This design comes from an exercise in tuning for small area, a short achievable clock period and few clock cycles per item on the open sky130 flow, not from production work.
Where RTL was checked, it was by simulation tests only, not by an equivalence proof against the original.
The series may have gaps, and a smaller design here may also do less where the tests do not look.
Function not checked in runs 4, 6, 7 and 13 to 18: the RTL went through the layout flow alone.
Power and IR drop assume default switching activity.

==> run_1/floorplan.png <==
Pins as bars on the die edge.
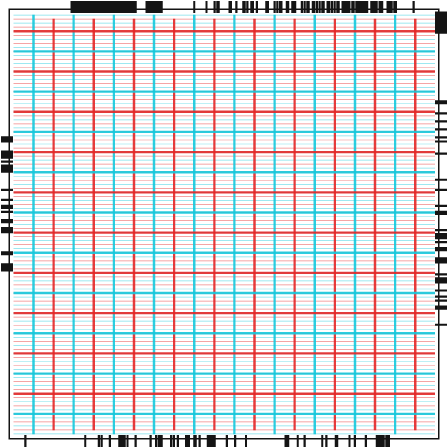
==> run_1/routed.png <==
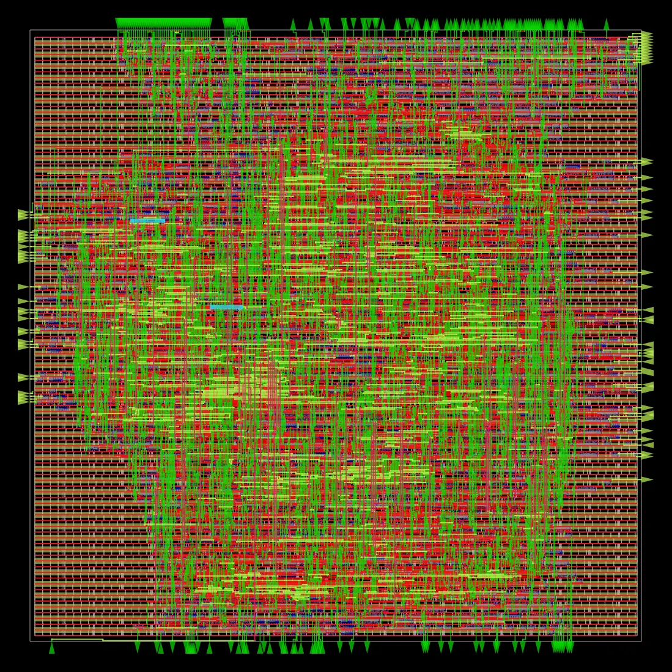
==> run_1/gates.png <==
Scale bar: 100 um.
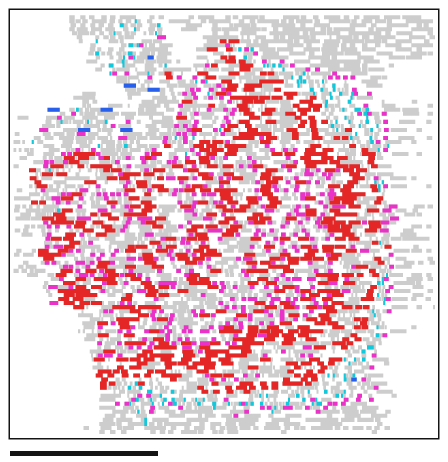
==> run_1/port_trees.png <==
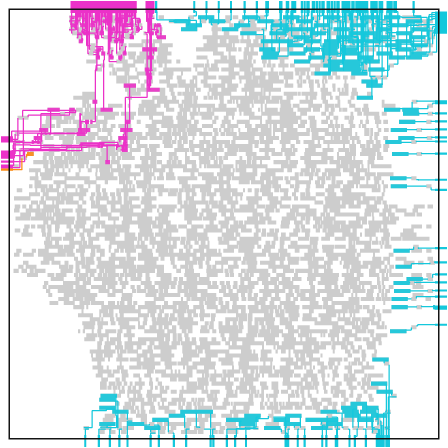
**config.mk**
```make
export PLATFORM = sky130hd
export DESIGN_NAME = multiplication_top
export DESIGN_NICKNAME = multiplication_top
export VERILOG_FILES = /design/flow/design.v
export SDC_FILE = /design/flow/constraint.sdc
export NUM_CORES = 4
export LEC_CHECK = 0
export CAP_MARGIN = 20
export CORE_MARGIN = 2
export CORE_UTILIZATION = 40
export SLEW_MARGIN = 20
```
**constraint.sdc**
```tcl
create_clock -name core_clock -period 4.0 [get_ports {clk}]
set_input_delay 0.8000 -clock core_clock [delete_from_list [all_inputs] [get_ports {clk}]]
set_output_delay 0.8000 -clock core_clock [all_outputs]
set_load 0.01 [all_outputs]
```
**design.v**
```verilog
module multiplication_top(a_in, b_in, result, clk, reset, start, ready);
    input [63:0] a_in, b_in;
    input clk, reset, start;
    output ready;
    output [128:0] result;
    reg rdy_q;
    reg [2:0] cnt_q;
    reg [4:0] sel_q;              
    reg [57:0] hi_q;               
    reg [69:0] lo_q;               
    reg [64:0] s_q, c_q;           
    reg [13:0] sr_q, cr_q;          
    reg [6:0] nr_q;               
    reg ca_q, cb_q;                
    reg [6:0] one_q, two_q, neg_q;
    wire last = !rdy_q && cnt_q == 3'd5;
    wire rdy_d = reset || (rdy_q ? !start : last);
    wire run = !reset && (rdy_q ? start : !last);
    wire [14:0] ach0 = {a_in[13:0], 1'b0};
    wire [14:0] ach;
    assign ach = ({15{sel_q[1]}} & {a_in[27], a_in[26], a_in[25], a_in[24], a_in[23], a_in[22], a_in[21], a_in[20], a_in[19], a_in[18], a_in[17], a_in[16], a_in[15], a_in[14], a_in[13]})
        | ({15{sel_q[2]}} & {a_in[41], a_in[40], a_in[39], a_in[38], a_in[37], a_in[36], a_in[35], a_in[34], a_in[33], a_in[32], a_in[31], a_in[30], a_in[29], a_in[28], a_in[27]})
        | ({15{sel_q[3]}} & {a_in[55], a_in[54], a_in[53], a_in[52], a_in[51], a_in[50], a_in[49], a_in[48], a_in[47], a_in[46], a_in[45], a_in[44], a_in[43], a_in[42], a_in[41]})
        | ({15{sel_q[4]}} & {1'b0, 1'b0, 1'b0, 1'b0, 1'b0, 1'b0, a_in[63], a_in[62], a_in[61], a_in[60], a_in[59], a_in[58], a_in[57], a_in[56], a_in[55]});
    wire [6:0] one0, two0, neg0, one_d, two_d, neg_d;
    genvar g;
    generate for (g = 0; g < 7; g = g + 1) begin : enc
        assign one0[g] = ach0[2*g+1] ^ ach0[2*g];
        assign two0[g] = (ach0[2*g+2] & ~ach0[2*g+1] & ~ach0[2*g]) | (~ach0[2*g+2] & ach0[2*g+1] & ach0[2*g]);
        assign neg0[g] = ach0[2*g+2];
        assign one_d[g] = ach[2*g+1] ^ ach[2*g];
        assign two_d[g] = (ach[2*g+2] & ~ach[2*g+1] & ~ach[2*g]) | (~ach[2*g+2] & ach[2*g+1] & ach[2*g]);
        assign neg_d[g] = ach[2*g+2];
    end endgenerate
    wire [6:0] one = rdy_q ? one0 : one_q;
    wire [6:0] two = rdy_q ? two0 : two_q;
    wire [6:0] neg = rdy_q ? neg0 : neg_q;
    wire [63:0] pp0 = ({64{one[0]}} & b_in | {64{two[0]}} & {b_in[62:0], 1'b0}) ^ {64{neg[0]}};
    wire py0 = two[0] & b_in[63];
    wire px0 = py0 ^ neg[0];
    wire npx0 = ~px0;
    wire npy0 = ~py0;
    wire pz0 = py0 & ~neg[0];
    wire [63:0] pp1 = ({64{one[1]}} & b_in | {64{two[1]}} & {b_in[62:0], 1'b0}) ^ {64{neg[1]}};
    wire py1 = two[1] & b_in[63];
    wire px1 = py1 ^ neg[1];
    wire npx1 = ~px1;
    wire npy1 = ~py1;
    wire pz1 = py1 & ~neg[1];
    wire [63:0] pp2 = ({64{one[2]}} & b_in | {64{two[2]}} & {b_in[62:0], 1'b0}) ^ {64{neg[2]}};
    wire py2 = two[2] & b_in[63];
    wire px2 = py2 ^ neg[2];
    wire npx2 = ~px2;
    wire npy2 = ~py2;
    wire pz2 = py2 & ~neg[2];
    wire [63:0] pp3 = ({64{one[3]}} & b_in | {64{two[3]}} & {b_in[62:0], 1'b0}) ^ {64{neg[3]}};
    wire py3 = two[3] & b_in[63];
    wire px3 = py3 ^ neg[3];
    wire npx3 = ~px3;
    wire npy3 = ~py3;
    wire pz3 = py3 & ~neg[3];
    wire [63:0] pp4 = ({64{one[4]}} & b_in | {64{two[4]}} & {b_in[62:0], 1'b0}) ^ {64{neg[4]}};
    wire py4 = two[4] & b_in[63];
    wire px4 = py4 ^ neg[4];
    wire npx4 = ~px4;
    wire npy4 = ~py4;
    wire pz4 = py4 & ~neg[4];
    wire [63:0] pp5 = ({64{one[5]}} & b_in | {64{two[5]}} & {b_in[62:0], 1'b0}) ^ {64{neg[5]}};
    wire py5 = two[5] & b_in[63];
    wire px5 = py5 ^ neg[5];
    wire npx5 = ~px5;
    wire npy5 = ~py5;
    wire pz5 = py5 & ~neg[5];
    wire [63:0] pp6 = ({64{one[6]}} & b_in | {64{two[6]}} & {b_in[62:0], 1'b0}) ^ {64{neg[6]}};
    wire py6 = two[6] & b_in[63];
    wire px6 = py6 ^ neg[6];
    wire npx6 = ~px6;
    wire npy6 = ~py6;
    wire pz6 = py6 & ~neg[6];
    wire fs1;
    wire fc2;
    wire hs3;
    wire hc4;
    wire fs5;
    wire fc6;
    wire fs7;
    wire fc8;
    wire hs9;
    wire hc10;
    wire fs11;
    wire fc12;
    wire fs13;
    wire fc14;
    wire fs15;
    wire fc16;
    wire fs17;
    wire fc18;
    wire hs19;
    wire hc20;
    wire fs21;
    wire fc22;
    wire fs23;
    wire fc24;
    wire fs25;
    wire fc26;
    wire fs27;
    wire fc28;
    wire fs29;
    wire fc30;
    wire fs31;
    wire fc32;
    wire fs33;
    wire fc34;
    wire fs35;
    wire fc36;
    wire fs37;
    wire fc38;
    wire fs39;
    wire fc40;
    wire fs41;
    wire fc42;
    wire fs43;
    wire fc44;
    wire fs45;
    wire fc46;
    wire fs47;
    wire fc48;
    wire fs49;
    wire fc50;
    wire fs51;
    wire fc52;
    wire fs53;
    wire fc54;
    wire fs55;
    wire fc56;
    wire fs57;
    wire fc58;
    wire fs59;
    wire fc60;
    wire fs61;
    wire fc62;
    wire fs63;
    wire fc64;
    wire fs65;
    wire fc66;
    wire fs67;
    wire fc68;
    wire fs69;
    wire fc70;
    wire fs71;
    wire fc72;
    wire fs73;
    wire fc74;
    wire fs75;
    wire fc76;
    wire fs77;
    wire fc78;
    wire fs79;
    wire fc80;
    wire fs81;
    wire fc82;
    wire fs83;
    wire fc84;
    wire fs85;
    wire fc86;
    wire fs87;
    wire fc88;
    wire fs89;
    wire fc90;
    wire fs91;
    wire fc92;
    wire fs93;
    wire fc94;
    wire fs95;
    wire fc96;
    wire fs97;
    wire fc98;
    wire fs99;
    wire fc100;
    wire fs101;
    wire fc102;
    wire fs103;
    wire fc104;
    wire fs105;
    wire fc106;
    wire fs107;
    wire fc108;
    wire fs109;
    wire fc110;
    wire fs111;
    wire fc112;
    wire fs113;
    wire fc114;
    wire fs115;
    wire fc116;
    wire fs117;
    wire fc118;
    wire fs119;
    wire fc120;
    wire fs121;
    wire fc122;
    wire fs123;
    wire fc124;
    wire fs125;
    wire fc126;
    wire fs127;
    wire fc128;
    wire fs129;
    wire fc130;
    wire fs131;
    wire fc132;
    wire fs133;
    wire fc134;
    wire fs135;
    wire fc136;
    wire fs137;
    wire fc138;
    wire fs139;
    wire fc140;
    wire fs141;
    wire fc142;
    wire fs143;
    wire fc144;
    wire fs145;
    wire fc146;
    wire fs147;
    wire fc148;
    wire fs149;
    wire fc150;
    wire fs151;
    wire fc152;
    wire fs153;
    wire fc154;
    wire fs155;
    wire fc156;
    wire fs157;
    wire fc158;
    wire fs159;
    wire fc160;
    wire fs161;
    wire fc162;
    wire fs163;
    wire fc164;
    wire fs165;
    wire fc166;
    wire fs167;
    wire fc168;
    wire fs169;
    wire fc170;
    wire fs171;
    wire fc172;
    wire fs173;
    wire fc174;
    wire fs175;
    wire fc176;
    wire fs177;
    wire fc178;
    wire fs179;
    wire fc180;
    wire fs181;
    wire fc182;
    wire fs183;
    wire fc184;
    wire fs185;
    wire fc186;
    wire fs187;
    wire fc188;
    wire fs189;
    wire fc190;
    wire fs191;
    wire fc192;
    wire fs193;
    wire fc194;
    wire fs195;
    wire fc196;
    wire fs197;
    wire fc198;
    wire fs199;
    wire fc200;
    wire fs201;
    wire fc202;
    wire fs203;
    wire fc204;
    wire fs205;
    wire fc206;
    wire fs207;
    wire fc208;
    wire fs209;
    wire fc210;
    wire fs211;
    wire fc212;
    wire fs213;
    wire fc214;
    wire fs215;
    wire fc216;
    wire fs217;
    wire fc218;
    wire fs219;
    wire fc220;
    wire fs221;
    wire fc222;
    wire fs223;
    wire fc224;
    wire fs225;
    wire fc226;
    wire fs227;
    wire fc228;
    wire fs229;
    wire fc230;
    wire fs231;
    wire fc232;
    wire fs233;
    wire fc234;
    wire fs235;
    wire fc236;
    wire fs237;
    wire fc238;
    wire fs239;
    wire fc240;
    wire fs241;
    wire fc242;
    wire fs243;
    wire fc244;
    wire fs245;
    wire fc246;
    wire fs247;
    wire fc248;
    wire fs249;
    wire fc250;
    wire fs251;
    wire fc252;
    wire fs253;
    wire fc254;
    wire fs255;
    wire fc256;
    wire fs257;
    wire fc258;
    wire fs259;
    wire fc260;
    wire fs261;
    wire fc262;
    wire fs263;
    wire fc264;
    wire fs265;
    wire fc266;
    wire fs267;
    wire fc268;
    wire fs269;
    wire fc270;
    wire fs271;
    wire fc272;
    wire fs273;
    wire fc274;
    wire fs275;
    wire fc276;
    wire fs277;
    wire fc278;
    wire fs279;
    wire fc280;
    wire fs281;
    wire fc282;
    wire fs283;
    wire fc284;
    wire fs285;
    wire fc286;
    wire fs287;
    wire fc288;
    wire fs289;
    wire fc290;
    wire fs291;
    wire fc292;
    wire fs293;
    wire fc294;
    wire fs295;
    wire fc296;
    wire fs297;
    wire fc298;
    wire fs299;
    wire fc300;
    wire fs301;
    wire fc302;
    wire fs303;
    wire fc304;
    wire fs305;
    wire fc306;
    wire fs307;
    wire fc308;
    wire fs309;
    wire fc310;
    wire fs311;
    wire fc312;
    wire fs313;
    wire fc314;
    wire fs315;
    wire fc316;
    wire fs317;
    wire fc318;
    wire fs319;
    wire fc320;
    wire fs321;
    wire fc322;
    wire fs323;
    wire fc324;
    wire fs325;
    wire fc326;
    wire fs327;
    wire fc328;
    wire fs329;
    wire fc330;
    wire fs331;
    wire fc332;
    wire fs333;
    wire fc334;
    wire fs335;
    wire fc336;
    wire fs337;
    wire fc338;
    wire hs339;
    wire hc340;
    wire fs341;
    wire fc342;
    wire hs343;
    wire hc344;
    wire hs345;
    wire hc346;
    wire fs347;
    wire fc348;
    wire fs349;
    wire fc350;
    wire hs351;
    wire hc352;
    wire fs353;
    wire fc354;
    wire fs355;
    wire fc356;
    wire fs357;
    wire fc358;
    wire fs359;
    wire fc360;
    wire fs361;
    wire fc362;
    wire fs363;
    wire fc364;
    wire fs365;
    wire fc366;
    wire fs367;
    wire fc368;
    wire fs369;
    wire fc370;
    wire fs371;
    wire fc372;
    wire fs373;
    wire fc374;
    wire fs375;
    wire fc376;
    wire fs377;
    wire fc378;
    wire fs379;
    wire fc380;
    wire fs381;
    wire fc382;
    wire fs383;
    wire fc384;
    wire fs385;
    wire fc386;
    wire fs387;
    wire fc388;
    wire fs389;
    wire fc390;
    wire fs391;
    wire fc392;
    wire fs393;
    wire fc394;
    wire fs395;
    wire fc396;
    wire fs397;
    wire fc398;
    wire fs399;
    wire fc400;
    wire fs401;
    wire fc402;
    wire fs403;
    wire fc404;
    wire fs405;
    wire fc406;
    wire fs407;
    wire fc408;
    wire fs409;
    wire fc410;
    wire fs411;
    wire fc412;
    wire fs413;
    wire fc414;
    wire fs415;
    wire fc416;
    wire fs417;
    wire fc418;
    wire fs419;
    wire fc420;
    wire fs421;
    wire fc422;
    wire fs423;
    wire fc424;
    wire fs425;
    wire fc426;
    wire fs427;
    wire fc428;
    wire fs429;
    wire fc430;
    wire fs431;
    wire fc432;
    wire fs433;
    wire fc434;
    wire fs435;
    wire fc436;
    wire fs437;
    wire fc438;
    wire fs439;
    wire fc440;
    wire fs441;
    wire fc442;
    wire fs443;
    wire fc444;
    wire fs445;
    wire fc446;
    wire fs447;
    wire fc448;
    wire fs449;
    wire fc450;
    wire fs451;
    wire fc452;
    wire fs453;
    wire fc454;
    wire fs455;
    wire fc456;
    wire fs457;
    wire fc458;
    wire fs459;
    wire fc460;
    wire fs461;
    wire fc462;
    wire fs463;
    wire fc464;
    wire fs465;
    wire fc466;
    wire fs467;
    wire fc468;
    wire fs469;
    wire fc470;
    wire fs471;
    wire fc472;
    wire fs473;
    wire fc474;
    wire fs475;
    wire fc476;
    wire fs477;
    wire fc478;
    wire fs479;
    wire fc480;
    wire fs481;
    wire fc482;
    wire fs483;
    wire fc484;
    wire fs485;
    wire fc486;
    wire fs487;
    wire fc488;
    wire fs489;
    wire fc490;
    wire fs491;
    wire fc492;
    wire fs493;
    wire fc494;
    wire fs495;
    wire fc496;
    wire fs497;
    wire fc498;
    wire fs499;
    wire fc500;
    wire fs501;
    wire fc502;
    wire fs503;
    wire fc504;
    wire fs505;
    wire fc506;
    wire fs507;
    wire fc508;
    wire fs509;
    wire fc510;
    wire fs511;
    wire fc512;
    wire fs513;
    wire fc514;
    wire fs515;
    wire fc516;
    wire fs517;
    wire fc518;
    wire fs519;
    wire fc520;
    wire fs521;
    wire fc522;
    wire fs523;
    wire fc524;
    wire fs525;
    wire fc526;
    wire fs527;
    wire fc528;
    wire fs529;
    wire fc530;
    wire fs531;
    wire fc532;
    wire fs533;
    wire fc534;
    wire fs535;
    wire fc536;
    wire fs537;
    wire fc538;
    wire fs539;
    wire fc540;
    wire fs541;
    wire fc542;
    wire fs543;
    wire fc544;
    wire fs545;
    wire fc546;
    wire fs547;
    wire fc548;
    wire fs549;
    wire fc550;
    wire fs551;
    wire fc552;
    wire fs553;
    wire fc554;
    wire fs555;
    wire fc556;
    wire fs557;
    wire fc558;
    wire fs559;
    wire fc560;
    wire fs561;
    wire fc562;
    wire fs563;
    wire fc564;
    wire fs565;
    wire fc566;
    wire fs567;
    wire fc568;
    wire fs569;
    wire fc570;
    wire fs571;
    wire fc572;
    wire fs573;
    wire fc574;
    wire fs575;
    wire fc576;
    wire fs577;
    wire fc578;
    wire fs579;
    wire fc580;
    wire fs581;
    wire fc582;
    wire fs583;
    wire fc584;
    wire fs585;
    wire fc586;
    wire fs587;
    wire fc588;
    wire fs589;
    wire fc590;
    wire fs591;
    wire fc592;
    wire fs593;
    wire fc594;
    wire fs595;
    wire fc596;
    wire fs597;
    wire fc598;
    wire fs599;
    wire fc600;
    wire fs601;
    wire fc602;
    wire fs603;
    wire fc604;
    wire fs605;
    wire fc606;
    wire hs607;
    wire hc608;
    wire fs609;
    wire fc610;
    wire hs611;
    wire hc612;
    wire hs613;
    wire hc614;
    wire fs615;
    wire fc616;
    wire fs617;
    wire fc618;
    wire fs619;
    wire fc620;
    wire fs621;
    wire fc622;
    wire fs623;
    wire fc624;
    wire fs625;
    wire fc626;
    wire fs627;
    wire fc628;
    wire fs629;
    wire fc630;
    wire fs631;
    wire fc632;
    wire fs633;
    wire fc634;
    wire fs635;
    wire fc636;
    wire fs637;
    wire fc638;
    wire fs639;
    wire fc640;
    wire fs641;
    wire fc642;
    wire fs643;
    wire fc644;
    wire fs645;
    wire fc646;
    wire fs647;
    wire fc648;
    wire fs649;
    wire fc650;
    wire fs651;
    wire fc652;
    wire fs653;
    wire fc654;
    wire fs655;
    wire fc656;
    wire fs657;
    wire fc658;
    wire fs659;
    wire fc660;
    wire fs661;
    wire fc662;
    wire fs663;
    wire fc664;
    wire fs665;
    wire fc666;
    wire fs667;
    wire fc668;
    wire fs669;
    wire fc670;
    wire fs671;
    wire fc672;
    wire fs673;
    wire fc674;
    wire fs675;
    wire fc676;
    wire fs677;
    wire fc678;
    wire fs679;
    wire fc680;
    wire fs681;
    wire fc682;
    wire fs683;
    wire fc684;
    wire fs685;
    wire fc686;
    wire fs687;
    wire fc688;
    wire fs689;
    wire fc690;
    wire fs691;
    wire fc692;
    wire fs693;
    wire fc694;
    wire fs695;
    wire fc696;
    wire fs697;
    wire fc698;
    wire fs699;
    wire fc700;
    wire fs701;
    wire fc702;
    wire fs703;
    wire fc704;
    wire fs705;
    wire fc706;
    wire fs707;
    wire fc708;
    wire fs709;
    wire fc710;
    wire fs711;
    wire fc712;
    wire fs713;
    wire fc714;
    wire fs715;
    wire fc716;
    wire fs717;
    wire fc718;
    wire fs719;
    wire fc720;
    wire fs721;
    wire fc722;
    wire fs723;
    wire fc724;
    wire fs725;
    wire fc726;
    wire fs727;
    wire fc728;
    wire fs729;
    wire fc730;
    wire fs731;
    wire fc732;
    wire fs733;
    wire fc734;
    wire fs735;
    wire fc736;
    wire fs737;
    wire fc738;
    wire fs739;
    wire fc740;
    wire fs741;
    wire fc742;
    wire fs743;
    wire fc744;
    wire fs745;
    wire fc746;
    wire fs747;
    wire fc748;
    wire fs749;
    wire fc750;
    wire fs751;
    wire fc752;
    wire fs753;
    wire fc754;
    wire fs755;
    wire fc756;
    wire fs757;
    wire fc758;
    wire hs759;
    wire hc760;
    wire hs761;
    wire hc762;
    wire fs763;
    wire fc764;
    wire fs765;
    wire fc766;
    wire fs767;
    wire fc768;
    wire fs769;
    wire fc770;
    wire fs771;
    wire fc772;
    wire fs773;
    wire fc774;
    wire fs775;
    wire fc776;
    wire fs777;
    wire fc778;
    wire fs779;
    wire fc780;
    wire fs781;
    wire fc782;
    wire fs783;
    wire fc784;
    wire fs785;
    wire fc786;
    wire fs787;
    wire fc788;
    wire fs789;
    wire fc790;
    wire fs791;
    wire fc792;
    wire fs793;
    wire fc794;
    wire fs795;
    wire fc796;
    wire fs797;
    wire fc798;
    wire fs799;
    wire fc800;
    wire fs801;
    wire fc802;
    wire fs803;
    wire fc804;
    wire fs805;
    wire fc806;
    wire fs807;
    wire fc808;
    wire fs809;
    wire fc810;
    wire fs811;
    wire fc812;
    wire fs813;
    wire fc814;
    wire fs815;
    wire fc816;
    wire fs817;
    wire fc818;
    wire fs819;
    wire fc820;
    wire fs821;
    wire fc822;
    wire fs823;
    wire fc824;
    wire fs825;
    wire fc826;
    wire fs827;
    wire fc828;
    wire fs829;
    wire fc830;
    wire fs831;
    wire fc832;
    wire fs833;
    wire fc834;
    wire fs835;
    wire fc836;
    wire fs837;
    wire fc838;
    wire fs839;
    wire fc840;
    wire fs841;
    wire fc842;
    wire fs843;
    wire fc844;
    wire fs845;
    wire fc846;
    wire fs847;
    wire fc848;
    wire fs849;
    wire fc850;
    wire fs851;
    wire fc852;
    wire fs853;
    wire fc854;
    wire fs855;
    wire fc856;
    wire fs857;
    wire fc858;
    wire fs859;
    wire fc860;
    wire fs861;
    wire fc862;
    wire fs863;
    wire fc864;
    wire fs865;
    wire fc866;
    wire fs867;
    wire fc868;
    wire fs869;
    wire fc870;
    wire fs871;
    wire fc872;
    wire fs873;
    wire fc874;
    wire fs875;
    wire fc876;
    wire fs877;
    wire fc878;
    wire fs879;
    wire fc880;
    wire fs881;
    wire fc882;
    wire fs883;
    wire fc884;
    wire fs885;
    wire fc886;
    wire fs887;
    wire fc888;
    wire fs889;
    wire fc890;
    wire fs891;
    wire fc892;
    wire fs893;
    wire fc894;
    wire fs895;
    wire fc896;
    wire fs897;
    wire fc898;
    wire fs899;
    wire fc900;
    wire fs901;
    wire fc902;
    wire fs903;
    wire fc904;
    wire fs905;
    wire fc906;
    wire fs907;
    wire fc908;
    wire fs909;
    wire fc910;
    wire hs911;
    wire hc912;
    assign {fc2, fs1} = s_q[0] + c_q[0] + pp0[0];
    assign {hc4, hs3} = s_q[8] + c_q[8];
    assign {fc6, fs5} = s_q[9] + c_q[9] + pp0[9];
    assign {fc8, fs7} = s_q[10] + c_q[10] + pp0[10];
    assign {hc10, hs9} = pp1[8] + pp2[6];
    assign {fc12, fs11} = s_q[11] + c_q[11] + pp0[11];
    assign {fc14, fs13} = pp1[9] + pp2[7] + pp3[5];
    assign {fc16, fs15} = s_q[12] + c_q[12] + pp0[12];
    assign {fc18, fs17} = pp1[10] + pp2[8] + pp3[6];
    assign {hc20, hs19} = pp4[4] + pp5[2];
    assign {fc22, fs21} = s_q[13] + c_q[13] + pp0[13];
    assign {fc24, fs23} = pp1[11] + pp2[9] + pp3[7];
    assign {fc26, fs25} = pp4[5] + pp5[3] + pp6[1];
    assign {fc28, fs27} = s_q[14] + c_q[14] + pp0[14];
    assign {fc30, fs29} = pp1[12] + pp2[10] + pp3[8];
    assign {fc32, fs31} = pp4[6] + pp5[4] + pp6[2];
    assign {fc34, fs33} = s_q[15] + c_q[15] + pp0[15];
    assign {fc36, fs35} = pp1[13] + pp2[11] + pp3[9];
    assign {fc38, fs37} = pp4[7] + pp5[5] + pp6[3];
    assign {fc40, fs39} = s_q[16] + c_q[16] + pp0[16];
    assign {fc42, fs41} = pp1[14] + pp2[12] + pp3[10];
    assign {fc44, fs43} = pp4[8] + pp5[6] + pp6[4];
    assign {fc46, fs45} = s_q[17] + c_q[17] + pp0[17];
    assign {fc48, fs47} = pp1[15] + pp2[13] + pp3[11];
    assign {fc50, fs49} = pp4[9] + pp5[7] + pp6[5];
    assign {fc52, fs51} = s_q[18] + c_q[18] + pp0[18];
    assign {fc54, fs53} = pp1[16] + pp2[14] + pp3[12];
    assign {fc56, fs55} = pp4[10] + pp5[8] + pp6[6];
    assign {fc58, fs57} = s_q[19] + c_q[19] + pp0[19];
    assign {fc60, fs59} = pp1[17] + pp2[15] + pp3[13];
    assign {fc62, fs61} = pp4[11] + pp5[9] + pp6[7];
    assign {fc64, fs63} = s_q[20] + c_q[20] + pp0[20];
    assign {fc66, fs65} = pp1[18] + pp2[16] + pp3[14];
    assign {fc68, fs67} = pp4[12] + pp5[10] + pp6[8];
    assign {fc70, fs69} = s_q[21] + c_q[21] + pp0[21];
    assign {fc72, fs71} = pp1[19] + pp2[17] + pp3[15];
    assign {fc74, fs73} = pp4[13] + pp5[11] + pp6[9];
    assign {fc76, fs75} = s_q[22] + c_q[22] + pp0[22];
    assign {fc78, fs77} = pp1[20] + pp2[18] + pp3[16];
    assign {fc80, fs79} = pp4[14] + pp5[12] + pp6[10];
    assign {fc82, fs81} = s_q[23] + c_q[23] + pp0[23];
    assign {fc84, fs83} = pp1[21] + pp2[19] + pp3[17];
    assign {fc86, fs85} = pp4[15] + pp5[13] + pp6[11];
    assign {fc88, fs87} = s_q[24] + c_q[24] + pp0[24];
    assign {fc90, fs89} = pp1[22] + pp2[20] + pp3[18];
    assign {fc92, fs91} = pp4[16] + pp5[14] + pp6[12];
    assign {fc94, fs93} = s_q[25] + c_q[25] + pp0[25];
    assign {fc96, fs95} = pp1[23] + pp2[21] + pp3[19];
    assign {fc98, fs97} = pp4[17] + pp5[15] + pp6[13];
    assign {fc100, fs99} = s_q[26] + c_q[26] + pp0[26];
    assign {fc102, fs101} = pp1[24] + pp2[22] + pp3[20];
    assign {fc104, fs103} = pp4[18] + pp5[16] + pp6[14];
    assign {fc106, fs105} = s_q[27] + c_q[27] + pp0[27];
    assign {fc108, fs107} = pp1[25] + pp2[23] + pp3[21];
    assign {fc110, fs109} = pp4[19] + pp5[17] + pp6[15];
    assign {fc112, fs111} = s_q[28] + c_q[28] + pp0[28];
    assign {fc114, fs113} = pp1[26] + pp2[24] + pp3[22];
    assign {fc116, fs115} = pp4[20] + pp5[18] + pp6[16];
    assign {fc118, fs117} = s_q[29] + c_q[29] + pp0[29];
    assign {fc120, fs119} = pp1[27] + pp2[25] + pp3[23];
    assign {fc122, fs121} = pp4[21] + pp5[19] + pp6[17];
    assign {fc124, fs123} = s_q[30] + c_q[30] + pp0[30];
    assign {fc126, fs125} = pp1[28] + pp2[26] + pp3[24];
    assign {fc128, fs127} = pp4[22] + pp5[20] + pp6[18];
    assign {fc130, fs129} = s_q[31] + c_q[31] + pp0[31];
    assign {fc132, fs131} = pp1[29] + pp2[27] + pp3[25];
    assign {fc134, fs133} = pp4[23] + pp5[21] + pp6[19];
    assign {fc136, fs135} = s_q[32] + c_q[32] + pp0[32];
    assign {fc138, fs137} = pp1[30] + pp2[28] + pp3[26];
    assign {fc140, fs139} = pp4[24] + pp5[22] + pp6[20];
    assign {fc142, fs141} = s_q[33] + c_q[33] + pp0[33];
    assign {fc144, fs143} = pp1[31] + pp2[29] + pp3[27];
    assign {fc146, fs145} = pp4[25] + pp5[23] + pp6[21];
    assign {fc148, fs147} = s_q[34] + c_q[34] + pp0[34];
    assign {fc150, fs149} = pp1[32] + pp2[30] + pp3[28];
    assign {fc152, fs151} = pp4[26] + pp5[24] + pp6[22];
    assign {fc154, fs153} = s_q[35] + c_q[35] + pp0[35];
    assign {fc156, fs155} = pp1[33] + pp2[31] + pp3[29];
    assign {fc158, fs157} = pp4[27] + pp5[25] + pp6[23];
    assign {fc160, fs159} = s_q[36] + c_q[36] + pp0[36];
    assign {fc162, fs161} = pp1[34] + pp2[32] + pp3[30];
    assign {fc164, fs163} = pp4[28] + pp5[26] + pp6[24];
    assign {fc166, fs165} = s_q[37] + c_q[37] + pp0[37];
    assign {fc168, fs167} = pp1[35] + pp2[33] + pp3[31];
    assign {fc170, fs169} = pp4[29] + pp5[27] + pp6[25];
    assign {fc172, fs171} = s_q[38] + c_q[38] + pp0[38];
    assign {fc174, fs173} = pp1[36] + pp2[34] + pp3[32];
    assign {fc176, fs175} = pp4[30] + pp5[28] + pp6[26];
    assign {fc178, fs177} = s_q[39] + c_q[39] + pp0[39];
    assign {fc180, fs179} = pp1[37] + pp2[35] + pp3[33];
    assign {fc182, fs181} = pp4[31] + pp5[29] + pp6[27];
    assign {fc184, fs183} = s_q[40] + c_q[40] + pp0[40];
    assign {fc186, fs185} = pp1[38] + pp2[36] + pp3[34];
    assign {fc188, fs187} = pp4[32] + pp5[30] + pp6[28];
    assign {fc190, fs189} = s_q[41] + c_q[41] + pp0[41];
    assign {fc192, fs191} = pp1[39] + pp2[37] + pp3[35];
    assign {fc194, fs193} = pp4[33] + pp5[31] + pp6[29];
    assign {fc196, fs195} = s_q[42] + c_q[42] + pp0[42];
    assign {fc198, fs197} = pp1[40] + pp2[38] + pp3[36];
    assign {fc200, fs199} = pp4[34] + pp5[32] + pp6[30];
    assign {fc202, fs201} = s_q[43] + c_q[43] + pp0[43];
    assign {fc204, fs203} = pp1[41] + pp2[39] + pp3[37];
    assign {fc206, fs205} = pp4[35] + pp5[33] + pp6[31];
    assign {fc208, fs207} = s_q[44] + c_q[44] + pp0[44];
    assign {fc210, fs209} = pp1[42] + pp2[40] + pp3[38];
    assign {fc212, fs211} = pp4[36] + pp5[34] + pp6[32];
    assign {fc214, fs213} = s_q[45] + c_q[45] + pp0[45];
    assign {fc216, fs215} = pp1[43] + pp2[41] + pp3[39];
    assign {fc218, fs217} = pp4[37] + pp5[35] + pp6[33];
    assign {fc220, fs219} = s_q[46] + c_q[46] + pp0[46];
    assign {fc222, fs221} = pp1[44] + pp2[42] + pp3[40];
    assign {fc224, fs223} = pp4[38] + pp5[36] + pp6[34];
    assign {fc226, fs225} = s_q[47] + c_q[47] + pp0[47];
    assign {fc228, fs227} = pp1[45] + pp2[43] + pp3[41];
    assign {fc230, fs229} = pp4[39] + pp5[37] + pp6[35];
    assign {fc232, fs231} = s_q[48] + c_q[48] + pp0[48];
    assign {fc234, fs233} = pp1[46] + pp2[44] + pp3[42];
    assign {fc236, fs235} = pp4[40] + pp5[38] + pp6[36];
    assign {fc238, fs237} = s_q[49] + c_q[49] + pp0[49];
    assign {fc240, fs239} = pp1[47] + pp2[45] + pp3[43];
    assign {fc242, fs241} = pp4[41] + pp5[39] + pp6[37];
    assign {fc244, fs243} = s_q[50] + c_q[50] + pp0[50];
    assign {fc246, fs245} = pp1[48] + pp2[46] + pp3[44];
    assign {fc248, fs247} = pp4[42] + pp5[40] + pp6[38];
    assign {fc250, fs249} = s_q[51] + c_q[51] + pp0[51];
    assign {fc252, fs251} = pp1[49] + pp2[47] + pp3[45];
    assign {fc254, fs253} = pp4[43] + pp5[41] + pp6[39];
    assign {fc256, fs255} = s_q[52] + c_q[52] + pp0[52];
    assign {fc258, fs257} = pp1[50] + pp2[48] + pp3[46];
    assign {fc260, fs259} = pp4[44] + pp5[42] + pp6[40];
    assign {fc262, fs261} = s_q[53] + c_q[53] + pp0[53];
    assign {fc264, fs263} = pp1[51] + pp2[49] + pp3[47];
    assign {fc266, fs265} = pp4[45] + pp5[43] + pp6[41];
    assign {fc268, fs267} = s_q[54] + c_q[54] + pp0[54];
    assign {fc270, fs269} = pp1[52] + pp2[50] + pp3[48];
    assign {fc272, fs271} = pp4[46] + pp5[44] + pp6[42];
    assign {fc274, fs273} = s_q[55] + c_q[55] + pp0[55];
    assign {fc276, fs275} = pp1[53] + pp2[51] + pp3[49];
    assign {fc278, fs277} = pp4[47] + pp5[45] + pp6[43];
    assign {fc280, fs279} = s_q[56] + c_q[56] + pp0[56];
    assign {fc282, fs281} = pp1[54] + pp2[52] + pp3[50];
    assign {fc284, fs283} = pp4[48] + pp5[46] + pp6[44];
    assign {fc286, fs285} = s_q[57] + c_q[57] + pp0[57];
    assign {fc288, fs287} = pp1[55] + pp2[53] + pp3[51];
    assign {fc290, fs289} = pp4[49] + pp5[47] + pp6[45];
    assign {fc292, fs291} = s_q[58] + c_q[58] + pp0[58];
    assign {fc294, fs293} = pp1[56] + pp2[54] + pp3[52];
    assign {fc296, fs295} = pp4[50] + pp5[48] + pp6[46];
    assign {fc298, fs297} = s_q[59] + c_q[59] + pp0[59];
    assign {fc300, fs299} = pp1[57] + pp2[55] + pp3[53];
    assign {fc302, fs301} = pp4[51] + pp5[49] + pp6[47];
    assign {fc304, fs303} = s_q[60] + c_q[60] + pp0[60];
    assign {fc306, fs305} = pp1[58] + pp2[56] + pp3[54];
    assign {fc308, fs307} = pp4[52] + pp5[50] + pp6[48];
    assign {fc310, fs309} = s_q[61] + c_q[61] + pp0[61];
    assign {fc312, fs311} = pp1[59] + pp2[57] + pp3[55];
    assign {fc314, fs313} = pp4[53] + pp5[51] + pp6[49];
    assign {fc316, fs315} = s_q[62] + c_q[62] + pp0[62];
    assign {fc318, fs317} = pp1[60] + pp2[58] + pp3[56];
    assign {fc320, fs319} = pp4[54] + pp5[52] + pp6[50];
    assign {fc322, fs321} = s_q[63] + c_q[63] + pp0[63];
    assign {fc324, fs323} = pp1[61] + pp2[59] + pp3[57];
    assign {fc326, fs325} = pp4[55] + pp5[53] + pp6[51];
    assign {fc328, fs327} = s_q[64] + c_q[64] + npx0;
    assign {fc330, fs329} = pp1[62] + pp2[60] + pp3[58];
    assign {fc332, fs331} = pp4[56] + pp5[54] + pp6[52];
    assign {fc334, fs333} = npy0 + pp1[63] + pp2[61];
    assign {fc336, fs335} = pp3[59] + pp4[57] + pp5[55];
    assign {fc338, fs337} = pz0 + npx1 + pp2[62];
    assign {hc340, hs339} = pp3[60] + pp4[58];
    assign {fc342, fs341} = npy1 + pp2[63] + pp3[61];
    assign {hc344, hs343} = pz1 + npx2;
    assign {hc346, hs345} = s_q[4] + c_q[4];
    assign {fc348, fs347} = s_q[5] + c_q[5] + pp0[5];
    assign {fc350, fs349} = s_q[6] + c_q[6] + pp0[6];
    assign {hc352, hs351} = pp1[4] + pp2[2];
    assign {fc354, fs353} = s_q[7] + c_q[7] + pp0[7];
    assign {fc356, fs355} = pp1[5] + pp2[3] + pp3[1];
    assign {fc358, fs357} = hs3 + pp0[8] + pp1[6];
    assign {fc360, fs359} = pp2[4] + pp3[2] + pp4[0];
    assign {fc362, fs361} = hc4 + pp1[7] + pp2[5];
    assign {fc364, fs363} = pp3[3] + pp4[1] + fs5;
    assign {fc366, fs365} = pp3[4] + pp4[2] + pp5[0];
    assign {fc368, fs367} = fc6 + fs7 + hs9;
    assign {fc370, fs369} = pp4[3] + pp5[1] + fc8;
    assign {fc372, fs371} = hc10 + fs11 + fs13;
    assign {fc374, fs373} = pp6[0] + fc12 + fc14;
    assign {fc376, fs375} = fs15 + fs17 + hs19;
    assign {fc378, fs377} = fc16 + fc18 + hc20;
    assign {fc380, fs379} = fs21 + fs23 + fs25;
    assign {fc382, fs381} = fc22 + fc24 + fc26;
    assign {fc384, fs383} = fs27 + fs29 + fs31;
    assign {fc386, fs385} = fc28 + fc30 + fc32;
    assign {fc388, fs387} = fs33 + fs35 + fs37;
    assign {fc390, fs389} = fc34 + fc36 + fc38;
    assign {fc392, fs391} = fs39 + fs41 + fs43;
    assign {fc394, fs393} = fc40 + fc42 + fc44;
    assign {fc396, fs395} = fs45 + fs47 + fs49;
    assign {fc398, fs397} = fc46 + fc48 + fc50;
    assign {fc400, fs399} = fs51 + fs53 + fs55;
    assign {fc402, fs401} = fc52 + fc54 + fc56;
    assign {fc404, fs403} = fs57 + fs59 + fs61;
    assign {fc406, fs405} = fc58 + fc60 + fc62;
    assign {fc408, fs407} = fs63 + fs65 + fs67;
    assign {fc410, fs409} = fc64 + fc66 + fc68;
    assign {fc412, fs411} = fs69 + fs71 + fs73;
    assign {fc414, fs413} = fc70 + fc72 + fc74;
    assign {fc416, fs415} = fs75 + fs77 + fs79;
    assign {fc418, fs417} = fc76 + fc78 + fc80;
    assign {fc420, fs419} = fs81 + fs83 + fs85;
    assign {fc422, fs421} = fc82 + fc84 + fc86;
    assign {fc424, fs423} = fs87 + fs89 + fs91;
    assign {fc426, fs425} = fc88 + fc90 + fc92;
    assign {fc428, fs427} = fs93 + fs95 + fs97;
    assign {fc430, fs429} = fc94 + fc96 + fc98;
    assign {fc432, fs431} = fs99 + fs101 + fs103;
    assign {fc434, fs433} = fc100 + fc102 + fc104;
    assign {fc436, fs435} = fs105 + fs107 + fs109;
    assign {fc438, fs437} = fc106 + fc108 + fc110;
    assign {fc440, fs439} = fs111 + fs113 + fs115;
    assign {fc442, fs441} = fc112 + fc114 + fc116;
    assign {fc444, fs443} = fs117 + fs119 + fs121;
    assign {fc446, fs445} = fc118 + fc120 + fc122;
    assign {fc448, fs447} = fs123 + fs125 + fs127;
    assign {fc450, fs449} = fc124 + fc126 + fc128;
    assign {fc452, fs451} = fs129 + fs131 + fs133;
    assign {fc454, fs453} = fc130 + fc132 + fc134;
    assign {fc456, fs455} = fs135 + fs137 + fs139;
    assign {fc458, fs457} = fc136 + fc138 + fc140;
    assign {fc460, fs459} = fs141 + fs143 + fs145;
    assign {fc462, fs461} = fc142 + fc144 + fc146;
    assign {fc464, fs463} = fs147 + fs149 + fs151;
    assign {fc466, fs465} = fc148 + fc150 + fc152;
    assign {fc468, fs467} = fs153 + fs155 + fs157;
    assign {fc470, fs469} = fc154 + fc156 + fc158;
    assign {fc472, fs471} = fs159 + fs161 + fs163;
    assign {fc474, fs473} = fc160 + fc162 + fc164;
    assign {fc476, fs475} = fs165 + fs167 + fs169;
    assign {fc478, fs477} = fc166 + fc168 + fc170;
    assign {fc480, fs479} = fs171 + fs173 + fs175;
    assign {fc482, fs481} = fc172 + fc174 + fc176;
    assign {fc484, fs483} = fs177 + fs179 + fs181;
    assign {fc486, fs485} = fc178 + fc180 + fc182;
    assign {fc488, fs487} = fs183 + fs185 + fs187;
    assign {fc490, fs489} = fc184 + fc186 + fc188;
    assign {fc492, fs491} = fs189 + fs191 + fs193;
    assign {fc494, fs493} = fc190 + fc192 + fc194;
    assign {fc496, fs495} = fs195 + fs197 + fs199;
    assign {fc498, fs497} = fc196 + fc198 + fc200;
    assign {fc500, fs499} = fs201 + fs203 + fs205;
    assign {fc502, fs501} = fc202 + fc204 + fc206;
    assign {fc504, fs503} = fs207 + fs209 + fs211;
    assign {fc506, fs505} = fc208 + fc210 + fc212;
    assign {fc508, fs507} = fs213 + fs215 + fs217;
    assign {fc510, fs509} = fc214 + fc216 + fc218;
    assign {fc512, fs511} = fs219 + fs221 + fs223;
    assign {fc514, fs513} = fc220 + fc222 + fc224;
    assign {fc516, fs515} = fs225 + fs227 + fs229;
    assign {fc518, fs517} = fc226 + fc228 + fc230;
    assign {fc520, fs519} = fs231 + fs233 + fs235;
    assign {fc522, fs521} = fc232 + fc234 + fc236;
    assign {fc524, fs523} = fs237 + fs239 + fs241;
    assign {fc526, fs525} = fc238 + fc240 + fc242;
    assign {fc528, fs527} = fs243 + fs245 + fs247;
    assign {fc530, fs529} = fc244 + fc246 + fc248;
    assign {fc532, fs531} = fs249 + fs251 + fs253;
    assign {fc534, fs533} = fc250 + fc252 + fc254;
    assign {fc536, fs535} = fs255 + fs257 + fs259;
    assign {fc538, fs537} = fc256 + fc258 + fc260;
    assign {fc540, fs539} = fs261 + fs263 + fs265;
    assign {fc542, fs541} = fc262 + fc264 + fc266;
    assign {fc544, fs543} = fs267 + fs269 + fs271;
    assign {fc546, fs545} = fc268 + fc270 + fc272;
    assign {fc548, fs547} = fs273 + fs275 + fs277;
    assign {fc550, fs549} = fc274 + fc276 + fc278;
    assign {fc552, fs551} = fs279 + fs281 + fs283;
    assign {fc554, fs553} = fc280 + fc282 + fc284;
    assign {fc556, fs555} = fs285 + fs287 + fs289;
    assign {fc558, fs557} = fc286 + fc288 + fc290;
    assign {fc560, fs559} = fs291 + fs293 + fs295;
    assign {fc562, fs561} = fc292 + fc294 + fc296;
    assign {fc564, fs563} = fs297 + fs299 + fs301;
    assign {fc566, fs565} = fc298 + fc300 + fc302;
    assign {fc568, fs567} = fs303 + fs305 + fs307;
    assign {fc570, fs569} = fc304 + fc306 + fc308;
    assign {fc572, fs571} = fs309 + fs311 + fs313;
    assign {fc574, fs573} = fc310 + fc312 + fc314;
    assign {fc576, fs575} = fs315 + fs317 + fs319;
    assign {fc578, fs577} = fc316 + fc318 + fc320;
    assign {fc580, fs579} = fs321 + fs323 + fs325;
    assign {fc582, fs581} = fc322 + fc324 + fc326;
    assign {fc584, fs583} = fs327 + fs329 + fs331;
    assign {fc586, fs585} = pp6[53] + fc328 + fc330;
    assign {fc588, fs587} = fc332 + fs333 + fs335;
    assign {fc590, fs589} = pp5[56] + pp6[54] + fc334;
    assign {fc592, fs591} = fc336 + fs337 + hs339;
    assign {fc594, fs593} = pp4[59] + pp5[57] + pp6[55];
    assign {fc596, fs595} = fc338 + hc340 + fs341;
    assign {fc598, fs597} = pp3[62] + pp4[60] + pp5[58];
    assign {fc600, fs599} = pp6[56] + fc342 + hs343;
    assign {fc602, fs601} = npy2 + pp3[63] + pp4[61];
    assign {fc604, fs603} = pp5[59] + pp6[57] + hc344;
    assign {fc606, fs605} = pz2 + npx3 + pp4[62];
    assign {hc608, hs607} = pp5[60] + pp6[58];
    assign {fc610, fs609} = npy3 + pp4[63] + pp5[61];
    assign {hc612, hs611} = pz3 + npx4;
    assign {hc614, hs613} = s_q[1] + c_q[1];
    assign {fc616, fs615} = s_q[2] + c_q[2] + pp0[2];
    assign {fc618, fs617} = s_q[3] + c_q[3] + pp0[3];
    assign {fc620, fs619} = hs345 + pp0[4] + pp1[2];
    assign {fc622, fs621} = hc346 + pp1[3] + pp2[1];
    assign {fc624, fs623} = pp3[0] + fc348 + fs349;
    assign {fc626, fs625} = fc350 + hc352 + fs353;
    assign {fc628, fs627} = fc354 + fc356 + fs357;
    assign {fc630, fs629} = fc358 + fc360 + fs361;
    assign {fc632, fs631} = fc362 + fs365 + fc364;
    assign {fc634, fs633} = fc366 + fc368 + fs369;
    assign {fc636, fs635} = fc370 + fc372 + fs373;
    assign {fc638, fs637} = fc374 + fc376 + fs377;
    assign {fc640, fs639} = fc378 + fc380 + fs381;
    assign {fc642, fs641} = fc382 + fc384 + fs385;
    assign {fc644, fs643} = fc386 + fc388 + fs389;
    assign {fc646, fs645} = fc390 + fc392 + fs393;
    assign {fc648, fs647} = fc394 + fc396 + fs397;
    assign {fc650, fs649} = fc398 + fc400 + fs401;
    assign {fc652, fs651} = fc402 + fc404 + fs405;
    assign {fc654, fs653} = fc406 + fc408 + fs409;
    assign {fc656, fs655} = fc410 + fc412 + fs413;
    assign {fc658, fs657} = fc414 + fc416 + fs417;
    assign {fc660, fs659} = fc418 + fc420 + fs421;
    assign {fc662, fs661} = fc422 + fc424 + fs425;
    assign {fc664, fs663} = fc426 + fc428 + fs429;
    assign {fc666, fs665} = fc430 + fc432 + fs433;
    assign {fc668, fs667} = fc434 + fc436 + fs437;
    assign {fc670, fs669} = fc438 + fc440 + fs441;
    assign {fc672, fs671} = fc442 + fc444 + fs445;
    assign {fc674, fs673} = fc446 + fc448 + fs449;
    assign {fc676, fs675} = fc450 + fc452 + fs453;
    assign {fc678, fs677} = fc454 + fc456 + fs457;
    assign {fc680, fs679} = fc458 + fc460 + fs461;
    assign {fc682, fs681} = fc462 + fc464 + fs465;
    assign {fc684, fs683} = fc466 + fc468 + fs469;
    assign {fc686, fs685} = fc470 + fc472 + fs473;
    assign {fc688, fs687} = fc474 + fc476 + fs477;
    assign {fc690, fs689} = fc478 + fc480 + fs481;
    assign {fc692, fs691} = fc482 + fc484 + fs485;
    assign {fc694, fs693} = fc486 + fc488 + fs489;
    assign {fc696, fs695} = fc490 + fc492 + fs493;
    assign {fc698, fs697} = fc494 + fc496 + fs497;
    assign {fc700, fs699} = fc498 + fc500 + fs501;
    assign {fc702, fs701} = fc502 + fc504 + fs505;
    assign {fc704, fs703} = fc506 + fc508 + fs509;
    assign {fc706, fs705} = fc510 + fc512 + fs513;
    assign {fc708, fs707} = fc514 + fc516 + fs517;
    assign {fc710, fs709} = fc518 + fc520 + fs521;
    assign {fc712, fs711} = fc522 + fc524 + fs525;
    assign {fc714, fs713} = fc526 + fc528 + fs529;
    assign {fc716, fs715} = fc530 + fc532 + fs533;
    assign {fc718, fs717} = fc534 + fc536 + fs537;
    assign {fc720, fs719} = fc538 + fc540 + fs541;
    assign {fc722, fs721} = fc542 + fc544 + fs545;
    assign {fc724, fs723} = fc546 + fc548 + fs549;
    assign {fc726, fs725} = fc550 + fc552 + fs553;
    assign {fc728, fs727} = fc554 + fc556 + fs557;
    assign {fc730, fs729} = fc558 + fc560 + fs561;
    assign {fc732, fs731} = fc562 + fc564 + fs565;
    assign {fc734, fs733} = fc566 + fc568 + fs569;
    assign {fc736, fs735} = fc570 + fc572 + fs573;
    assign {fc738, fs737} = fc574 + fc576 + fs577;
    assign {fc740, fs739} = fc578 + fc580 + fs581;
    assign {fc742, fs741} = fc582 + fc584 + fs585;
    assign {fc744, fs743} = fc586 + fc588 + fs589;
    assign {fc746, fs745} = fs593 + fc590 + fc592;
    assign {fc748, fs747} = fc594 + fs597 + fc596;
    assign {fc750, fs749} = fc598 + fs601 + fc600;
    assign {fc752, fs751} = fc602 + fs605 + hs607;
    assign {fc754, fs753} = pp6[59] + fc606 + hc608;
    assign {fc756, fs755} = pp5[62] + pp6[60] + fc610;
    assign {fc758, fs757} = npy4 + pp5[63] + pp6[61];
    assign {hc760, hs759} = pz4 + npx5;
    assign {hc762, hs761} = hs613 + pp0[1];
    assign {fc764, fs763} = hc614 + pp1[0] + fs615;
    assign {fc766, fs765} = pp1[1] + fc616 + fs617;
    assign {fc768, fs767} = pp2[0] + fc618 + fs619;
    assign {fc770, fs769} = fc620 + fs621 + fs347;
    assign {fc772, fs771} = fc622 + hs351 + fs623;
    assign {fc774, fs773} = fs355 + fc624 + fs625;
    assign {fc776, fs775} = fs359 + fc626 + fs627;
    assign {fc778, fs777} = fc628 + fs629 + fs363;
    assign {fc780, fs779} = fc630 + fs367 + fs631;
    assign {fc782, fs781} = fs371 + fc632 + fs633;
    assign {fc784, fs783} = fs375 + fc634 + fs635;
    assign {fc786, fs785} = fs379 + fc636 + fs637;
    assign {fc788, fs787} = fs383 + fc638 + fs639;
    assign {fc790, fs789} = fs387 + fc640 + fs641;
    assign {fc792, fs791} = fs391 + fc642 + fs643;
    assign {fc794, fs793} = fs395 + fc644 + fs645;
    assign {fc796, fs795} = fs399 + fc646 + fs647;
    assign {fc798, fs797} = fs403 + fc648 + fs649;
    assign {fc800, fs799} = fs407 + fc650 + fs651;
    assign {fc802, fs801} = fs411 + fc652 + fs653;
    assign {fc804, fs803} = fs415 + fc654 + fs655;
    assign {fc806, fs805} = fs419 + fc656 + fs657;
    assign {fc808, fs807} = fs423 + fc658 + fs659;
    assign {fc810, fs809} = fs427 + fc660 + fs661;
    assign {fc812, fs811} = fs431 + fc662 + fs663;
    assign {fc814, fs813} = fs435 + fc664 + fs665;
    assign {fc816, fs815} = fs439 + fc666 + fs667;
    assign {fc818, fs817} = fs443 + fc668 + fs669;
    assign {fc820, fs819} = fs447 + fc670 + fs671;
    assign {fc822, fs821} = fs451 + fc672 + fs673;
    assign {fc824, fs823} = fs455 + fc674 + fs675;
    assign {fc826, fs825} = fs459 + fc676 + fs677;
    assign {fc828, fs827} = fs463 + fc678 + fs679;
    assign {fc830, fs829} = fs467 + fc680 + fs681;
    assign {fc832, fs831} = fs471 + fc682 + fs683;
    assign {fc834, fs833} = fs475 + fc684 + fs685;
    assign {fc836, fs835} = fs479 + fc686 + fs687;
    assign {fc838, fs837} = fs483 + fc688 + fs689;
    assign {fc840, fs839} = fs487 + fc690 + fs691;
    assign {fc842, fs841} = fs491 + fc692 + fs693;
    assign {fc844, fs843} = fs495 + fc694 + fs695;
    assign {fc846, fs845} = fs499 + fc696 + fs697;
    assign {fc848, fs847} = fs503 + fc698 + fs699;
    assign {fc850, fs849} = fs507 + fc700 + fs701;
    assign {fc852, fs851} = fs511 + fc702 + fs703;
    assign {fc854, fs853} = fs515 + fc704 + fs705;
    assign {fc856, fs855} = fs519 + fc706 + fs707;
    assign {fc858, fs857} = fs523 + fc708 + fs709;
    assign {fc860, fs859} = fs527 + fc710 + fs711;
    assign {fc862, fs861} = fs531 + fc712 + fs713;
    assign {fc864, fs863} = fs535 + fc714 + fs715;
    assign {fc866, fs865} = fs539 + fc716 + fs717;
    assign {fc868, fs867} = fs543 + fc718 + fs719;
    assign {fc870, fs869} = fs547 + fc720 + fs721;
    assign {fc872, fs871} = fs551 + fc722 + fs723;
    assign {fc874, fs873} = fs555 + fc724 + fs725;
    assign {fc876, fs875} = fs559 + fc726 + fs727;
    assign {fc878, fs877} = fs563 + fc728 + fs729;
    assign {fc880, fs879} = fs567 + fc730 + fs731;
    assign {fc882, fs881} = fs571 + fc732 + fs733;
    assign {fc884, fs883} = fs575 + fc734 + fs735;
    assign {fc886, fs885} = fs579 + fc736 + fs737;
    assign {fc888, fs887} = fs583 + fc738 + fs739;
    assign {fc890, fs889} = fs587 + fc740 + fs741;
    assign {fc892, fs891} = fs591 + fc742 + fs743;
    assign {fc894, fs893} = fs595 + fc744 + fs745;
    assign {fc896, fs895} = fs599 + fc746 + fs747;
    assign {fc898, fs897} = fs603 + fc748 + fs749;
    assign {fc900, fs899} = fs751 + fc604 + fc750;
    assign {fc902, fs901} = fs609 + fc752 + fs753;
    assign {fc904, fs903} = hs611 + fc754 + fs755;
    assign {fc906, fs905} = fs757 + hc612 + fc756;
    assign {fc908, fs907} = pp6[62] + fc758 + hs759;
    assign {fc910, fs909} = npy5 + pp6[63] + hc760;
    assign {hc912, hs911} = pz5 + npx6;
    wire [78:0] ts = {pz6, hc912, fc910, fc908, fc906, fc904, fc902, fc900, fc898, fc896, fc894, fc892, fc890, fc888, fc886, fc884, fc882, fc880, fc878, fc876, fc874, fc872, fc870, fc868, fc866, fc864, fc862, fc860, fc858, fc856, fc854, fc852, fc850, fc848, fc846, fc844, fc842, fc840, fc838, fc836, fc834, fc832, fc830, fc828, fc826, fc824, fc822, fc820, fc818, fc816, fc814, fc812, fc810, fc808, fc806, fc804, fc802, fc800, fc798, fc796, fc794, fc792, fc790, fc788, fc786, fc784, fc782, fc780, fc778, fc776, fc774, fc772, fc770, fc768, fc766, fc764, hc762, hs761, fs1};
    wire [78:0] tc = {1'b0, npy6, hs911, fs909, fs907, fs905, fs903, fs901, fs899, fs897, fs895, fs893, fs891, fs889, fs887, fs885, fs883, fs881, fs879, fs877, fs875, fs873, fs871, fs869, fs867, fs865, fs863, fs861, fs859, fs857, fs855, fs853, fs851, fs849, fs847, fs845, fs843, fs841, fs839, fs837, fs835, fs833, fs831, fs829, fs827, fs825, fs823, fs821, fs819, fs817, fs815, fs813, fs811, fs809, fs807, fs805, fs803, fs801, fs799, fs797, fs795, fs793, fs791, fs789, fs787, fs785, fs783, fs781, fs779, fs777, fs775, fs773, fs771, fs769, fs767, fs765, fs763, fc2, 1'b0};
    wire [71:0] fp = {s_q[57:0], sr_q};
    wire [71:0] fq = {c_q[57:0], cr_q[13:1], ca_q};
    wire [71:0] fr = {58'd0, 1'b0, nr_q[6], 1'b0, nr_q[5], 1'b0, nr_q[4], 1'b0, nr_q[3], 1'b0, nr_q[2], 1'b0, nr_q[1], 1'b0, nr_q[0]};
    wire [71:0] fres = fp + fq + fr + {71'd0, cb_q};
    wire [15:0] lsum = fp[13:0] + fq[13:0] + fr[13:0] + {15'd0, cb_q};
    wire ca_d = lsum[15];
    wire cb_d = lsum[15] | lsum[14];
    always @(posedge clk) begin
        rdy_q <= rdy_d;
        cnt_q <= rdy_q ? 3'd1 : cnt_q + 3'd1;
        sel_q <= rdy_d ? 5'd2 : {sel_q[3:0], 1'b0};
        one_q <= one_d;
        two_q <= two_d;
        neg_q <= neg_d;
        s_q <= run ? ts[78:14] : {1'b1, 64'd0};
        c_q <= run ? tc[78:14] : 65'd0;
        sr_q <= ts[13:0];
        cr_q <= tc[13:0];
        nr_q <= neg;
        ca_q <= rdy_q ? 1'b0 : ca_d;
        cb_q <= rdy_q ? 1'b0 : cb_d;
        if (!rdy_q) lo_q <= {fres[13:0], lo_q[69:14]};
        if (last) hi_q <= fres[71:14];
    end
    assign ready = rdy_q;
    assign result = {1'b0, hi_q, lo_q};
endmodule
```
**run.sh**
```bash
#!/bin/bash
# synth_recipe.tcl (not shown) runs the flow's synth.tcl, then flattens the netlist and writes it again
# the make line also repeats each setting of config.mk as NAME=value (left out here)
make -C /OpenROAD-flow-scripts/flow DESIGN_CONFIG=/design/flow/config.mk WORK_HOME=/design/flow/orfs CLKGATE_MAP_FILE= SYNTH_SCRIPT=/design/flow/synth_recipe.tcl finish
```
==> flow_metrics.tcl, run 1 <==
set metrics [dict create \
    status "finished clean" \
    seq_cell_count 322 \
    max-cap-violations 0 \
    p_clk_mw 3.75 \
    largest_reg_flops 70 \
    critPathRequiredTime_ns 4.43 \
    synth-seq-area-share 0.238 \
    power-top-group "combinational cells" \
    comb-power_mw 24.4 \
    grt_setup_unrepaired "false" \
    die_w_um 289 \
    place_area_sq_mm 0.0399 \
    crit_end "c_q[34]" \
    power_density_mw_per_mm2 788 \
    syn-num-nets 3854 \
    synth_top_area_frac 0.277 \
    clk_pin_slew_worst_paths_ns 0.06 \
    buffers 607 \
    busiest_layer "met2" \
    syn2layout_area_growth_pct 30.0 \
    end_kind "flop" \
    synth.avg_cell_area_sq_um 10.4 \
    worstHoldEndpoint "cnt_q[0]" \
    yosys-top-cells-count "496 x xnor2_1, 459 x a22oi_1, 449 x fa_1" \
    path_delay_family "adder cells" \
    synth_ff_type "dfxtp_1" \
    maxSlewHeadroom 0.403 \
    synth_top_family_by_area "adder cells" \
    io_buffers 259 \
    synth_xor_area_frac 0.143 \
    gp_congestion 0.900 \
    synth_top_area_cell "fa_1" \
    start_util 0.404 \
    crit_arrival_ns 4.35 \
    power.leakage_nw 16.4 \
    multiInputGateArea_sq_mm 0.0239 \
    final_cells 4597 \
    synth_enable_flop_cells 128 \
    clock_path_buffers 3 \
]
Testbench counts for the RTL of run 1, summed over its fixed seeds: cycles 9,608, items 1,600.
-- floorplan.png (at the start) --
legend:
  cyan:
    net: VSS
  red:
    net: VDD
met4 straps: 20
rows: 104
met1 rails: 105

-- routed.png (at the start) --
total global-route track usage: 0.257
Vias: 25900
post-DR wirelength/cell: 23.9 um
Routed WL: 110000 um
M1 WL: 45300 um

-- gates.png (at the start) --
legend:
  cyan:
    family: nand cells
    cells: 167
  magenta:
    family: xor and xnor cells
    cells: 531
  blue:
    family: mux cells
    cells: 8
  red:
    family: fa/ha/maj cells
    cells: 605

-- port_trees.png (at the start) --
legend:
  magenta:
    port: a_in
    direction: input
    edge: 54 top, 10 left
    end_cells: 63
    buffers: 77
    wire: 2320 um
  orange:
    port: reset
    direction: input
    edge: left
    end_cells: 1
    buffers: 1
    wire: 18.7 um
  cyan:
    port: result
    direction: output
    edge: 64 top, 35 bottom, 30 right
    end_cells: 129
    buffers: 128
    wire: 3310 um

==> run 1 -> run 2 <==
--- a/config.mk
+++ b/config.mk
@@ -8,4 +8,5 @@
 export CAP_MARGIN = 20
 export CORE_MARGIN = 2
 export CORE_UTILIZATION = 40
+export SETUP_SLACK_MARGIN = 0.6
 export SLEW_MARGIN = 20
==> flow_metrics.tcl, run 2 <==
set metrics [dict create \
    io_buffers 259 \
    yosys-top-cells-count "496 x xnor2_1, 459 x a22oi_1, 449 x fa_1" \
    critPathRequiredTime_ns 4.47 \
    seq_cell_count 322 \
    grt_setup_unrepaired "true" \
    end_kind "flop" \
    synth_top_area_cell "fa_1" \
    postCtsHoldBufs 0 \
    synth_top_area_frac 0.277 \
    synth_ff_type "dfxtp_1" \
    die_w_um 289 \
    comb-power_mw 26.2 \
    swShare 0.455 \
    power.leakage_nw 17.2 \
    buffers 701 \
    crit_arrival_ns 4.27 \
    synth_adder_area_share 0.337 \
    fin_skew_ns 0.0311 \
    multiInputGateArea_sq_mm 0.0254 \
    syn2layout_area_growth_pct 38.3 \
    start_util 0.404 \
    max-cap-violations 0 \
    largest_reg_flops 70 \
    num_rows 104 \
    crit_path_start "rdy_q" \
    status "finished clean" \
    synth_enable_flop_cells 128 \
    p_clk_mw 3.71 \
    synth.avg_cell_area_sq_um 10.4 \
    gp_congestion 0.915 \
    busiest_layer "met2" \
    maxSlewHeadroom 0.256 \
    met1_length_um 45800 \
    power-top-group "combinational cells" \
    nMultiInputCombCells 2310 \
    clock_path_buffers 3 \
    insertion_delay_ns 0.61 \
    synth_xor_area_frac 0.143 \
    synth-seq-area-share 0.238 \
    power_density_mw_per_mm2 779 \
    wl_um 116000 \
    place_area_sq_mm 0.0398 \
    setup-violations-final 0 \
    crit_end "c_q[3]" \
    path_delay_family "adder cells" \
    synth_top_family_by_area "adder cells" \
    worstHoldEndpoint "cnt_q[0]" \
    syn-num-nets 3854 \
    pwr-share-clk 0.106 \
]
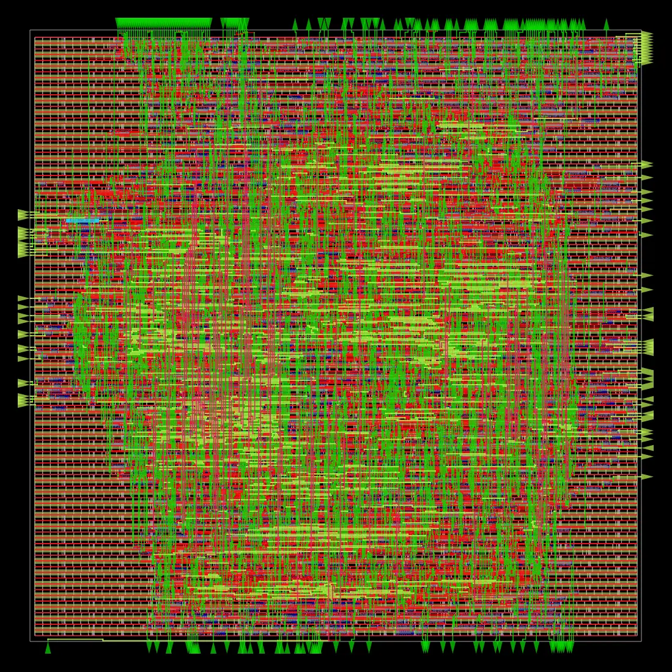
(run_2/routed.png)
Vias: 26700
total global-route track usage: 0.267

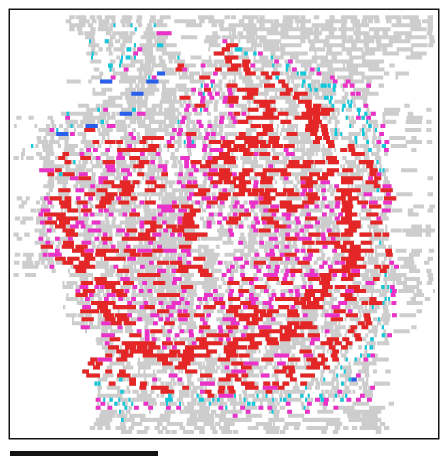
(run_2/gates.png)
Scale bar: 100 um.
multi-input logic portion of the cell area: 0.564
count of non-filler cells in the finished layout: 4692

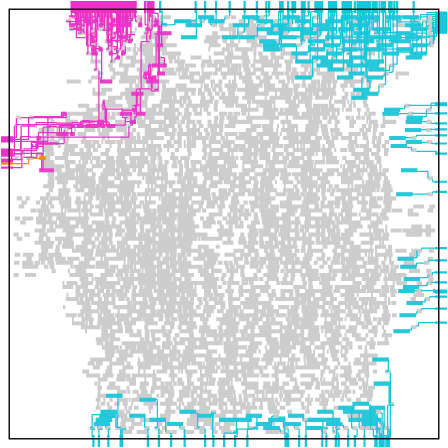
(run_2/port_trees.png)
legend:
  magenta:
    port: a_in
    direction: input
    edge: 54 top, 10 left
    end_cells: 63
    buffers: 80
    wire: 2340 um
  orange:
    port: reset
    direction: input
    edge: left
    end_cells: 1
    buffers: 1
    wire: 20.8 um
  cyan:
    port: result
    direction: output
    edge: 64 top, 35 bottom, 30 right
    end_cells: 129
    buffers: 128
    wire: 3160 um

==> run 2 -> run 3 <==
--- a/config.mk
+++ b/config.mk
@@ -8,5 +8,5 @@
 export CAP_MARGIN = 20
 export CORE_MARGIN = 2
 export CORE_UTILIZATION = 40
-export SETUP_SLACK_MARGIN = 0.6
+export SETUP_SLACK_MARGIN = 1.2
 export SLEW_MARGIN = 20
==> flow_metrics.tcl, run 3 <==
set metrics [dict create \
    met1_length_um 45800 \
    multi_input_area_share 0.566 \
    crit_cells 14 \
    crit_path_start "a_in[2]" \
    swShare 0.455 \
    gp_congestion 0.915 \
    async_flop_share 0 \
    track_usage 0.267 \
    clock_path_buffers 3 \
    busiest_layer "met2" \
    worstHoldEndpoint "cnt_q[0]" \
    fp.coreArea_sq_mm 0.0805 \
    insertion_delay_ns 0.61 \
    yosysMostFrequentCell "xnor2_1" \
    ys_warn_count 1 \
    fin_area_sq_mm 0.0451 \
    syn-num-nets 3854 \
    maxSlewHeadroom 0.256 \
    end_kind "flop" \
    synth_adder_area_share 0.337 \
    io_buffers 259 \
    buffers 703 \
    seq_cell_count 322 \
    timing.rr.end "c_q[3]" \
    syn2layout_area_growth_pct 38.8 \
    routed.top_layer "met5" \
    p_clk_mw 3.71 \
    pwr-share-clk 0.105 \
    crit_path_top_delay_cell "fa_2" \
    start_util 0.404 \
    seqAreaFraction 0.172 \
    max-cap-violations 0 \
    crit_end "c_q[7]" \
    postCtsHoldBufs 0 \
    multiInputGateArea_sq_mm 0.0255 \
    num_rows 104 \
    critPathRequiredTime_ns 4.46 \
    power_density_mw_per_mm2 782 \
    min_path_type "reg2reg" \
    nMultiInputCombCells 2310 \
    grt_setup_unrepaired "true" \
    synth_enable_flop_cells 128 \
    place_area_sq_mm 0.0398 \
    synth_ff_type "dfxtp_1" \
    inverters_excl_clock 224 \
    path_max_fanout 9 \
    clk_pin_slew_worst_paths_ns 0.06 \
    grt_pass1_wl_um 168000 \
    die_w_um 289 \
    synth_xor_area_frac 0.143 \
    yosys-top-cells-count "496 x xnor2_1, 459 x a22oi_1, 449 x fa_1" \
    synth_top_area_cell "fa_1" \
    synth_top_family_by_area "adder cells" \
    power.leakage_nw 17.3 \
    synth.avg_cell_area_sq_um 10.4 \
    final_cells 4694 \
    drtIter0Drc 2786 \
    status "finished clean" \
    setup-violations-final 0 \
    comb-power_mw 26.4 \
    path_delay_family "adder cells" \
    power-top-group "combinational cells" \
    synth-seq-area-share 0.238 \
    synth_top_area_frac 0.277 \
    crit_arrival_ns 4.26 \
    largest_reg_flops 70 \
    synth.distinct_cells 77 \
    fin_skew_ns 0.0328 \
    p_comb_frac 0.749 \
    nClkBuffers 59 \
]
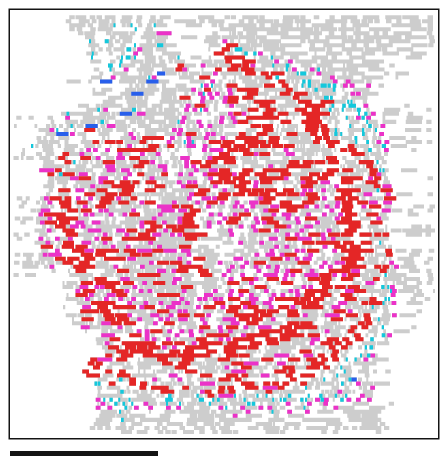
(run_3/gates.png)
Scale bar: 100 um.
legend:
  red:
    family: fa/ha/maj cells
    cells: 605
  cyan:
    family: nand cells
    cells: 167
    where: widely spread
  magenta:
    family: xor and xnor cells
    cells: 531
  blue:
    family: mux cells
    cells: 8

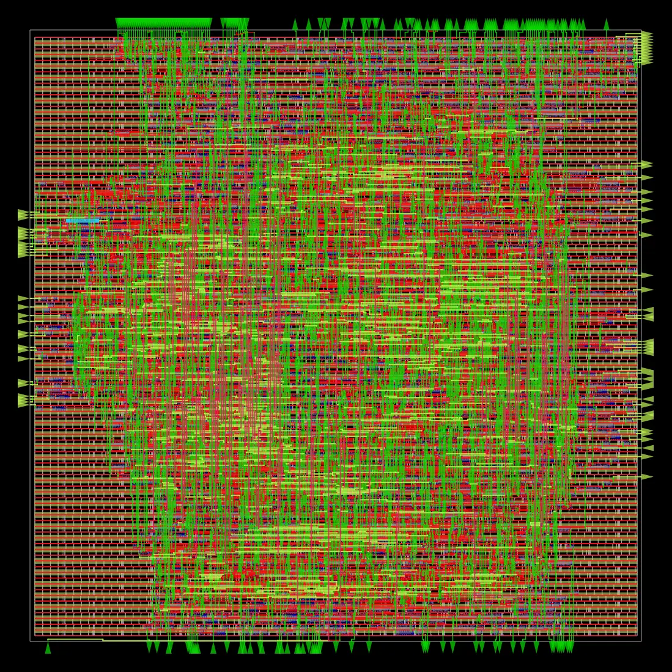
(run_3/routed.png)
Vias: 26700
metal2 WL: 53100 um
Met3 Wirelength: 10700 um
post-DR wirelength/cell: 24.7 um
Routed WL: 116000 um

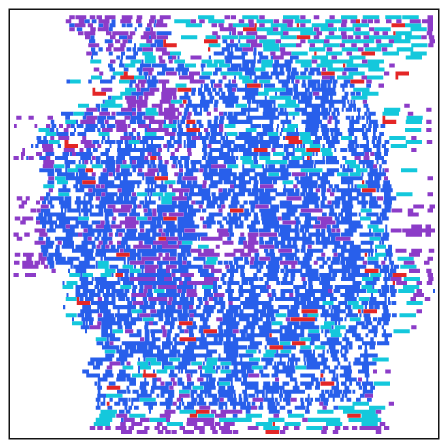
(run_3/class_map.png)
legend:
  purple:
    class: remaining buffers and delay cells
    cells: 703
  blue:
    class: remaining logic cells
    cells: 2534
  cyan:
    class: sequential cells
    cells: 322
  red:
    class: clock drivers and dummy loads
    cells: 75

==> run 3 -> run 4 <==
--- a/design.v
+++ b/design.v
@@ -1450,10 +1450,13 @@
     wire [71:0] fp = {s_q[57:0], sr_q};
     wire [71:0] fq = {c_q[57:0], cr_q[13:1], ca_q};
     wire [71:0] fr = {58'd0, 1'b0, nr_q[6], 1'b0, nr_q[5], 1'b0, nr_q[4], 1'b0, nr_q[3], 1'b0, nr_q[2], 1'b0, nr_q[1], 1'b0, nr_q[0]};
-    wire [71:0] fres = fp + fq + fr + {71'd0, cb_q};
-    wire [15:0] lsum = fp[13:0] + fq[13:0] + fr[13:0] + {15'd0, cb_q};
-    wire ca_d = lsum[15];
-    wire cb_d = lsum[15] | lsum[14];
+    wire [71:0] fsum, fcar;
+    generate for (g = 0; g < 72; g = g + 1) begin : csa
+        assign {fcar[g], fsum[g]} = fp[g] + fq[g] + fr[g];
+    end endgenerate
+    wire [71:0] fres = fsum + {fcar[70:0], 1'b0} + {71'd0, cb_q};
+    wire cb_d = fres[14] ^ fsum[14] ^ fcar[13];
+    wire ca_d = fcar[13];
     always @(posedge clk) begin
         rdy_q <= rdy_d;
         cnt_q <= rdy_q ? 3'd1 : cnt_q + 3'd1;
--- a/config.mk
+++ b/config.mk
@@ -8,5 +8,4 @@
 export CAP_MARGIN = 20
 export CORE_MARGIN = 2
 export CORE_UTILIZATION = 40
-export SETUP_SLACK_MARGIN = 1.2
 export SLEW_MARGIN = 20
==> flow_metrics.tcl, run 4 <==
set metrics [dict create \
    yosys-top-cells-count "493 x xnor2_1, 459 x a22oi_1, 449 x fa_1" \
    synth-seq-area-share 0.239 \
    end_kind "flop" \
    ys_warn_count 1 \
    insertion_delay_ns 0.58 \
    crit_path_start "rdy_q" \
    synth.avg_cell_area_sq_um 10.5 \
    synth.distinct_cells 75 \
    routed.top_layer "met5" \
    seq_cell_count 322 \
    synth_compound_area_frac 0.167 \
    status "finished clean" \
    nMultiInputCombCells 2299 \
    synth_xor_area_frac 0.144 \
    drtIter0Drc 2847 \
    vias 26000 \
    power_density_mw_per_mm2 786 \
    wl_met3_um 10300 \
    die_w_um 288 \
    swShare 0.451 \
    power-top-group "combinational cells" \
    clk_pin_slew_worst_paths_ns 0.06 \
    gp_congestion 0.910 \
    htree_levels 2 \
    wl_met2_um 51200 \
    max-cap-violations 0 \
    p_clk_mw 3.96 \
    syn-num-nets 3822 \
    pwr-share-clk 0.119 \
    ys_ff_latch 322 \
    synth_enable_flop_cells 128 \
    crit_cells 12 \
    multi_input_area_share 0.556 \
    final_common_cell "xnor2_1" \
    crit_path_top_delay_cell "fa_1" \
    synth_top_area_cell "fa_1" \
    yosysMostFrequentCell "xnor2_1" \
    io_buffers 259 \
    start_util 0.403 \
    wl_um 111000 \
    nClkBuffers 55 \
    async_flop_share 0 \
    fin_skew_ns 0.0223 \
    place_area_sq_mm 0.0400 \
    path_max_fanout 16 \
    power.leakage_nw 17.0 \
    final_cells 4632 \
    multiInputGateArea_sq_mm 0.0236 \
    timing.rr.end "c_q[5]" \
    wire_per_inst_um 24.1 \
    critPathRequiredTime_ns 4.45 \
    synth_top_family_by_area "adder cells" \
    crit_path_cell_trace "buf_4 > clkinvlp_4 > o2bb2ai_4 > buf_12 > buf_12 > a22oi_1 > xnor2_1 > fa_1 > fa_1 > fa_1 > fa_1 > nor2_1" \
    setup-violations-final 0 \
    cts_setup_buffers 11 \
    path_delay_family "adder cells" \
    synth_ff_type "dfxtp_1" \
    largest_reg_flops 70 \
    synth_adder_area_share 0.338 \
    fin_tns_setup_ns 0 \
    crit_arrival_ns 4.41 \
    crit_end "c_q[5]" \
    comb-power_mw 24.2 \
    p_comb_frac 0.724 \
    grt_setup_unrepaired "true" \
    met1_length_um 44700 \
    grt_pass1_wl_um 165000 \
    buffers 658 \
    track_usage 0.262 \
    busiest_layer "met2" \
    inverters_excl_clock 217 \
]
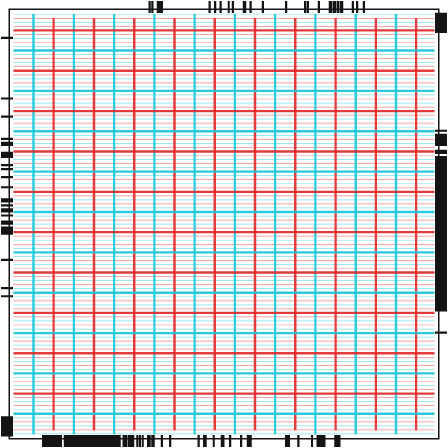
(run_4/floorplan.png)
Pins as bars on the die edge.
legend:
  cyan:
    net: VSS
  red:
    net: VDD
signal pins: 261
rows: 104
met5 straps: 20
met4 straps: 20
met1 rails: 105

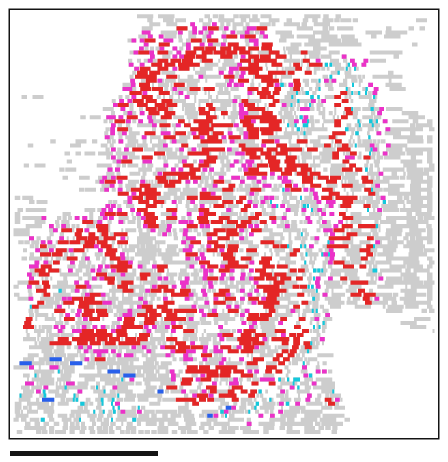
(run_4/gates.png)
Scale bar: 100 um.
legend:
  blue:
    family: mux cells
    cells: 9
  magenta:
    family: xor and xnor cells
    cells: 531
  red:
    family: fa/ha/maj cells
    cells: 606
  cyan:
    family: nand cells
    cells: 133
    where: widely spread

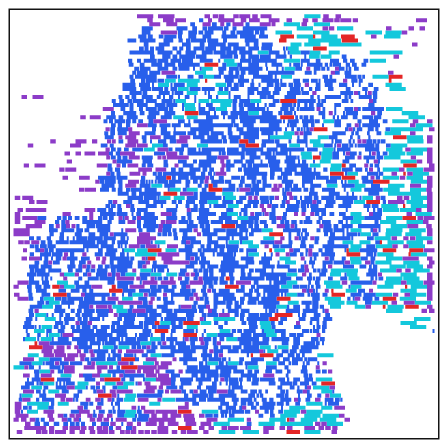
(run_4/class_map.png)
sequential share of cell area: 0.182
# rows: 104
core region area: 0.0803 sq mm
post-route cell area: 0.0424 sq mm
post-layout util: 0.529

==> run 4 -> run 5 <==
--- a/design.v
+++ b/design.v
@@ -1450,13 +1450,10 @@
     wire [71:0] fp = {s_q[57:0], sr_q};
     wire [71:0] fq = {c_q[57:0], cr_q[13:1], ca_q};
     wire [71:0] fr = {58'd0, 1'b0, nr_q[6], 1'b0, nr_q[5], 1'b0, nr_q[4], 1'b0, nr_q[3], 1'b0, nr_q[2], 1'b0, nr_q[1], 1'b0, nr_q[0]};
-    wire [71:0] fsum, fcar;
-    generate for (g = 0; g < 72; g = g + 1) begin : csa
-        assign {fcar[g], fsum[g]} = fp[g] + fq[g] + fr[g];
-    end endgenerate
-    wire [71:0] fres = fsum + {fcar[70:0], 1'b0} + {71'd0, cb_q};
-    wire cb_d = fres[14] ^ fsum[14] ^ fcar[13];
-    wire ca_d = fcar[13];
+    wire [71:0] fres = fp + fq + fr + {71'd0, cb_q};
+    wire [15:0] lsum = fp[13:0] + fq[13:0] + fr[13:0] + {15'd0, cb_q};
+    wire ca_d = lsum[15];
+    wire cb_d = lsum[15] | lsum[14];
     always @(posedge clk) begin
         rdy_q <= rdy_d;
         cnt_q <= rdy_q ? 3'd1 : cnt_q + 3'd1;
==> flow/run.sh (new file) <==
#!/bin/bash
# The standard layout (standard.sh: standard synthesis, floorplan, place,
# CTS, route), except that the ports are buffered with plain sky130 buf_1
# cells instead of the delay buffers buffer_ports picks by default.
# make's full output goes to flow_make.log here; ORFS's per-step logs are
# under orfs/logs/.
set -euo pipefail
bash standard.sh "BUFFER_PORTS_ARGS=-buffer_cell sky130_fd_sc_hd__buf_1" finish > flow_make.log 2>&1
==> standard.sh (new file) <==
#!/bin/bash
# synth_recipe.tcl (not shown) runs the flow's synth.tcl, then flattens the netlist and writes it again
# the make line also repeats each setting of config.mk as NAME=value (left out here)
make -C /OpenROAD-flow-scripts/flow DESIGN_CONFIG=/design/flow/config.mk WORK_HOME=/design/flow/orfs CLKGATE_MAP_FILE= SYNTH_SCRIPT=/design/flow/synth_recipe.tcl "${@:-finish}"
removed: run.sh
==> flow_metrics.tcl, run 5 <==
set metrics [dict create \
    status "finished clean" \
    p_switching_mw 15.1 \
    num_rows 104 \
    fin_area_sq_mm 0.0389 \
    synth.avg_cell_area_sq_um 10.4 \
    path_max_fanout 23 \
    fin_crit_sh 0.973 \
    place_area_sq_mm 0.0372 \
    drtIter0Drc 2763 \
    synth_enable_flop_cells 128 \
    worstSetupStartpointType "flop" \
    synth_top_area_frac 0.277 \
    layout.cells.most_common_list "485 x xnor2_1, 436 x a22oi_1, 380 x fa_1, 257 x buf_1, 220 x inv_1" \
    crit_path_start "rdy_q" \
    track_usage 0.252 \
    cts_made_buffers 42 \
    timing.rr.end "c_q[2]" \
    multi_input_area_share 0.606 \
    critPathRequiredTime_ns 4.48 \
    final_cells 4519 \
    nets 4162 \
    clk_pin_slew_worst_paths_ns 0.06 \
    synth_xor_area_frac 0.143 \
    min_path_type "reg2reg" \
    syn2layout_area_growth_pct 19.6 \
    hp-start "cnt_q[0]" \
    inverters_excl_clock 224 \
    syn-num-nets 3854 \
    fin_util 0.483 \
    met1_length_um 44200 \
    drc 0 \
    power-top-group "combinational cells" \
    p_comb_frac 0.720 \
    async_flop_share 0 \
    final_common_cell "xnor2_1" \
    routed.top_layer "met5" \
    synth_compound_area_frac 0.164 \
    htree_levels 2 \
    cts_setup_buffers 0 \
    fin_skew_ns 0.0230 \
    insertion_delay_ns 0.59 \
    holdWs_ns 0.409 \
    setup-violations-final 0 \
    synth-seq-area-share 0.238 \
    synth_top_family_by_area "adder cells" \
    grt_pass1_wl_um 159000 \
    crit_path_cell_trace "buf_12 > buf_4 > buf_4 > a21oi_4 > buf_4 > clkbuf_16 > a22oi_1 > xnor2_1 > fa_1 > fa_1 > fa_1 > fa_1 > nor2_1" \
    synth.distinct_cells 77 \
    fin_tns_setup_ns 0 \
    synth_top_area_cell "fa_1" \
    synth_ff_type "dfxtp_1" \
    nMultiInputCombCells 2310 \
    largest_reg_flops 70 \
    synth_adder_area_share 0.337 \
    maxSlewHeadroom 0.352 \
    wl_met2_um 49700 \
    power.leakage_nw 14.9 \
    ir_drop_mv 0.399 \
    die_w_um 289 \
    pwr-share-clk 0.123 \
    powerSeq_mw 5.13 \
    p_clk_mw 4.04 \
    busiest_layer "met2" \
    critical_path_buf_inv_count 5 \
    clock_sinks 322 \
    yosysMostFrequentCell "xnor2_1" \
    swShare 0.460 \
    postCtsHoldBufs 0 \
    start_util 0.404 \
    wl_met3_um 8470 \
    timing.rr.start "rdy_q" \
    multiInputGateArea_sq_mm 0.0235 \
    power_frac_seq 0.157 \
    comb-power_mw 23.6 \
    dr.pass1.iters 6 \
    ys_ff_latch 322 \
    clock.fmax_mhz 257 \
    slew_viol_final 0 \
    clock_path_buffers 3 \
    viasPerCell 5.65 \
    end_kind "flop" \
    ys_warn_count 1 \
    fp.coreArea_sq_mm 0.0805 \
    seq_cell_count 322 \
    worstHoldEndpoint "cnt_q[0]" \
    crit_arrival_ns 4.37 \
    min_path_cells 1 \
    path_delay_family "adder cells" \
    grt.met3_usage 0.0449 \
    yosys-top-cells-count "496 x xnor2_1, 459 x a22oi_1, 449 x fa_1" \
    wl_um 106000 \
    buffers 526 \
    max-cap-violations 0 \
    crit_cells 13 \
    crit_path_top_delay_cell "fa_1" \
    vias 25500 \
    p_int_mw 17.7 \
    slowest_delay_ns 0.59 \
    cts_tree "yes" \
    nClkBuffers 51 \
    yosys-top-cells-area "fa_1 28%, xnor2_1 13%, dfxtp_1 12%" \
    finalCriticalPeriod_ns 3.89 \
    gp_congestion 0.900 \
    power_density_mw_per_mm2 842 \
    seqAreaFraction 0.199 \
    antenna_found_initial 2 \
    crit_end "c_q[2]" \
    wire_per_inst_um 23.6 \
]
Testbench counts for the RTL of run 5, summed over its fixed seeds: cycles 9,608, items 1,600.
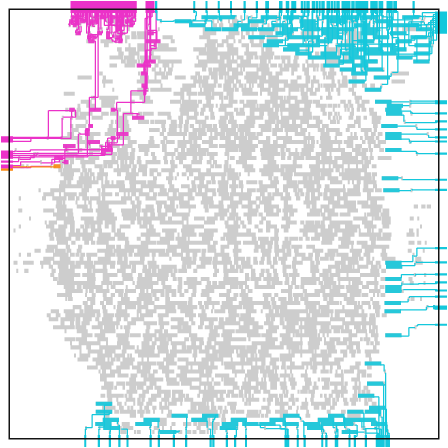
(run_5/port_trees.png)
PortBufs: 259
Ports: 261

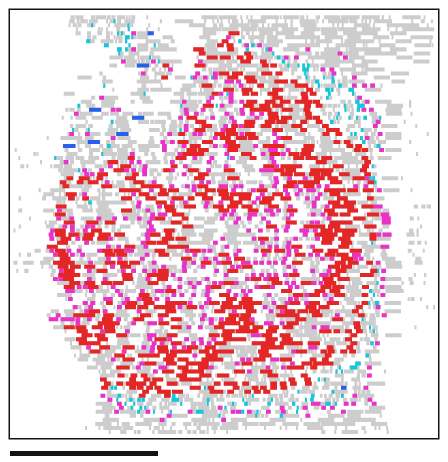
(run_5/gates.png)
Scale bar: 100 um.
legend:
  cyan:
    family: nand cells
    cells: 167
  red:
    family: fa/ha/maj cells
    cells: 605
  blue:
    family: mux cells
    cells: 8
  magenta:
    family: xor and xnor cells
    cells: 531

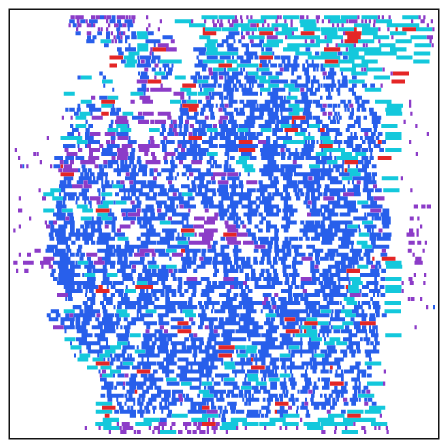
(run_5/class_map.png)
legend:
  red:
    class: clock drivers and dummy loads
    cells: 77
  purple:
    class: remaining buffers and delay cells
    cells: 526
  blue:
    class: remaining logic cells
    cells: 2534
  cyan:
    class: sequential cells
    cells: 322

==> run 5 -> run 6 <==
--- a/design.v
+++ b/design.v
@@ -10,8 +10,7 @@
     reg [69:0] lo_q;               
     reg [64:0] s_q, c_q;           
     reg [13:0] sr_q, cr_q;          
-    reg [6:0] nr_q;               
-    reg ca_q, cb_q;                
+    reg cb_q;                      
     reg [6:0] one_q, two_q, neg_q;
     wire last = !rdy_q && cnt_q == 3'd5;
     wire rdy_d = reset || (rdy_q ? !start : last);
@@ -77,6 +76,12 @@
     wire npx6 = ~px6;
     wire npy6 = ~py6;
     wire pz6 = py6 & ~neg[6];
+    wire [63:0] negs;
+    generate for (g = 0; g < 32; g = g + 1) begin : ng
+        assign negs[2*g] = a_in[2*g+1];
+        assign negs[2*g+1] = 1'b0;
+    end endgenerate
+    wire [64:0] ci_t = rdy_q ? {1'b0, negs} : c_q;
     wire fs1;
     wire fc2;
     wire hs3;
@@ -989,170 +994,170 @@
     wire fc910;
     wire hs911;
     wire hc912;
-    assign {fc2, fs1} = s_q[0] + c_q[0] + pp0[0];
-    assign {hc4, hs3} = s_q[8] + c_q[8];
-    assign {fc6, fs5} = s_q[9] + c_q[9] + pp0[9];
-    assign {fc8, fs7} = s_q[10] + c_q[10] + pp0[10];
+    assign {fc2, fs1} = s_q[0] + ci_t[0] + pp0[0];
+    assign {hc4, hs3} = s_q[8] + ci_t[8];
+    assign {fc6, fs5} = s_q[9] + ci_t[9] + pp0[9];
+    assign {fc8, fs7} = s_q[10] + ci_t[10] + pp0[10];
     assign {hc10, hs9} = pp1[8] + pp2[6];
-    assign {fc12, fs11} = s_q[11] + c_q[11] + pp0[11];
+    assign {fc12, fs11} = s_q[11] + ci_t[11] + pp0[11];
     assign {fc14, fs13} = pp1[9] + pp2[7] + pp3[5];
-    assign {fc16, fs15} = s_q[12] + c_q[12] + pp0[12];
+    assign {fc16, fs15} = s_q[12] + ci_t[12] + pp0[12];
     assign {fc18, fs17} = pp1[10] + pp2[8] + pp3[6];
     assign {hc20, hs19} = pp4[4] + pp5[2];
-    assign {fc22, fs21} = s_q[13] + c_q[13] + pp0[13];
+    assign {fc22, fs21} = s_q[13] + ci_t[13] + pp0[13];
     assign {fc24, fs23} = pp1[11] + pp2[9] + pp3[7];
     assign {fc26, fs25} = pp4[5] + pp5[3] + pp6[1];
-    assign {fc28, fs27} = s_q[14] + c_q[14] + pp0[14];
+    assign {fc28, fs27} = s_q[14] + ci_t[14] + pp0[14];
     assign {fc30, fs29} = pp1[12] + pp2[10] + pp3[8];
     assign {fc32, fs31} = pp4[6] + pp5[4] + pp6[2];
-    assign {fc34, fs33} = s_q[15] + c_q[15] + pp0[15];
+    assign {fc34, fs33} = s_q[15] + ci_t[15] + pp0[15];
     assign {fc36, fs35} = pp1[13] + pp2[11] + pp3[9];
     assign {fc38, fs37} = pp4[7] + pp5[5] + pp6[3];
-    assign {fc40, fs39} = s_q[16] + c_q[16] + pp0[16];
+    assign {fc40, fs39} = s_q[16] + ci_t[16] + pp0[16];
     assign {fc42, fs41} = pp1[14] + pp2[12] + pp3[10];
     assign {fc44, fs43} = pp4[8] + pp5[6] + pp6[4];
-    assign {fc46, fs45} = s_q[17] + c_q[17] + pp0[17];
+    assign {fc46, fs45} = s_q[17] + ci_t[17] + pp0[17];
     assign {fc48, fs47} = pp1[15] + pp2[13] + pp3[11];
     assign {fc50, fs49} = pp4[9] + pp5[7] + pp6[5];
-    assign {fc52, fs51} = s_q[18] + c_q[18] + pp0[18];
+    assign {fc52, fs51} = s_q[18] + ci_t[18] + pp0[18];
     assign {fc54, fs53} = pp1[16] + pp2[14] + pp3[12];
     assign {fc56, fs55} = pp4[10] + pp5[8] + pp6[6];
-    assign {fc58, fs57} = s_q[19] + c_q[19] + pp0[19];
+    assign {fc58, fs57} = s_q[19] + ci_t[19] + pp0[19];
     assign {fc60, fs59} = pp1[17] + pp2[15] + pp3[13];
     assign {fc62, fs61} = pp4[11] + pp5[9] + pp6[7];
-    assign {fc64, fs63} = s_q[20] + c_q[20] + pp0[20];
+    assign {fc64, fs63} = s_q[20] + ci_t[20] + pp0[20];
     assign {fc66, fs65} = pp1[18] + pp2[16] + pp3[14];
     assign {fc68, fs67} = pp4[12] + pp5[10] + pp6[8];
-    assign {fc70, fs69} = s_q[21] + c_q[21] + pp0[21];
+    assign {fc70, fs69} = s_q[21] + ci_t[21] + pp0[21];
     assign {fc72, fs71} = pp1[19] + pp2[17] + pp3[15];
     assign {fc74, fs73} = pp4[13] + pp5[11] + pp6[9];
-    assign {fc76, fs75} = s_q[22] + c_q[22] + pp0[22];
+    assign {fc76, fs75} = s_q[22] + ci_t[22] + pp0[22];
     assign {fc78, fs77} = pp1[20] + pp2[18] + pp3[16];
     assign {fc80, fs79} = pp4[14] + pp5[12] + pp6[10];
-    assign {fc82, fs81} = s_q[23] + c_q[23] + pp0[23];
+    assign {fc82, fs81} = s_q[23] + ci_t[23] + pp0[23];
     assign {fc84, fs83} = pp1[21] + pp2[19] + pp3[17];
     assign {fc86, fs85} = pp4[15] + pp5[13] + pp6[11];
-    assign {fc88, fs87} = s_q[24] + c_q[24] + pp0[24];
+    assign {fc88, fs87} = s_q[24] + ci_t[24] + pp0[24];
     assign {fc90, fs89} = pp1[22] + pp2[20] + pp3[18];
     assign {fc92, fs91} = pp4[16] + pp5[14] + pp6[12];
-    assign {fc94, fs93} = s_q[25] + c_q[25] + pp0[25];
+    assign {fc94, fs93} = s_q[25] + ci_t[25] + pp0[25];
     assign {fc96, fs95} = pp1[23] + pp2[21] + pp3[19];
     assign {fc98, fs97} = pp4[17] + pp5[15] + pp6[13];
-    assign {fc100, fs99} = s_q[26] + c_q[26] + pp0[26];
+    assign {fc100, fs99} = s_q[26] + ci_t[26] + pp0[26];
     assign {fc102, fs101} = pp1[24] + pp2[22] + pp3[20];
     assign {fc104, fs103} = pp4[18] + pp5[16] + pp6[14];
-    assign {fc106, fs105} = s_q[27] + c_q[27] + pp0[27];
+    assign {fc106, fs105} = s_q[27] + ci_t[27] + pp0[27];
     assign {fc108, fs107} = pp1[25] + pp2[23] + pp3[21];
     assign {fc110, fs109} = pp4[19] + pp5[17] + pp6[15];
-    assign {fc112, fs111} = s_q[28] + c_q[28] + pp0[28];
+    assign {fc112, fs111} = s_q[28] + ci_t[28] + pp0[28];
     assign {fc114, fs113} = pp1[26] + pp2[24] + pp3[22];
     assign {fc116, fs115} = pp4[20] + pp5[18] + pp6[16];
-    assign {fc118, fs117} = s_q[29] + c_q[29] + pp0[29];
+    assign {fc118, fs117} = s_q[29] + ci_t[29] + pp0[29];
     assign {fc120, fs119} = pp1[27] + pp2[25] + pp3[23];
     assign {fc122, fs121} = pp4[21] + pp5[19] + pp6[17];
-    assign {fc124, fs123} = s_q[30] + c_q[30] + pp0[30];
+    assign {fc124, fs123} = s_q[30] + ci_t[30] + pp0[30];
     assign {fc126, fs125} = pp1[28] + pp2[26] + pp3[24];
     assign {fc128, fs127} = pp4[22] + pp5[20] + pp6[18];
-    assign {fc130, fs129} = s_q[31] + c_q[31] + pp0[31];
+    assign {fc130, fs129} = s_q[31] + ci_t[31] + pp0[31];
     assign {fc132, fs131} = pp1[29] + pp2[27] + pp3[25];
     assign {fc134, fs133} = pp4[23] + pp5[21] + pp6[19];
-    assign {fc136, fs135} = s_q[32] + c_q[32] + pp0[32];
+    assign {fc136, fs135} = s_q[32] + ci_t[32] + pp0[32];
     assign {fc138, fs137} = pp1[30] + pp2[28] + pp3[26];
     assign {fc140, fs139} = pp4[24] + pp5[22] + pp6[20];
-    assign {fc142, fs141} = s_q[33] + c_q[33] + pp0[33];
+    assign {fc142, fs141} = s_q[33] + ci_t[33] + pp0[33];
     assign {fc144, fs143} = pp1[31] + pp2[29] + pp3[27];
     assign {fc146, fs145} = pp4[25] + pp5[23] + pp6[21];
-    assign {fc148, fs147} = s_q[34] + c_q[34] + pp0[34];
+    assign {fc148, fs147} = s_q[34] + ci_t[34] + pp0[34];
     assign {fc150, fs149} = pp1[32] + pp2[30] + pp3[28];
     assign {fc152, fs151} = pp4[26] + pp5[24] + pp6[22];
-    assign {fc154, fs153} = s_q[35] + c_q[35] + pp0[35];
+    assign {fc154, fs153} = s_q[35] + ci_t[35] + pp0[35];
     assign {fc156, fs155} = pp1[33] + pp2[31] + pp3[29];
     assign {fc158, fs157} = pp4[27] + pp5[25] + pp6[23];
-    assign {fc160, fs159} = s_q[36] + c_q[36] + pp0[36];
+    assign {fc160, fs159} = s_q[36] + ci_t[36] + pp0[36];
     assign {fc162, fs161} = pp1[34] + pp2[32] + pp3[30];
     assign {fc164, fs163} = pp4[28] + pp5[26] + pp6[24];
-    assign {fc166, fs165} = s_q[37] + c_q[37] + pp0[37];
+    assign {fc166, fs165} = s_q[37] + ci_t[37] + pp0[37];
     assign {fc168, fs167} = pp1[35] + pp2[33] + pp3[31];
     assign {fc170, fs169} = pp4[29] + pp5[27] + pp6[25];
-    assign {fc172, fs171} = s_q[38] + c_q[38] + pp0[38];
+    assign {fc172, fs171} = s_q[38] + ci_t[38] + pp0[38];
     assign {fc174, fs173} = pp1[36] + pp2[34] + pp3[32];
     assign {fc176, fs175} = pp4[30] + pp5[28] + pp6[26];
-    assign {fc178, fs177} = s_q[39] + c_q[39] + pp0[39];
+    assign {fc178, fs177} = s_q[39] + ci_t[39] + pp0[39];
     assign {fc180, fs179} = pp1[37] + pp2[35] + pp3[33];
     assign {fc182, fs181} = pp4[31] + pp5[29] + pp6[27];
-    assign {fc184, fs183} = s_q[40] + c_q[40] + pp0[40];
+    assign {fc184, fs183} = s_q[40] + ci_t[40] + pp0[40];
     assign {fc186, fs185} = pp1[38] + pp2[36] + pp3[34];
     assign {fc188, fs187} = pp4[32] + pp5[30] + pp6[28];
-    assign {fc190, fs189} = s_q[41] + c_q[41] + pp0[41];
+    assign {fc190, fs189} = s_q[41] + ci_t[41] + pp0[41];
     assign {fc192, fs191} = pp1[39] + pp2[37] + pp3[35];
     assign {fc194, fs193} = pp4[33] + pp5[31] + pp6[29];
-    assign {fc196, fs195} = s_q[42] + c_q[42] + pp0[42];
+    assign {fc196, fs195} = s_q[42] + ci_t[42] + pp0[42];
     assign {fc198, fs197} = pp1[40] + pp2[38] + pp3[36];
     assign {fc200, fs199} = pp4[34] + pp5[32] + pp6[30];
-    assign {fc202, fs201} = s_q[43] + c_q[43] + pp0[43];
+    assign {fc202, fs201} = s_q[43] + ci_t[43] + pp0[43];
     assign {fc204, fs203} = pp1[41] + pp2[39] + pp3[37];
     assign {fc206, fs205} = pp4[35] + pp5[33] + pp6[31];
-    assign {fc208, fs207} = s_q[44] + c_q[44] + pp0[44];
+    assign {fc208, fs207} = s_q[44] + ci_t[44] + pp0[44];
     assign {fc210, fs209} = pp1[42] + pp2[40] + pp3[38];
     assign {fc212, fs211} = pp4[36] + pp5[34] + pp6[32];
-    assign {fc214, fs213} = s_q[45] + c_q[45] + pp0[45];
+    assign {fc214, fs213} = s_q[45] + ci_t[45] + pp0[45];
     assign {fc216, fs215} = pp1[43] + pp2[41] + pp3[39];
     assign {fc218, fs217} = pp4[37] + pp5[35] + pp6[33];
-    assign {fc220, fs219} = s_q[46] + c_q[46] + pp0[46];
+    assign {fc220, fs219} = s_q[46] + ci_t[46] + pp0[46];
     assign {fc222, fs221} = pp1[44] + pp2[42] + pp3[40];
     assign {fc224, fs223} = pp4[38] + pp5[36] + pp6[34];
-    assign {fc226, fs225} = s_q[47] + c_q[47] + pp0[47];
+    assign {fc226, fs225} = s_q[47] + ci_t[47] + pp0[47];
     assign {fc228, fs227} = pp1[45] + pp2[43] + pp3[41];
     assign {fc230, fs229} = pp4[39] + pp5[37] + pp6[35];
-    assign {fc232, fs231} = s_q[48] + c_q[48] + pp0[48];
+    assign {fc232, fs231} = s_q[48] + ci_t[48] + pp0[48];
     assign {fc234, fs233} = pp1[46] + pp2[44] + pp3[42];
     assign {fc236, fs235} = pp4[40] + pp5[38] + pp6[36];
-    assign {fc238, fs237} = s_q[49] + c_q[49] + pp0[49];
+    assign {fc238, fs237} = s_q[49] + ci_t[49] + pp0[49];
     assign {fc240, fs239} = pp1[47] + pp2[45] + pp3[43];
     assign {fc242, fs241} = pp4[41] + pp5[39] + pp6[37];
-    assign {fc244, fs243} = s_q[50] + c_q[50] + pp0[50];
+    assign {fc244, fs243} = s_q[50] + ci_t[50] + pp0[50];
     assign {fc246, fs245} = pp1[48] + pp2[46] + pp3[44];
     assign {fc248, fs247} = pp4[42] + pp5[40] + pp6[38];
-    assign {fc250, fs249} = s_q[51] + c_q[51] + pp0[51];
+    assign {fc250, fs249} = s_q[51] + ci_t[51] + pp0[51];
     assign {fc252, fs251} = pp1[49] + pp2[47] + pp3[45];
     assign {fc254, fs253} = pp4[43] + pp5[41] + pp6[39];
-    assign {fc256, fs255} = s_q[52] + c_q[52] + pp0[52];
+    assign {fc256, fs255} = s_q[52] + ci_t[52] + pp0[52];
     assign {fc258, fs257} = pp1[50] + pp2[48] + pp3[46];
     assign {fc260, fs259} = pp4[44] + pp5[42] + pp6[40];
-    assign {fc262, fs261} = s_q[53] + c_q[53] + pp0[53];
+    assign {fc262, fs261} = s_q[53] + ci_t[53] + pp0[53];
     assign {fc264, fs263} = pp1[51] + pp2[49] + pp3[47];
     assign {fc266, fs265} = pp4[45] + pp5[43] + pp6[41];
-    assign {fc268, fs267} = s_q[54] + c_q[54] + pp0[54];
+    assign {fc268, fs267} = s_q[54] + ci_t[54] + pp0[54];
     assign {fc270, fs269} = pp1[52] + pp2[50] + pp3[48];
     assign {fc272, fs271} = pp4[46] + pp5[44] + pp6[42];
-    assign {fc274, fs273} = s_q[55] + c_q[55] + pp0[55];
+    assign {fc274, fs273} = s_q[55] + ci_t[55] + pp0[55];
     assign {fc276, fs275} = pp1[53] + pp2[51] + pp3[49];
     assign {fc278, fs277} = pp4[47] + pp5[45] + pp6[43];
-    assign {fc280, fs279} = s_q[56] + c_q[56] + pp0[56];
+    assign {fc280, fs279} = s_q[56] + ci_t[56] + pp0[56];
     assign {fc282, fs281} = pp1[54] + pp2[52] + pp3[50];
     assign {fc284, fs283} = pp4[48] + pp5[46] + pp6[44];
-    assign {fc286, fs285} = s_q[57] + c_q[57] + pp0[57];
+    assign {fc286, fs285} = s_q[57] + ci_t[57] + pp0[57];
     assign {fc288, fs287} = pp1[55] + pp2[53] + pp3[51];
     assign {fc290, fs289} = pp4[49] + pp5[47] + pp6[45];
-    assign {fc292, fs291} = s_q[58] + c_q[58] + pp0[58];
+    assign {fc292, fs291} = s_q[58] + ci_t[58] + pp0[58];
     assign {fc294, fs293} = pp1[56] + pp2[54] + pp3[52];
     assign {fc296, fs295} = pp4[50] + pp5[48] + pp6[46];
-    assign {fc298, fs297} = s_q[59] + c_q[59] + pp0[59];
+    assign {fc298, fs297} = s_q[59] + ci_t[59] + pp0[59];
     assign {fc300, fs299} = pp1[57] + pp2[55] + pp3[53];
     assign {fc302, fs301} = pp4[51] + pp5[49] + pp6[47];
-    assign {fc304, fs303} = s_q[60] + c_q[60] + pp0[60];
+    assign {fc304, fs303} = s_q[60] + ci_t[60] + pp0[60];
     assign {fc306, fs305} = pp1[58] + pp2[56] + pp3[54];
     assign {fc308, fs307} = pp4[52] + pp5[50] + pp6[48];
-    assign {fc310, fs309} = s_q[61] + c_q[61] + pp0[61];
+    assign {fc310, fs309} = s_q[61] + ci_t[61] + pp0[61];
     assign {fc312, fs311} = pp1[59] + pp2[57] + pp3[55];
     assign {fc314, fs313} = pp4[53] + pp5[51] + pp6[49];
-    assign {fc316, fs315} = s_q[62] + c_q[62] + pp0[62];
+    assign {fc316, fs315} = s_q[62] + ci_t[62] + pp0[62];
     assign {fc318, fs317} = pp1[60] + pp2[58] + pp3[56];
     assign {fc320, fs319} = pp4[54] + pp5[52] + pp6[50];
-    assign {fc322, fs321} = s_q[63] + c_q[63] + pp0[63];
+    assign {fc322, fs321} = s_q[63] + ci_t[63] + pp0[63];
     assign {fc324, fs323} = pp1[61] + pp2[59] + pp3[57];
     assign {fc326, fs325} = pp4[55] + pp5[53] + pp6[51];
-    assign {fc328, fs327} = s_q[64] + c_q[64] + npx0;
+    assign {fc328, fs327} = s_q[64] + ci_t[64] + npx0;
     assign {fc330, fs329} = pp1[62] + pp2[60] + pp3[58];
     assign {fc332, fs331} = pp4[56] + pp5[54] + pp6[52];
     assign {fc334, fs333} = npy0 + pp1[63] + pp2[61];
@@ -1161,11 +1166,11 @@
     assign {hc340, hs339} = pp3[60] + pp4[58];
     assign {fc342, fs341} = npy1 + pp2[63] + pp3[61];
     assign {hc344, hs343} = pz1 + npx2;
-    assign {hc346, hs345} = s_q[4] + c_q[4];
-    assign {fc348, fs347} = s_q[5] + c_q[5] + pp0[5];
-    assign {fc350, fs349} = s_q[6] + c_q[6] + pp0[6];
+    assign {hc346, hs345} = s_q[4] + ci_t[4];
+    assign {fc348, fs347} = s_q[5] + ci_t[5] + pp0[5];
+    assign {fc350, fs349} = s_q[6] + ci_t[6] + pp0[6];
     assign {hc352, hs351} = pp1[4] + pp2[2];
-    assign {fc354, fs353} = s_q[7] + c_q[7] + pp0[7];
+    assign {fc354, fs353} = s_q[7] + ci_t[7] + pp0[7];
     assign {fc356, fs355} = pp1[5] + pp2[3] + pp3[1];
     assign {fc358, fs357} = hs3 + pp0[8] + pp1[6];
     assign {fc360, fs359} = pp2[4] + pp3[2] + pp4[0];
@@ -1295,9 +1300,9 @@
     assign {hc608, hs607} = pp5[60] + pp6[58];
     assign {fc610, fs609} = npy3 + pp4[63] + pp5[61];
     assign {hc612, hs611} = pz3 + npx4;
-    assign {hc614, hs613} = s_q[1] + c_q[1];
-    assign {fc616, fs615} = s_q[2] + c_q[2] + pp0[2];
-    assign {fc618, fs617} = s_q[3] + c_q[3] + pp0[3];
+    assign {hc614, hs613} = s_q[1] + ci_t[1];
+    assign {fc616, fs615} = s_q[2] + ci_t[2] + pp0[2];
+    assign {fc618, fs617} = s_q[3] + ci_t[3] + pp0[3];
     assign {fc620, fs619} = hs345 + pp0[4] + pp1[2];
     assign {fc622, fs621} = hc346 + pp1[3] + pp2[1];
     assign {fc624, fs623} = pp3[0] + fc348 + fs349;
@@ -1448,12 +1453,9 @@
     wire [78:0] ts = {pz6, hc912, fc910, fc908, fc906, fc904, fc902, fc900, fc898, fc896, fc894, fc892, fc890, fc888, fc886, fc884, fc882, fc880, fc878, fc876, fc874, fc872, fc870, fc868, fc866, fc864, fc862, fc860, fc858, fc856, fc854, fc852, fc850, fc848, fc846, fc844, fc842, fc840, fc838, fc836, fc834, fc832, fc830, fc828, fc826, fc824, fc822, fc820, fc818, fc816, fc814, fc812, fc810, fc808, fc806, fc804, fc802, fc800, fc798, fc796, fc794, fc792, fc790, fc788, fc786, fc784, fc782, fc780, fc778, fc776, fc774, fc772, fc770, fc768, fc766, fc764, hc762, hs761, fs1};
     wire [78:0] tc = {1'b0, npy6, hs911, fs909, fs907, fs905, fs903, fs901, fs899, fs897, fs895, fs893, fs891, fs889, fs887, fs885, fs883, fs881, fs879, fs877, fs875, fs873, fs871, fs869, fs867, fs865, fs863, fs861, fs859, fs857, fs855, fs853, fs851, fs849, fs847, fs845, fs843, fs841, fs839, fs837, fs835, fs833, fs831, fs829, fs827, fs825, fs823, fs821, fs819, fs817, fs815, fs813, fs811, fs809, fs807, fs805, fs803, fs801, fs799, fs797, fs795, fs793, fs791, fs789, fs787, fs785, fs783, fs781, fs779, fs777, fs775, fs773, fs771, fs769, fs767, fs765, fs763, fc2, 1'b0};
     wire [71:0] fp = {s_q[57:0], sr_q};
-    wire [71:0] fq = {c_q[57:0], cr_q[13:1], ca_q};
-    wire [71:0] fr = {58'd0, 1'b0, nr_q[6], 1'b0, nr_q[5], 1'b0, nr_q[4], 1'b0, nr_q[3], 1'b0, nr_q[2], 1'b0, nr_q[1], 1'b0, nr_q[0]};
-    wire [71:0] fres = fp + fq + fr + {71'd0, cb_q};
-    wire [15:0] lsum = fp[13:0] + fq[13:0] + fr[13:0] + {15'd0, cb_q};
-    wire ca_d = lsum[15];
-    wire cb_d = lsum[15] | lsum[14];
+    wire [71:0] fq = {c_q[57:0], cr_q[13:1], cb_q};
+    wire [71:0] fres = fp + fq;
+    wire cb_d = fres[14] ^ fp[14] ^ fq[14];
     always @(posedge clk) begin
         rdy_q <= rdy_d;
         cnt_q <= rdy_q ? 3'd1 : cnt_q + 3'd1;
@@ -1465,8 +1467,6 @@
         c_q <= run ? tc[78:14] : 65'd0;
         sr_q <= ts[13:0];
         cr_q <= tc[13:0];
-        nr_q <= neg;
-        ca_q <= rdy_q ? 1'b0 : ca_d;
         cb_q <= rdy_q ? 1'b0 : cb_d;
         if (!rdy_q) lo_q <= {fres[13:0], lo_q[69:14]};
         if (last) hi_q <= fres[71:14];
--- a/config.mk
+++ b/config.mk
@@ -8,4 +8,5 @@
 export CAP_MARGIN = 20
 export CORE_MARGIN = 2
 export CORE_UTILIZATION = 40
+export SETUP_SLACK_MARGIN = 0.15
 export SLEW_MARGIN = 20
==> flow_metrics.tcl, run 6 <==
set metrics [dict create \
    finalCriticalPeriod_ns 3.88 \
    seq_cell_count 314 \
    nMultiInputCombCells 2272 \
    status "finished clean" \
    grt.met3_usage 0.0540 \
    yosysMostFrequentCell "a22oi_1" \
    wl_um 115000 \
    critPathRequiredTime_ns 4.47 \
    synth_top_area_cell "fa_1" \
    power_frac_seq 0.164 \
    timing.rr.end "c_q[28]" \
    p_int_mw 16.7 \
    async_flop_share 0 \
    worstHoldEndpoint "cnt_q[0]" \
    synth.avg_cell_area_sq_um 10.4 \
    synth_xor_area_frac 0.148 \
    critical_path_buf_inv_count 4 \
    gp_congestion 0.938 \
    htree_levels 2 \
    synth_ff_type "dfxtp_1" \
    min_path_cells 1 \
    ys_ff_latch 314 \
    fin_tns_setup_ns 0 \
    nClkBuffers 53 \
    drc 0 \
    die_w_um 285 \
    crit_end "c_q[42]" \
    start_util 0.403 \
    ir_drop_mv 0.467 \
    fin_crit_sh 0.970 \
    synth-seq-area-share 0.239 \
    slew_viol_final 0 \
    buffers 671 \
    multi_input_area_share 0.584 \
    multiInputGateArea_sq_mm 0.0231 \
    synth_enable_flop_cells 128 \
    hp-start "cnt_q[0]" \
    cts_made_buffers 41 \
    cts_setup_buffers 9 \
    cts_tree "yes" \
    grt_setup_unrepaired "true" \
    num_rows 103 \
    syn-num-nets 3704 \
    power.leakage_nw 15.2 \
    crit_path_cell_trace "buf_1 > or3b_4 > a31oi_4 > buf_6 > buf_12 > buf_4 > a22oi_1 > xnor2_1 > fa_1 > fa_1 > fa_1 > fa_1 > nor2_1" \
    inverters_excl_clock 185 \
    pwr-share-clk 0.121 \
    clock_path_buffers 3 \
    worstSetupStartpointType "input pin" \
    clk_pin_slew_worst_paths_ns 0.06 \
    drtIter0Drc 3045 \
    p_comb_frac 0.715 \
    power_density_mw_per_mm2 779 \
    viasPerCell 5.69 \
    crit_path_start "a_in[3]" \
    p_switching_mw 14.1 \
    yosys-top-cells-count "459 x a22oi_1, 443 x xnor2_1, 442 x fa_1" \
    synth_compound_area_frac 0.167 \
    place_area_sq_mm 0.0372 \
    fin_skew_ns 0.0311 \
    antenna_found_initial 6 \
    fp.coreArea_sq_mm 0.0786 \
    dr.pass1.iters 8 \
    seqAreaFraction 0.192 \
    grt_pass1_wl_um 168000 \
    max-cap-violations 0 \
    power-top-group "combinational cells" \
    end_kind "flop" \
    wl_met3_um 11900 \
    synth_top_family_by_area "adder cells" \
    slowest_delay_ns 0.55 \
    crit_path_top_delay_cell "fa_1" \
    routed.top_layer "met5" \
    clock.fmax_mhz 258 \
    io_buffers 259 \
    min_path_type "reg2reg" \
    swShare 0.458 \
    fin_util 0.502 \
    largest_reg_flops 70 \
    final_common_cell "a22oi_1" \
    layout.cells.most_common_list "433 x a22oi_1, 432 x xnor2_1, 344 x fa_1, 299 x buf_4, 255 x buf_1" \
    setup-violations-final 0 \
    postCtsHoldBufs 0 \
    insertion_delay_ns 0.59 \
    clock_sinks 314 \
    ioPinCount 261 \
    nets 4153 \
]
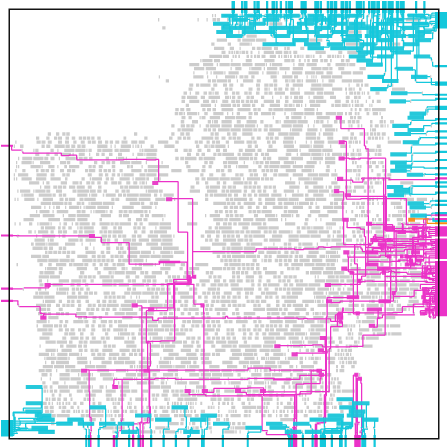
(run_6/port_trees.png)

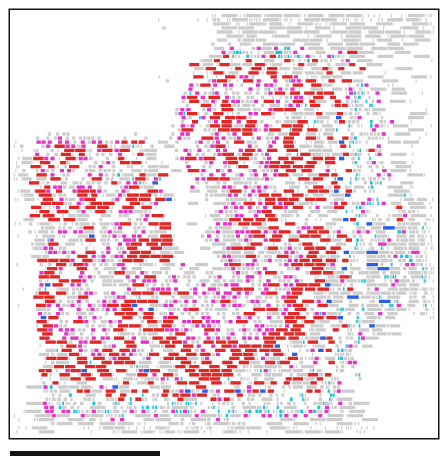
(run_6/gates.png)
Scale bar: 100 um.
legend:
  cyan:
    family: nand cells
    cells: 176
  blue:
    family: mux cells
    cells: 38
  red:
    family: fa/ha/maj cells
    cells: 537
    where: widely spread
  magenta:
    family: xor and xnor cells
    cells: 535

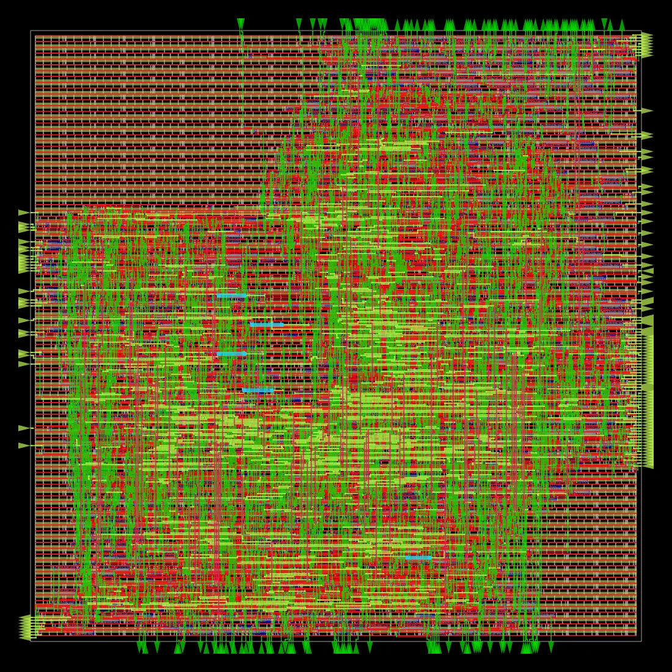
(run_6/routed.png)
post-DR wirelength/cell: 25.2 um
M1 WL: 47400 um
total global-route track usage: 0.274
metal2 WL: 51600 um
Vias: 26000

==> run 6 -> run 7 <==
--- a/config.mk
+++ b/config.mk
@@ -8,5 +8,6 @@
 export CAP_MARGIN = 20
 export CORE_MARGIN = 2
 export CORE_UTILIZATION = 40
-export SETUP_SLACK_MARGIN = 0.15
+export CTS_CLUSTER_DIAMETER = 80
+export CTS_CLUSTER_SIZE = 20
 export SLEW_MARGIN = 20
==> flow_metrics.tcl, run 7 <==
set metrics [dict create \
    multi_input_area_share 0.603 \
    synth_top_area_cell "fa_1" \
    fin_area_sq_mm 0.0376 \
    status "finished clean" \
    insertion_delay_ns 0.63 \
    synth_enable_flop_cells 128 \
    viasPerCell 5.65 \
    power.leakage_nw 14.3 \
    fp.coreArea_sq_mm 0.0786 \
    nets 4026 \
    syn2layout_area_growth_pct 18.7 \
    multiInputGateArea_sq_mm 0.0226 \
    wire_per_inst_um 24.4 \
    gp_congestion 0.929 \
    p_switching_mw 13.9 \
    synth_adder_area_share 0.317 \
    num_rows 103 \
    synth_top_family_by_area "adder cells" \
    crit_cells 12 \
    io_buffers 259 \
    final_common_cell "a22oi_1" \
    critical_path_buf_inv_count 3 \
    power_frac_seq 0.171 \
    fin_skew_ns 0.0213 \
    pwr-share-clk 0.105 \
    crit_end "c_q[29]" \
    cts_made_buffers 29 \
    clock.fmax_mhz 256 \
    power_density_mw_per_mm2 780 \
    nClkBuffers 33 \
    clock_sinks 314 \
    final_cells 4432 \
    drc 0 \
    inverters_excl_clock 185 \
    synth_top_area_frac 0.280 \
    vias 25100 \
    fin_crit_sh 0.976 \
    p_int_mw 15.4 \
    largest_reg_flops 70 \
    grt.met3_usage 0.0566 \
    layout.cells.most_common_list "458 x a22oi_1, 443 x xnor2_1, 420 x fa_1, 258 x buf_1, 208 x buf_4" \
    powerSeq_mw 5.00 \
    swShare 0.474 \
    synth_compound_area_frac 0.167 \
    fin_tns_setup_ns 0 \
    power-top-group "combinational cells" \
    yosys-top-cells-area "fa_1 28%, xnor2_1 12%, edfxtp_1 12%" \
    seq_cell_count 314 \
    min_path_type "reg2reg" \
    timing.rr.start "rdy_q" \
    end_kind "flop" \
    crit_path_start "a_in[7]" \
    grt_pass1_wl_um 161000 \
    async_flop_share 0 \
    comb-power_mw 21.2 \
    path_delay_family "adder cells" \
    path_max_fanout 21 \
    ys_warn_count 1 \
    slowest_delay_ns 0.55 \
    critPathRequiredTime_ns 4.49 \
    synth-seq-area-share 0.239 \
    wl_met2_um 48300 \
    hp-start "cnt_q[0]" \
    timing.rr.end "c_q[14]" \
    synth.avg_cell_area_sq_um 10.4 \
    clock_path_buffers 3 \
    synth.distinct_cells 74 \
    yosys-top-cells-count "459 x a22oi_1, 443 x xnor2_1, 442 x fa_1" \
    crit_path_top_delay_cell "fa_1" \
    wl_met3_um 10600 \
    track_usage 0.262 \
    p_comb_frac 0.725 \
    htree_levels 1 \
    die_w_um 285 \
]
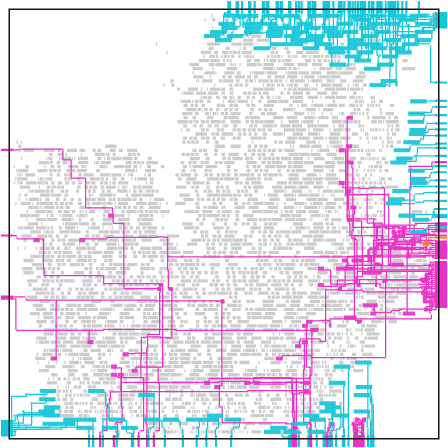
(run_7/port_trees.png)
legend:
  orange:
    port: reset
    direction: input
    edge: right
    end_cells: 1
    buffers: 1
    wire: 13.0 um
  cyan:
    port: result
    direction: output
    edge: 63 top, 30 bottom, 28 right, 8 left
    end_cells: 129
    buffers: 128
    wire: 2930 um
  magenta:
    port: a_in
    direction: input
    edge: 38 right, 22 bottom, 4 left
    end_cells: 90
    buffers: 82
    wire: 5260 um

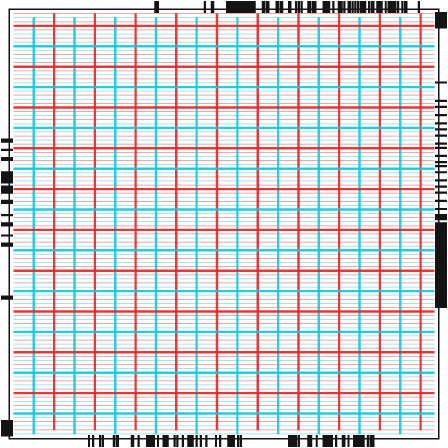
(run_7/floorplan.png)
Pins as bars on the die edge.
legend:
  cyan:
    net: VSS
  red:
    net: VDD
signal pins: 261
rows: 103

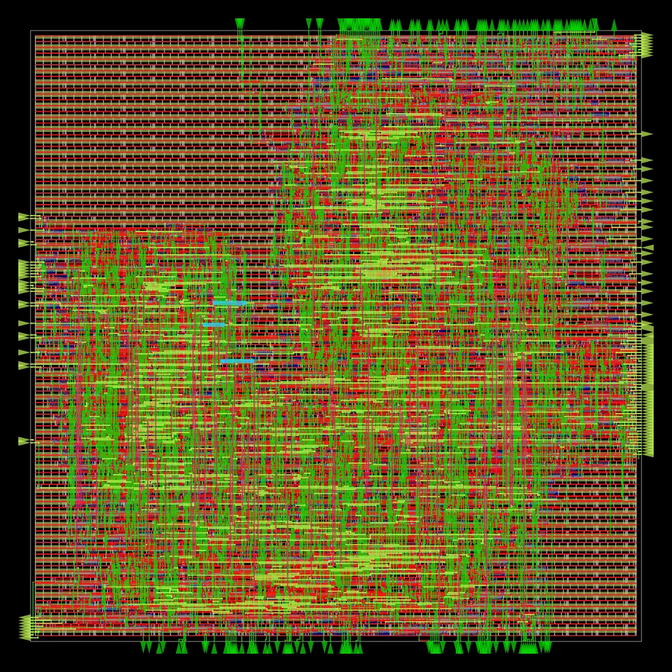
(run_7/routed.png)
M1 WL: 44600 um
Routed WL: 108000 um
top routing layer in use: met5

==> run 7 -> run 8 <==
--- a/design.v
+++ b/design.v
@@ -1453,8 +1453,8 @@
     wire [78:0] ts = {pz6, hc912, fc910, fc908, fc906, fc904, fc902, fc900, fc898, fc896, fc894, fc892, fc890, fc888, fc886, fc884, fc882, fc880, fc878, fc876, fc874, fc872, fc870, fc868, fc866, fc864, fc862, fc860, fc858, fc856, fc854, fc852, fc850, fc848, fc846, fc844, fc842, fc840, fc838, fc836, fc834, fc832, fc830, fc828, fc826, fc824, fc822, fc820, fc818, fc816, fc814, fc812, fc810, fc808, fc806, fc804, fc802, fc800, fc798, fc796, fc794, fc792, fc790, fc788, fc786, fc784, fc782, fc780, fc778, fc776, fc774, fc772, fc770, fc768, fc766, fc764, hc762, hs761, fs1};
     wire [78:0] tc = {1'b0, npy6, hs911, fs909, fs907, fs905, fs903, fs901, fs899, fs897, fs895, fs893, fs891, fs889, fs887, fs885, fs883, fs881, fs879, fs877, fs875, fs873, fs871, fs869, fs867, fs865, fs863, fs861, fs859, fs857, fs855, fs853, fs851, fs849, fs847, fs845, fs843, fs841, fs839, fs837, fs835, fs833, fs831, fs829, fs827, fs825, fs823, fs821, fs819, fs817, fs815, fs813, fs811, fs809, fs807, fs805, fs803, fs801, fs799, fs797, fs795, fs793, fs791, fs789, fs787, fs785, fs783, fs781, fs779, fs777, fs775, fs773, fs771, fs769, fs767, fs765, fs763, fc2, 1'b0};
     wire [71:0] fp = {s_q[57:0], sr_q};
-    wire [71:0] fq = {c_q[57:0], cr_q[13:1], cb_q};
-    wire [71:0] fres = fp + fq;
+    wire [71:0] fq = {c_q[57:0], cr_q};
+    wire [71:0] fres = fp + fq + {71'd0, cb_q};
     wire cb_d = fres[14] ^ fp[14] ^ fq[14];
     always @(posedge clk) begin
         rdy_q <= rdy_d;
==> flow_metrics.tcl, run 8 <==
set metrics [dict create \
    status "finished clean" \
    buffers 526 \
    htree_levels 1 \
    fin_area_sq_mm 0.0371 \
    start_util 0.402 \
    fin_crit_sh 0.973 \
    clock_path_buffers 3 \
    powerSeq_mw 4.96 \
    ioPinCount 261 \
    synth-seq-area-share 0.239 \
    comb-power_mw 21.3 \
    cts_tree "yes" \
    die_w_um 285 \
    nets 4011 \
    routed.top_layer "met5" \
    viasPerCell 5.68 \
    track_usage 0.263 \
    io_buffers 259 \
    nClkBuffers 30 \
    synth_ff_type "dfxtp_1" \
    synth_top_family_by_area "adder cells" \
    critical_path_buf_inv_count 3 \
    dr.pass1.iters 6 \
    async_flop_share 0 \
    fp.coreArea_sq_mm 0.0786 \
    crit_path_top_delay_cell "fa_1" \
    cts_setup_buffers 0 \
    grt_pass1_wl_um 162000 \
    layout.cells.most_common_list "457 x a22oi_1, 449 x xnor2_1, 440 x fa_1, 256 x buf_1, 195 x inv_1" \
    synth_enable_flop_cells 128 \
    drc 0 \
    fin_util 0.471 \
    end_kind "flop" \
    min_path_type "reg2reg" \
    clock_sinks 314 \
    vias 25100 \
    syn2layout_area_growth_pct 17.2 \
    synth_xor_area_frac 0.147 \
    worstHoldEndpoint "cnt_q[0]" \
    largest_reg_flops 70 \
    slowest_delay_ns 0.58 \
    multiInputGateArea_sq_mm 0.0226 \
    antenna_found_initial 11 \
    seq_cell_count 314 \
    pwr-share-clk 0.093 \
    power-top-group "combinational cells" \
    fin_skew_ns 0.0821 \
    num_rows 103 \
    synth_compound_area_frac 0.169 \
]
Testbench counts for the RTL of run 8, summed over its fixed seeds: cycles 9,608, items 1,600.
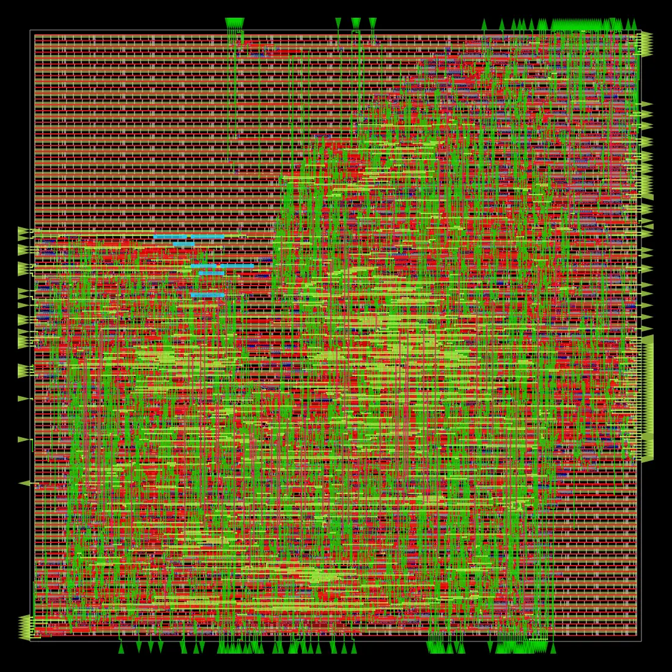
(run_8/routed.png)
Routed WL: 109000 um
Met3 Wirelength: 10700 um

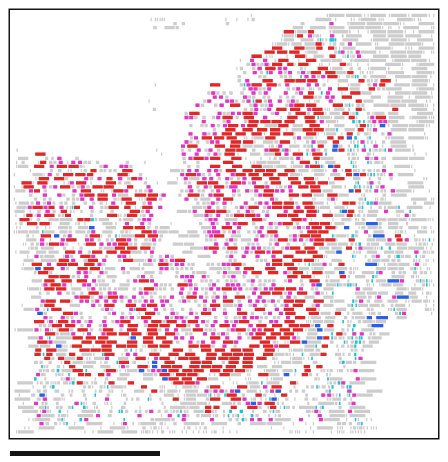
(run_8/gates.png)
Scale bar: 100 um.
multi-input logic portion of the cell area: 0.610
count of non-filler cells in the finished layout: 4415
commonest non-fill, non-tap cell in the layout: a22oi_1

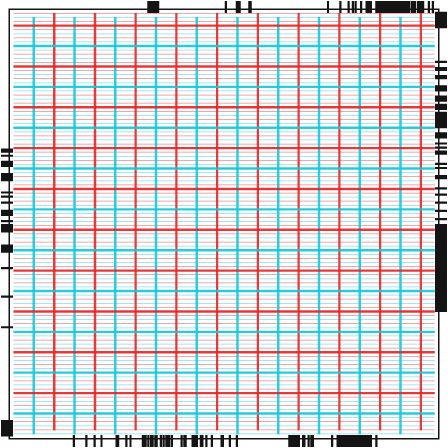
(run_8/floorplan.png)
Pins as bars on the die edge.
legend:
  red:
    net: VDD
  cyan:
    net: VSS
met4 straps: 20
met5 straps: 20
rows: 103
signal pins: 261
met1 rails: 104

==> run 8 -> run 9 <==
--- a/config.mk
+++ b/config.mk
@@ -8,6 +8,4 @@
 export CAP_MARGIN = 20
 export CORE_MARGIN = 2
 export CORE_UTILIZATION = 40
-export CTS_CLUSTER_DIAMETER = 80
-export CTS_CLUSTER_SIZE = 20
 export SLEW_MARGIN = 20
==> flow_metrics.tcl, run 9 <==
set metrics [dict create \
    fin_area_sq_mm 0.0374 \
    seq_cell_count 314 \
    swShare 0.460 \
    final_cells 4432 \
    seqAreaFraction 0.202 \
    buffers 519 \
    synth_top_family_by_area "adder cells" \
    nMultiInputCombCells 2279 \
    busiest_layer "met2" \
    wl_um 108000 \
    wl_met2_um 48500 \
    worstHoldEndpoint "cnt_q[0]" \
    inverters_excl_clock 197 \
    synth_compound_area_frac 0.169 \
    min_path_cells 1 \
    yosys-top-cells-count "459 x a22oi_1, 451 x xnor2_1, 442 x fa_1" \
    ys_ff_latch 314 \
    maxSlewHeadroom 0.371 \
    ir_drop_mv 0.447 \
    insertion_delay_ns 0.59 \
    grt_pass1_wl_um 163000 \
    io_buffers 259 \
    gp_congestion 0.965 \
    p_comb_frac 0.710 \
    crit_end "c_q[13]" \
    largest_reg_flops 70 \
    timing.rr.end "c_q[13]" \
    critical_path_buf_inv_count 4 \
    htree_levels 2 \
    met1_length_um 45100 \
    largestClassByArea "multi-input combinational cells" \
    rrSetupSlack_ns 0.12 \
    viasPerCell 5.66 \
    place_area_sq_mm 0.0360 \
    routed.top_layer "met5" \
    p_clk_mw 3.72 \
    die_area_sq_mm 0.0813 \
    synth_top_area_cell "fa_1" \
    p_switching_mw 13.8 \
    power.leakage_nw 14.2 \
    syn-num-nets 3711 \
    synth_adder_area_share 0.318 \
    synth_xor_area_frac 0.147 \
    path_max_fanout 28 \
    power_density_mw_per_mm2 799 \
    holdWs_ns 0.430 \
    cts_made_buffers 39 \
    fin_skew_ns 0.0467 \
    crit_arrival_ns 4.32 \
    num_rows 103 \
    finalCriticalPeriod_ns 3.88 \
    timing.rr.start "rdy_q" \
    multi_input_area_share 0.604 \
    fp.coreArea_sq_mm 0.0786 \
    start_util 0.402 \
    ys_warn_count 1 \
    clock_path_buffers 3 \
    slowest_delay_ns 0.53 \
    power_frac_seq 0.166 \
    synth_ff_type "dfxtp_1" \
    async_flop_share 0 \
    crit_path_top_delay_cell "fa_1" \
    yosys-top-cells-area "fa_1 28%, xnor2_1 12%, edfxtp_1 12%" \
    pwr-share-clk 0.124 \
    crit_path_cell_trace "buf_12 > buf_4 > a21oi_4 > buf_12 > buf_12 > a22oi_1 > xnor2_1 > fa_1 > fa_1 > fa_1 > fa_1 > nor2_1" \
    power-top-group "combinational cells" \
    cts_tree "yes" \
    antenna_found_initial 10 \
    path_delay_family "adder cells" \
    wire_per_inst_um 24.4 \
    die_w_um 285 \
    synth_enable_flop_cells 128 \
    multiInputGateArea_sq_mm 0.0226 \
    grt.met3_usage 0.0641 \
    drc 0 \
    synth.distinct_cells 71 \
    nets 4018 \
    cts_setup_buffers 0 \
    slew_viol_final 0 \
    end_kind "flop" \
    fin_tns_setup_ns 0 \
    p_int_mw 16.2 \
    crit_path_start "rdy_q" \
    clk_pin_slew_worst_paths_ns 0.06 \
    synth-seq-area-share 0.239 \
    postCtsHoldBufs 0 \
    track_usage 0.265 \
    wl_met3_um 10900 \
    status "finished clean" \
    clock_sinks 314 \
    layout.cells.most_common_list "458 x a22oi_1, 451 x xnor2_1, 439 x fa_1, 256 x buf_1, 195 x inv_1" \
    dr.pass1.iters 7 \
    hp-start "cnt_q[0]" \
    min_path_type "reg2reg" \
    grt_setup_unrepaired "true" \
    critPathRequiredTime_ns 4.44 \
    nClkBuffers 48 \
    worstSetupStartpointType "flop" \
    max-cap-violations 0 \
    synth_top_area_frac 0.280 \
    vias 25100 \
    ioPinCount 261 \
    drtIter0Drc 2584 \
    final_common_cell "a22oi_1" \
    comb-power_mw 21.2 \
]
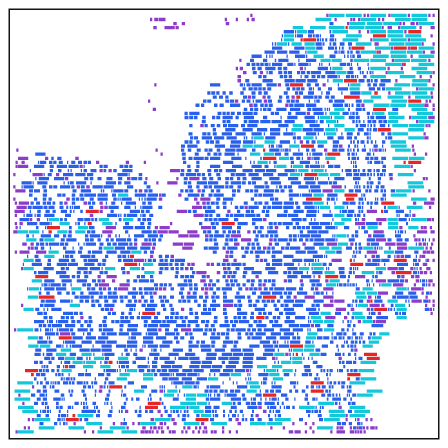
(run_9/class_map.png)
legend:
  red:
    class: clock drivers and dummy loads
    cells: 71
  blue:
    class: remaining logic cells
    cells: 2476
  purple:
    class: remaining buffers and delay cells
    cells: 519
  cyan:
    class: sequential cells
    cells: 314

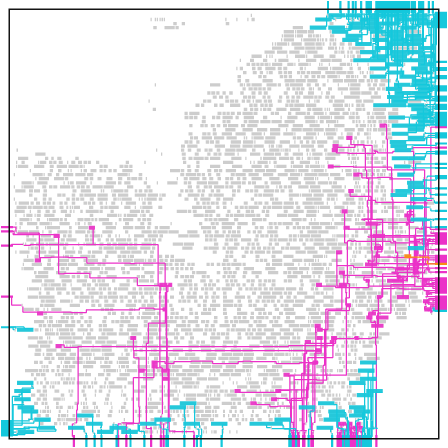
(run_9/port_trees.png)
legend:
  cyan:
    port: result
    direction: output
    edge: 46 right, 44 top, 30 bottom, 9 left
    end_cells: 129
    buffers: 128
    wire: 3230 um
  orange:
    port: reset
    direction: input
    edge: right
    end_cells: 1
    buffers: 1
    wire: 25.8 um
  magenta:
    port: a_in
    direction: input
    edge: 31 right, 29 bottom, 4 left
    end_cells: 96
    buffers: 82
    wire: 5160 um

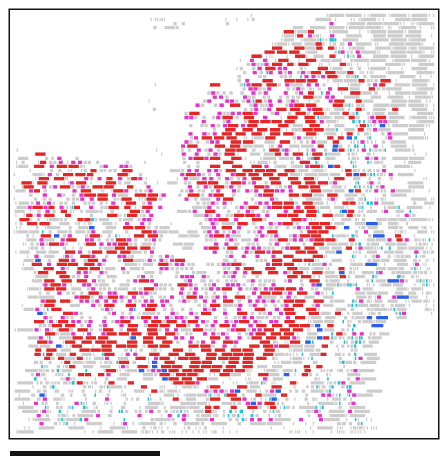
(run_9/gates.png)
Scale bar: 100 um.
legend:
  magenta:
    family: xor and xnor cells
    cells: 530
  red:
    family: fa/ha/maj cells
    cells: 537
  cyan:
    family: nand cells
    cells: 157
    where: widely spread
  blue:
    family: mux cells
    cells: 41

==> run 9 -> run 10 <==
--- a/config.mk
+++ b/config.mk
@@ -8,4 +8,7 @@
 export CAP_MARGIN = 20
 export CORE_MARGIN = 2
 export CORE_UTILIZATION = 40
+export CTS_CLUSTER_DIAMETER = 100
+export CTS_CLUSTER_SIZE = 30
+export PLACE_DENSITY = 0.72
 export SLEW_MARGIN = 20
==> flow_metrics.tcl, run 10 <==
set metrics [dict create \
    syn_area_sq_mm 0.0316 \
    regArea_sq_mm 0.00757 \
    clock.fmax_mhz 256 \
    viasPerCell 5.82 \
    synth_xor_area_frac 0.147 \
    synth_compound_area_frac 0.169 \
    max-cap-violations 0 \
    synth.distinct_cells 71 \
    nClkBuffers 27 \
    synth_top_area_frac 0.280 \
    cts_setup_buffers 0 \
    fin_tns_setup_ns 0 \
    cts_tree "yes" \
    yosys-top-cells-count "459 x a22oi_1, 451 x xnor2_1, 442 x fa_1" \
    crit_path_start "rdy_q" \
    path_max_fanout 34 \
    dr.pass1.iters 8 \
    maxSlewHeadroom 0.268 \
    power-top-group "combinational cells" \
    grt_pass1_wl_um 159000 \
    synth.avg_cell_area_sq_um 10.4 \
    finalCriticalPeriod_ns 3.91 \
    io_buffers 259 \
    multi_input_area_share 0.616 \
    seq_cell_count 314 \
    post-place-ws_ns -0.615 \
    gp_congestion 0.957 \
    nMultiInputCombCells 2279 \
    busiest_layer "met2" \
    die_area_sq_mm 0.0813 \
    fp.coreArea_sq_mm 0.0786 \
    yosysMostFrequentCell "a22oi_1" \
    critical_path_buf_inv_count 2 \
    largestClassByArea "multi-input combinational cells" \
    synth_adder_area_share 0.318 \
    clk_pin_slew_worst_paths_ns 0.12 \
    fin_skew_ns 0.0548 \
    power_frac_seq 0.176 \
    crit_end "c_q[45]" \
    setup-violations-final 0 \
    holdWs_ns 0.430 \
    syn2layout_area_growth_pct 16.4 \
    hold_viol_final 0 \
    met1_length_um 41000 \
    crit_cells 11 \
    power.leakage_nw 13.9 \
    multiInputGateArea_sq_mm 0.0227 \
    timing.rr.end "c_q[45]" \
    fin_crit_sh 0.978 \
    p_comb_frac 0.737 \
    synth_top_area_cell "fa_1" \
    status "finished clean" \
    synth_enable_flop_cells 128 \
    critPathRequiredTime_ns 4.43 \
    ys_warn_count 1 \
    num_rows 103 \
    slowest_delay_ns 0.56 \
    seqAreaFraction 0.206 \
    p_switching_mw 13.4 \
    final_common_cell "a22oi_1" \
    fin_util 0.468 \
    insertion_delay_ns 0.59 \
    hp-start "cnt_q[0]" \
    powerSeq_mw 4.98 \
    worstSetupStartpointType "flop" \
    final_cells 4393 \
    start_util 0.402 \
    comb-power_mw 20.9 \
    layout.cells.most_common_list "458 x a22oi_1, 446 x xnor2_1, 441 x fa_1, 255 x buf_1, 195 x inv_1" \
    swShare 0.473 \
    async_flop_share 0 \
    vias 25500 \
    drc 0 \
    min_path_cells 1 \
    ioPinCount 261 \
    synth_top_family_by_area "adder cells" \
    nets 3994 \
    cts_made_buffers 21 \
    p_clk_mw 2.47 \
    pwr-share-clk 0.087 \
    grt_setup_unrepaired "true" \
    synth-seq-area-share 0.239 \
    end_kind "flop" \
    yosys-top-cells-area "fa_1 28%, xnor2_1 12%, edfxtp_1 12%" \
    slew_viol_final 0 \
    ys_ff_latch 314 \
    crit_path_cell_trace "buf_12 > nor2_1 > a21oi_4 > buf_12 > a22oi_1 > xnor2_1 > fa_1 > fa_1 > fa_1 > fa_1 > nor2_1" \
    crit_path_top_delay_cell "fa_1" \
    syn-num-nets 3711 \
    fillers 7268 \
    min_path_type "reg2reg" \
    power_density_mw_per_mm2 771 \
    clock_sinks 314 \
    postCtsHoldBufs 0 \
    fin_area_sq_mm 0.0368 \
    antenna_found_initial 10 \
    rrSetupSlack_ns 0.09 \
    largest_reg_flops 70 \
    htree_levels 1 \
    drtIter0Drc 2850 \
    synth_ff_type "dfxtp_1" \
]
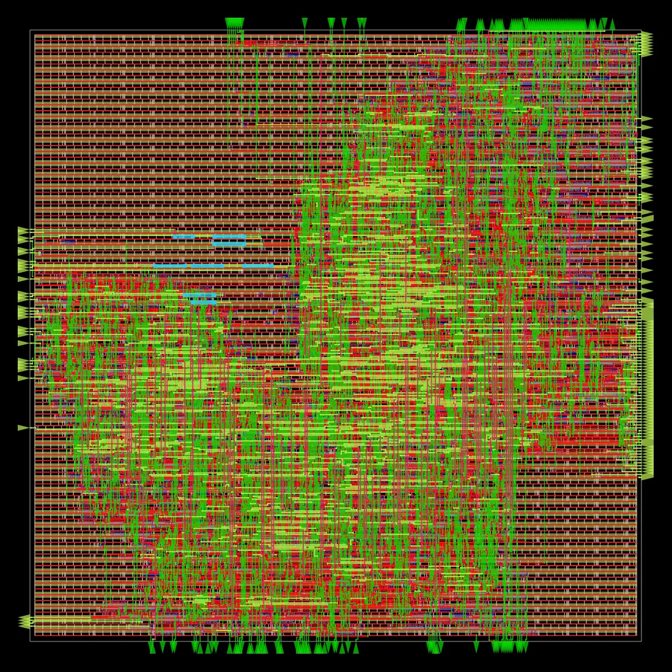
(run_10/routed.png)
total global-route track usage: 0.255
Routed WL: 106000 um
metal2 WL: 47600 um
Met3 Wirelength: 12500 um
post-DR wirelength/cell: 24.2 um

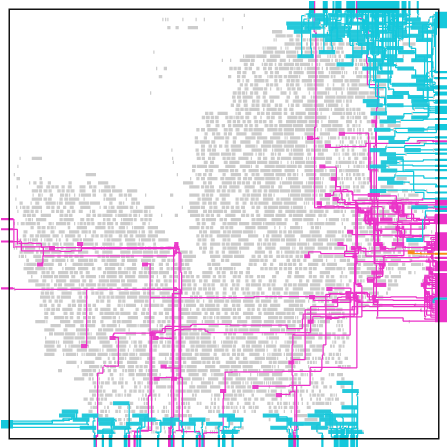
(run_10/port_trees.png)

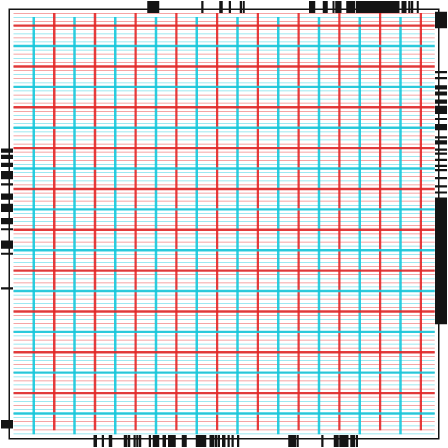
(run_10/floorplan.png)
Pins as bars on the die edge.
die width: 285 um
DIE HEIGHT: 285 um
worst ir drop on vdd: 0.458 mV

==> run 10 -> run 11 <==
--- a/config.mk
+++ b/config.mk
@@ -10,5 +10,4 @@
 export CORE_UTILIZATION = 40
 export CTS_CLUSTER_DIAMETER = 100
 export CTS_CLUSTER_SIZE = 30
-export PLACE_DENSITY = 0.72
 export SLEW_MARGIN = 20
==> flow_metrics.tcl, run 11 <==
set metrics [dict create \
    crit_path_top_delay_cell "fa_1" \
    htree_levels 1 \
    viasPerCell 5.70 \
    swShare 0.476 \
    post-place-ws_ns -0.527 \
    wl_met3_um 10900 \
    grt.met3_usage 0.0552 \
    synth_top_area_cell "fa_1" \
    cts_made_buffers 20 \
    busiest_layer "met2" \
    gp_congestion 0.965 \
    inverters_excl_clock 197 \
    powerSeq_mw 4.95 \
    yosys-top-cells-count "459 x a22oi_1, 451 x xnor2_1, 442 x fa_1" \
    die_w_um 285 \
    clock_sinks 314 \
    final_common_cell "a22oi_1" \
    clk_pin_slew_worst_paths_ns 0.10 \
    fin_util 0.470 \
    crit_path_cell_trace "buf_12 > buf_4 > a21oi_4 > buf_12 > clkbuf_16 > a22oi_1 > xnor2_1 > fa_1 > fa_1 > fa_1 > fa_1 > nor2_1" \
    grt_pass1_wl_um 162000 \
    seqAreaFraction 0.205 \
    worstSetupStartpointType "flop" \
    num_rows 103 \
    antenna_found_initial 10 \
    insertion_delay_ns 0.60 \
    track_usage 0.263 \
    min_path_type "reg2reg" \
    p_switching_mw 13.6 \
    synth_top_area_frac 0.280 \
    p_comb_frac 0.744 \
    place_area_sq_mm 0.0360 \
    timing.rr.start "rdy_q" \
    fin_tns_setup_ns 0 \
    synth_ff_type "dfxtp_1" \
    die_area_sq_mm 0.0813 \
    ir_drop_mv 0.499 \
    p_int_mw 15.0 \
    die_h_um 285 \
    crit_end "c_q[31]" \
    routed.top_layer "met5" \
    slowest_delay_ns 0.55 \
    synth_xor_area_frac 0.147 \
    min_path_cells 1 \
    drc 0 \
    yosys-top-cells-area "fa_1 28%, xnor2_1 12%, edfxtp_1 12%" \
    start_util 0.402 \
    syn2layout_area_growth_pct 16.8 \
    drtIter0Drc 2626 \
    holdWs_ns 0.439 \
    io_buffers 259 \
    crit_cells 12 \
    grt_setup_unrepaired "false" \
    postCtsHoldBufs 0 \
    path_delay_family "adder cells" \
    largestClassByArea "multi-input combinational cells" \
    yosysMostFrequentCell "a22oi_1" \
    nets 4012 \
    ioPinCount 261 \
    async_flop_share 0 \
    worstHoldEndpoint "cnt_q[0]" \
    status "finished clean" \
    hold_viol_final 0 \
    fin_area_sq_mm 0.0369 \
    power_density_mw_per_mm2 774 \
    p_clk_mw 2.35 \
    synth_compound_area_frac 0.169 \
    power_frac_seq 0.173 \
    fin_crit_sh 0.967 \
    ys_warn_count 1 \
    critPathRequiredTime_ns 4.47 \
    critical_path_buf_inv_count 4 \
    timing.rr.end "c_q[31]" \
    slew_viol_final 0 \
    dr.pass1.iters 8 \
    power_mw 28.6 \
    synth_adder_area_share 0.318 \
    syn_area_sq_mm 0.0316 \
    synth-seq-area-share 0.239 \
    clock.fmax_mhz 258 \
    pwr-share-clk 0.082 \
    setup-violations-final 0 \
    hp-start "cnt_q[0]" \
    cts_tree "yes" \
    crit_path_start "rdy_q" \
    ys_ff_latch 314 \
    synth_enable_flop_cells 128 \
    comb-power_mw 21.3 \
    multiInputGateArea_sq_mm 0.0226 \
    largest_reg_flops 70 \
    regArea_sq_mm 0.00757 \
    seq_cell_count 314 \
    nClkBuffers 24 \
]
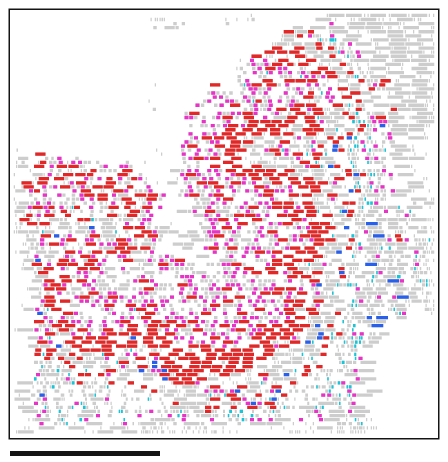
(run_11/gates.png)
Scale bar: 100 um.
multi-input logic portion of the cell area: 0.613
count of non-filler cells in the finished layout: 4410

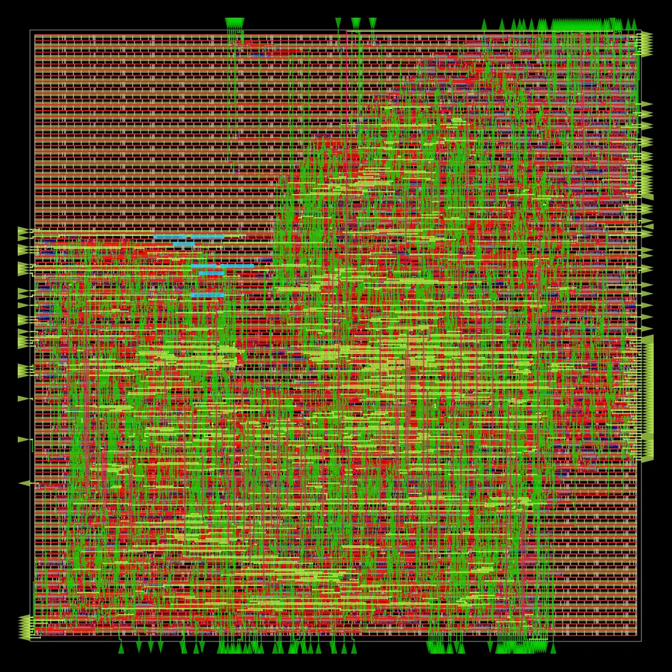
(run_11/routed.png)
Vias: 25100
Routed WL: 109000 um
post-DR wirelength/cell: 24.8 um
metal2 WL: 49400 um
M1 WL: 45400 um

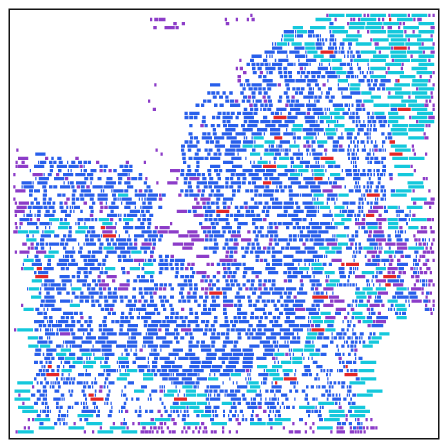
(run_11/class_map.png)
legend:
  blue:
    class: remaining logic cells
    cells: 2476
  red:
    class: clock drivers and dummy loads
    cells: 36
  purple:
    class: remaining buffers and delay cells
    cells: 532
  cyan:
    class: sequential cells
    cells: 314

==> run 11 -> run 12 <==
--- a/config.mk
+++ b/config.mk
@@ -5,6 +5,7 @@
 export SDC_FILE = /design/flow/constraint.sdc
 export NUM_CORES = 4
 export LEC_CHECK = 0
+export ABC_AREA = 1
 export CAP_MARGIN = 20
 export CORE_MARGIN = 2
 export CORE_UTILIZATION = 40
==> flow_metrics.tcl, run 12 <==
set metrics [dict create \
    power-top-group "combinational cells" \
    async_flop_share 0 \
    dr.pass1.iters 6 \
    track_usage 0.279 \
    synth_top_area_frac 0.262 \
    holdWs_ns 0.421 \
    synth_enable_flop_cells 128 \
    seq_cell_count 314 \
    layout.cells.most_common_list "706 x nand2_1, 558 x inv_1, 490 x xor2_1, 442 x fa_1, 437 x o22ai_1" \
    multi_input_area_share 0.588 \
    clk_pin_slew_worst_paths_ns 0.09 \
    insertion_delay_ns 0.62 \
    maxSlewHeadroom 0.346 \
    multiInputGateArea_sq_mm 0.0228 \
    final_common_cell "nand2_1" \
    cts_setup_buffers 0 \
    largestClassByArea "multi-input combinational cells" \
    slowest_delay_ns 0.52 \
    yosys-top-cells-count "706 x nand2_1, 559 x inv_1, 490 x xor2_1" \
    p_switching_mw 14.3 \
    die_area_sq_mm 0.0867 \
    ioPinCount 261 \
    timing.rr.end "c_q[14]" \
    syn_area_sq_mm 0.0338 \
    hold_viol_final 0 \
    min_path_cells 1 \
    path_delay_family "adder cells" \
    postCtsHoldBufs 0 \
    cts_tree "yes" \
    wire_per_inst_um 22.6 \
    crit_arrival_ns 4.37 \
    fin_area_sq_mm 0.0389 \
    crit_path_top_delay_cell "fa_1" \
    drc 0 \
    timing.rr.start "rdy_q" \
    pwr-share-clk 0.091 \
    hp-start "cnt_q[0]" \
    clock_sinks 314 \
    crit_path_cell_trace "buf_4 > buf_4 > buf_4 > o21ai_4 > buf_12 > xor2_1 > fa_1 > fa_1 > fa_1 > fa_1 > nor2_2" \
    cts_made_buffers 22 \
    drtIter0Drc 3017 \
    synth.avg_cell_area_sq_um 8.63 \
    synth_compound_area_frac 0.118 \
    crit_path_start "rdy_q" \
    syn-num-nets 4579 \
    inverters_excl_clock 573 \
    min_path_type "reg2reg" \
    synth_xor_area_frac 0.128 \
    busiest_layer "met2" \
    vias 29000 \
    rrSetupSlack_ns 0.15 \
    nets 4927 \
    synth-seq-area-share 0.224 \
    met1_length_um 49000 \
    worstHoldEndpoint "cnt_q[0]" \
    nClkBuffers 24 \
    synth.distinct_cells 46 \
    synth_top_family_by_area "adder cells" \
    fin_tns_setup_ns 0 \
    final_cells 5356 \
    max-cap-violations 0 \
    status "finished clean" \
    worstSetupStartpointType "flop" \
    clock_path_buffers 3 \
    grt.met3_usage 0.0741 \
    synth_top_area_cell "fa_1" \
    place_area_sq_mm 0.0380 \
    fin_crit_sh 0.962 \
    post-place-ws_ns -0.436 \
    finalCriticalPeriod_ns 3.85 \
    largest_reg_flops 70 \
    htree_levels 1 \
    fin_skew_ns 0.0634 \
    yosys-top-cells-area "fa_1 26%, xor2_1 13%, edfxtp_1 11%" \
    power_mw 28.9 \
    swShare 0.494 \
    antenna_found_initial 0 \
    crit_cells 11 \
    p_clk_mw 2.62 \
    power_density_mw_per_mm2 744 \
    power_frac_seq 0.179 \
    setup-violations-final 0 \
    num_rows 106 \
]
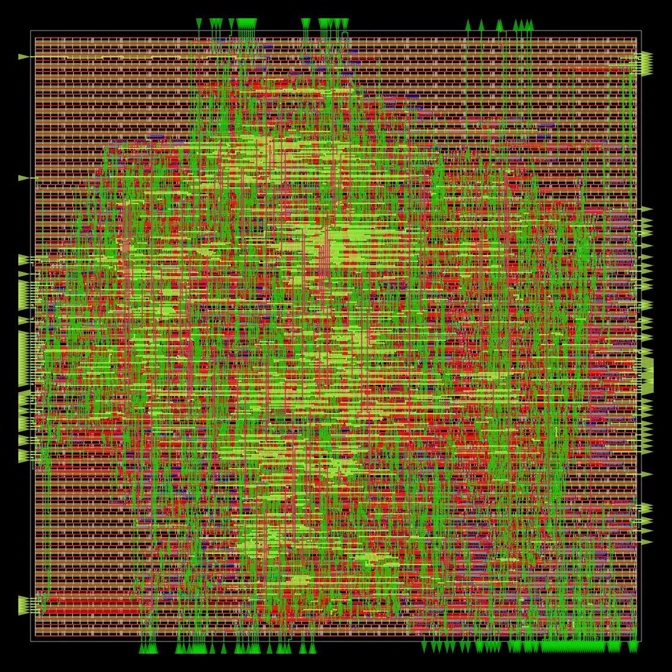
(run_12/routed.png)
Met3 Wirelength: 12800 um
top routing layer in use: met4

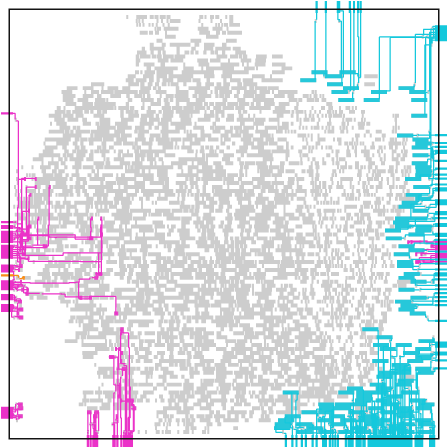
(run_12/port_trees.png)
legend:
  magenta:
    port: a_in
    direction: input
    edge: 39 left, 17 bottom, 8 right
    end_cells: 83
    buffers: 68
    wire: 2050 um
  cyan:
    port: result
    direction: output
    edge: 68 bottom, 53 right, 8 top
    end_cells: 129
    buffers: 128
    wire: 3790 um
  orange:
    port: reset
    direction: input
    edge: left
    end_cells: 1
    buffers: 1
    wire: 11.4 um

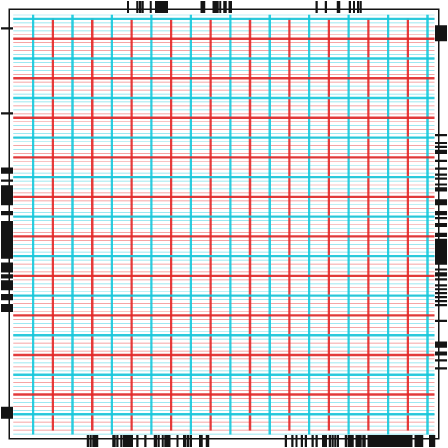
(run_12/floorplan.png)
Pins as bars on the die edge.
die width: 294 um
worst ir drop on vdd: 0.386 mV
DIE HEIGHT: 294 um
core region area: 0.0836 sq mm

==> run 12 -> run 13 <==
--- a/design.v
+++ b/design.v
@@ -1453,8 +1453,8 @@
     wire [78:0] ts = {pz6, hc912, fc910, fc908, fc906, fc904, fc902, fc900, fc898, fc896, fc894, fc892, fc890, fc888, fc886, fc884, fc882, fc880, fc878, fc876, fc874, fc872, fc870, fc868, fc866, fc864, fc862, fc860, fc858, fc856, fc854, fc852, fc850, fc848, fc846, fc844, fc842, fc840, fc838, fc836, fc834, fc832, fc830, fc828, fc826, fc824, fc822, fc820, fc818, fc816, fc814, fc812, fc810, fc808, fc806, fc804, fc802, fc800, fc798, fc796, fc794, fc792, fc790, fc788, fc786, fc784, fc782, fc780, fc778, fc776, fc774, fc772, fc770, fc768, fc766, fc764, hc762, hs761, fs1};
     wire [78:0] tc = {1'b0, npy6, hs911, fs909, fs907, fs905, fs903, fs901, fs899, fs897, fs895, fs893, fs891, fs889, fs887, fs885, fs883, fs881, fs879, fs877, fs875, fs873, fs871, fs869, fs867, fs865, fs863, fs861, fs859, fs857, fs855, fs853, fs851, fs849, fs847, fs845, fs843, fs841, fs839, fs837, fs835, fs833, fs831, fs829, fs827, fs825, fs823, fs821, fs819, fs817, fs815, fs813, fs811, fs809, fs807, fs805, fs803, fs801, fs799, fs797, fs795, fs793, fs791, fs789, fs787, fs785, fs783, fs781, fs779, fs777, fs775, fs773, fs771, fs769, fs767, fs765, fs763, fc2, 1'b0};
     wire [71:0] fp = {s_q[57:0], sr_q};
-    wire [71:0] fq = {c_q[57:0], cr_q};
-    wire [71:0] fres = fp + fq + {71'd0, cb_q};
+    wire [71:0] fq = {c_q[57:0], cr_q[13:1], cb_q};
+    wire [71:0] fres = fp + fq;
     wire cb_d = fres[14] ^ fp[14] ^ fq[14];
     always @(posedge clk) begin
         rdy_q <= rdy_d;
--- a/config.mk
+++ b/config.mk
@@ -5,7 +5,6 @@
 export SDC_FILE = /design/flow/constraint.sdc
 export NUM_CORES = 4
 export LEC_CHECK = 0
-export ABC_AREA = 1
 export CAP_MARGIN = 20
 export CORE_MARGIN = 2
 export CORE_UTILIZATION = 40
==> flow_metrics.tcl, run 13 <==
set metrics [dict create \
    postCtsHoldBufs 0 \
    buffers 558 \
    layout.cells.most_common_list "458 x a22oi_1, 442 x xnor2_1, 420 x fa_1, 258 x buf_1, 209 x buf_4" \
    p_clk_mw 2.81 \
    end_kind "flop" \
    syn_area_sq_mm 0.0317 \
    power_mw 29.1 \
    fin_crit_sh 0.985 \
    ys_ff_latch 314 \
    synth.avg_cell_area_sq_um 10.4 \
    wl_met2_um 49000 \
    worstSetupStartpointType "input pin" \
    fin_skew_ns 0.0735 \
    clk_pin_slew_worst_paths_ns 0.11 \
    status "finished clean" \
    cts_made_buffers 24 \
    power_density_mw_per_mm2 777 \
    nClkBuffers 26 \
    min_path_type "reg2reg" \
    post-place-ws_ns -0.665 \
    timing.rr.end "c_q[14]" \
    worstHoldEndpoint "lo_q[53]" \
    async_flop_share 0 \
    p_switching_mw 13.9 \
    ys_warn_count 1 \
    clock.fmax_mhz 254 \
    vias 25200 \
    finalCriticalPeriod_ns 3.94 \
    seq_cell_count 314 \
    synth_xor_area_frac 0.148 \
    syn-num-nets 3704 \
    fin_tns_setup_ns 0 \
    p_comb_frac 0.732 \
    path_delay_family "adder cells" \
    crit_cells 12 \
    ioPinCount 261 \
    path_max_fanout 12 \
    die_area_sq_mm 0.0814 \
    io_buffers 259 \
    nets 4023 \
    yosys-top-cells-count "459 x a22oi_1, 443 x xnor2_1, 442 x fa_1" \
    maxSlewHeadroom 0.371 \
    yosys-top-cells-area "fa_1 28%, xnor2_1 12%, edfxtp_1 12%" \
    insertion_delay_ns 0.64 \
    die_w_um 285 \
    die_h_um 285 \
    ir_drop_mv 0.402 \
    crit_path_top_delay_cell "fa_2" \
    antenna_found_initial 3 \
    final_cells 4423 \
    fillers 7409 \
    seqAreaFraction 0.202 \
    min_path_cells 0 \
    power-top-group "combinational cells" \
    cts_setup_buffers 0 \
    met1_length_um 44900 \
    pwr-share-clk 0.096 \
    synth_top_area_frac 0.280 \
    synth.distinct_cells 74 \
    critical_path_buf_inv_count 3 \
    swShare 0.476 \
    multiInputGateArea_sq_mm 0.0226 \
    slew_viol_final 0 \
    largest_reg_flops 70 \
    crit_path_cell_trace "buf_1 > or3b_4 > a31oi_4 > buf_4 > clkbuf_16 > a22oi_1 > xnor2_1 > fa_2 > fa_1 > fa_1 > fa_1 > nor2_1" \
    synth_adder_area_share 0.317 \
    p_int_mw 15.3 \
    power.leakage_nw 14.3 \
    largestClassByArea "multi-input combinational cells" \
    hp-start "lo_q[67]" \
    crit_path_start "a_in[7]" \
    start_util 0.403 \
    slowest_delay_ns 0.53 \
    grt_pass1_wl_um 162000 \
    crit_arrival_ns 4.42 \
    crit_end "c_q[6]" \
    synth_top_area_cell "fa_1" \
    syn2layout_area_growth_pct 18.4 \
    drc 0 \
    cts_tree "yes" \
]
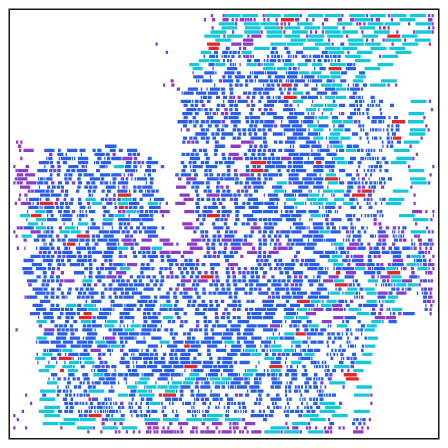
(run_13/class_map.png)
legend:
  blue:
    class: remaining logic cells
    cells: 2457
  cyan:
    class: sequential cells
    cells: 314
  red:
    class: clock drivers and dummy loads
    cells: 44
  purple:
    class: remaining buffers and delay cells
    cells: 558

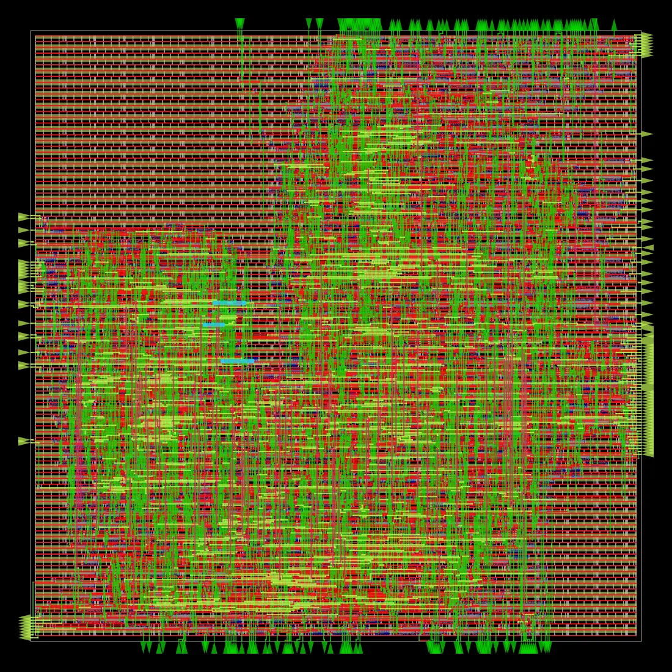
(run_13/routed.png)
post-DR wirelength/cell: 24.6 um
Routed WL: 109000 um

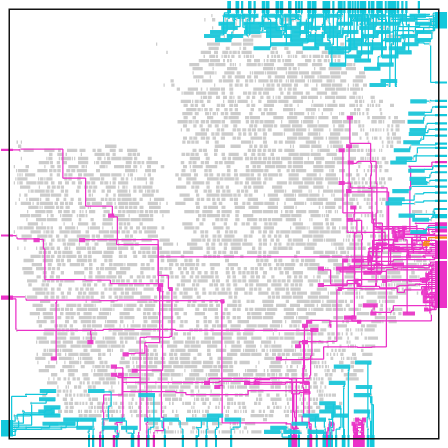
(run_13/port_trees.png)
legend:
  magenta:
    port: a_in
    direction: input
    edge: 38 right, 22 bottom, 4 left
    end_cells: 90
    buffers: 82
    wire: 5290 um
  cyan:
    port: result
    direction: output
    edge: 63 top, 30 bottom, 28 right, 8 left
    end_cells: 129
    buffers: 128
    wire: 2920 um
  orange:
    port: reset
    direction: input
    edge: right
    end_cells: 1
    buffers: 1
    wire: 13.0 um

==> run 13 -> run 14 <==
--- a/design.v
+++ b/design.v
@@ -4,6 +4,7 @@
     output ready;
     output [128:0] result;
     reg rdy_q;
+    reg busy_q;                    
     reg [2:0] cnt_q;
     reg [4:0] sel_q;              
     reg [57:0] hi_q;               
@@ -81,7 +82,7 @@
         assign negs[2*g] = a_in[2*g+1];
         assign negs[2*g+1] = 1'b0;
     end endgenerate
-    wire [64:0] ci_t = rdy_q ? {1'b0, negs} : c_q;
+    wire [64:0] ci_t = busy_q ? c_q : {1'b0, negs};
     wire fs1;
     wire fc2;
     wire hs3;
@@ -1453,11 +1454,12 @@
     wire [78:0] ts = {pz6, hc912, fc910, fc908, fc906, fc904, fc902, fc900, fc898, fc896, fc894, fc892, fc890, fc888, fc886, fc884, fc882, fc880, fc878, fc876, fc874, fc872, fc870, fc868, fc866, fc864, fc862, fc860, fc858, fc856, fc854, fc852, fc850, fc848, fc846, fc844, fc842, fc840, fc838, fc836, fc834, fc832, fc830, fc828, fc826, fc824, fc822, fc820, fc818, fc816, fc814, fc812, fc810, fc808, fc806, fc804, fc802, fc800, fc798, fc796, fc794, fc792, fc790, fc788, fc786, fc784, fc782, fc780, fc778, fc776, fc774, fc772, fc770, fc768, fc766, fc764, hc762, hs761, fs1};
     wire [78:0] tc = {1'b0, npy6, hs911, fs909, fs907, fs905, fs903, fs901, fs899, fs897, fs895, fs893, fs891, fs889, fs887, fs885, fs883, fs881, fs879, fs877, fs875, fs873, fs871, fs869, fs867, fs865, fs863, fs861, fs859, fs857, fs855, fs853, fs851, fs849, fs847, fs845, fs843, fs841, fs839, fs837, fs835, fs833, fs831, fs829, fs827, fs825, fs823, fs821, fs819, fs817, fs815, fs813, fs811, fs809, fs807, fs805, fs803, fs801, fs799, fs797, fs795, fs793, fs791, fs789, fs787, fs785, fs783, fs781, fs779, fs777, fs775, fs773, fs771, fs769, fs767, fs765, fs763, fc2, 1'b0};
     wire [71:0] fp = {s_q[57:0], sr_q};
-    wire [71:0] fq = {c_q[57:0], cr_q[13:1], cb_q};
-    wire [71:0] fres = fp + fq;
+    wire [71:0] fq = {c_q[57:0], cr_q};
+    wire [71:0] fres = fp + fq + {71'd0, cb_q};
     wire cb_d = fres[14] ^ fp[14] ^ fq[14];
     always @(posedge clk) begin
         rdy_q <= rdy_d;
+        busy_q <= !rdy_d;
         cnt_q <= rdy_q ? 3'd1 : cnt_q + 3'd1;
         sel_q <= rdy_d ? 5'd2 : {sel_q[3:0], 1'b0};
         one_q <= one_d;
@@ -1467,8 +1469,8 @@
         c_q <= run ? tc[78:14] : 65'd0;
         sr_q <= ts[13:0];
         cr_q <= tc[13:0];
-        cb_q <= rdy_q ? 1'b0 : cb_d;
-        if (!rdy_q) lo_q <= {fres[13:0], lo_q[69:14]};
+        cb_q <= busy_q ? cb_d : 1'b0;
+        if (busy_q) lo_q <= {fres[13:0], lo_q[69:14]};
         if (last) hi_q <= fres[71:14];
     end
     assign ready = rdy_q;
==> flow_metrics.tcl, run 14 <==
set metrics [dict create \
    status "finished clean" \
    fin_area_sq_mm 0.0377 \
    layout.cells.most_common_list "459 x a22oi_1, 450 x xnor2_1, 440 x fa_1, 257 x buf_1, 203 x buf_4" \
    worstHoldEndpoint "cnt_q[0]" \
    p_clk_mw 2.75 \
    critical_path_buf_inv_count 2 \
    pwr-share-clk 0.093 \
    worstSetupStartpointType "flop" \
    fin_skew_ns 0.0995 \
    clock.fmax_mhz 257 \
    timing.rr.start "rdy_q" \
    clk_pin_slew_worst_paths_ns 0.10 \
    synth_top_area_cell "fa_1" \
    final_cells 4461 \
    die_w_um 286 \
    multi_input_area_share 0.606 \
    dr.pass1.iters 6 \
    io_buffers 259 \
    drtIter0Drc 2900 \
    multiInputGateArea_sq_mm 0.0228 \
    die_area_sq_mm 0.0819 \
    clock_sinks 315 \
    power_density_mw_per_mm2 786 \
    crit_path_top_delay_cell "fa_1" \
    max-cap-violations 0 \
    ys_warn_count 1 \
    power_frac_seq 0.170 \
    nClkBuffers 24 \
    cts_setup_buffers 1 \
    insertion_delay_ns 0.65 \
    place_area_sq_mm 0.0366 \
    drc 0 \
    slowest_delay_ns 0.53 \
    path_delay_family "adder cells" \
    crit_arrival_ns 4.33 \
    seq_cell_count 315 \
    start_util 0.404 \
    grt_setup_unrepaired "false" \
    cts_made_buffers 22 \
    seqAreaFraction 0.202 \
    finalCriticalPeriod_ns 3.89 \
    vias 25600 \
    synth_top_area_frac 0.278 \
    ioPinCount 261 \
    setup-violations-final 0 \
    wl_um 110000 \
    power.leakage_nw 14.3 \
    wl_met3_um 9900 \
    synth.avg_cell_area_sq_um 10.3 \
    timing.rr.end "c_q[3]" \
    hp-start "cnt_q[0]" \
    crit_path_start "rdy_q" \
    fp.coreArea_sq_mm 0.0789 \
    grt.met3_usage 0.0375 \
    fin_crit_sh 0.971 \
    critPathRequiredTime_ns 4.44 \
    inverters_excl_clock 192 \
    synth_ff_type "dfxtp_1" \
    synth_adder_area_share 0.315 \
    track_usage 0.261 \
    htree_levels 1 \
    busiest_layer "met2" \
    yosysMostFrequentCell "a22oi_1" \
    min_path_cells 1 \
    met1_length_um 45300 \
    hold_viol_final 0 \
    syn-num-nets 3751 \
    p_comb_frac 0.737 \
    synth_top_family_by_area "adder cells" \
    p_int_mw 15.3 \
    largest_reg_flops 70 \
    comb-power_mw 21.8 \
    power-top-group "combinational cells" \
    maxSlewHeadroom 0.383 \
    synth_compound_area_frac 0.170 \
    grt_pass1_wl_um 162000 \
]
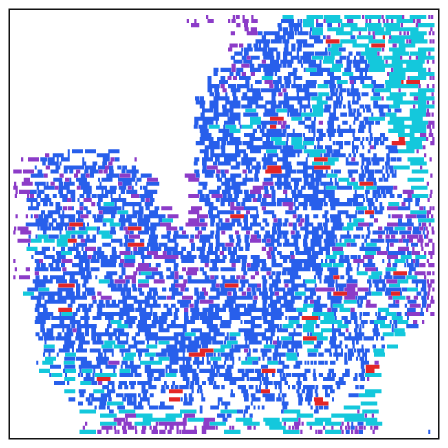
(run_14/class_map.png)
legend:
  purple:
    class: remaining buffers and delay cells
    cells: 554
  blue:
    class: remaining logic cells
    cells: 2501
  red:
    class: clock drivers and dummy loads
    cells: 40
  cyan:
    class: sequential cells
    cells: 315

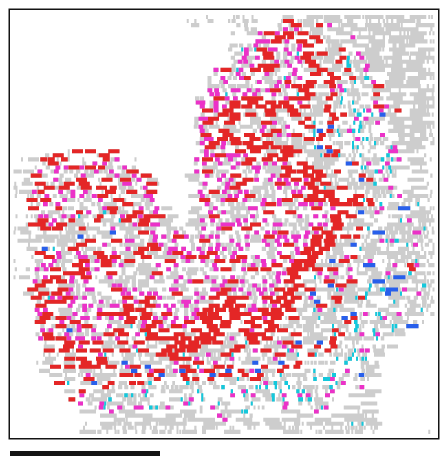
(run_14/gates.png)
Scale bar: 100 um.
legend:
  red:
    family: fa/ha/maj cells
    cells: 537
  blue:
    family: mux cells
    cells: 41
  cyan:
    family: nand cells
    cells: 178
  magenta:
    family: xor and xnor cells
    cells: 531

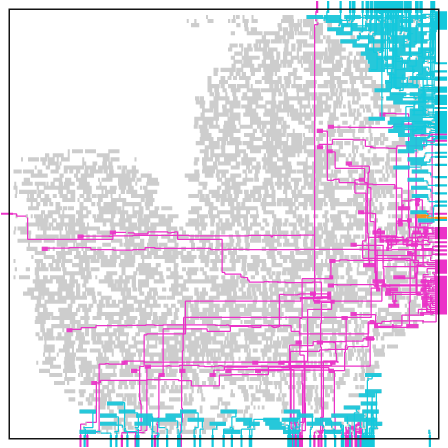
(run_14/port_trees.png)
legend:
  magenta:
    port: a_in
    direction: input
    edge: 39 right, 23 bottom, 1 top, 1 left
    end_cells: 96
    buffers: 83
    wire: 6250 um
  orange:
    port: reset
    direction: input
    edge: right
    end_cells: 1
    buffers: 1
    wire: 13.1 um
  cyan:
    port: result
    direction: output
    edge: 45 right, 43 top, 41 bottom
    end_cells: 129
    buffers: 128
    wire: 3050 um

==> run 14 -> run 15 <==
--- a/design.v
+++ b/design.v
@@ -4,18 +4,15 @@
     output ready;
     output [128:0] result;
     reg rdy_q;
-    reg busy_q;                    
-    reg [2:0] cnt_q;
-    reg [4:0] sel_q;              
+    reg [6:0] sel_q;              
     reg [57:0] hi_q;               
     reg [69:0] lo_q;               
     reg [64:0] s_q, c_q;           
     reg [13:0] sr_q, cr_q;          
     reg cb_q;                      
     reg [6:0] one_q, two_q, neg_q;
-    wire last = !rdy_q && cnt_q == 3'd5;
+    wire last = !rdy_q && sel_q[6];
     wire rdy_d = reset || (rdy_q ? !start : last);
-    wire run = !reset && (rdy_q ? start : !last);
     wire [14:0] ach0 = {a_in[13:0], 1'b0};
     wire [14:0] ach;
     assign ach = ({15{sel_q[1]}} & {a_in[27], a_in[26], a_in[25], a_in[24], a_in[23], a_in[22], a_in[21], a_in[20], a_in[19], a_in[18], a_in[17], a_in[16], a_in[15], a_in[14], a_in[13]})
@@ -82,7 +79,8 @@
         assign negs[2*g] = a_in[2*g+1];
         assign negs[2*g+1] = 1'b0;
     end endgenerate
-    wire [64:0] ci_t = busy_q ? c_q : {1'b0, negs};
+    wire [64:0] si_t = rdy_q ? {1'b1, 64'd0} : s_q;
+    wire [64:0] ci_t = rdy_q ? {1'b0, negs} : c_q;
     wire fs1;
     wire fc2;
     wire hs3;
@@ -995,170 +993,170 @@
     wire fc910;
     wire hs911;
     wire hc912;
-    assign {fc2, fs1} = s_q[0] + ci_t[0] + pp0[0];
-    assign {hc4, hs3} = s_q[8] + ci_t[8];
-    assign {fc6, fs5} = s_q[9] + ci_t[9] + pp0[9];
-    assign {fc8, fs7} = s_q[10] + ci_t[10] + pp0[10];
+    assign {fc2, fs1} = si_t[0] + ci_t[0] + pp0[0];
+    assign {hc4, hs3} = si_t[8] + ci_t[8];
+    assign {fc6, fs5} = si_t[9] + ci_t[9] + pp0[9];
+    assign {fc8, fs7} = si_t[10] + ci_t[10] + pp0[10];
     assign {hc10, hs9} = pp1[8] + pp2[6];
-    assign {fc12, fs11} = s_q[11] + ci_t[11] + pp0[11];
+    assign {fc12, fs11} = si_t[11] + ci_t[11] + pp0[11];
     assign {fc14, fs13} = pp1[9] + pp2[7] + pp3[5];
-    assign {fc16, fs15} = s_q[12] + ci_t[12] + pp0[12];
+    assign {fc16, fs15} = si_t[12] + ci_t[12] + pp0[12];
     assign {fc18, fs17} = pp1[10] + pp2[8] + pp3[6];
     assign {hc20, hs19} = pp4[4] + pp5[2];
-    assign {fc22, fs21} = s_q[13] + ci_t[13] + pp0[13];
+    assign {fc22, fs21} = si_t[13] + ci_t[13] + pp0[13];
     assign {fc24, fs23} = pp1[11] + pp2[9] + pp3[7];
     assign {fc26, fs25} = pp4[5] + pp5[3] + pp6[1];
-    assign {fc28, fs27} = s_q[14] + ci_t[14] + pp0[14];
+    assign {fc28, fs27} = si_t[14] + ci_t[14] + pp0[14];
     assign {fc30, fs29} = pp1[12] + pp2[10] + pp3[8];
     assign {fc32, fs31} = pp4[6] + pp5[4] + pp6[2];
-    assign {fc34, fs33} = s_q[15] + ci_t[15] + pp0[15];
+    assign {fc34, fs33} = si_t[15] + ci_t[15] + pp0[15];
     assign {fc36, fs35} = pp1[13] + pp2[11] + pp3[9];
     assign {fc38, fs37} = pp4[7] + pp5[5] + pp6[3];
-    assign {fc40, fs39} = s_q[16] + ci_t[16] + pp0[16];
+    assign {fc40, fs39} = si_t[16] + ci_t[16] + pp0[16];
     assign {fc42, fs41} = pp1[14] + pp2[12] + pp3[10];
     assign {fc44, fs43} = pp4[8] + pp5[6] + pp6[4];
-    assign {fc46, fs45} = s_q[17] + ci_t[17] + pp0[17];
+    assign {fc46, fs45} = si_t[17] + ci_t[17] + pp0[17];
     assign {fc48, fs47} = pp1[15] + pp2[13] + pp3[11];
     assign {fc50, fs49} = pp4[9] + pp5[7] + pp6[5];
-    assign {fc52, fs51} = s_q[18] + ci_t[18] + pp0[18];
+    assign {fc52, fs51} = si_t[18] + ci_t[18] + pp0[18];
     assign {fc54, fs53} = pp1[16] + pp2[14] + pp3[12];
     assign {fc56, fs55} = pp4[10] + pp5[8] + pp6[6];
-    assign {fc58, fs57} = s_q[19] + ci_t[19] + pp0[19];
+    assign {fc58, fs57} = si_t[19] + ci_t[19] + pp0[19];
     assign {fc60, fs59} = pp1[17] + pp2[15] + pp3[13];
     assign {fc62, fs61} = pp4[11] + pp5[9] + pp6[7];
-    assign {fc64, fs63} = s_q[20] + ci_t[20] + pp0[20];
+    assign {fc64, fs63} = si_t[20] + ci_t[20] + pp0[20];
     assign {fc66, fs65} = pp1[18] + pp2[16] + pp3[14];
     assign {fc68, fs67} = pp4[12] + pp5[10] + pp6[8];
-    assign {fc70, fs69} = s_q[21] + ci_t[21] + pp0[21];
+    assign {fc70, fs69} = si_t[21] + ci_t[21] + pp0[21];
     assign {fc72, fs71} = pp1[19] + pp2[17] + pp3[15];
     assign {fc74, fs73} = pp4[13] + pp5[11] + pp6[9];
-    assign {fc76, fs75} = s_q[22] + ci_t[22] + pp0[22];
+    assign {fc76, fs75} = si_t[22] + ci_t[22] + pp0[22];
     assign {fc78, fs77} = pp1[20] + pp2[18] + pp3[16];
     assign {fc80, fs79} = pp4[14] + pp5[12] + pp6[10];
-    assign {fc82, fs81} = s_q[23] + ci_t[23] + pp0[23];
+    assign {fc82, fs81} = si_t[23] + ci_t[23] + pp0[23];
     assign {fc84, fs83} = pp1[21] + pp2[19] + pp3[17];
     assign {fc86, fs85} = pp4[15] + pp5[13] + pp6[11];
-    assign {fc88, fs87} = s_q[24] + ci_t[24] + pp0[24];
+    assign {fc88, fs87} = si_t[24] + ci_t[24] + pp0[24];
     assign {fc90, fs89} = pp1[22] + pp2[20] + pp3[18];
     assign {fc92, fs91} = pp4[16] + pp5[14] + pp6[12];
-    assign {fc94, fs93} = s_q[25] + ci_t[25] + pp0[25];
+    assign {fc94, fs93} = si_t[25] + ci_t[25] + pp0[25];
     assign {fc96, fs95} = pp1[23] + pp2[21] + pp3[19];
     assign {fc98, fs97} = pp4[17] + pp5[15] + pp6[13];
-    assign {fc100, fs99} = s_q[26] + ci_t[26] + pp0[26];
+    assign {fc100, fs99} = si_t[26] + ci_t[26] + pp0[26];
     assign {fc102, fs101} = pp1[24] + pp2[22] + pp3[20];
     assign {fc104, fs103} = pp4[18] + pp5[16] + pp6[14];
-    assign {fc106, fs105} = s_q[27] + ci_t[27] + pp0[27];
+    assign {fc106, fs105} = si_t[27] + ci_t[27] + pp0[27];
     assign {fc108, fs107} = pp1[25] + pp2[23] + pp3[21];
     assign {fc110, fs109} = pp4[19] + pp5[17] + pp6[15];
-    assign {fc112, fs111} = s_q[28] + ci_t[28] + pp0[28];
+    assign {fc112, fs111} = si_t[28] + ci_t[28] + pp0[28];
     assign {fc114, fs113} = pp1[26] + pp2[24] + pp3[22];
     assign {fc116, fs115} = pp4[20] + pp5[18] + pp6[16];
-    assign {fc118, fs117} = s_q[29] + ci_t[29] + pp0[29];
+    assign {fc118, fs117} = si_t[29] + ci_t[29] + pp0[29];
     assign {fc120, fs119} = pp1[27] + pp2[25] + pp3[23];
     assign {fc122, fs121} = pp4[21] + pp5[19] + pp6[17];
-    assign {fc124, fs123} = s_q[30] + ci_t[30] + pp0[30];
+    assign {fc124, fs123} = si_t[30] + ci_t[30] + pp0[30];
     assign {fc126, fs125} = pp1[28] + pp2[26] + pp3[24];
     assign {fc128, fs127} = pp4[22] + pp5[20] + pp6[18];
-    assign {fc130, fs129} = s_q[31] + ci_t[31] + pp0[31];
+    assign {fc130, fs129} = si_t[31] + ci_t[31] + pp0[31];
     assign {fc132, fs131} = pp1[29] + pp2[27] + pp3[25];
     assign {fc134, fs133} = pp4[23] + pp5[21] + pp6[19];
-    assign {fc136, fs135} = s_q[32] + ci_t[32] + pp0[32];
+    assign {fc136, fs135} = si_t[32] + ci_t[32] + pp0[32];
     assign {fc138, fs137} = pp1[30] + pp2[28] + pp3[26];
     assign {fc140, fs139} = pp4[24] + pp5[22] + pp6[20];
-    assign {fc142, fs141} = s_q[33] + ci_t[33] + pp0[33];
+    assign {fc142, fs141} = si_t[33] + ci_t[33] + pp0[33];
     assign {fc144, fs143} = pp1[31] + pp2[29] + pp3[27];
     assign {fc146, fs145} = pp4[25] + pp5[23] + pp6[21];
-    assign {fc148, fs147} = s_q[34] + ci_t[34] + pp0[34];
+    assign {fc148, fs147} = si_t[34] + ci_t[34] + pp0[34];
     assign {fc150, fs149} = pp1[32] + pp2[30] + pp3[28];
     assign {fc152, fs151} = pp4[26] + pp5[24] + pp6[22];
-    assign {fc154, fs153} = s_q[35] + ci_t[35] + pp0[35];
+    assign {fc154, fs153} = si_t[35] + ci_t[35] + pp0[35];
     assign {fc156, fs155} = pp1[33] + pp2[31] + pp3[29];
     assign {fc158, fs157} = pp4[27] + pp5[25] + pp6[23];
-    assign {fc160, fs159} = s_q[36] + ci_t[36] + pp0[36];
+    assign {fc160, fs159} = si_t[36] + ci_t[36] + pp0[36];
     assign {fc162, fs161} = pp1[34] + pp2[32] + pp3[30];
     assign {fc164, fs163} = pp4[28] + pp5[26] + pp6[24];
-    assign {fc166, fs165} = s_q[37] + ci_t[37] + pp0[37];
+    assign {fc166, fs165} = si_t[37] + ci_t[37] + pp0[37];
     assign {fc168, fs167} = pp1[35] + pp2[33] + pp3[31];
     assign {fc170, fs169} = pp4[29] + pp5[27] + pp6[25];
-    assign {fc172, fs171} = s_q[38] + ci_t[38] + pp0[38];
+    assign {fc172, fs171} = si_t[38] + ci_t[38] + pp0[38];
     assign {fc174, fs173} = pp1[36] + pp2[34] + pp3[32];
     assign {fc176, fs175} = pp4[30] + pp5[28] + pp6[26];
-    assign {fc178, fs177} = s_q[39] + ci_t[39] + pp0[39];
+    assign {fc178, fs177} = si_t[39] + ci_t[39] + pp0[39];
     assign {fc180, fs179} = pp1[37] + pp2[35] + pp3[33];
     assign {fc182, fs181} = pp4[31] + pp5[29] + pp6[27];
-    assign {fc184, fs183} = s_q[40] + ci_t[40] + pp0[40];
+    assign {fc184, fs183} = si_t[40] + ci_t[40] + pp0[40];
     assign {fc186, fs185} = pp1[38] + pp2[36] + pp3[34];
     assign {fc188, fs187} = pp4[32] + pp5[30] + pp6[28];
-    assign {fc190, fs189} = s_q[41] + ci_t[41] + pp0[41];
+    assign {fc190, fs189} = si_t[41] + ci_t[41] + pp0[41];
     assign {fc192, fs191} = pp1[39] + pp2[37] + pp3[35];
     assign {fc194, fs193} = pp4[33] + pp5[31] + pp6[29];
-    assign {fc196, fs195} = s_q[42] + ci_t[42] + pp0[42];
+    assign {fc196, fs195} = si_t[42] + ci_t[42] + pp0[42];
     assign {fc198, fs197} = pp1[40] + pp2[38] + pp3[36];
     assign {fc200, fs199} = pp4[34] + pp5[32] + pp6[30];
-    assign {fc202, fs201} = s_q[43] + ci_t[43] + pp0[43];
+    assign {fc202, fs201} = si_t[43] + ci_t[43] + pp0[43];
     assign {fc204, fs203} = pp1[41] + pp2[39] + pp3[37];
     assign {fc206, fs205} = pp4[35] + pp5[33] + pp6[31];
-    assign {fc208, fs207} = s_q[44] + ci_t[44] + pp0[44];
+    assign {fc208, fs207} = si_t[44] + ci_t[44] + pp0[44];
     assign {fc210, fs209} = pp1[42] + pp2[40] + pp3[38];
     assign {fc212, fs211} = pp4[36] + pp5[34] + pp6[32];
-    assign {fc214, fs213} = s_q[45] + ci_t[45] + pp0[45];
+    assign {fc214, fs213} = si_t[45] + ci_t[45] + pp0[45];
     assign {fc216, fs215} = pp1[43] + pp2[41] + pp3[39];
     assign {fc218, fs217} = pp4[37] + pp5[35] + pp6[33];
-    assign {fc220, fs219} = s_q[46] + ci_t[46] + pp0[46];
+    assign {fc220, fs219} = si_t[46] + ci_t[46] + pp0[46];
     assign {fc222, fs221} = pp1[44] + pp2[42] + pp3[40];
     assign {fc224, fs223} = pp4[38] + pp5[36] + pp6[34];
-    assign {fc226, fs225} = s_q[47] + ci_t[47] + pp0[47];
+    assign {fc226, fs225} = si_t[47] + ci_t[47] + pp0[47];
     assign {fc228, fs227} = pp1[45] + pp2[43] + pp3[41];
     assign {fc230, fs229} = pp4[39] + pp5[37] + pp6[35];
-    assign {fc232, fs231} = s_q[48] + ci_t[48] + pp0[48];
+    assign {fc232, fs231} = si_t[48] + ci_t[48] + pp0[48];
     assign {fc234, fs233} = pp1[46] + pp2[44] + pp3[42];
     assign {fc236, fs235} = pp4[40] + pp5[38] + pp6[36];
-    assign {fc238, fs237} = s_q[49] + ci_t[49] + pp0[49];
+    assign {fc238, fs237} = si_t[49] + ci_t[49] + pp0[49];
     assign {fc240, fs239} = pp1[47] + pp2[45] + pp3[43];
     assign {fc242, fs241} = pp4[41] + pp5[39] + pp6[37];
-    assign {fc244, fs243} = s_q[50] + ci_t[50] + pp0[50];
+    assign {fc244, fs243} = si_t[50] + ci_t[50] + pp0[50];
     assign {fc246, fs245} = pp1[48] + pp2[46] + pp3[44];
     assign {fc248, fs247} = pp4[42] + pp5[40] + pp6[38];
-    assign {fc250, fs249} = s_q[51] + ci_t[51] + pp0[51];
+    assign {fc250, fs249} = si_t[51] + ci_t[51] + pp0[51];
     assign {fc252, fs251} = pp1[49] + pp2[47] + pp3[45];
     assign {fc254, fs253} = pp4[43] + pp5[41] + pp6[39];
-    assign {fc256, fs255} = s_q[52] + ci_t[52] + pp0[52];
+    assign {fc256, fs255} = si_t[52] + ci_t[52] + pp0[52];
     assign {fc258, fs257} = pp1[50] + pp2[48] + pp3[46];
     assign {fc260, fs259} = pp4[44] + pp5[42] + pp6[40];
-    assign {fc262, fs261} = s_q[53] + ci_t[53] + pp0[53];
+    assign {fc262, fs261} = si_t[53] + ci_t[53] + pp0[53];
     assign {fc264, fs263} = pp1[51] + pp2[49] + pp3[47];
     assign {fc266, fs265} = pp4[45] + pp5[43] + pp6[41];
-    assign {fc268, fs267} = s_q[54] + ci_t[54] + pp0[54];
+    assign {fc268, fs267} = si_t[54] + ci_t[54] + pp0[54];
     assign {fc270, fs269} = pp1[52] + pp2[50] + pp3[48];
     assign {fc272, fs271} = pp4[46] + pp5[44] + pp6[42];
-    assign {fc274, fs273} = s_q[55] + ci_t[55] + pp0[55];
+    assign {fc274, fs273} = si_t[55] + ci_t[55] + pp0[55];
     assign {fc276, fs275} = pp1[53] + pp2[51] + pp3[49];
     assign {fc278, fs277} = pp4[47] + pp5[45] + pp6[43];
-    assign {fc280, fs279} = s_q[56] + ci_t[56] + pp0[56];
+    assign {fc280, fs279} = si_t[56] + ci_t[56] + pp0[56];
     assign {fc282, fs281} = pp1[54] + pp2[52] + pp3[50];
     assign {fc284, fs283} = pp4[48] + pp5[46] + pp6[44];
-    assign {fc286, fs285} = s_q[57] + ci_t[57] + pp0[57];
+    assign {fc286, fs285} = si_t[57] + ci_t[57] + pp0[57];
     assign {fc288, fs287} = pp1[55] + pp2[53] + pp3[51];
     assign {fc290, fs289} = pp4[49] + pp5[47] + pp6[45];
-    assign {fc292, fs291} = s_q[58] + ci_t[58] + pp0[58];
+    assign {fc292, fs291} = si_t[58] + ci_t[58] + pp0[58];
     assign {fc294, fs293} = pp1[56] + pp2[54] + pp3[52];
     assign {fc296, fs295} = pp4[50] + pp5[48] + pp6[46];
-    assign {fc298, fs297} = s_q[59] + ci_t[59] + pp0[59];
+    assign {fc298, fs297} = si_t[59] + ci_t[59] + pp0[59];
     assign {fc300, fs299} = pp1[57] + pp2[55] + pp3[53];
     assign {fc302, fs301} = pp4[51] + pp5[49] + pp6[47];
-    assign {fc304, fs303} = s_q[60] + ci_t[60] + pp0[60];
+    assign {fc304, fs303} = si_t[60] + ci_t[60] + pp0[60];
     assign {fc306, fs305} = pp1[58] + pp2[56] + pp3[54];
     assign {fc308, fs307} = pp4[52] + pp5[50] + pp6[48];
-    assign {fc310, fs309} = s_q[61] + ci_t[61] + pp0[61];
+    assign {fc310, fs309} = si_t[61] + ci_t[61] + pp0[61];
     assign {fc312, fs311} = pp1[59] + pp2[57] + pp3[55];
     assign {fc314, fs313} = pp4[53] + pp5[51] + pp6[49];
-    assign {fc316, fs315} = s_q[62] + ci_t[62] + pp0[62];
+    assign {fc316, fs315} = si_t[62] + ci_t[62] + pp0[62];
     assign {fc318, fs317} = pp1[60] + pp2[58] + pp3[56];
     assign {fc320, fs319} = pp4[54] + pp5[52] + pp6[50];
-    assign {fc322, fs321} = s_q[63] + ci_t[63] + pp0[63];
+    assign {fc322, fs321} = si_t[63] + ci_t[63] + pp0[63];
     assign {fc324, fs323} = pp1[61] + pp2[59] + pp3[57];
     assign {fc326, fs325} = pp4[55] + pp5[53] + pp6[51];
-    assign {fc328, fs327} = s_q[64] + ci_t[64] + npx0;
+    assign {fc328, fs327} = si_t[64] + ci_t[64] + npx0;
     assign {fc330, fs329} = pp1[62] + pp2[60] + pp3[58];
     assign {fc332, fs331} = pp4[56] + pp5[54] + pp6[52];
     assign {fc334, fs333} = npy0 + pp1[63] + pp2[61];
@@ -1167,11 +1165,11 @@
     assign {hc340, hs339} = pp3[60] + pp4[58];
     assign {fc342, fs341} = npy1 + pp2[63] + pp3[61];
     assign {hc344, hs343} = pz1 + npx2;
-    assign {hc346, hs345} = s_q[4] + ci_t[4];
-    assign {fc348, fs347} = s_q[5] + ci_t[5] + pp0[5];
-    assign {fc350, fs349} = s_q[6] + ci_t[6] + pp0[6];
+    assign {hc346, hs345} = si_t[4] + ci_t[4];
+    assign {fc348, fs347} = si_t[5] + ci_t[5] + pp0[5];
+    assign {fc350, fs349} = si_t[6] + ci_t[6] + pp0[6];
     assign {hc352, hs351} = pp1[4] + pp2[2];
-    assign {fc354, fs353} = s_q[7] + ci_t[7] + pp0[7];
+    assign {fc354, fs353} = si_t[7] + ci_t[7] + pp0[7];
     assign {fc356, fs355} = pp1[5] + pp2[3] + pp3[1];
     assign {fc358, fs357} = hs3 + pp0[8] + pp1[6];
     assign {fc360, fs359} = pp2[4] + pp3[2] + pp4[0];
@@ -1301,9 +1299,9 @@
     assign {hc608, hs607} = pp5[60] + pp6[58];
     assign {fc610, fs609} = npy3 + pp4[63] + pp5[61];
     assign {hc612, hs611} = pz3 + npx4;
-    assign {hc614, hs613} = s_q[1] + ci_t[1];
-    assign {fc616, fs615} = s_q[2] + ci_t[2] + pp0[2];
-    assign {fc618, fs617} = s_q[3] + ci_t[3] + pp0[3];
+    assign {hc614, hs613} = si_t[1] + ci_t[1];
+    assign {fc616, fs615} = si_t[2] + ci_t[2] + pp0[2];
+    assign {fc618, fs617} = si_t[3] + ci_t[3] + pp0[3];
     assign {fc620, fs619} = hs345 + pp0[4] + pp1[2];
     assign {fc622, fs621} = hc346 + pp1[3] + pp2[1];
     assign {fc624, fs623} = pp3[0] + fc348 + fs349;
@@ -1454,23 +1452,21 @@
     wire [78:0] ts = {pz6, hc912, fc910, fc908, fc906, fc904, fc902, fc900, fc898, fc896, fc894, fc892, fc890, fc888, fc886, fc884, fc882, fc880, fc878, fc876, fc874, fc872, fc870, fc868, fc866, fc864, fc862, fc860, fc858, fc856, fc854, fc852, fc850, fc848, fc846, fc844, fc842, fc840, fc838, fc836, fc834, fc832, fc830, fc828, fc826, fc824, fc822, fc820, fc818, fc816, fc814, fc812, fc810, fc808, fc806, fc804, fc802, fc800, fc798, fc796, fc794, fc792, fc790, fc788, fc786, fc784, fc782, fc780, fc778, fc776, fc774, fc772, fc770, fc768, fc766, fc764, hc762, hs761, fs1};
     wire [78:0] tc = {1'b0, npy6, hs911, fs909, fs907, fs905, fs903, fs901, fs899, fs897, fs895, fs893, fs891, fs889, fs887, fs885, fs883, fs881, fs879, fs877, fs875, fs873, fs871, fs869, fs867, fs865, fs863, fs861, fs859, fs857, fs855, fs853, fs851, fs849, fs847, fs845, fs843, fs841, fs839, fs837, fs835, fs833, fs831, fs829, fs827, fs825, fs823, fs821, fs819, fs817, fs815, fs813, fs811, fs809, fs807, fs805, fs803, fs801, fs799, fs797, fs795, fs793, fs791, fs789, fs787, fs785, fs783, fs781, fs779, fs777, fs775, fs773, fs771, fs769, fs767, fs765, fs763, fc2, 1'b0};
     wire [71:0] fp = {s_q[57:0], sr_q};
-    wire [71:0] fq = {c_q[57:0], cr_q};
-    wire [71:0] fres = fp + fq + {71'd0, cb_q};
+    wire [71:0] fq = {c_q[57:0], cr_q[13:1], cb_q};
+    wire [71:0] fres = fp + fq;
     wire cb_d = fres[14] ^ fp[14] ^ fq[14];
     always @(posedge clk) begin
         rdy_q <= rdy_d;
-        busy_q <= !rdy_d;
-        cnt_q <= rdy_q ? 3'd1 : cnt_q + 3'd1;
-        sel_q <= rdy_d ? 5'd2 : {sel_q[3:0], 1'b0};
+        sel_q <= rdy_d ? 7'd2 : {sel_q[5:0], 1'b0};
         one_q <= one_d;
         two_q <= two_d;
         neg_q <= neg_d;
-        s_q <= run ? ts[78:14] : {1'b1, 64'd0};
-        c_q <= run ? tc[78:14] : 65'd0;
+        s_q <= ts[78:14];
+        c_q <= tc[78:14];
         sr_q <= ts[13:0];
         cr_q <= tc[13:0];
-        cb_q <= busy_q ? cb_d : 1'b0;
-        if (busy_q) lo_q <= {fres[13:0], lo_q[69:14]};
+        cb_q <= rdy_q ? 1'b0 : cb_d;
+        if (!rdy_q) lo_q <= {fres[13:0], lo_q[69:14]};
         if (last) hi_q <= fres[71:14];
     end
     assign ready = rdy_q;
--- a/config.mk
+++ b/config.mk
@@ -8,6 +8,4 @@
 export CAP_MARGIN = 20
 export CORE_MARGIN = 2
 export CORE_UTILIZATION = 40
-export CTS_CLUSTER_DIAMETER = 100
-export CTS_CLUSTER_SIZE = 30
 export SLEW_MARGIN = 20
==> flow_metrics.tcl, run 15 <==
set metrics [dict create \
    status "finished clean" \
    power.leakage_nw 14.8 \
    final_common_cell "a22oi_1" \
    p_switching_mw 17.8 \
    p_int_mw 19.3 \
    postCtsHoldBufs 0 \
    power_density_mw_per_mm2 982 \
    multi_input_area_share 0.592 \
    cts_tree "yes" \
    cts_setup_buffers 0 \
    ioPinCount 261 \
    drc 0 \
    seq_cell_count 313 \
    hp-start "sel_q[5]" \
    crit_path_start "a_in[9]" \
    num_rows 103 \
    antenna_found_initial 4 \
    io_buffers 259 \
    p_clk_mw 3.75 \
    powerSeq_mw 6.24 \
    clock.fmax_mhz 257 \
    busiest_layer "met2" \
    synth_top_area_frac 0.280 \
    grt.met3_usage 0.0568 \
    syn2layout_area_growth_pct 19.5 \
    synth_top_area_cell "fa_1" \
    comb-power_mw 27.1 \
    grt_setup_unrepaired "false" \
    synth_adder_area_share 0.317 \
    place_area_sq_mm 0.0364 \
    crit_path_top_delay_cell "fa_1" \
    die_area_sq_mm 0.0813 \
    path_max_fanout 23 \
    min_path_type "reg2reg" \
    cts_made_buffers 40 \
    end_kind "flop" \
    pwr-share-clk 0.101 \
    async_flop_share 0 \
    min_path_cells 1 \
    crit_cells 11 \
    drtIter0Drc 2602 \
    syn_area_sq_mm 0.0316 \
    path_delay_family "adder cells" \
    clock_path_buffers 3 \
    regArea_sq_mm 0.00755 \
    yosys-top-cells-area "fa_1 28%, xnor2_1 12%, edfxtp_1 12%" \
    timing.rr.start "rdy_q" \
    slew_viol_final 0 \
    worstHoldEndpoint "sel_q[6]" \
    vias 24900 \
    power-top-group "combinational cells" \
    fin_area_sq_mm 0.0378 \
    buffers 542 \
    power_frac_seq 0.168 \
    wl_met2_um 48500 \
    critPathRequiredTime_ns 4.47 \
    viasPerCell 5.61 \
    synth_xor_area_frac 0.147 \
    ys_ff_latch 313 \
    gp_congestion 0.925 \
    fin_skew_ns 0.0345 \
    p_comb_frac 0.731 \
    fin_tns_setup_ns 0 \
    htree_levels 2 \
    fillers 7407 \
    grt_pass1_wl_um 159000 \
    insertion_delay_ns 0.60 \
    critical_path_buf_inv_count 3 \
    fin_util 0.481 \
    swShare 0.479 \
    yosys-top-cells-count "461 x a22oi_1, 447 x xnor2_1, 442 x fa_1" \
    clk_pin_slew_worst_paths_ns 0.06 \
    ys_warn_count 1 \
    nClkBuffers 45 \
    synth.avg_cell_area_sq_um 10.5 \
    crit_arrival_ns 4.36 \
    layout.cells.most_common_list "461 x a22oi_1, 447 x xnor2_1, 435 x fa_1, 267 x inv_1, 257 x buf_1" \
    synth_top_family_by_area "adder cells" \
    die_w_um 285 \
    max-cap-violations 0 \
    final_cells 4434 \
    nMultiInputCombCells 2186 \
    multiInputGateArea_sq_mm 0.0224 \
    seqAreaFraction 0.200 \
    synth_enable_flop_cells 128 \
]
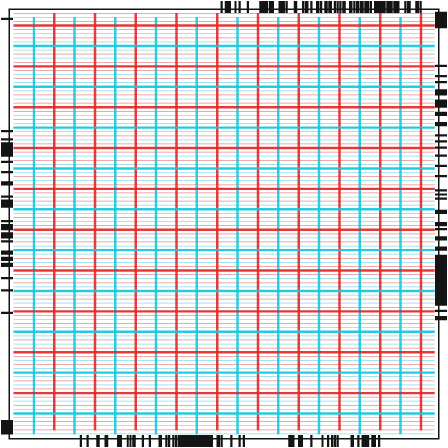
(run_15/floorplan.png)
Pins as bars on the die edge.
DIE HEIGHT: 285 um
core region area: 0.0786 sq mm
worst ir drop on vdd: 0.620 mV

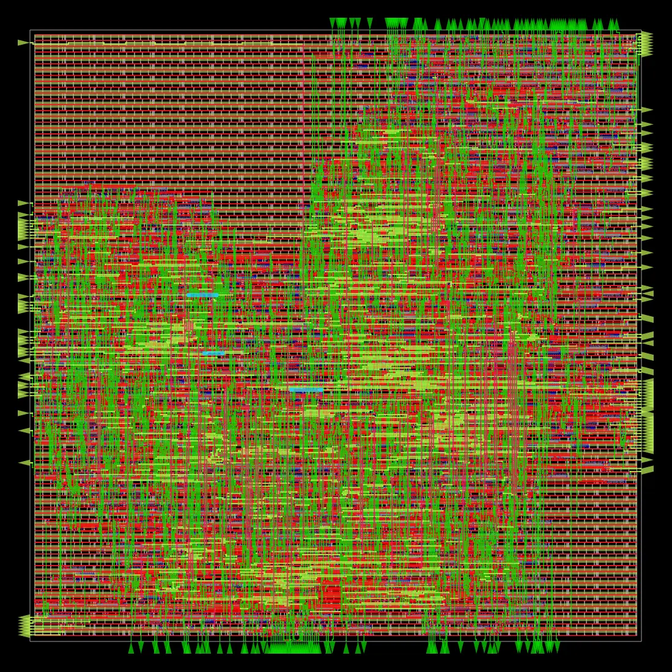
(run_15/routed.png)
total global-route track usage: 0.259
M1 WL: 42600 um
Met3 Wirelength: 10100 um
post-DR wirelength/cell: 24.0 um
Routed WL: 106000 um

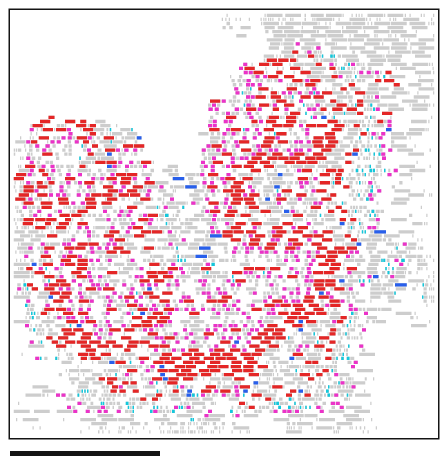
(run_15/gates.png)
Scale bar: 100 um.
legend:
  cyan:
    family: nand cells
    cells: 160
    where: widely spread
  magenta:
    family: xor and xnor cells
    cells: 532
  blue:
    family: mux cells
    cells: 40
  red:
    family: fa/ha/maj cells
    cells: 535

==> run 15 -> run 16 <==
--- a/design.v
+++ b/design.v
@@ -10,28 +10,23 @@
     reg [64:0] s_q, c_q;           
     reg [13:0] sr_q, cr_q;          
     reg cb_q;                      
-    reg [6:0] one_q, two_q, neg_q;
+    reg [14:0] ach_q;              
     wire last = !rdy_q && sel_q[6];
     wire rdy_d = reset || (rdy_q ? !start : last);
     wire [14:0] ach0 = {a_in[13:0], 1'b0};
-    wire [14:0] ach;
-    assign ach = ({15{sel_q[1]}} & {a_in[27], a_in[26], a_in[25], a_in[24], a_in[23], a_in[22], a_in[21], a_in[20], a_in[19], a_in[18], a_in[17], a_in[16], a_in[15], a_in[14], a_in[13]})
+    wire [14:0] ach_d;
+    assign ach_d = ({15{sel_q[1]}} & {a_in[27], a_in[26], a_in[25], a_in[24], a_in[23], a_in[22], a_in[21], a_in[20], a_in[19], a_in[18], a_in[17], a_in[16], a_in[15], a_in[14], a_in[13]})
         | ({15{sel_q[2]}} & {a_in[41], a_in[40], a_in[39], a_in[38], a_in[37], a_in[36], a_in[35], a_in[34], a_in[33], a_in[32], a_in[31], a_in[30], a_in[29], a_in[28], a_in[27]})
         | ({15{sel_q[3]}} & {a_in[55], a_in[54], a_in[53], a_in[52], a_in[51], a_in[50], a_in[49], a_in[48], a_in[47], a_in[46], a_in[45], a_in[44], a_in[43], a_in[42], a_in[41]})
         | ({15{sel_q[4]}} & {1'b0, 1'b0, 1'b0, 1'b0, 1'b0, 1'b0, a_in[63], a_in[62], a_in[61], a_in[60], a_in[59], a_in[58], a_in[57], a_in[56], a_in[55]});
-    wire [6:0] one0, two0, neg0, one_d, two_d, neg_d;
+    wire [14:0] ach = rdy_q ? ach0 : ach_q;
+    wire [6:0] one, two, neg;
     genvar g;
     generate for (g = 0; g < 7; g = g + 1) begin : enc
-        assign one0[g] = ach0[2*g+1] ^ ach0[2*g];
-        assign two0[g] = (ach0[2*g+2] & ~ach0[2*g+1] & ~ach0[2*g]) | (~ach0[2*g+2] & ach0[2*g+1] & ach0[2*g]);
-        assign neg0[g] = ach0[2*g+2];
-        assign one_d[g] = ach[2*g+1] ^ ach[2*g];
-        assign two_d[g] = (ach[2*g+2] & ~ach[2*g+1] & ~ach[2*g]) | (~ach[2*g+2] & ach[2*g+1] & ach[2*g]);
-        assign neg_d[g] = ach[2*g+2];
+        assign one[g] = ach[2*g+1] ^ ach[2*g];
+        assign two[g] = (ach[2*g+2] & ~ach[2*g+1] & ~ach[2*g]) | (~ach[2*g+2] & ach[2*g+1] & ach[2*g]);
+        assign neg[g] = ach[2*g+2];
     end endgenerate
-    wire [6:0] one = rdy_q ? one0 : one_q;
-    wire [6:0] two = rdy_q ? two0 : two_q;
-    wire [6:0] neg = rdy_q ? neg0 : neg_q;
     wire [63:0] pp0 = ({64{one[0]}} & b_in | {64{two[0]}} & {b_in[62:0], 1'b0}) ^ {64{neg[0]}};
     wire py0 = two[0] & b_in[63];
     wire px0 = py0 ^ neg[0];
@@ -1458,9 +1453,7 @@
     always @(posedge clk) begin
         rdy_q <= rdy_d;
         sel_q <= rdy_d ? 7'd2 : {sel_q[5:0], 1'b0};
-        one_q <= one_d;
-        two_q <= two_d;
-        neg_q <= neg_d;
+        ach_q <= ach_d;
         s_q <= ts[78:14];
         c_q <= tc[78:14];
         sr_q <= ts[13:0];
--- a/config.mk
+++ b/config.mk
@@ -7,5 +7,6 @@
 export LEC_CHECK = 0
 export CAP_MARGIN = 20
 export CORE_MARGIN = 2
-export CORE_UTILIZATION = 40
+export CORE_UTILIZATION = 50
+export PLACE_DENSITY = 0.65
 export SLEW_MARGIN = 20
==> flow_metrics.tcl, run 16 <==
set metrics [dict create \
    viasPerCell 6.38 \
    power_mw 36.1 \
    path_delay_family "adder cells" \
    power-top-group "combinational cells" \
    slowest_delay_ns 0.54 \
    status "complete, but fails checks" \
    nClkBuffers 43 \
    fin_tns_setup_ns -0.466 \
    die_h_um 271 \
    hold_viol_final 0 \
    cts_tree "yes" \
    largestClassByArea "multi-input combinational cells" \
    clock_sinks 307 \
    ir_drop_mv 0.483 \
    syn-num-nets 5080 \
    rrSetupSlack_ns -0.08 \
    syn_area_sq_mm 0.0358 \
    worstHoldEndpoint "ach_q[11]" \
    slew_viol_final 0 \
    synth_adder_area_share 0.278 \
    place_area_sq_mm 0.0407 \
    buffers 629 \
    check-failures "setup timing" \
    synth.distinct_cells 71 \
    crit_arrival_ns 4.54 \
    pwr-share-clk 0.098 \
    p_comb_frac 0.723 \
    num_rows 98 \
    min_path_type "in2reg" \
    start_util 0.503 \
    fp.coreArea_sq_mm 0.0711 \
    ioPinCount 261 \
    fin_util 0.608 \
    nMultiInputCombCells 3323 \
    setup_ws_ns -0.0762 \
    gp_congestion 1.02 \
    final_cells 5561 \
    comb-power_mw 26.1 \
    multi_input_area_share 0.615 \
    critical_path_buf_inv_count 6 \
    p_switching_mw 18.0 \
    nets 5241 \
    crit_path_top_delay_cell "fa_1" \
    die_w_um 271 \
    insertion_delay_ns 0.59 \
    postCtsHoldBufs 0 \
    seq_cell_count 307 \
    setup-violations-final 17 \
    yosys-top-cells-area "fa_1 25%, edfxtp_1 11%, dfxtp_1 10%" \
    clock_path_buffers 3 \
    grt.met3_usage 0.117 \
    synth-seq-area-share 0.208 \
    clock.fmax_mhz 245 \
    async_flop_share 0 \
    multiInputGateArea_sq_mm 0.0266 \
    maxSlewHeadroom 0.371 \
]
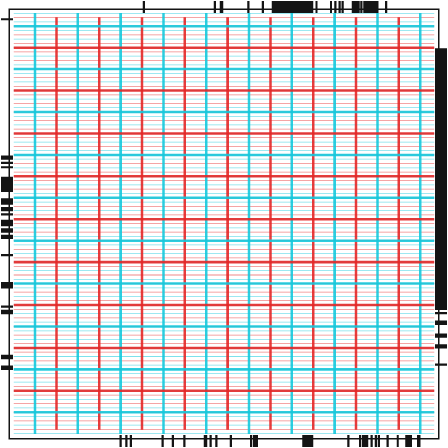
(run_16/floorplan.png)
Pins as bars on the die edge.
legend:
  red:
    net: VDD
  cyan:
    net: VSS
rows: 98
met4 straps: 19
signal pins: 261
met1 rails: 99
met5 straps: 19

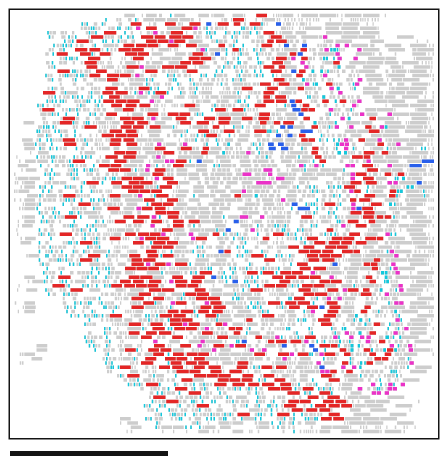
(run_16/gates.png)
Scale bar: 100 um.
legend:
  magenta:
    family: xor and xnor cells
    cells: 148
  cyan:
    family: nand cells
    cells: 794
    where: widely spread
  blue:
    family: mux cells
    cells: 39
  red:
    family: fa/ha/maj cells
    cells: 530

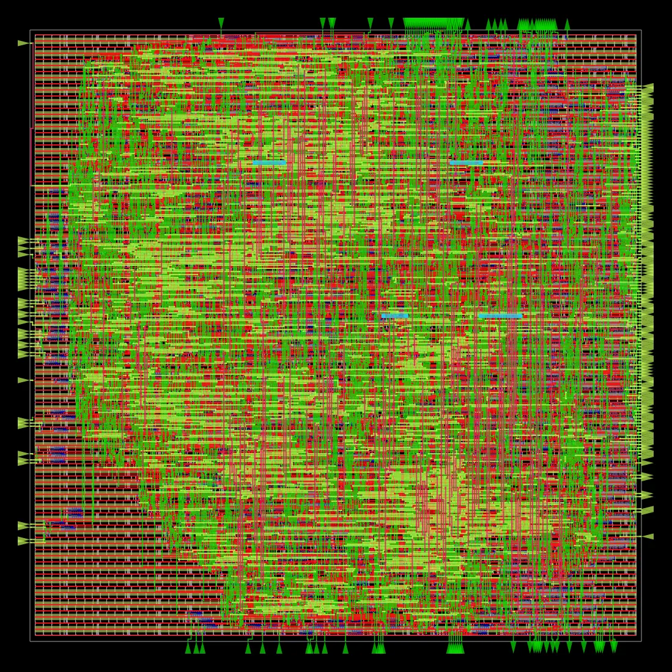
(run_16/routed.png)
total global-route track usage: 0.377
top routing layer in use: met5
Met3 Wirelength: 20900 um
Routed WL: 146000 um
M1 WL: 53700 um

==> run 17: a larger rewrite; changed files in full <==
removed: flow/run.sh
removed: standard.sh
==> design.v <==
module adder_df(sum, a, b);
    input [63:0]a;
    input [64:0]b;
    output [64:0]sum;
    assign sum = {1'd0,a} + b;
endmodule
module control(clk, reset, start, data_in, ready, wr, initial_wr, sh_right);
    input clk, reset, start;
    input data_in;
    output wr;
    output initial_wr;
    output sh_right;
    output ready;
    wire wr_check;
    wire initial_wr_check;
    wire sh_right_check;
    wire ready_check;
    reg [1:0] state;
    reg [9:0] counter;
    always @(posedge clk) begin
        if (reset) begin
            state <= 2'd0;
            counter <= 10'd0;
        end
        else begin
            case (state)
                2'b00: begin  
                    if (start == 1) state <= 2'b01;
                end
                2'b01: begin  
                    counter <= 0;
                    state <= 2'b10;
                end
                2'b10: begin  
                    if (counter == 63) state <= 2'b00;
                    counter <= counter+1;
                end
            endcase
        end
    end
    assign wr_check = (state == 2'b10) && data_in;
    assign wr = wr_check?1:0;
    assign initial_wr_check = (state == 2'b01);
    assign initial_wr = initial_wr_check?1:0;
    assign sh_right_check = (state == 2'b10);
    assign sh_right = sh_right_check?1:0;
    assign ready_check = (state == 2'b00);
    assign ready = ready_check?1:0;
endmodule
module multiplier_register(data_out, data_in, clk, reset);
    input [63:0]data_in;
    input clk, reset;
    output [63:0]data_out;
    reg [63:0]mul_reg;
    always @(posedge clk) begin  
        if (reset) mul_reg <= 64'd0;
        else mul_reg <= data_in;
    end
    assign data_out = mul_reg;
endmodule
module product_register(clk, reset, data_in, wr, initial_data_in, initial_wr, sh_right, data_out);
    input [64:0] data_in;
    input [63:0] initial_data_in;
    input clk, reset, wr, initial_wr, sh_right;
    output [128:0] data_out;
    reg [128:0] prod_reg;
    always @(posedge clk) begin
        if (reset) prod_reg <= 129'd0;
        else begin
            if (initial_wr == 1) prod_reg <= {65'd0, initial_data_in};
            else begin
                if (wr == 1) prod_reg <= {1'd0, data_in, data_out[63:1]};         
                else if (sh_right == 1) prod_reg <= {1'd0, data_out[128:1]};
            end
        end
    end
    assign data_out = prod_reg;
endmodule
module multiplication_top(a_in, b_in, result, clk, reset, start, ready);
    input [63:0] a_in, b_in;
    input clk, reset, start;
    output ready;
    output [128:0] result;
    wire [63:0]multiplier_out;
    wire [64:0]adder_out;
    wire [128:0]product_out;
    wire control_wr;
    wire control_initial_wr;
    wire control_sh_right;
    multiplier_register mru1(
        .data_out(multiplier_out), 
        .data_in(b_in), 
        .clk(clk), 
        .reset(reset));
    adder_df addu1(
        .sum(adder_out), 
        .a(multiplier_out), 
        .b(product_out[128:64]));
    product_register pru1(
        .clk(clk), 
        .reset(reset), 
        .data_in(adder_out), 
        .wr(control_wr), 
        .initial_data_in(a_in), 
        .initial_wr(control_initial_wr), 
        .data_out(product_out),
        .sh_right(control_sh_right));
    control cu1(
        .clk(clk), 
        .reset(reset), 
        .start(start), 
        .data_in(product_out[0]), 
        .ready(ready), 
        .wr(control_wr), 
        .initial_wr(control_initial_wr),
        .sh_right(control_sh_right));
    assign result = product_out;
endmodule
==> run.sh <==
#!/bin/bash
# synth_recipe.tcl (not shown) runs the flow's synth.tcl, then flattens the netlist and writes it again
# the make line also repeats each setting of config.mk as NAME=value (left out here)
make -C /OpenROAD-flow-scripts/flow DESIGN_CONFIG=/design/flow/config.mk WORK_HOME=/design/flow/orfs CLKGATE_MAP_FILE= SYNTH_SCRIPT=/design/flow/synth_recipe.tcl finish
==> config.mk <==
export PLATFORM = sky130hd
export DESIGN_NAME = multiplication_top
export DESIGN_NICKNAME = multiplication_top
export VERILOG_FILES = /design/flow/design.v
export SDC_FILE = /design/flow/constraint.sdc
export NUM_CORES = 4
export LEC_CHECK = 0
export CAP_MARGIN = 20
export CORE_MARGIN = 2
export CORE_UTILIZATION = 40
export SLEW_MARGIN = 20
==> flow_metrics.tcl, run 17 <==
set metrics [dict create \
    status "finished clean" \
    die_w_um 176 \
    slowest_delay_ns 0.43 \
    largestClassByArea "multi-input combinational cells" \
    dr.pass1.iters 5 \
    die_h_um 176 \
    crit_end "pru1.prod_reg[127]" \
    crit_path_start "pru1.prod_reg[64]" \
    timing.rr.end "pru1.prod_reg[127]" \
    track_usage 0.223 \
    drtIter0Drc 608 \
    ys_warn_count 3 \
    num_rows 62 \
    setup_ws_ns 0.531 \
    final_cells 1978 \
    viasPerCell 5.41 \
    power_frac_seq 0.311 \
    clk_pin_slew_worst_paths_ns 0.06 \
    path_max_fanout 5 \
    maxSlewHeadroom 0.307 \
    synth_top_area_frac 0.346 \
    timing.rr.start "pru1.prod_reg[64]" \
    yosys-top-cells-area "dfxtp_1 35%, mux2i_1 8.9%, ha_1 7.3%" \
    multiInputGateArea_sq_mm 0.00725 \
    routed.top_layer "met5" \
    fillers 2722 \
    fin_area_sq_mm 0.0154 \
    postCtsHoldBufs 0 \
    async_flop_share 0 \
    met1_length_um 16200 \
    drc 0 \
    ys_ff_latch 204 \
    inverters_excl_clock 22 \
    grt.met3_usage 0.0669 \
    clock.fmax_mhz 288 \
    layout.cells.most_common_list "258 x clkdlybuf4s50_1, 203 x dfxtp_1, 149 x nor2_1, 118 x a21oi_1, 105 x mux2i_1" \
    fin_tns_setup_ns 0 \
    synth_compound_area_frac 0.235 \
    multi_input_area_share 0.471 \
    clock_path_buffers 3 \
    syn2layout_area_growth_pct 30.3 \
    buffers 269 \
    worstSetupStartpointType "flop" \
    die_area_sq_mm 0.0309 \
    clock_sinks 204 \
    cts_made_buffers 25 \
    synth_enable_flop_cells 0 \
    crit_cells 12 \
    synth_ff_type "dfxtp_1" \
    grt_pass1_wl_um 56300 \
    ir_drop_mv 0.552 \
    regArea_sq_mm 0.00409 \
    power-top-group "combinational cells" \
    synth_adder_area_share 0.0748 \
    busiest_layer "met2" \
    final_common_cell "clkdlybuf4s50_1" \
    critPathRequiredTime_ns 4.41 \
    rrSetupSlack_ns 0.53 \
    powerSeq_mw 2.97 \
    syn_area_sq_mm 0.0118 \
    wl_met3_um 3190 \
    pwr-share-clk 0.235 \
    min_path_type "reg2reg" \
    p_comb_frac 0.454 \
    synth-seq-area-share 0.346 \
    ioPinCount 261 \
    fin_skew_ns 0.0170 \
    power.leakage_nw 5.89 \
    htree_levels 1 \
    synth_top_family_by_area "compound AO/OA/AOI/OAI gates" \
    finalCriticalPeriod_ns 3.47 \
    comb-power_mw 4.33 \
    nets 1778 \
    yosysMostFrequentCell "dfxtp_1" \
    vias 10700 \
    power_density_mw_per_mm2 620 \
    cts_setup_buffers 0 \
    synth_top_area_cell "dfxtp_1" \
    crit_arrival_ns 3.88 \
    synth_xor_area_frac 0.0475 \
    seq_cell_count 204 \
    power_mw 9.54 \
    grt_setup_unrepaired "false" \
]
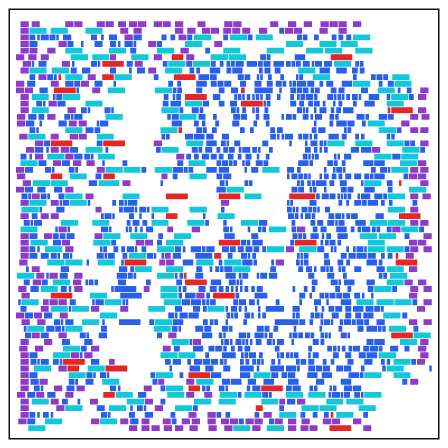
(run_17/class_map.png)
sequential share of cell area: 0.266
core region area: 0.0289 sq mm
post-layout util: 0.533

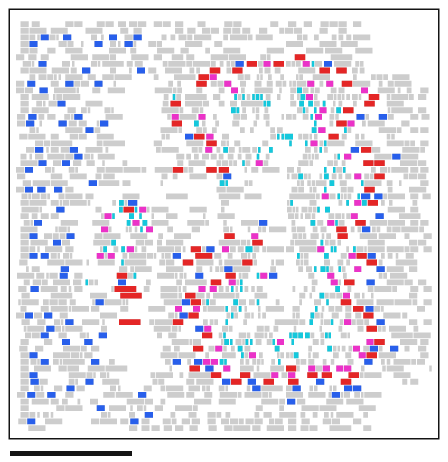
(run_17/gates.png)
Scale bar: 50 um.
legend:
  blue:
    family: mux cells
    cells: 107
    where: widely spread
  cyan:
    family: nand cells
    cells: 121
  red:
    family: fa/ha/maj cells
    cells: 70
  magenta:
    family: xor and xnor cells
    cells: 64

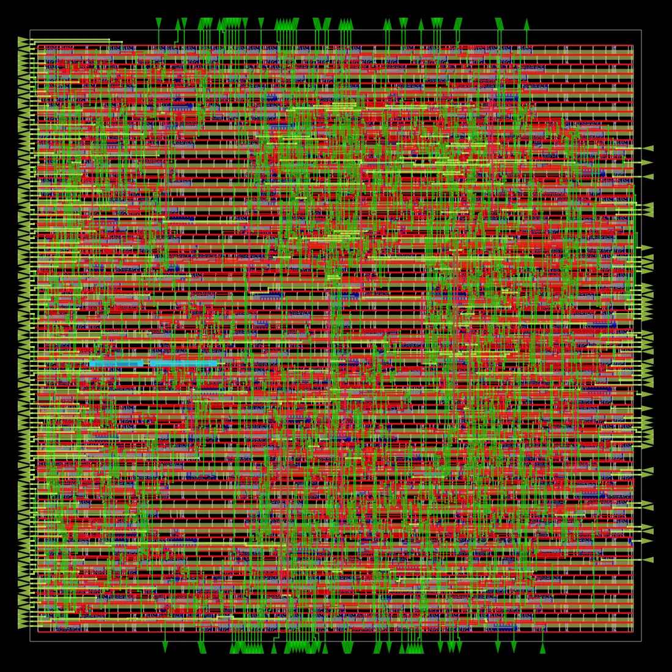
(run_17/routed.png)
post-DR wirelength/cell: 17.9 um
metal2 WL: 15400 um

## Run 18: large edit since run 17, in outline
design.v: 118 -> 1920 lines; modules unchanged: 0
  multiplication_top: edited, 40 -> 1920 lines
  removed: adder_df, control, multiplier_register, product_register
==> flow_metrics.tcl, run 18 <==
set metrics [dict create \
    status "finished clean" \
    maxSlewHeadroom 0.356 \
    end_kind "flop" \
    synth.distinct_cells 80 \
    yosys-top-cells-area "fa_1 26%, xnor2_1 12%, edfxtp_1 11%" \
    met1_length_um 48600 \
    final_cells 4911 \
    synth_top_area_frac 0.256 \
    synth_ff_type "dfxtp_1" \
    vias 27600 \
    fin_area_sq_mm 0.0408 \
    post-place-ws_ns 0.0214 \
    synth.avg_cell_area_sq_um 9.73 \
    seqAreaFraction 0.193 \
    die_h_um 301 \
    largestClassByArea "multi-input combinational cells" \
    critical_path_buf_inv_count 1 \
    yosys-top-cells-count "543 x inv_1, 482 x xnor2_1, 450 x fa_1" \
    insertion_delay_ns 0.62 \
    layout.cells.most_common_list "541 x inv_1, 482 x xnor2_1, 449 x fa_1, 447 x a22oi_1, 259 x clkdlybuf4s50_1" \
    nMultiInputCombCells 2399 \
    start_util 0.405 \
    inverters_excl_clock 550 \
    worstHoldEndpoint "lo_q[48]" \
    grt.met3_usage 0.0518 \
    nClkBuffers 56 \
    crit_cells 13 \
    ys_ff_latch 324 \
    regArea_sq_mm 0.00785 \
    rrSetupSlack_ns 0.20 \
    crit_arrival_ns 4.17 \
    clock.fmax_mhz 263 \
    track_usage 0.264 \
    final_common_cell "inv_1" \
    io_buffers 259 \
    min_path_cells 0 \
    crit_path_top_delay_cell "fa_1" \
    synth_top_family_by_area "adder cells" \
    ys_warn_count 1 \
    ir_drop_mv 0.552 \
    cts_setup_buffers 0 \
    crit_path_cell_trace "fa_1 > ha_1 > inv_1 > fa_2 > nor2b_2 > o2111ai_2 > a21oi_4 > o211a_1 > o2111ai_4 > a21oi_4 > o2111ai_4 > o2111a_1 > or3_1" \
    slowest_delay_ns 0.53 \
    htree_levels 2 \
    p_switching_mw 19.8 \
]
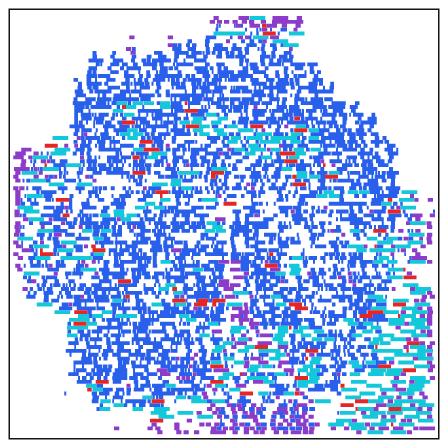
(run_18/class_map.png)
legend:
  blue:
    class: remaining logic cells
    cells: 2949
  purple:
    class: remaining buffers and delay cells
    cells: 399
  red:
    class: clock drivers and dummy loads
    cells: 82
  cyan:
    class: sequential cells
    cells: 324

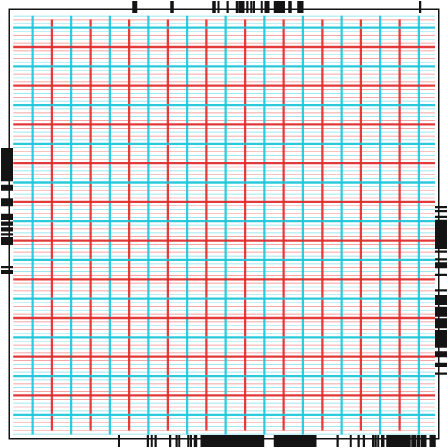
(run_18/floorplan.png)
Pins as bars on the die edge.
legend:
  red:
    net: VDD
  cyan:
    net: VSS
met5 straps: 21
met1 rails: 109
rows: 108

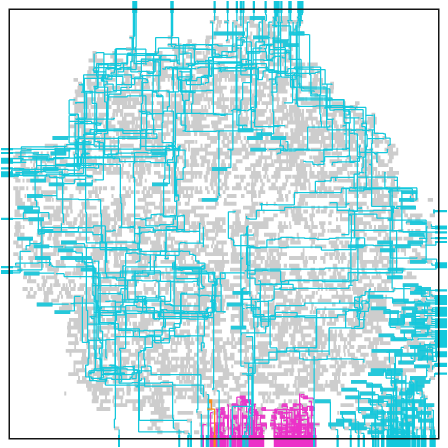
(run_18/port_trees.png)

==> port drivers added, routing unchanged <==
No port has a modelled driver above. Below, the same layouts with a new extraction and two added sets of constraints.
Step 1 sets driving cells, clkbuf_16 on the clock port and buf_2 on the other inputs (assumed; they add their load-dependent delay and slew).
Step 2 also shifts input and output timing later by t, the mid clock arrival at the registers, as if the neighbouring blocks saw the same clock.
Three values: ideal, step 1, step 2; two values: the first two.
run	t, ns	setup slack, ns	worst slew at a driven data input, ns
run 1	0.649	0.075 / 0.068 / -0.581	0.12
run 2	0.655	0.195 / 0.195 / -0.421	0.08
run 3	0.655	0.202 / 0.207 / -0.419	0.09
run 4	0.641	0.038 / 0.038 / -0.506	0.11
run 5	0.647	0.109 / 0.109 / -0.471	0.13
run 6	0.645	0.118 / 0.135 / -0.482	0.13
run 7	0.691	0.096 / 0.133 / -0.545	0.12
run 8	0.667	0.108 / 0.108 / -0.492	0.12
run 9	0.631	0.123 / 0.123 / -0.453	0.12
run 10	0.635	0.089 / 0.089 / -0.476	0.13
run 11	0.633	0.131 / 0.131 / -0.460	0.12
run 12	0.659	0.150 / 0.150 / -0.388	0.07
run 13	0.673	0.060 / 0.078 / -0.568	0.12
run 14	0.663	0.115 / 0.115 / -0.475	0.07
run 15	0.648	0.111 / 0.139 / -0.494	0.12
run 16	0.645	-0.076 / -0.076 / -0.494	0.16
run 17	0.577	0.531 / 0.531 / 0.531	0.07
run 18	0.657	0.197 / 0.197 / 0.197	0.07
Met with ideal ports but missed after step 2: setup timing in 15 of these runs. The setup slack of run 1, which loses most, moves by -0.007 ns with the drivers and by -0.656 ns with both steps.
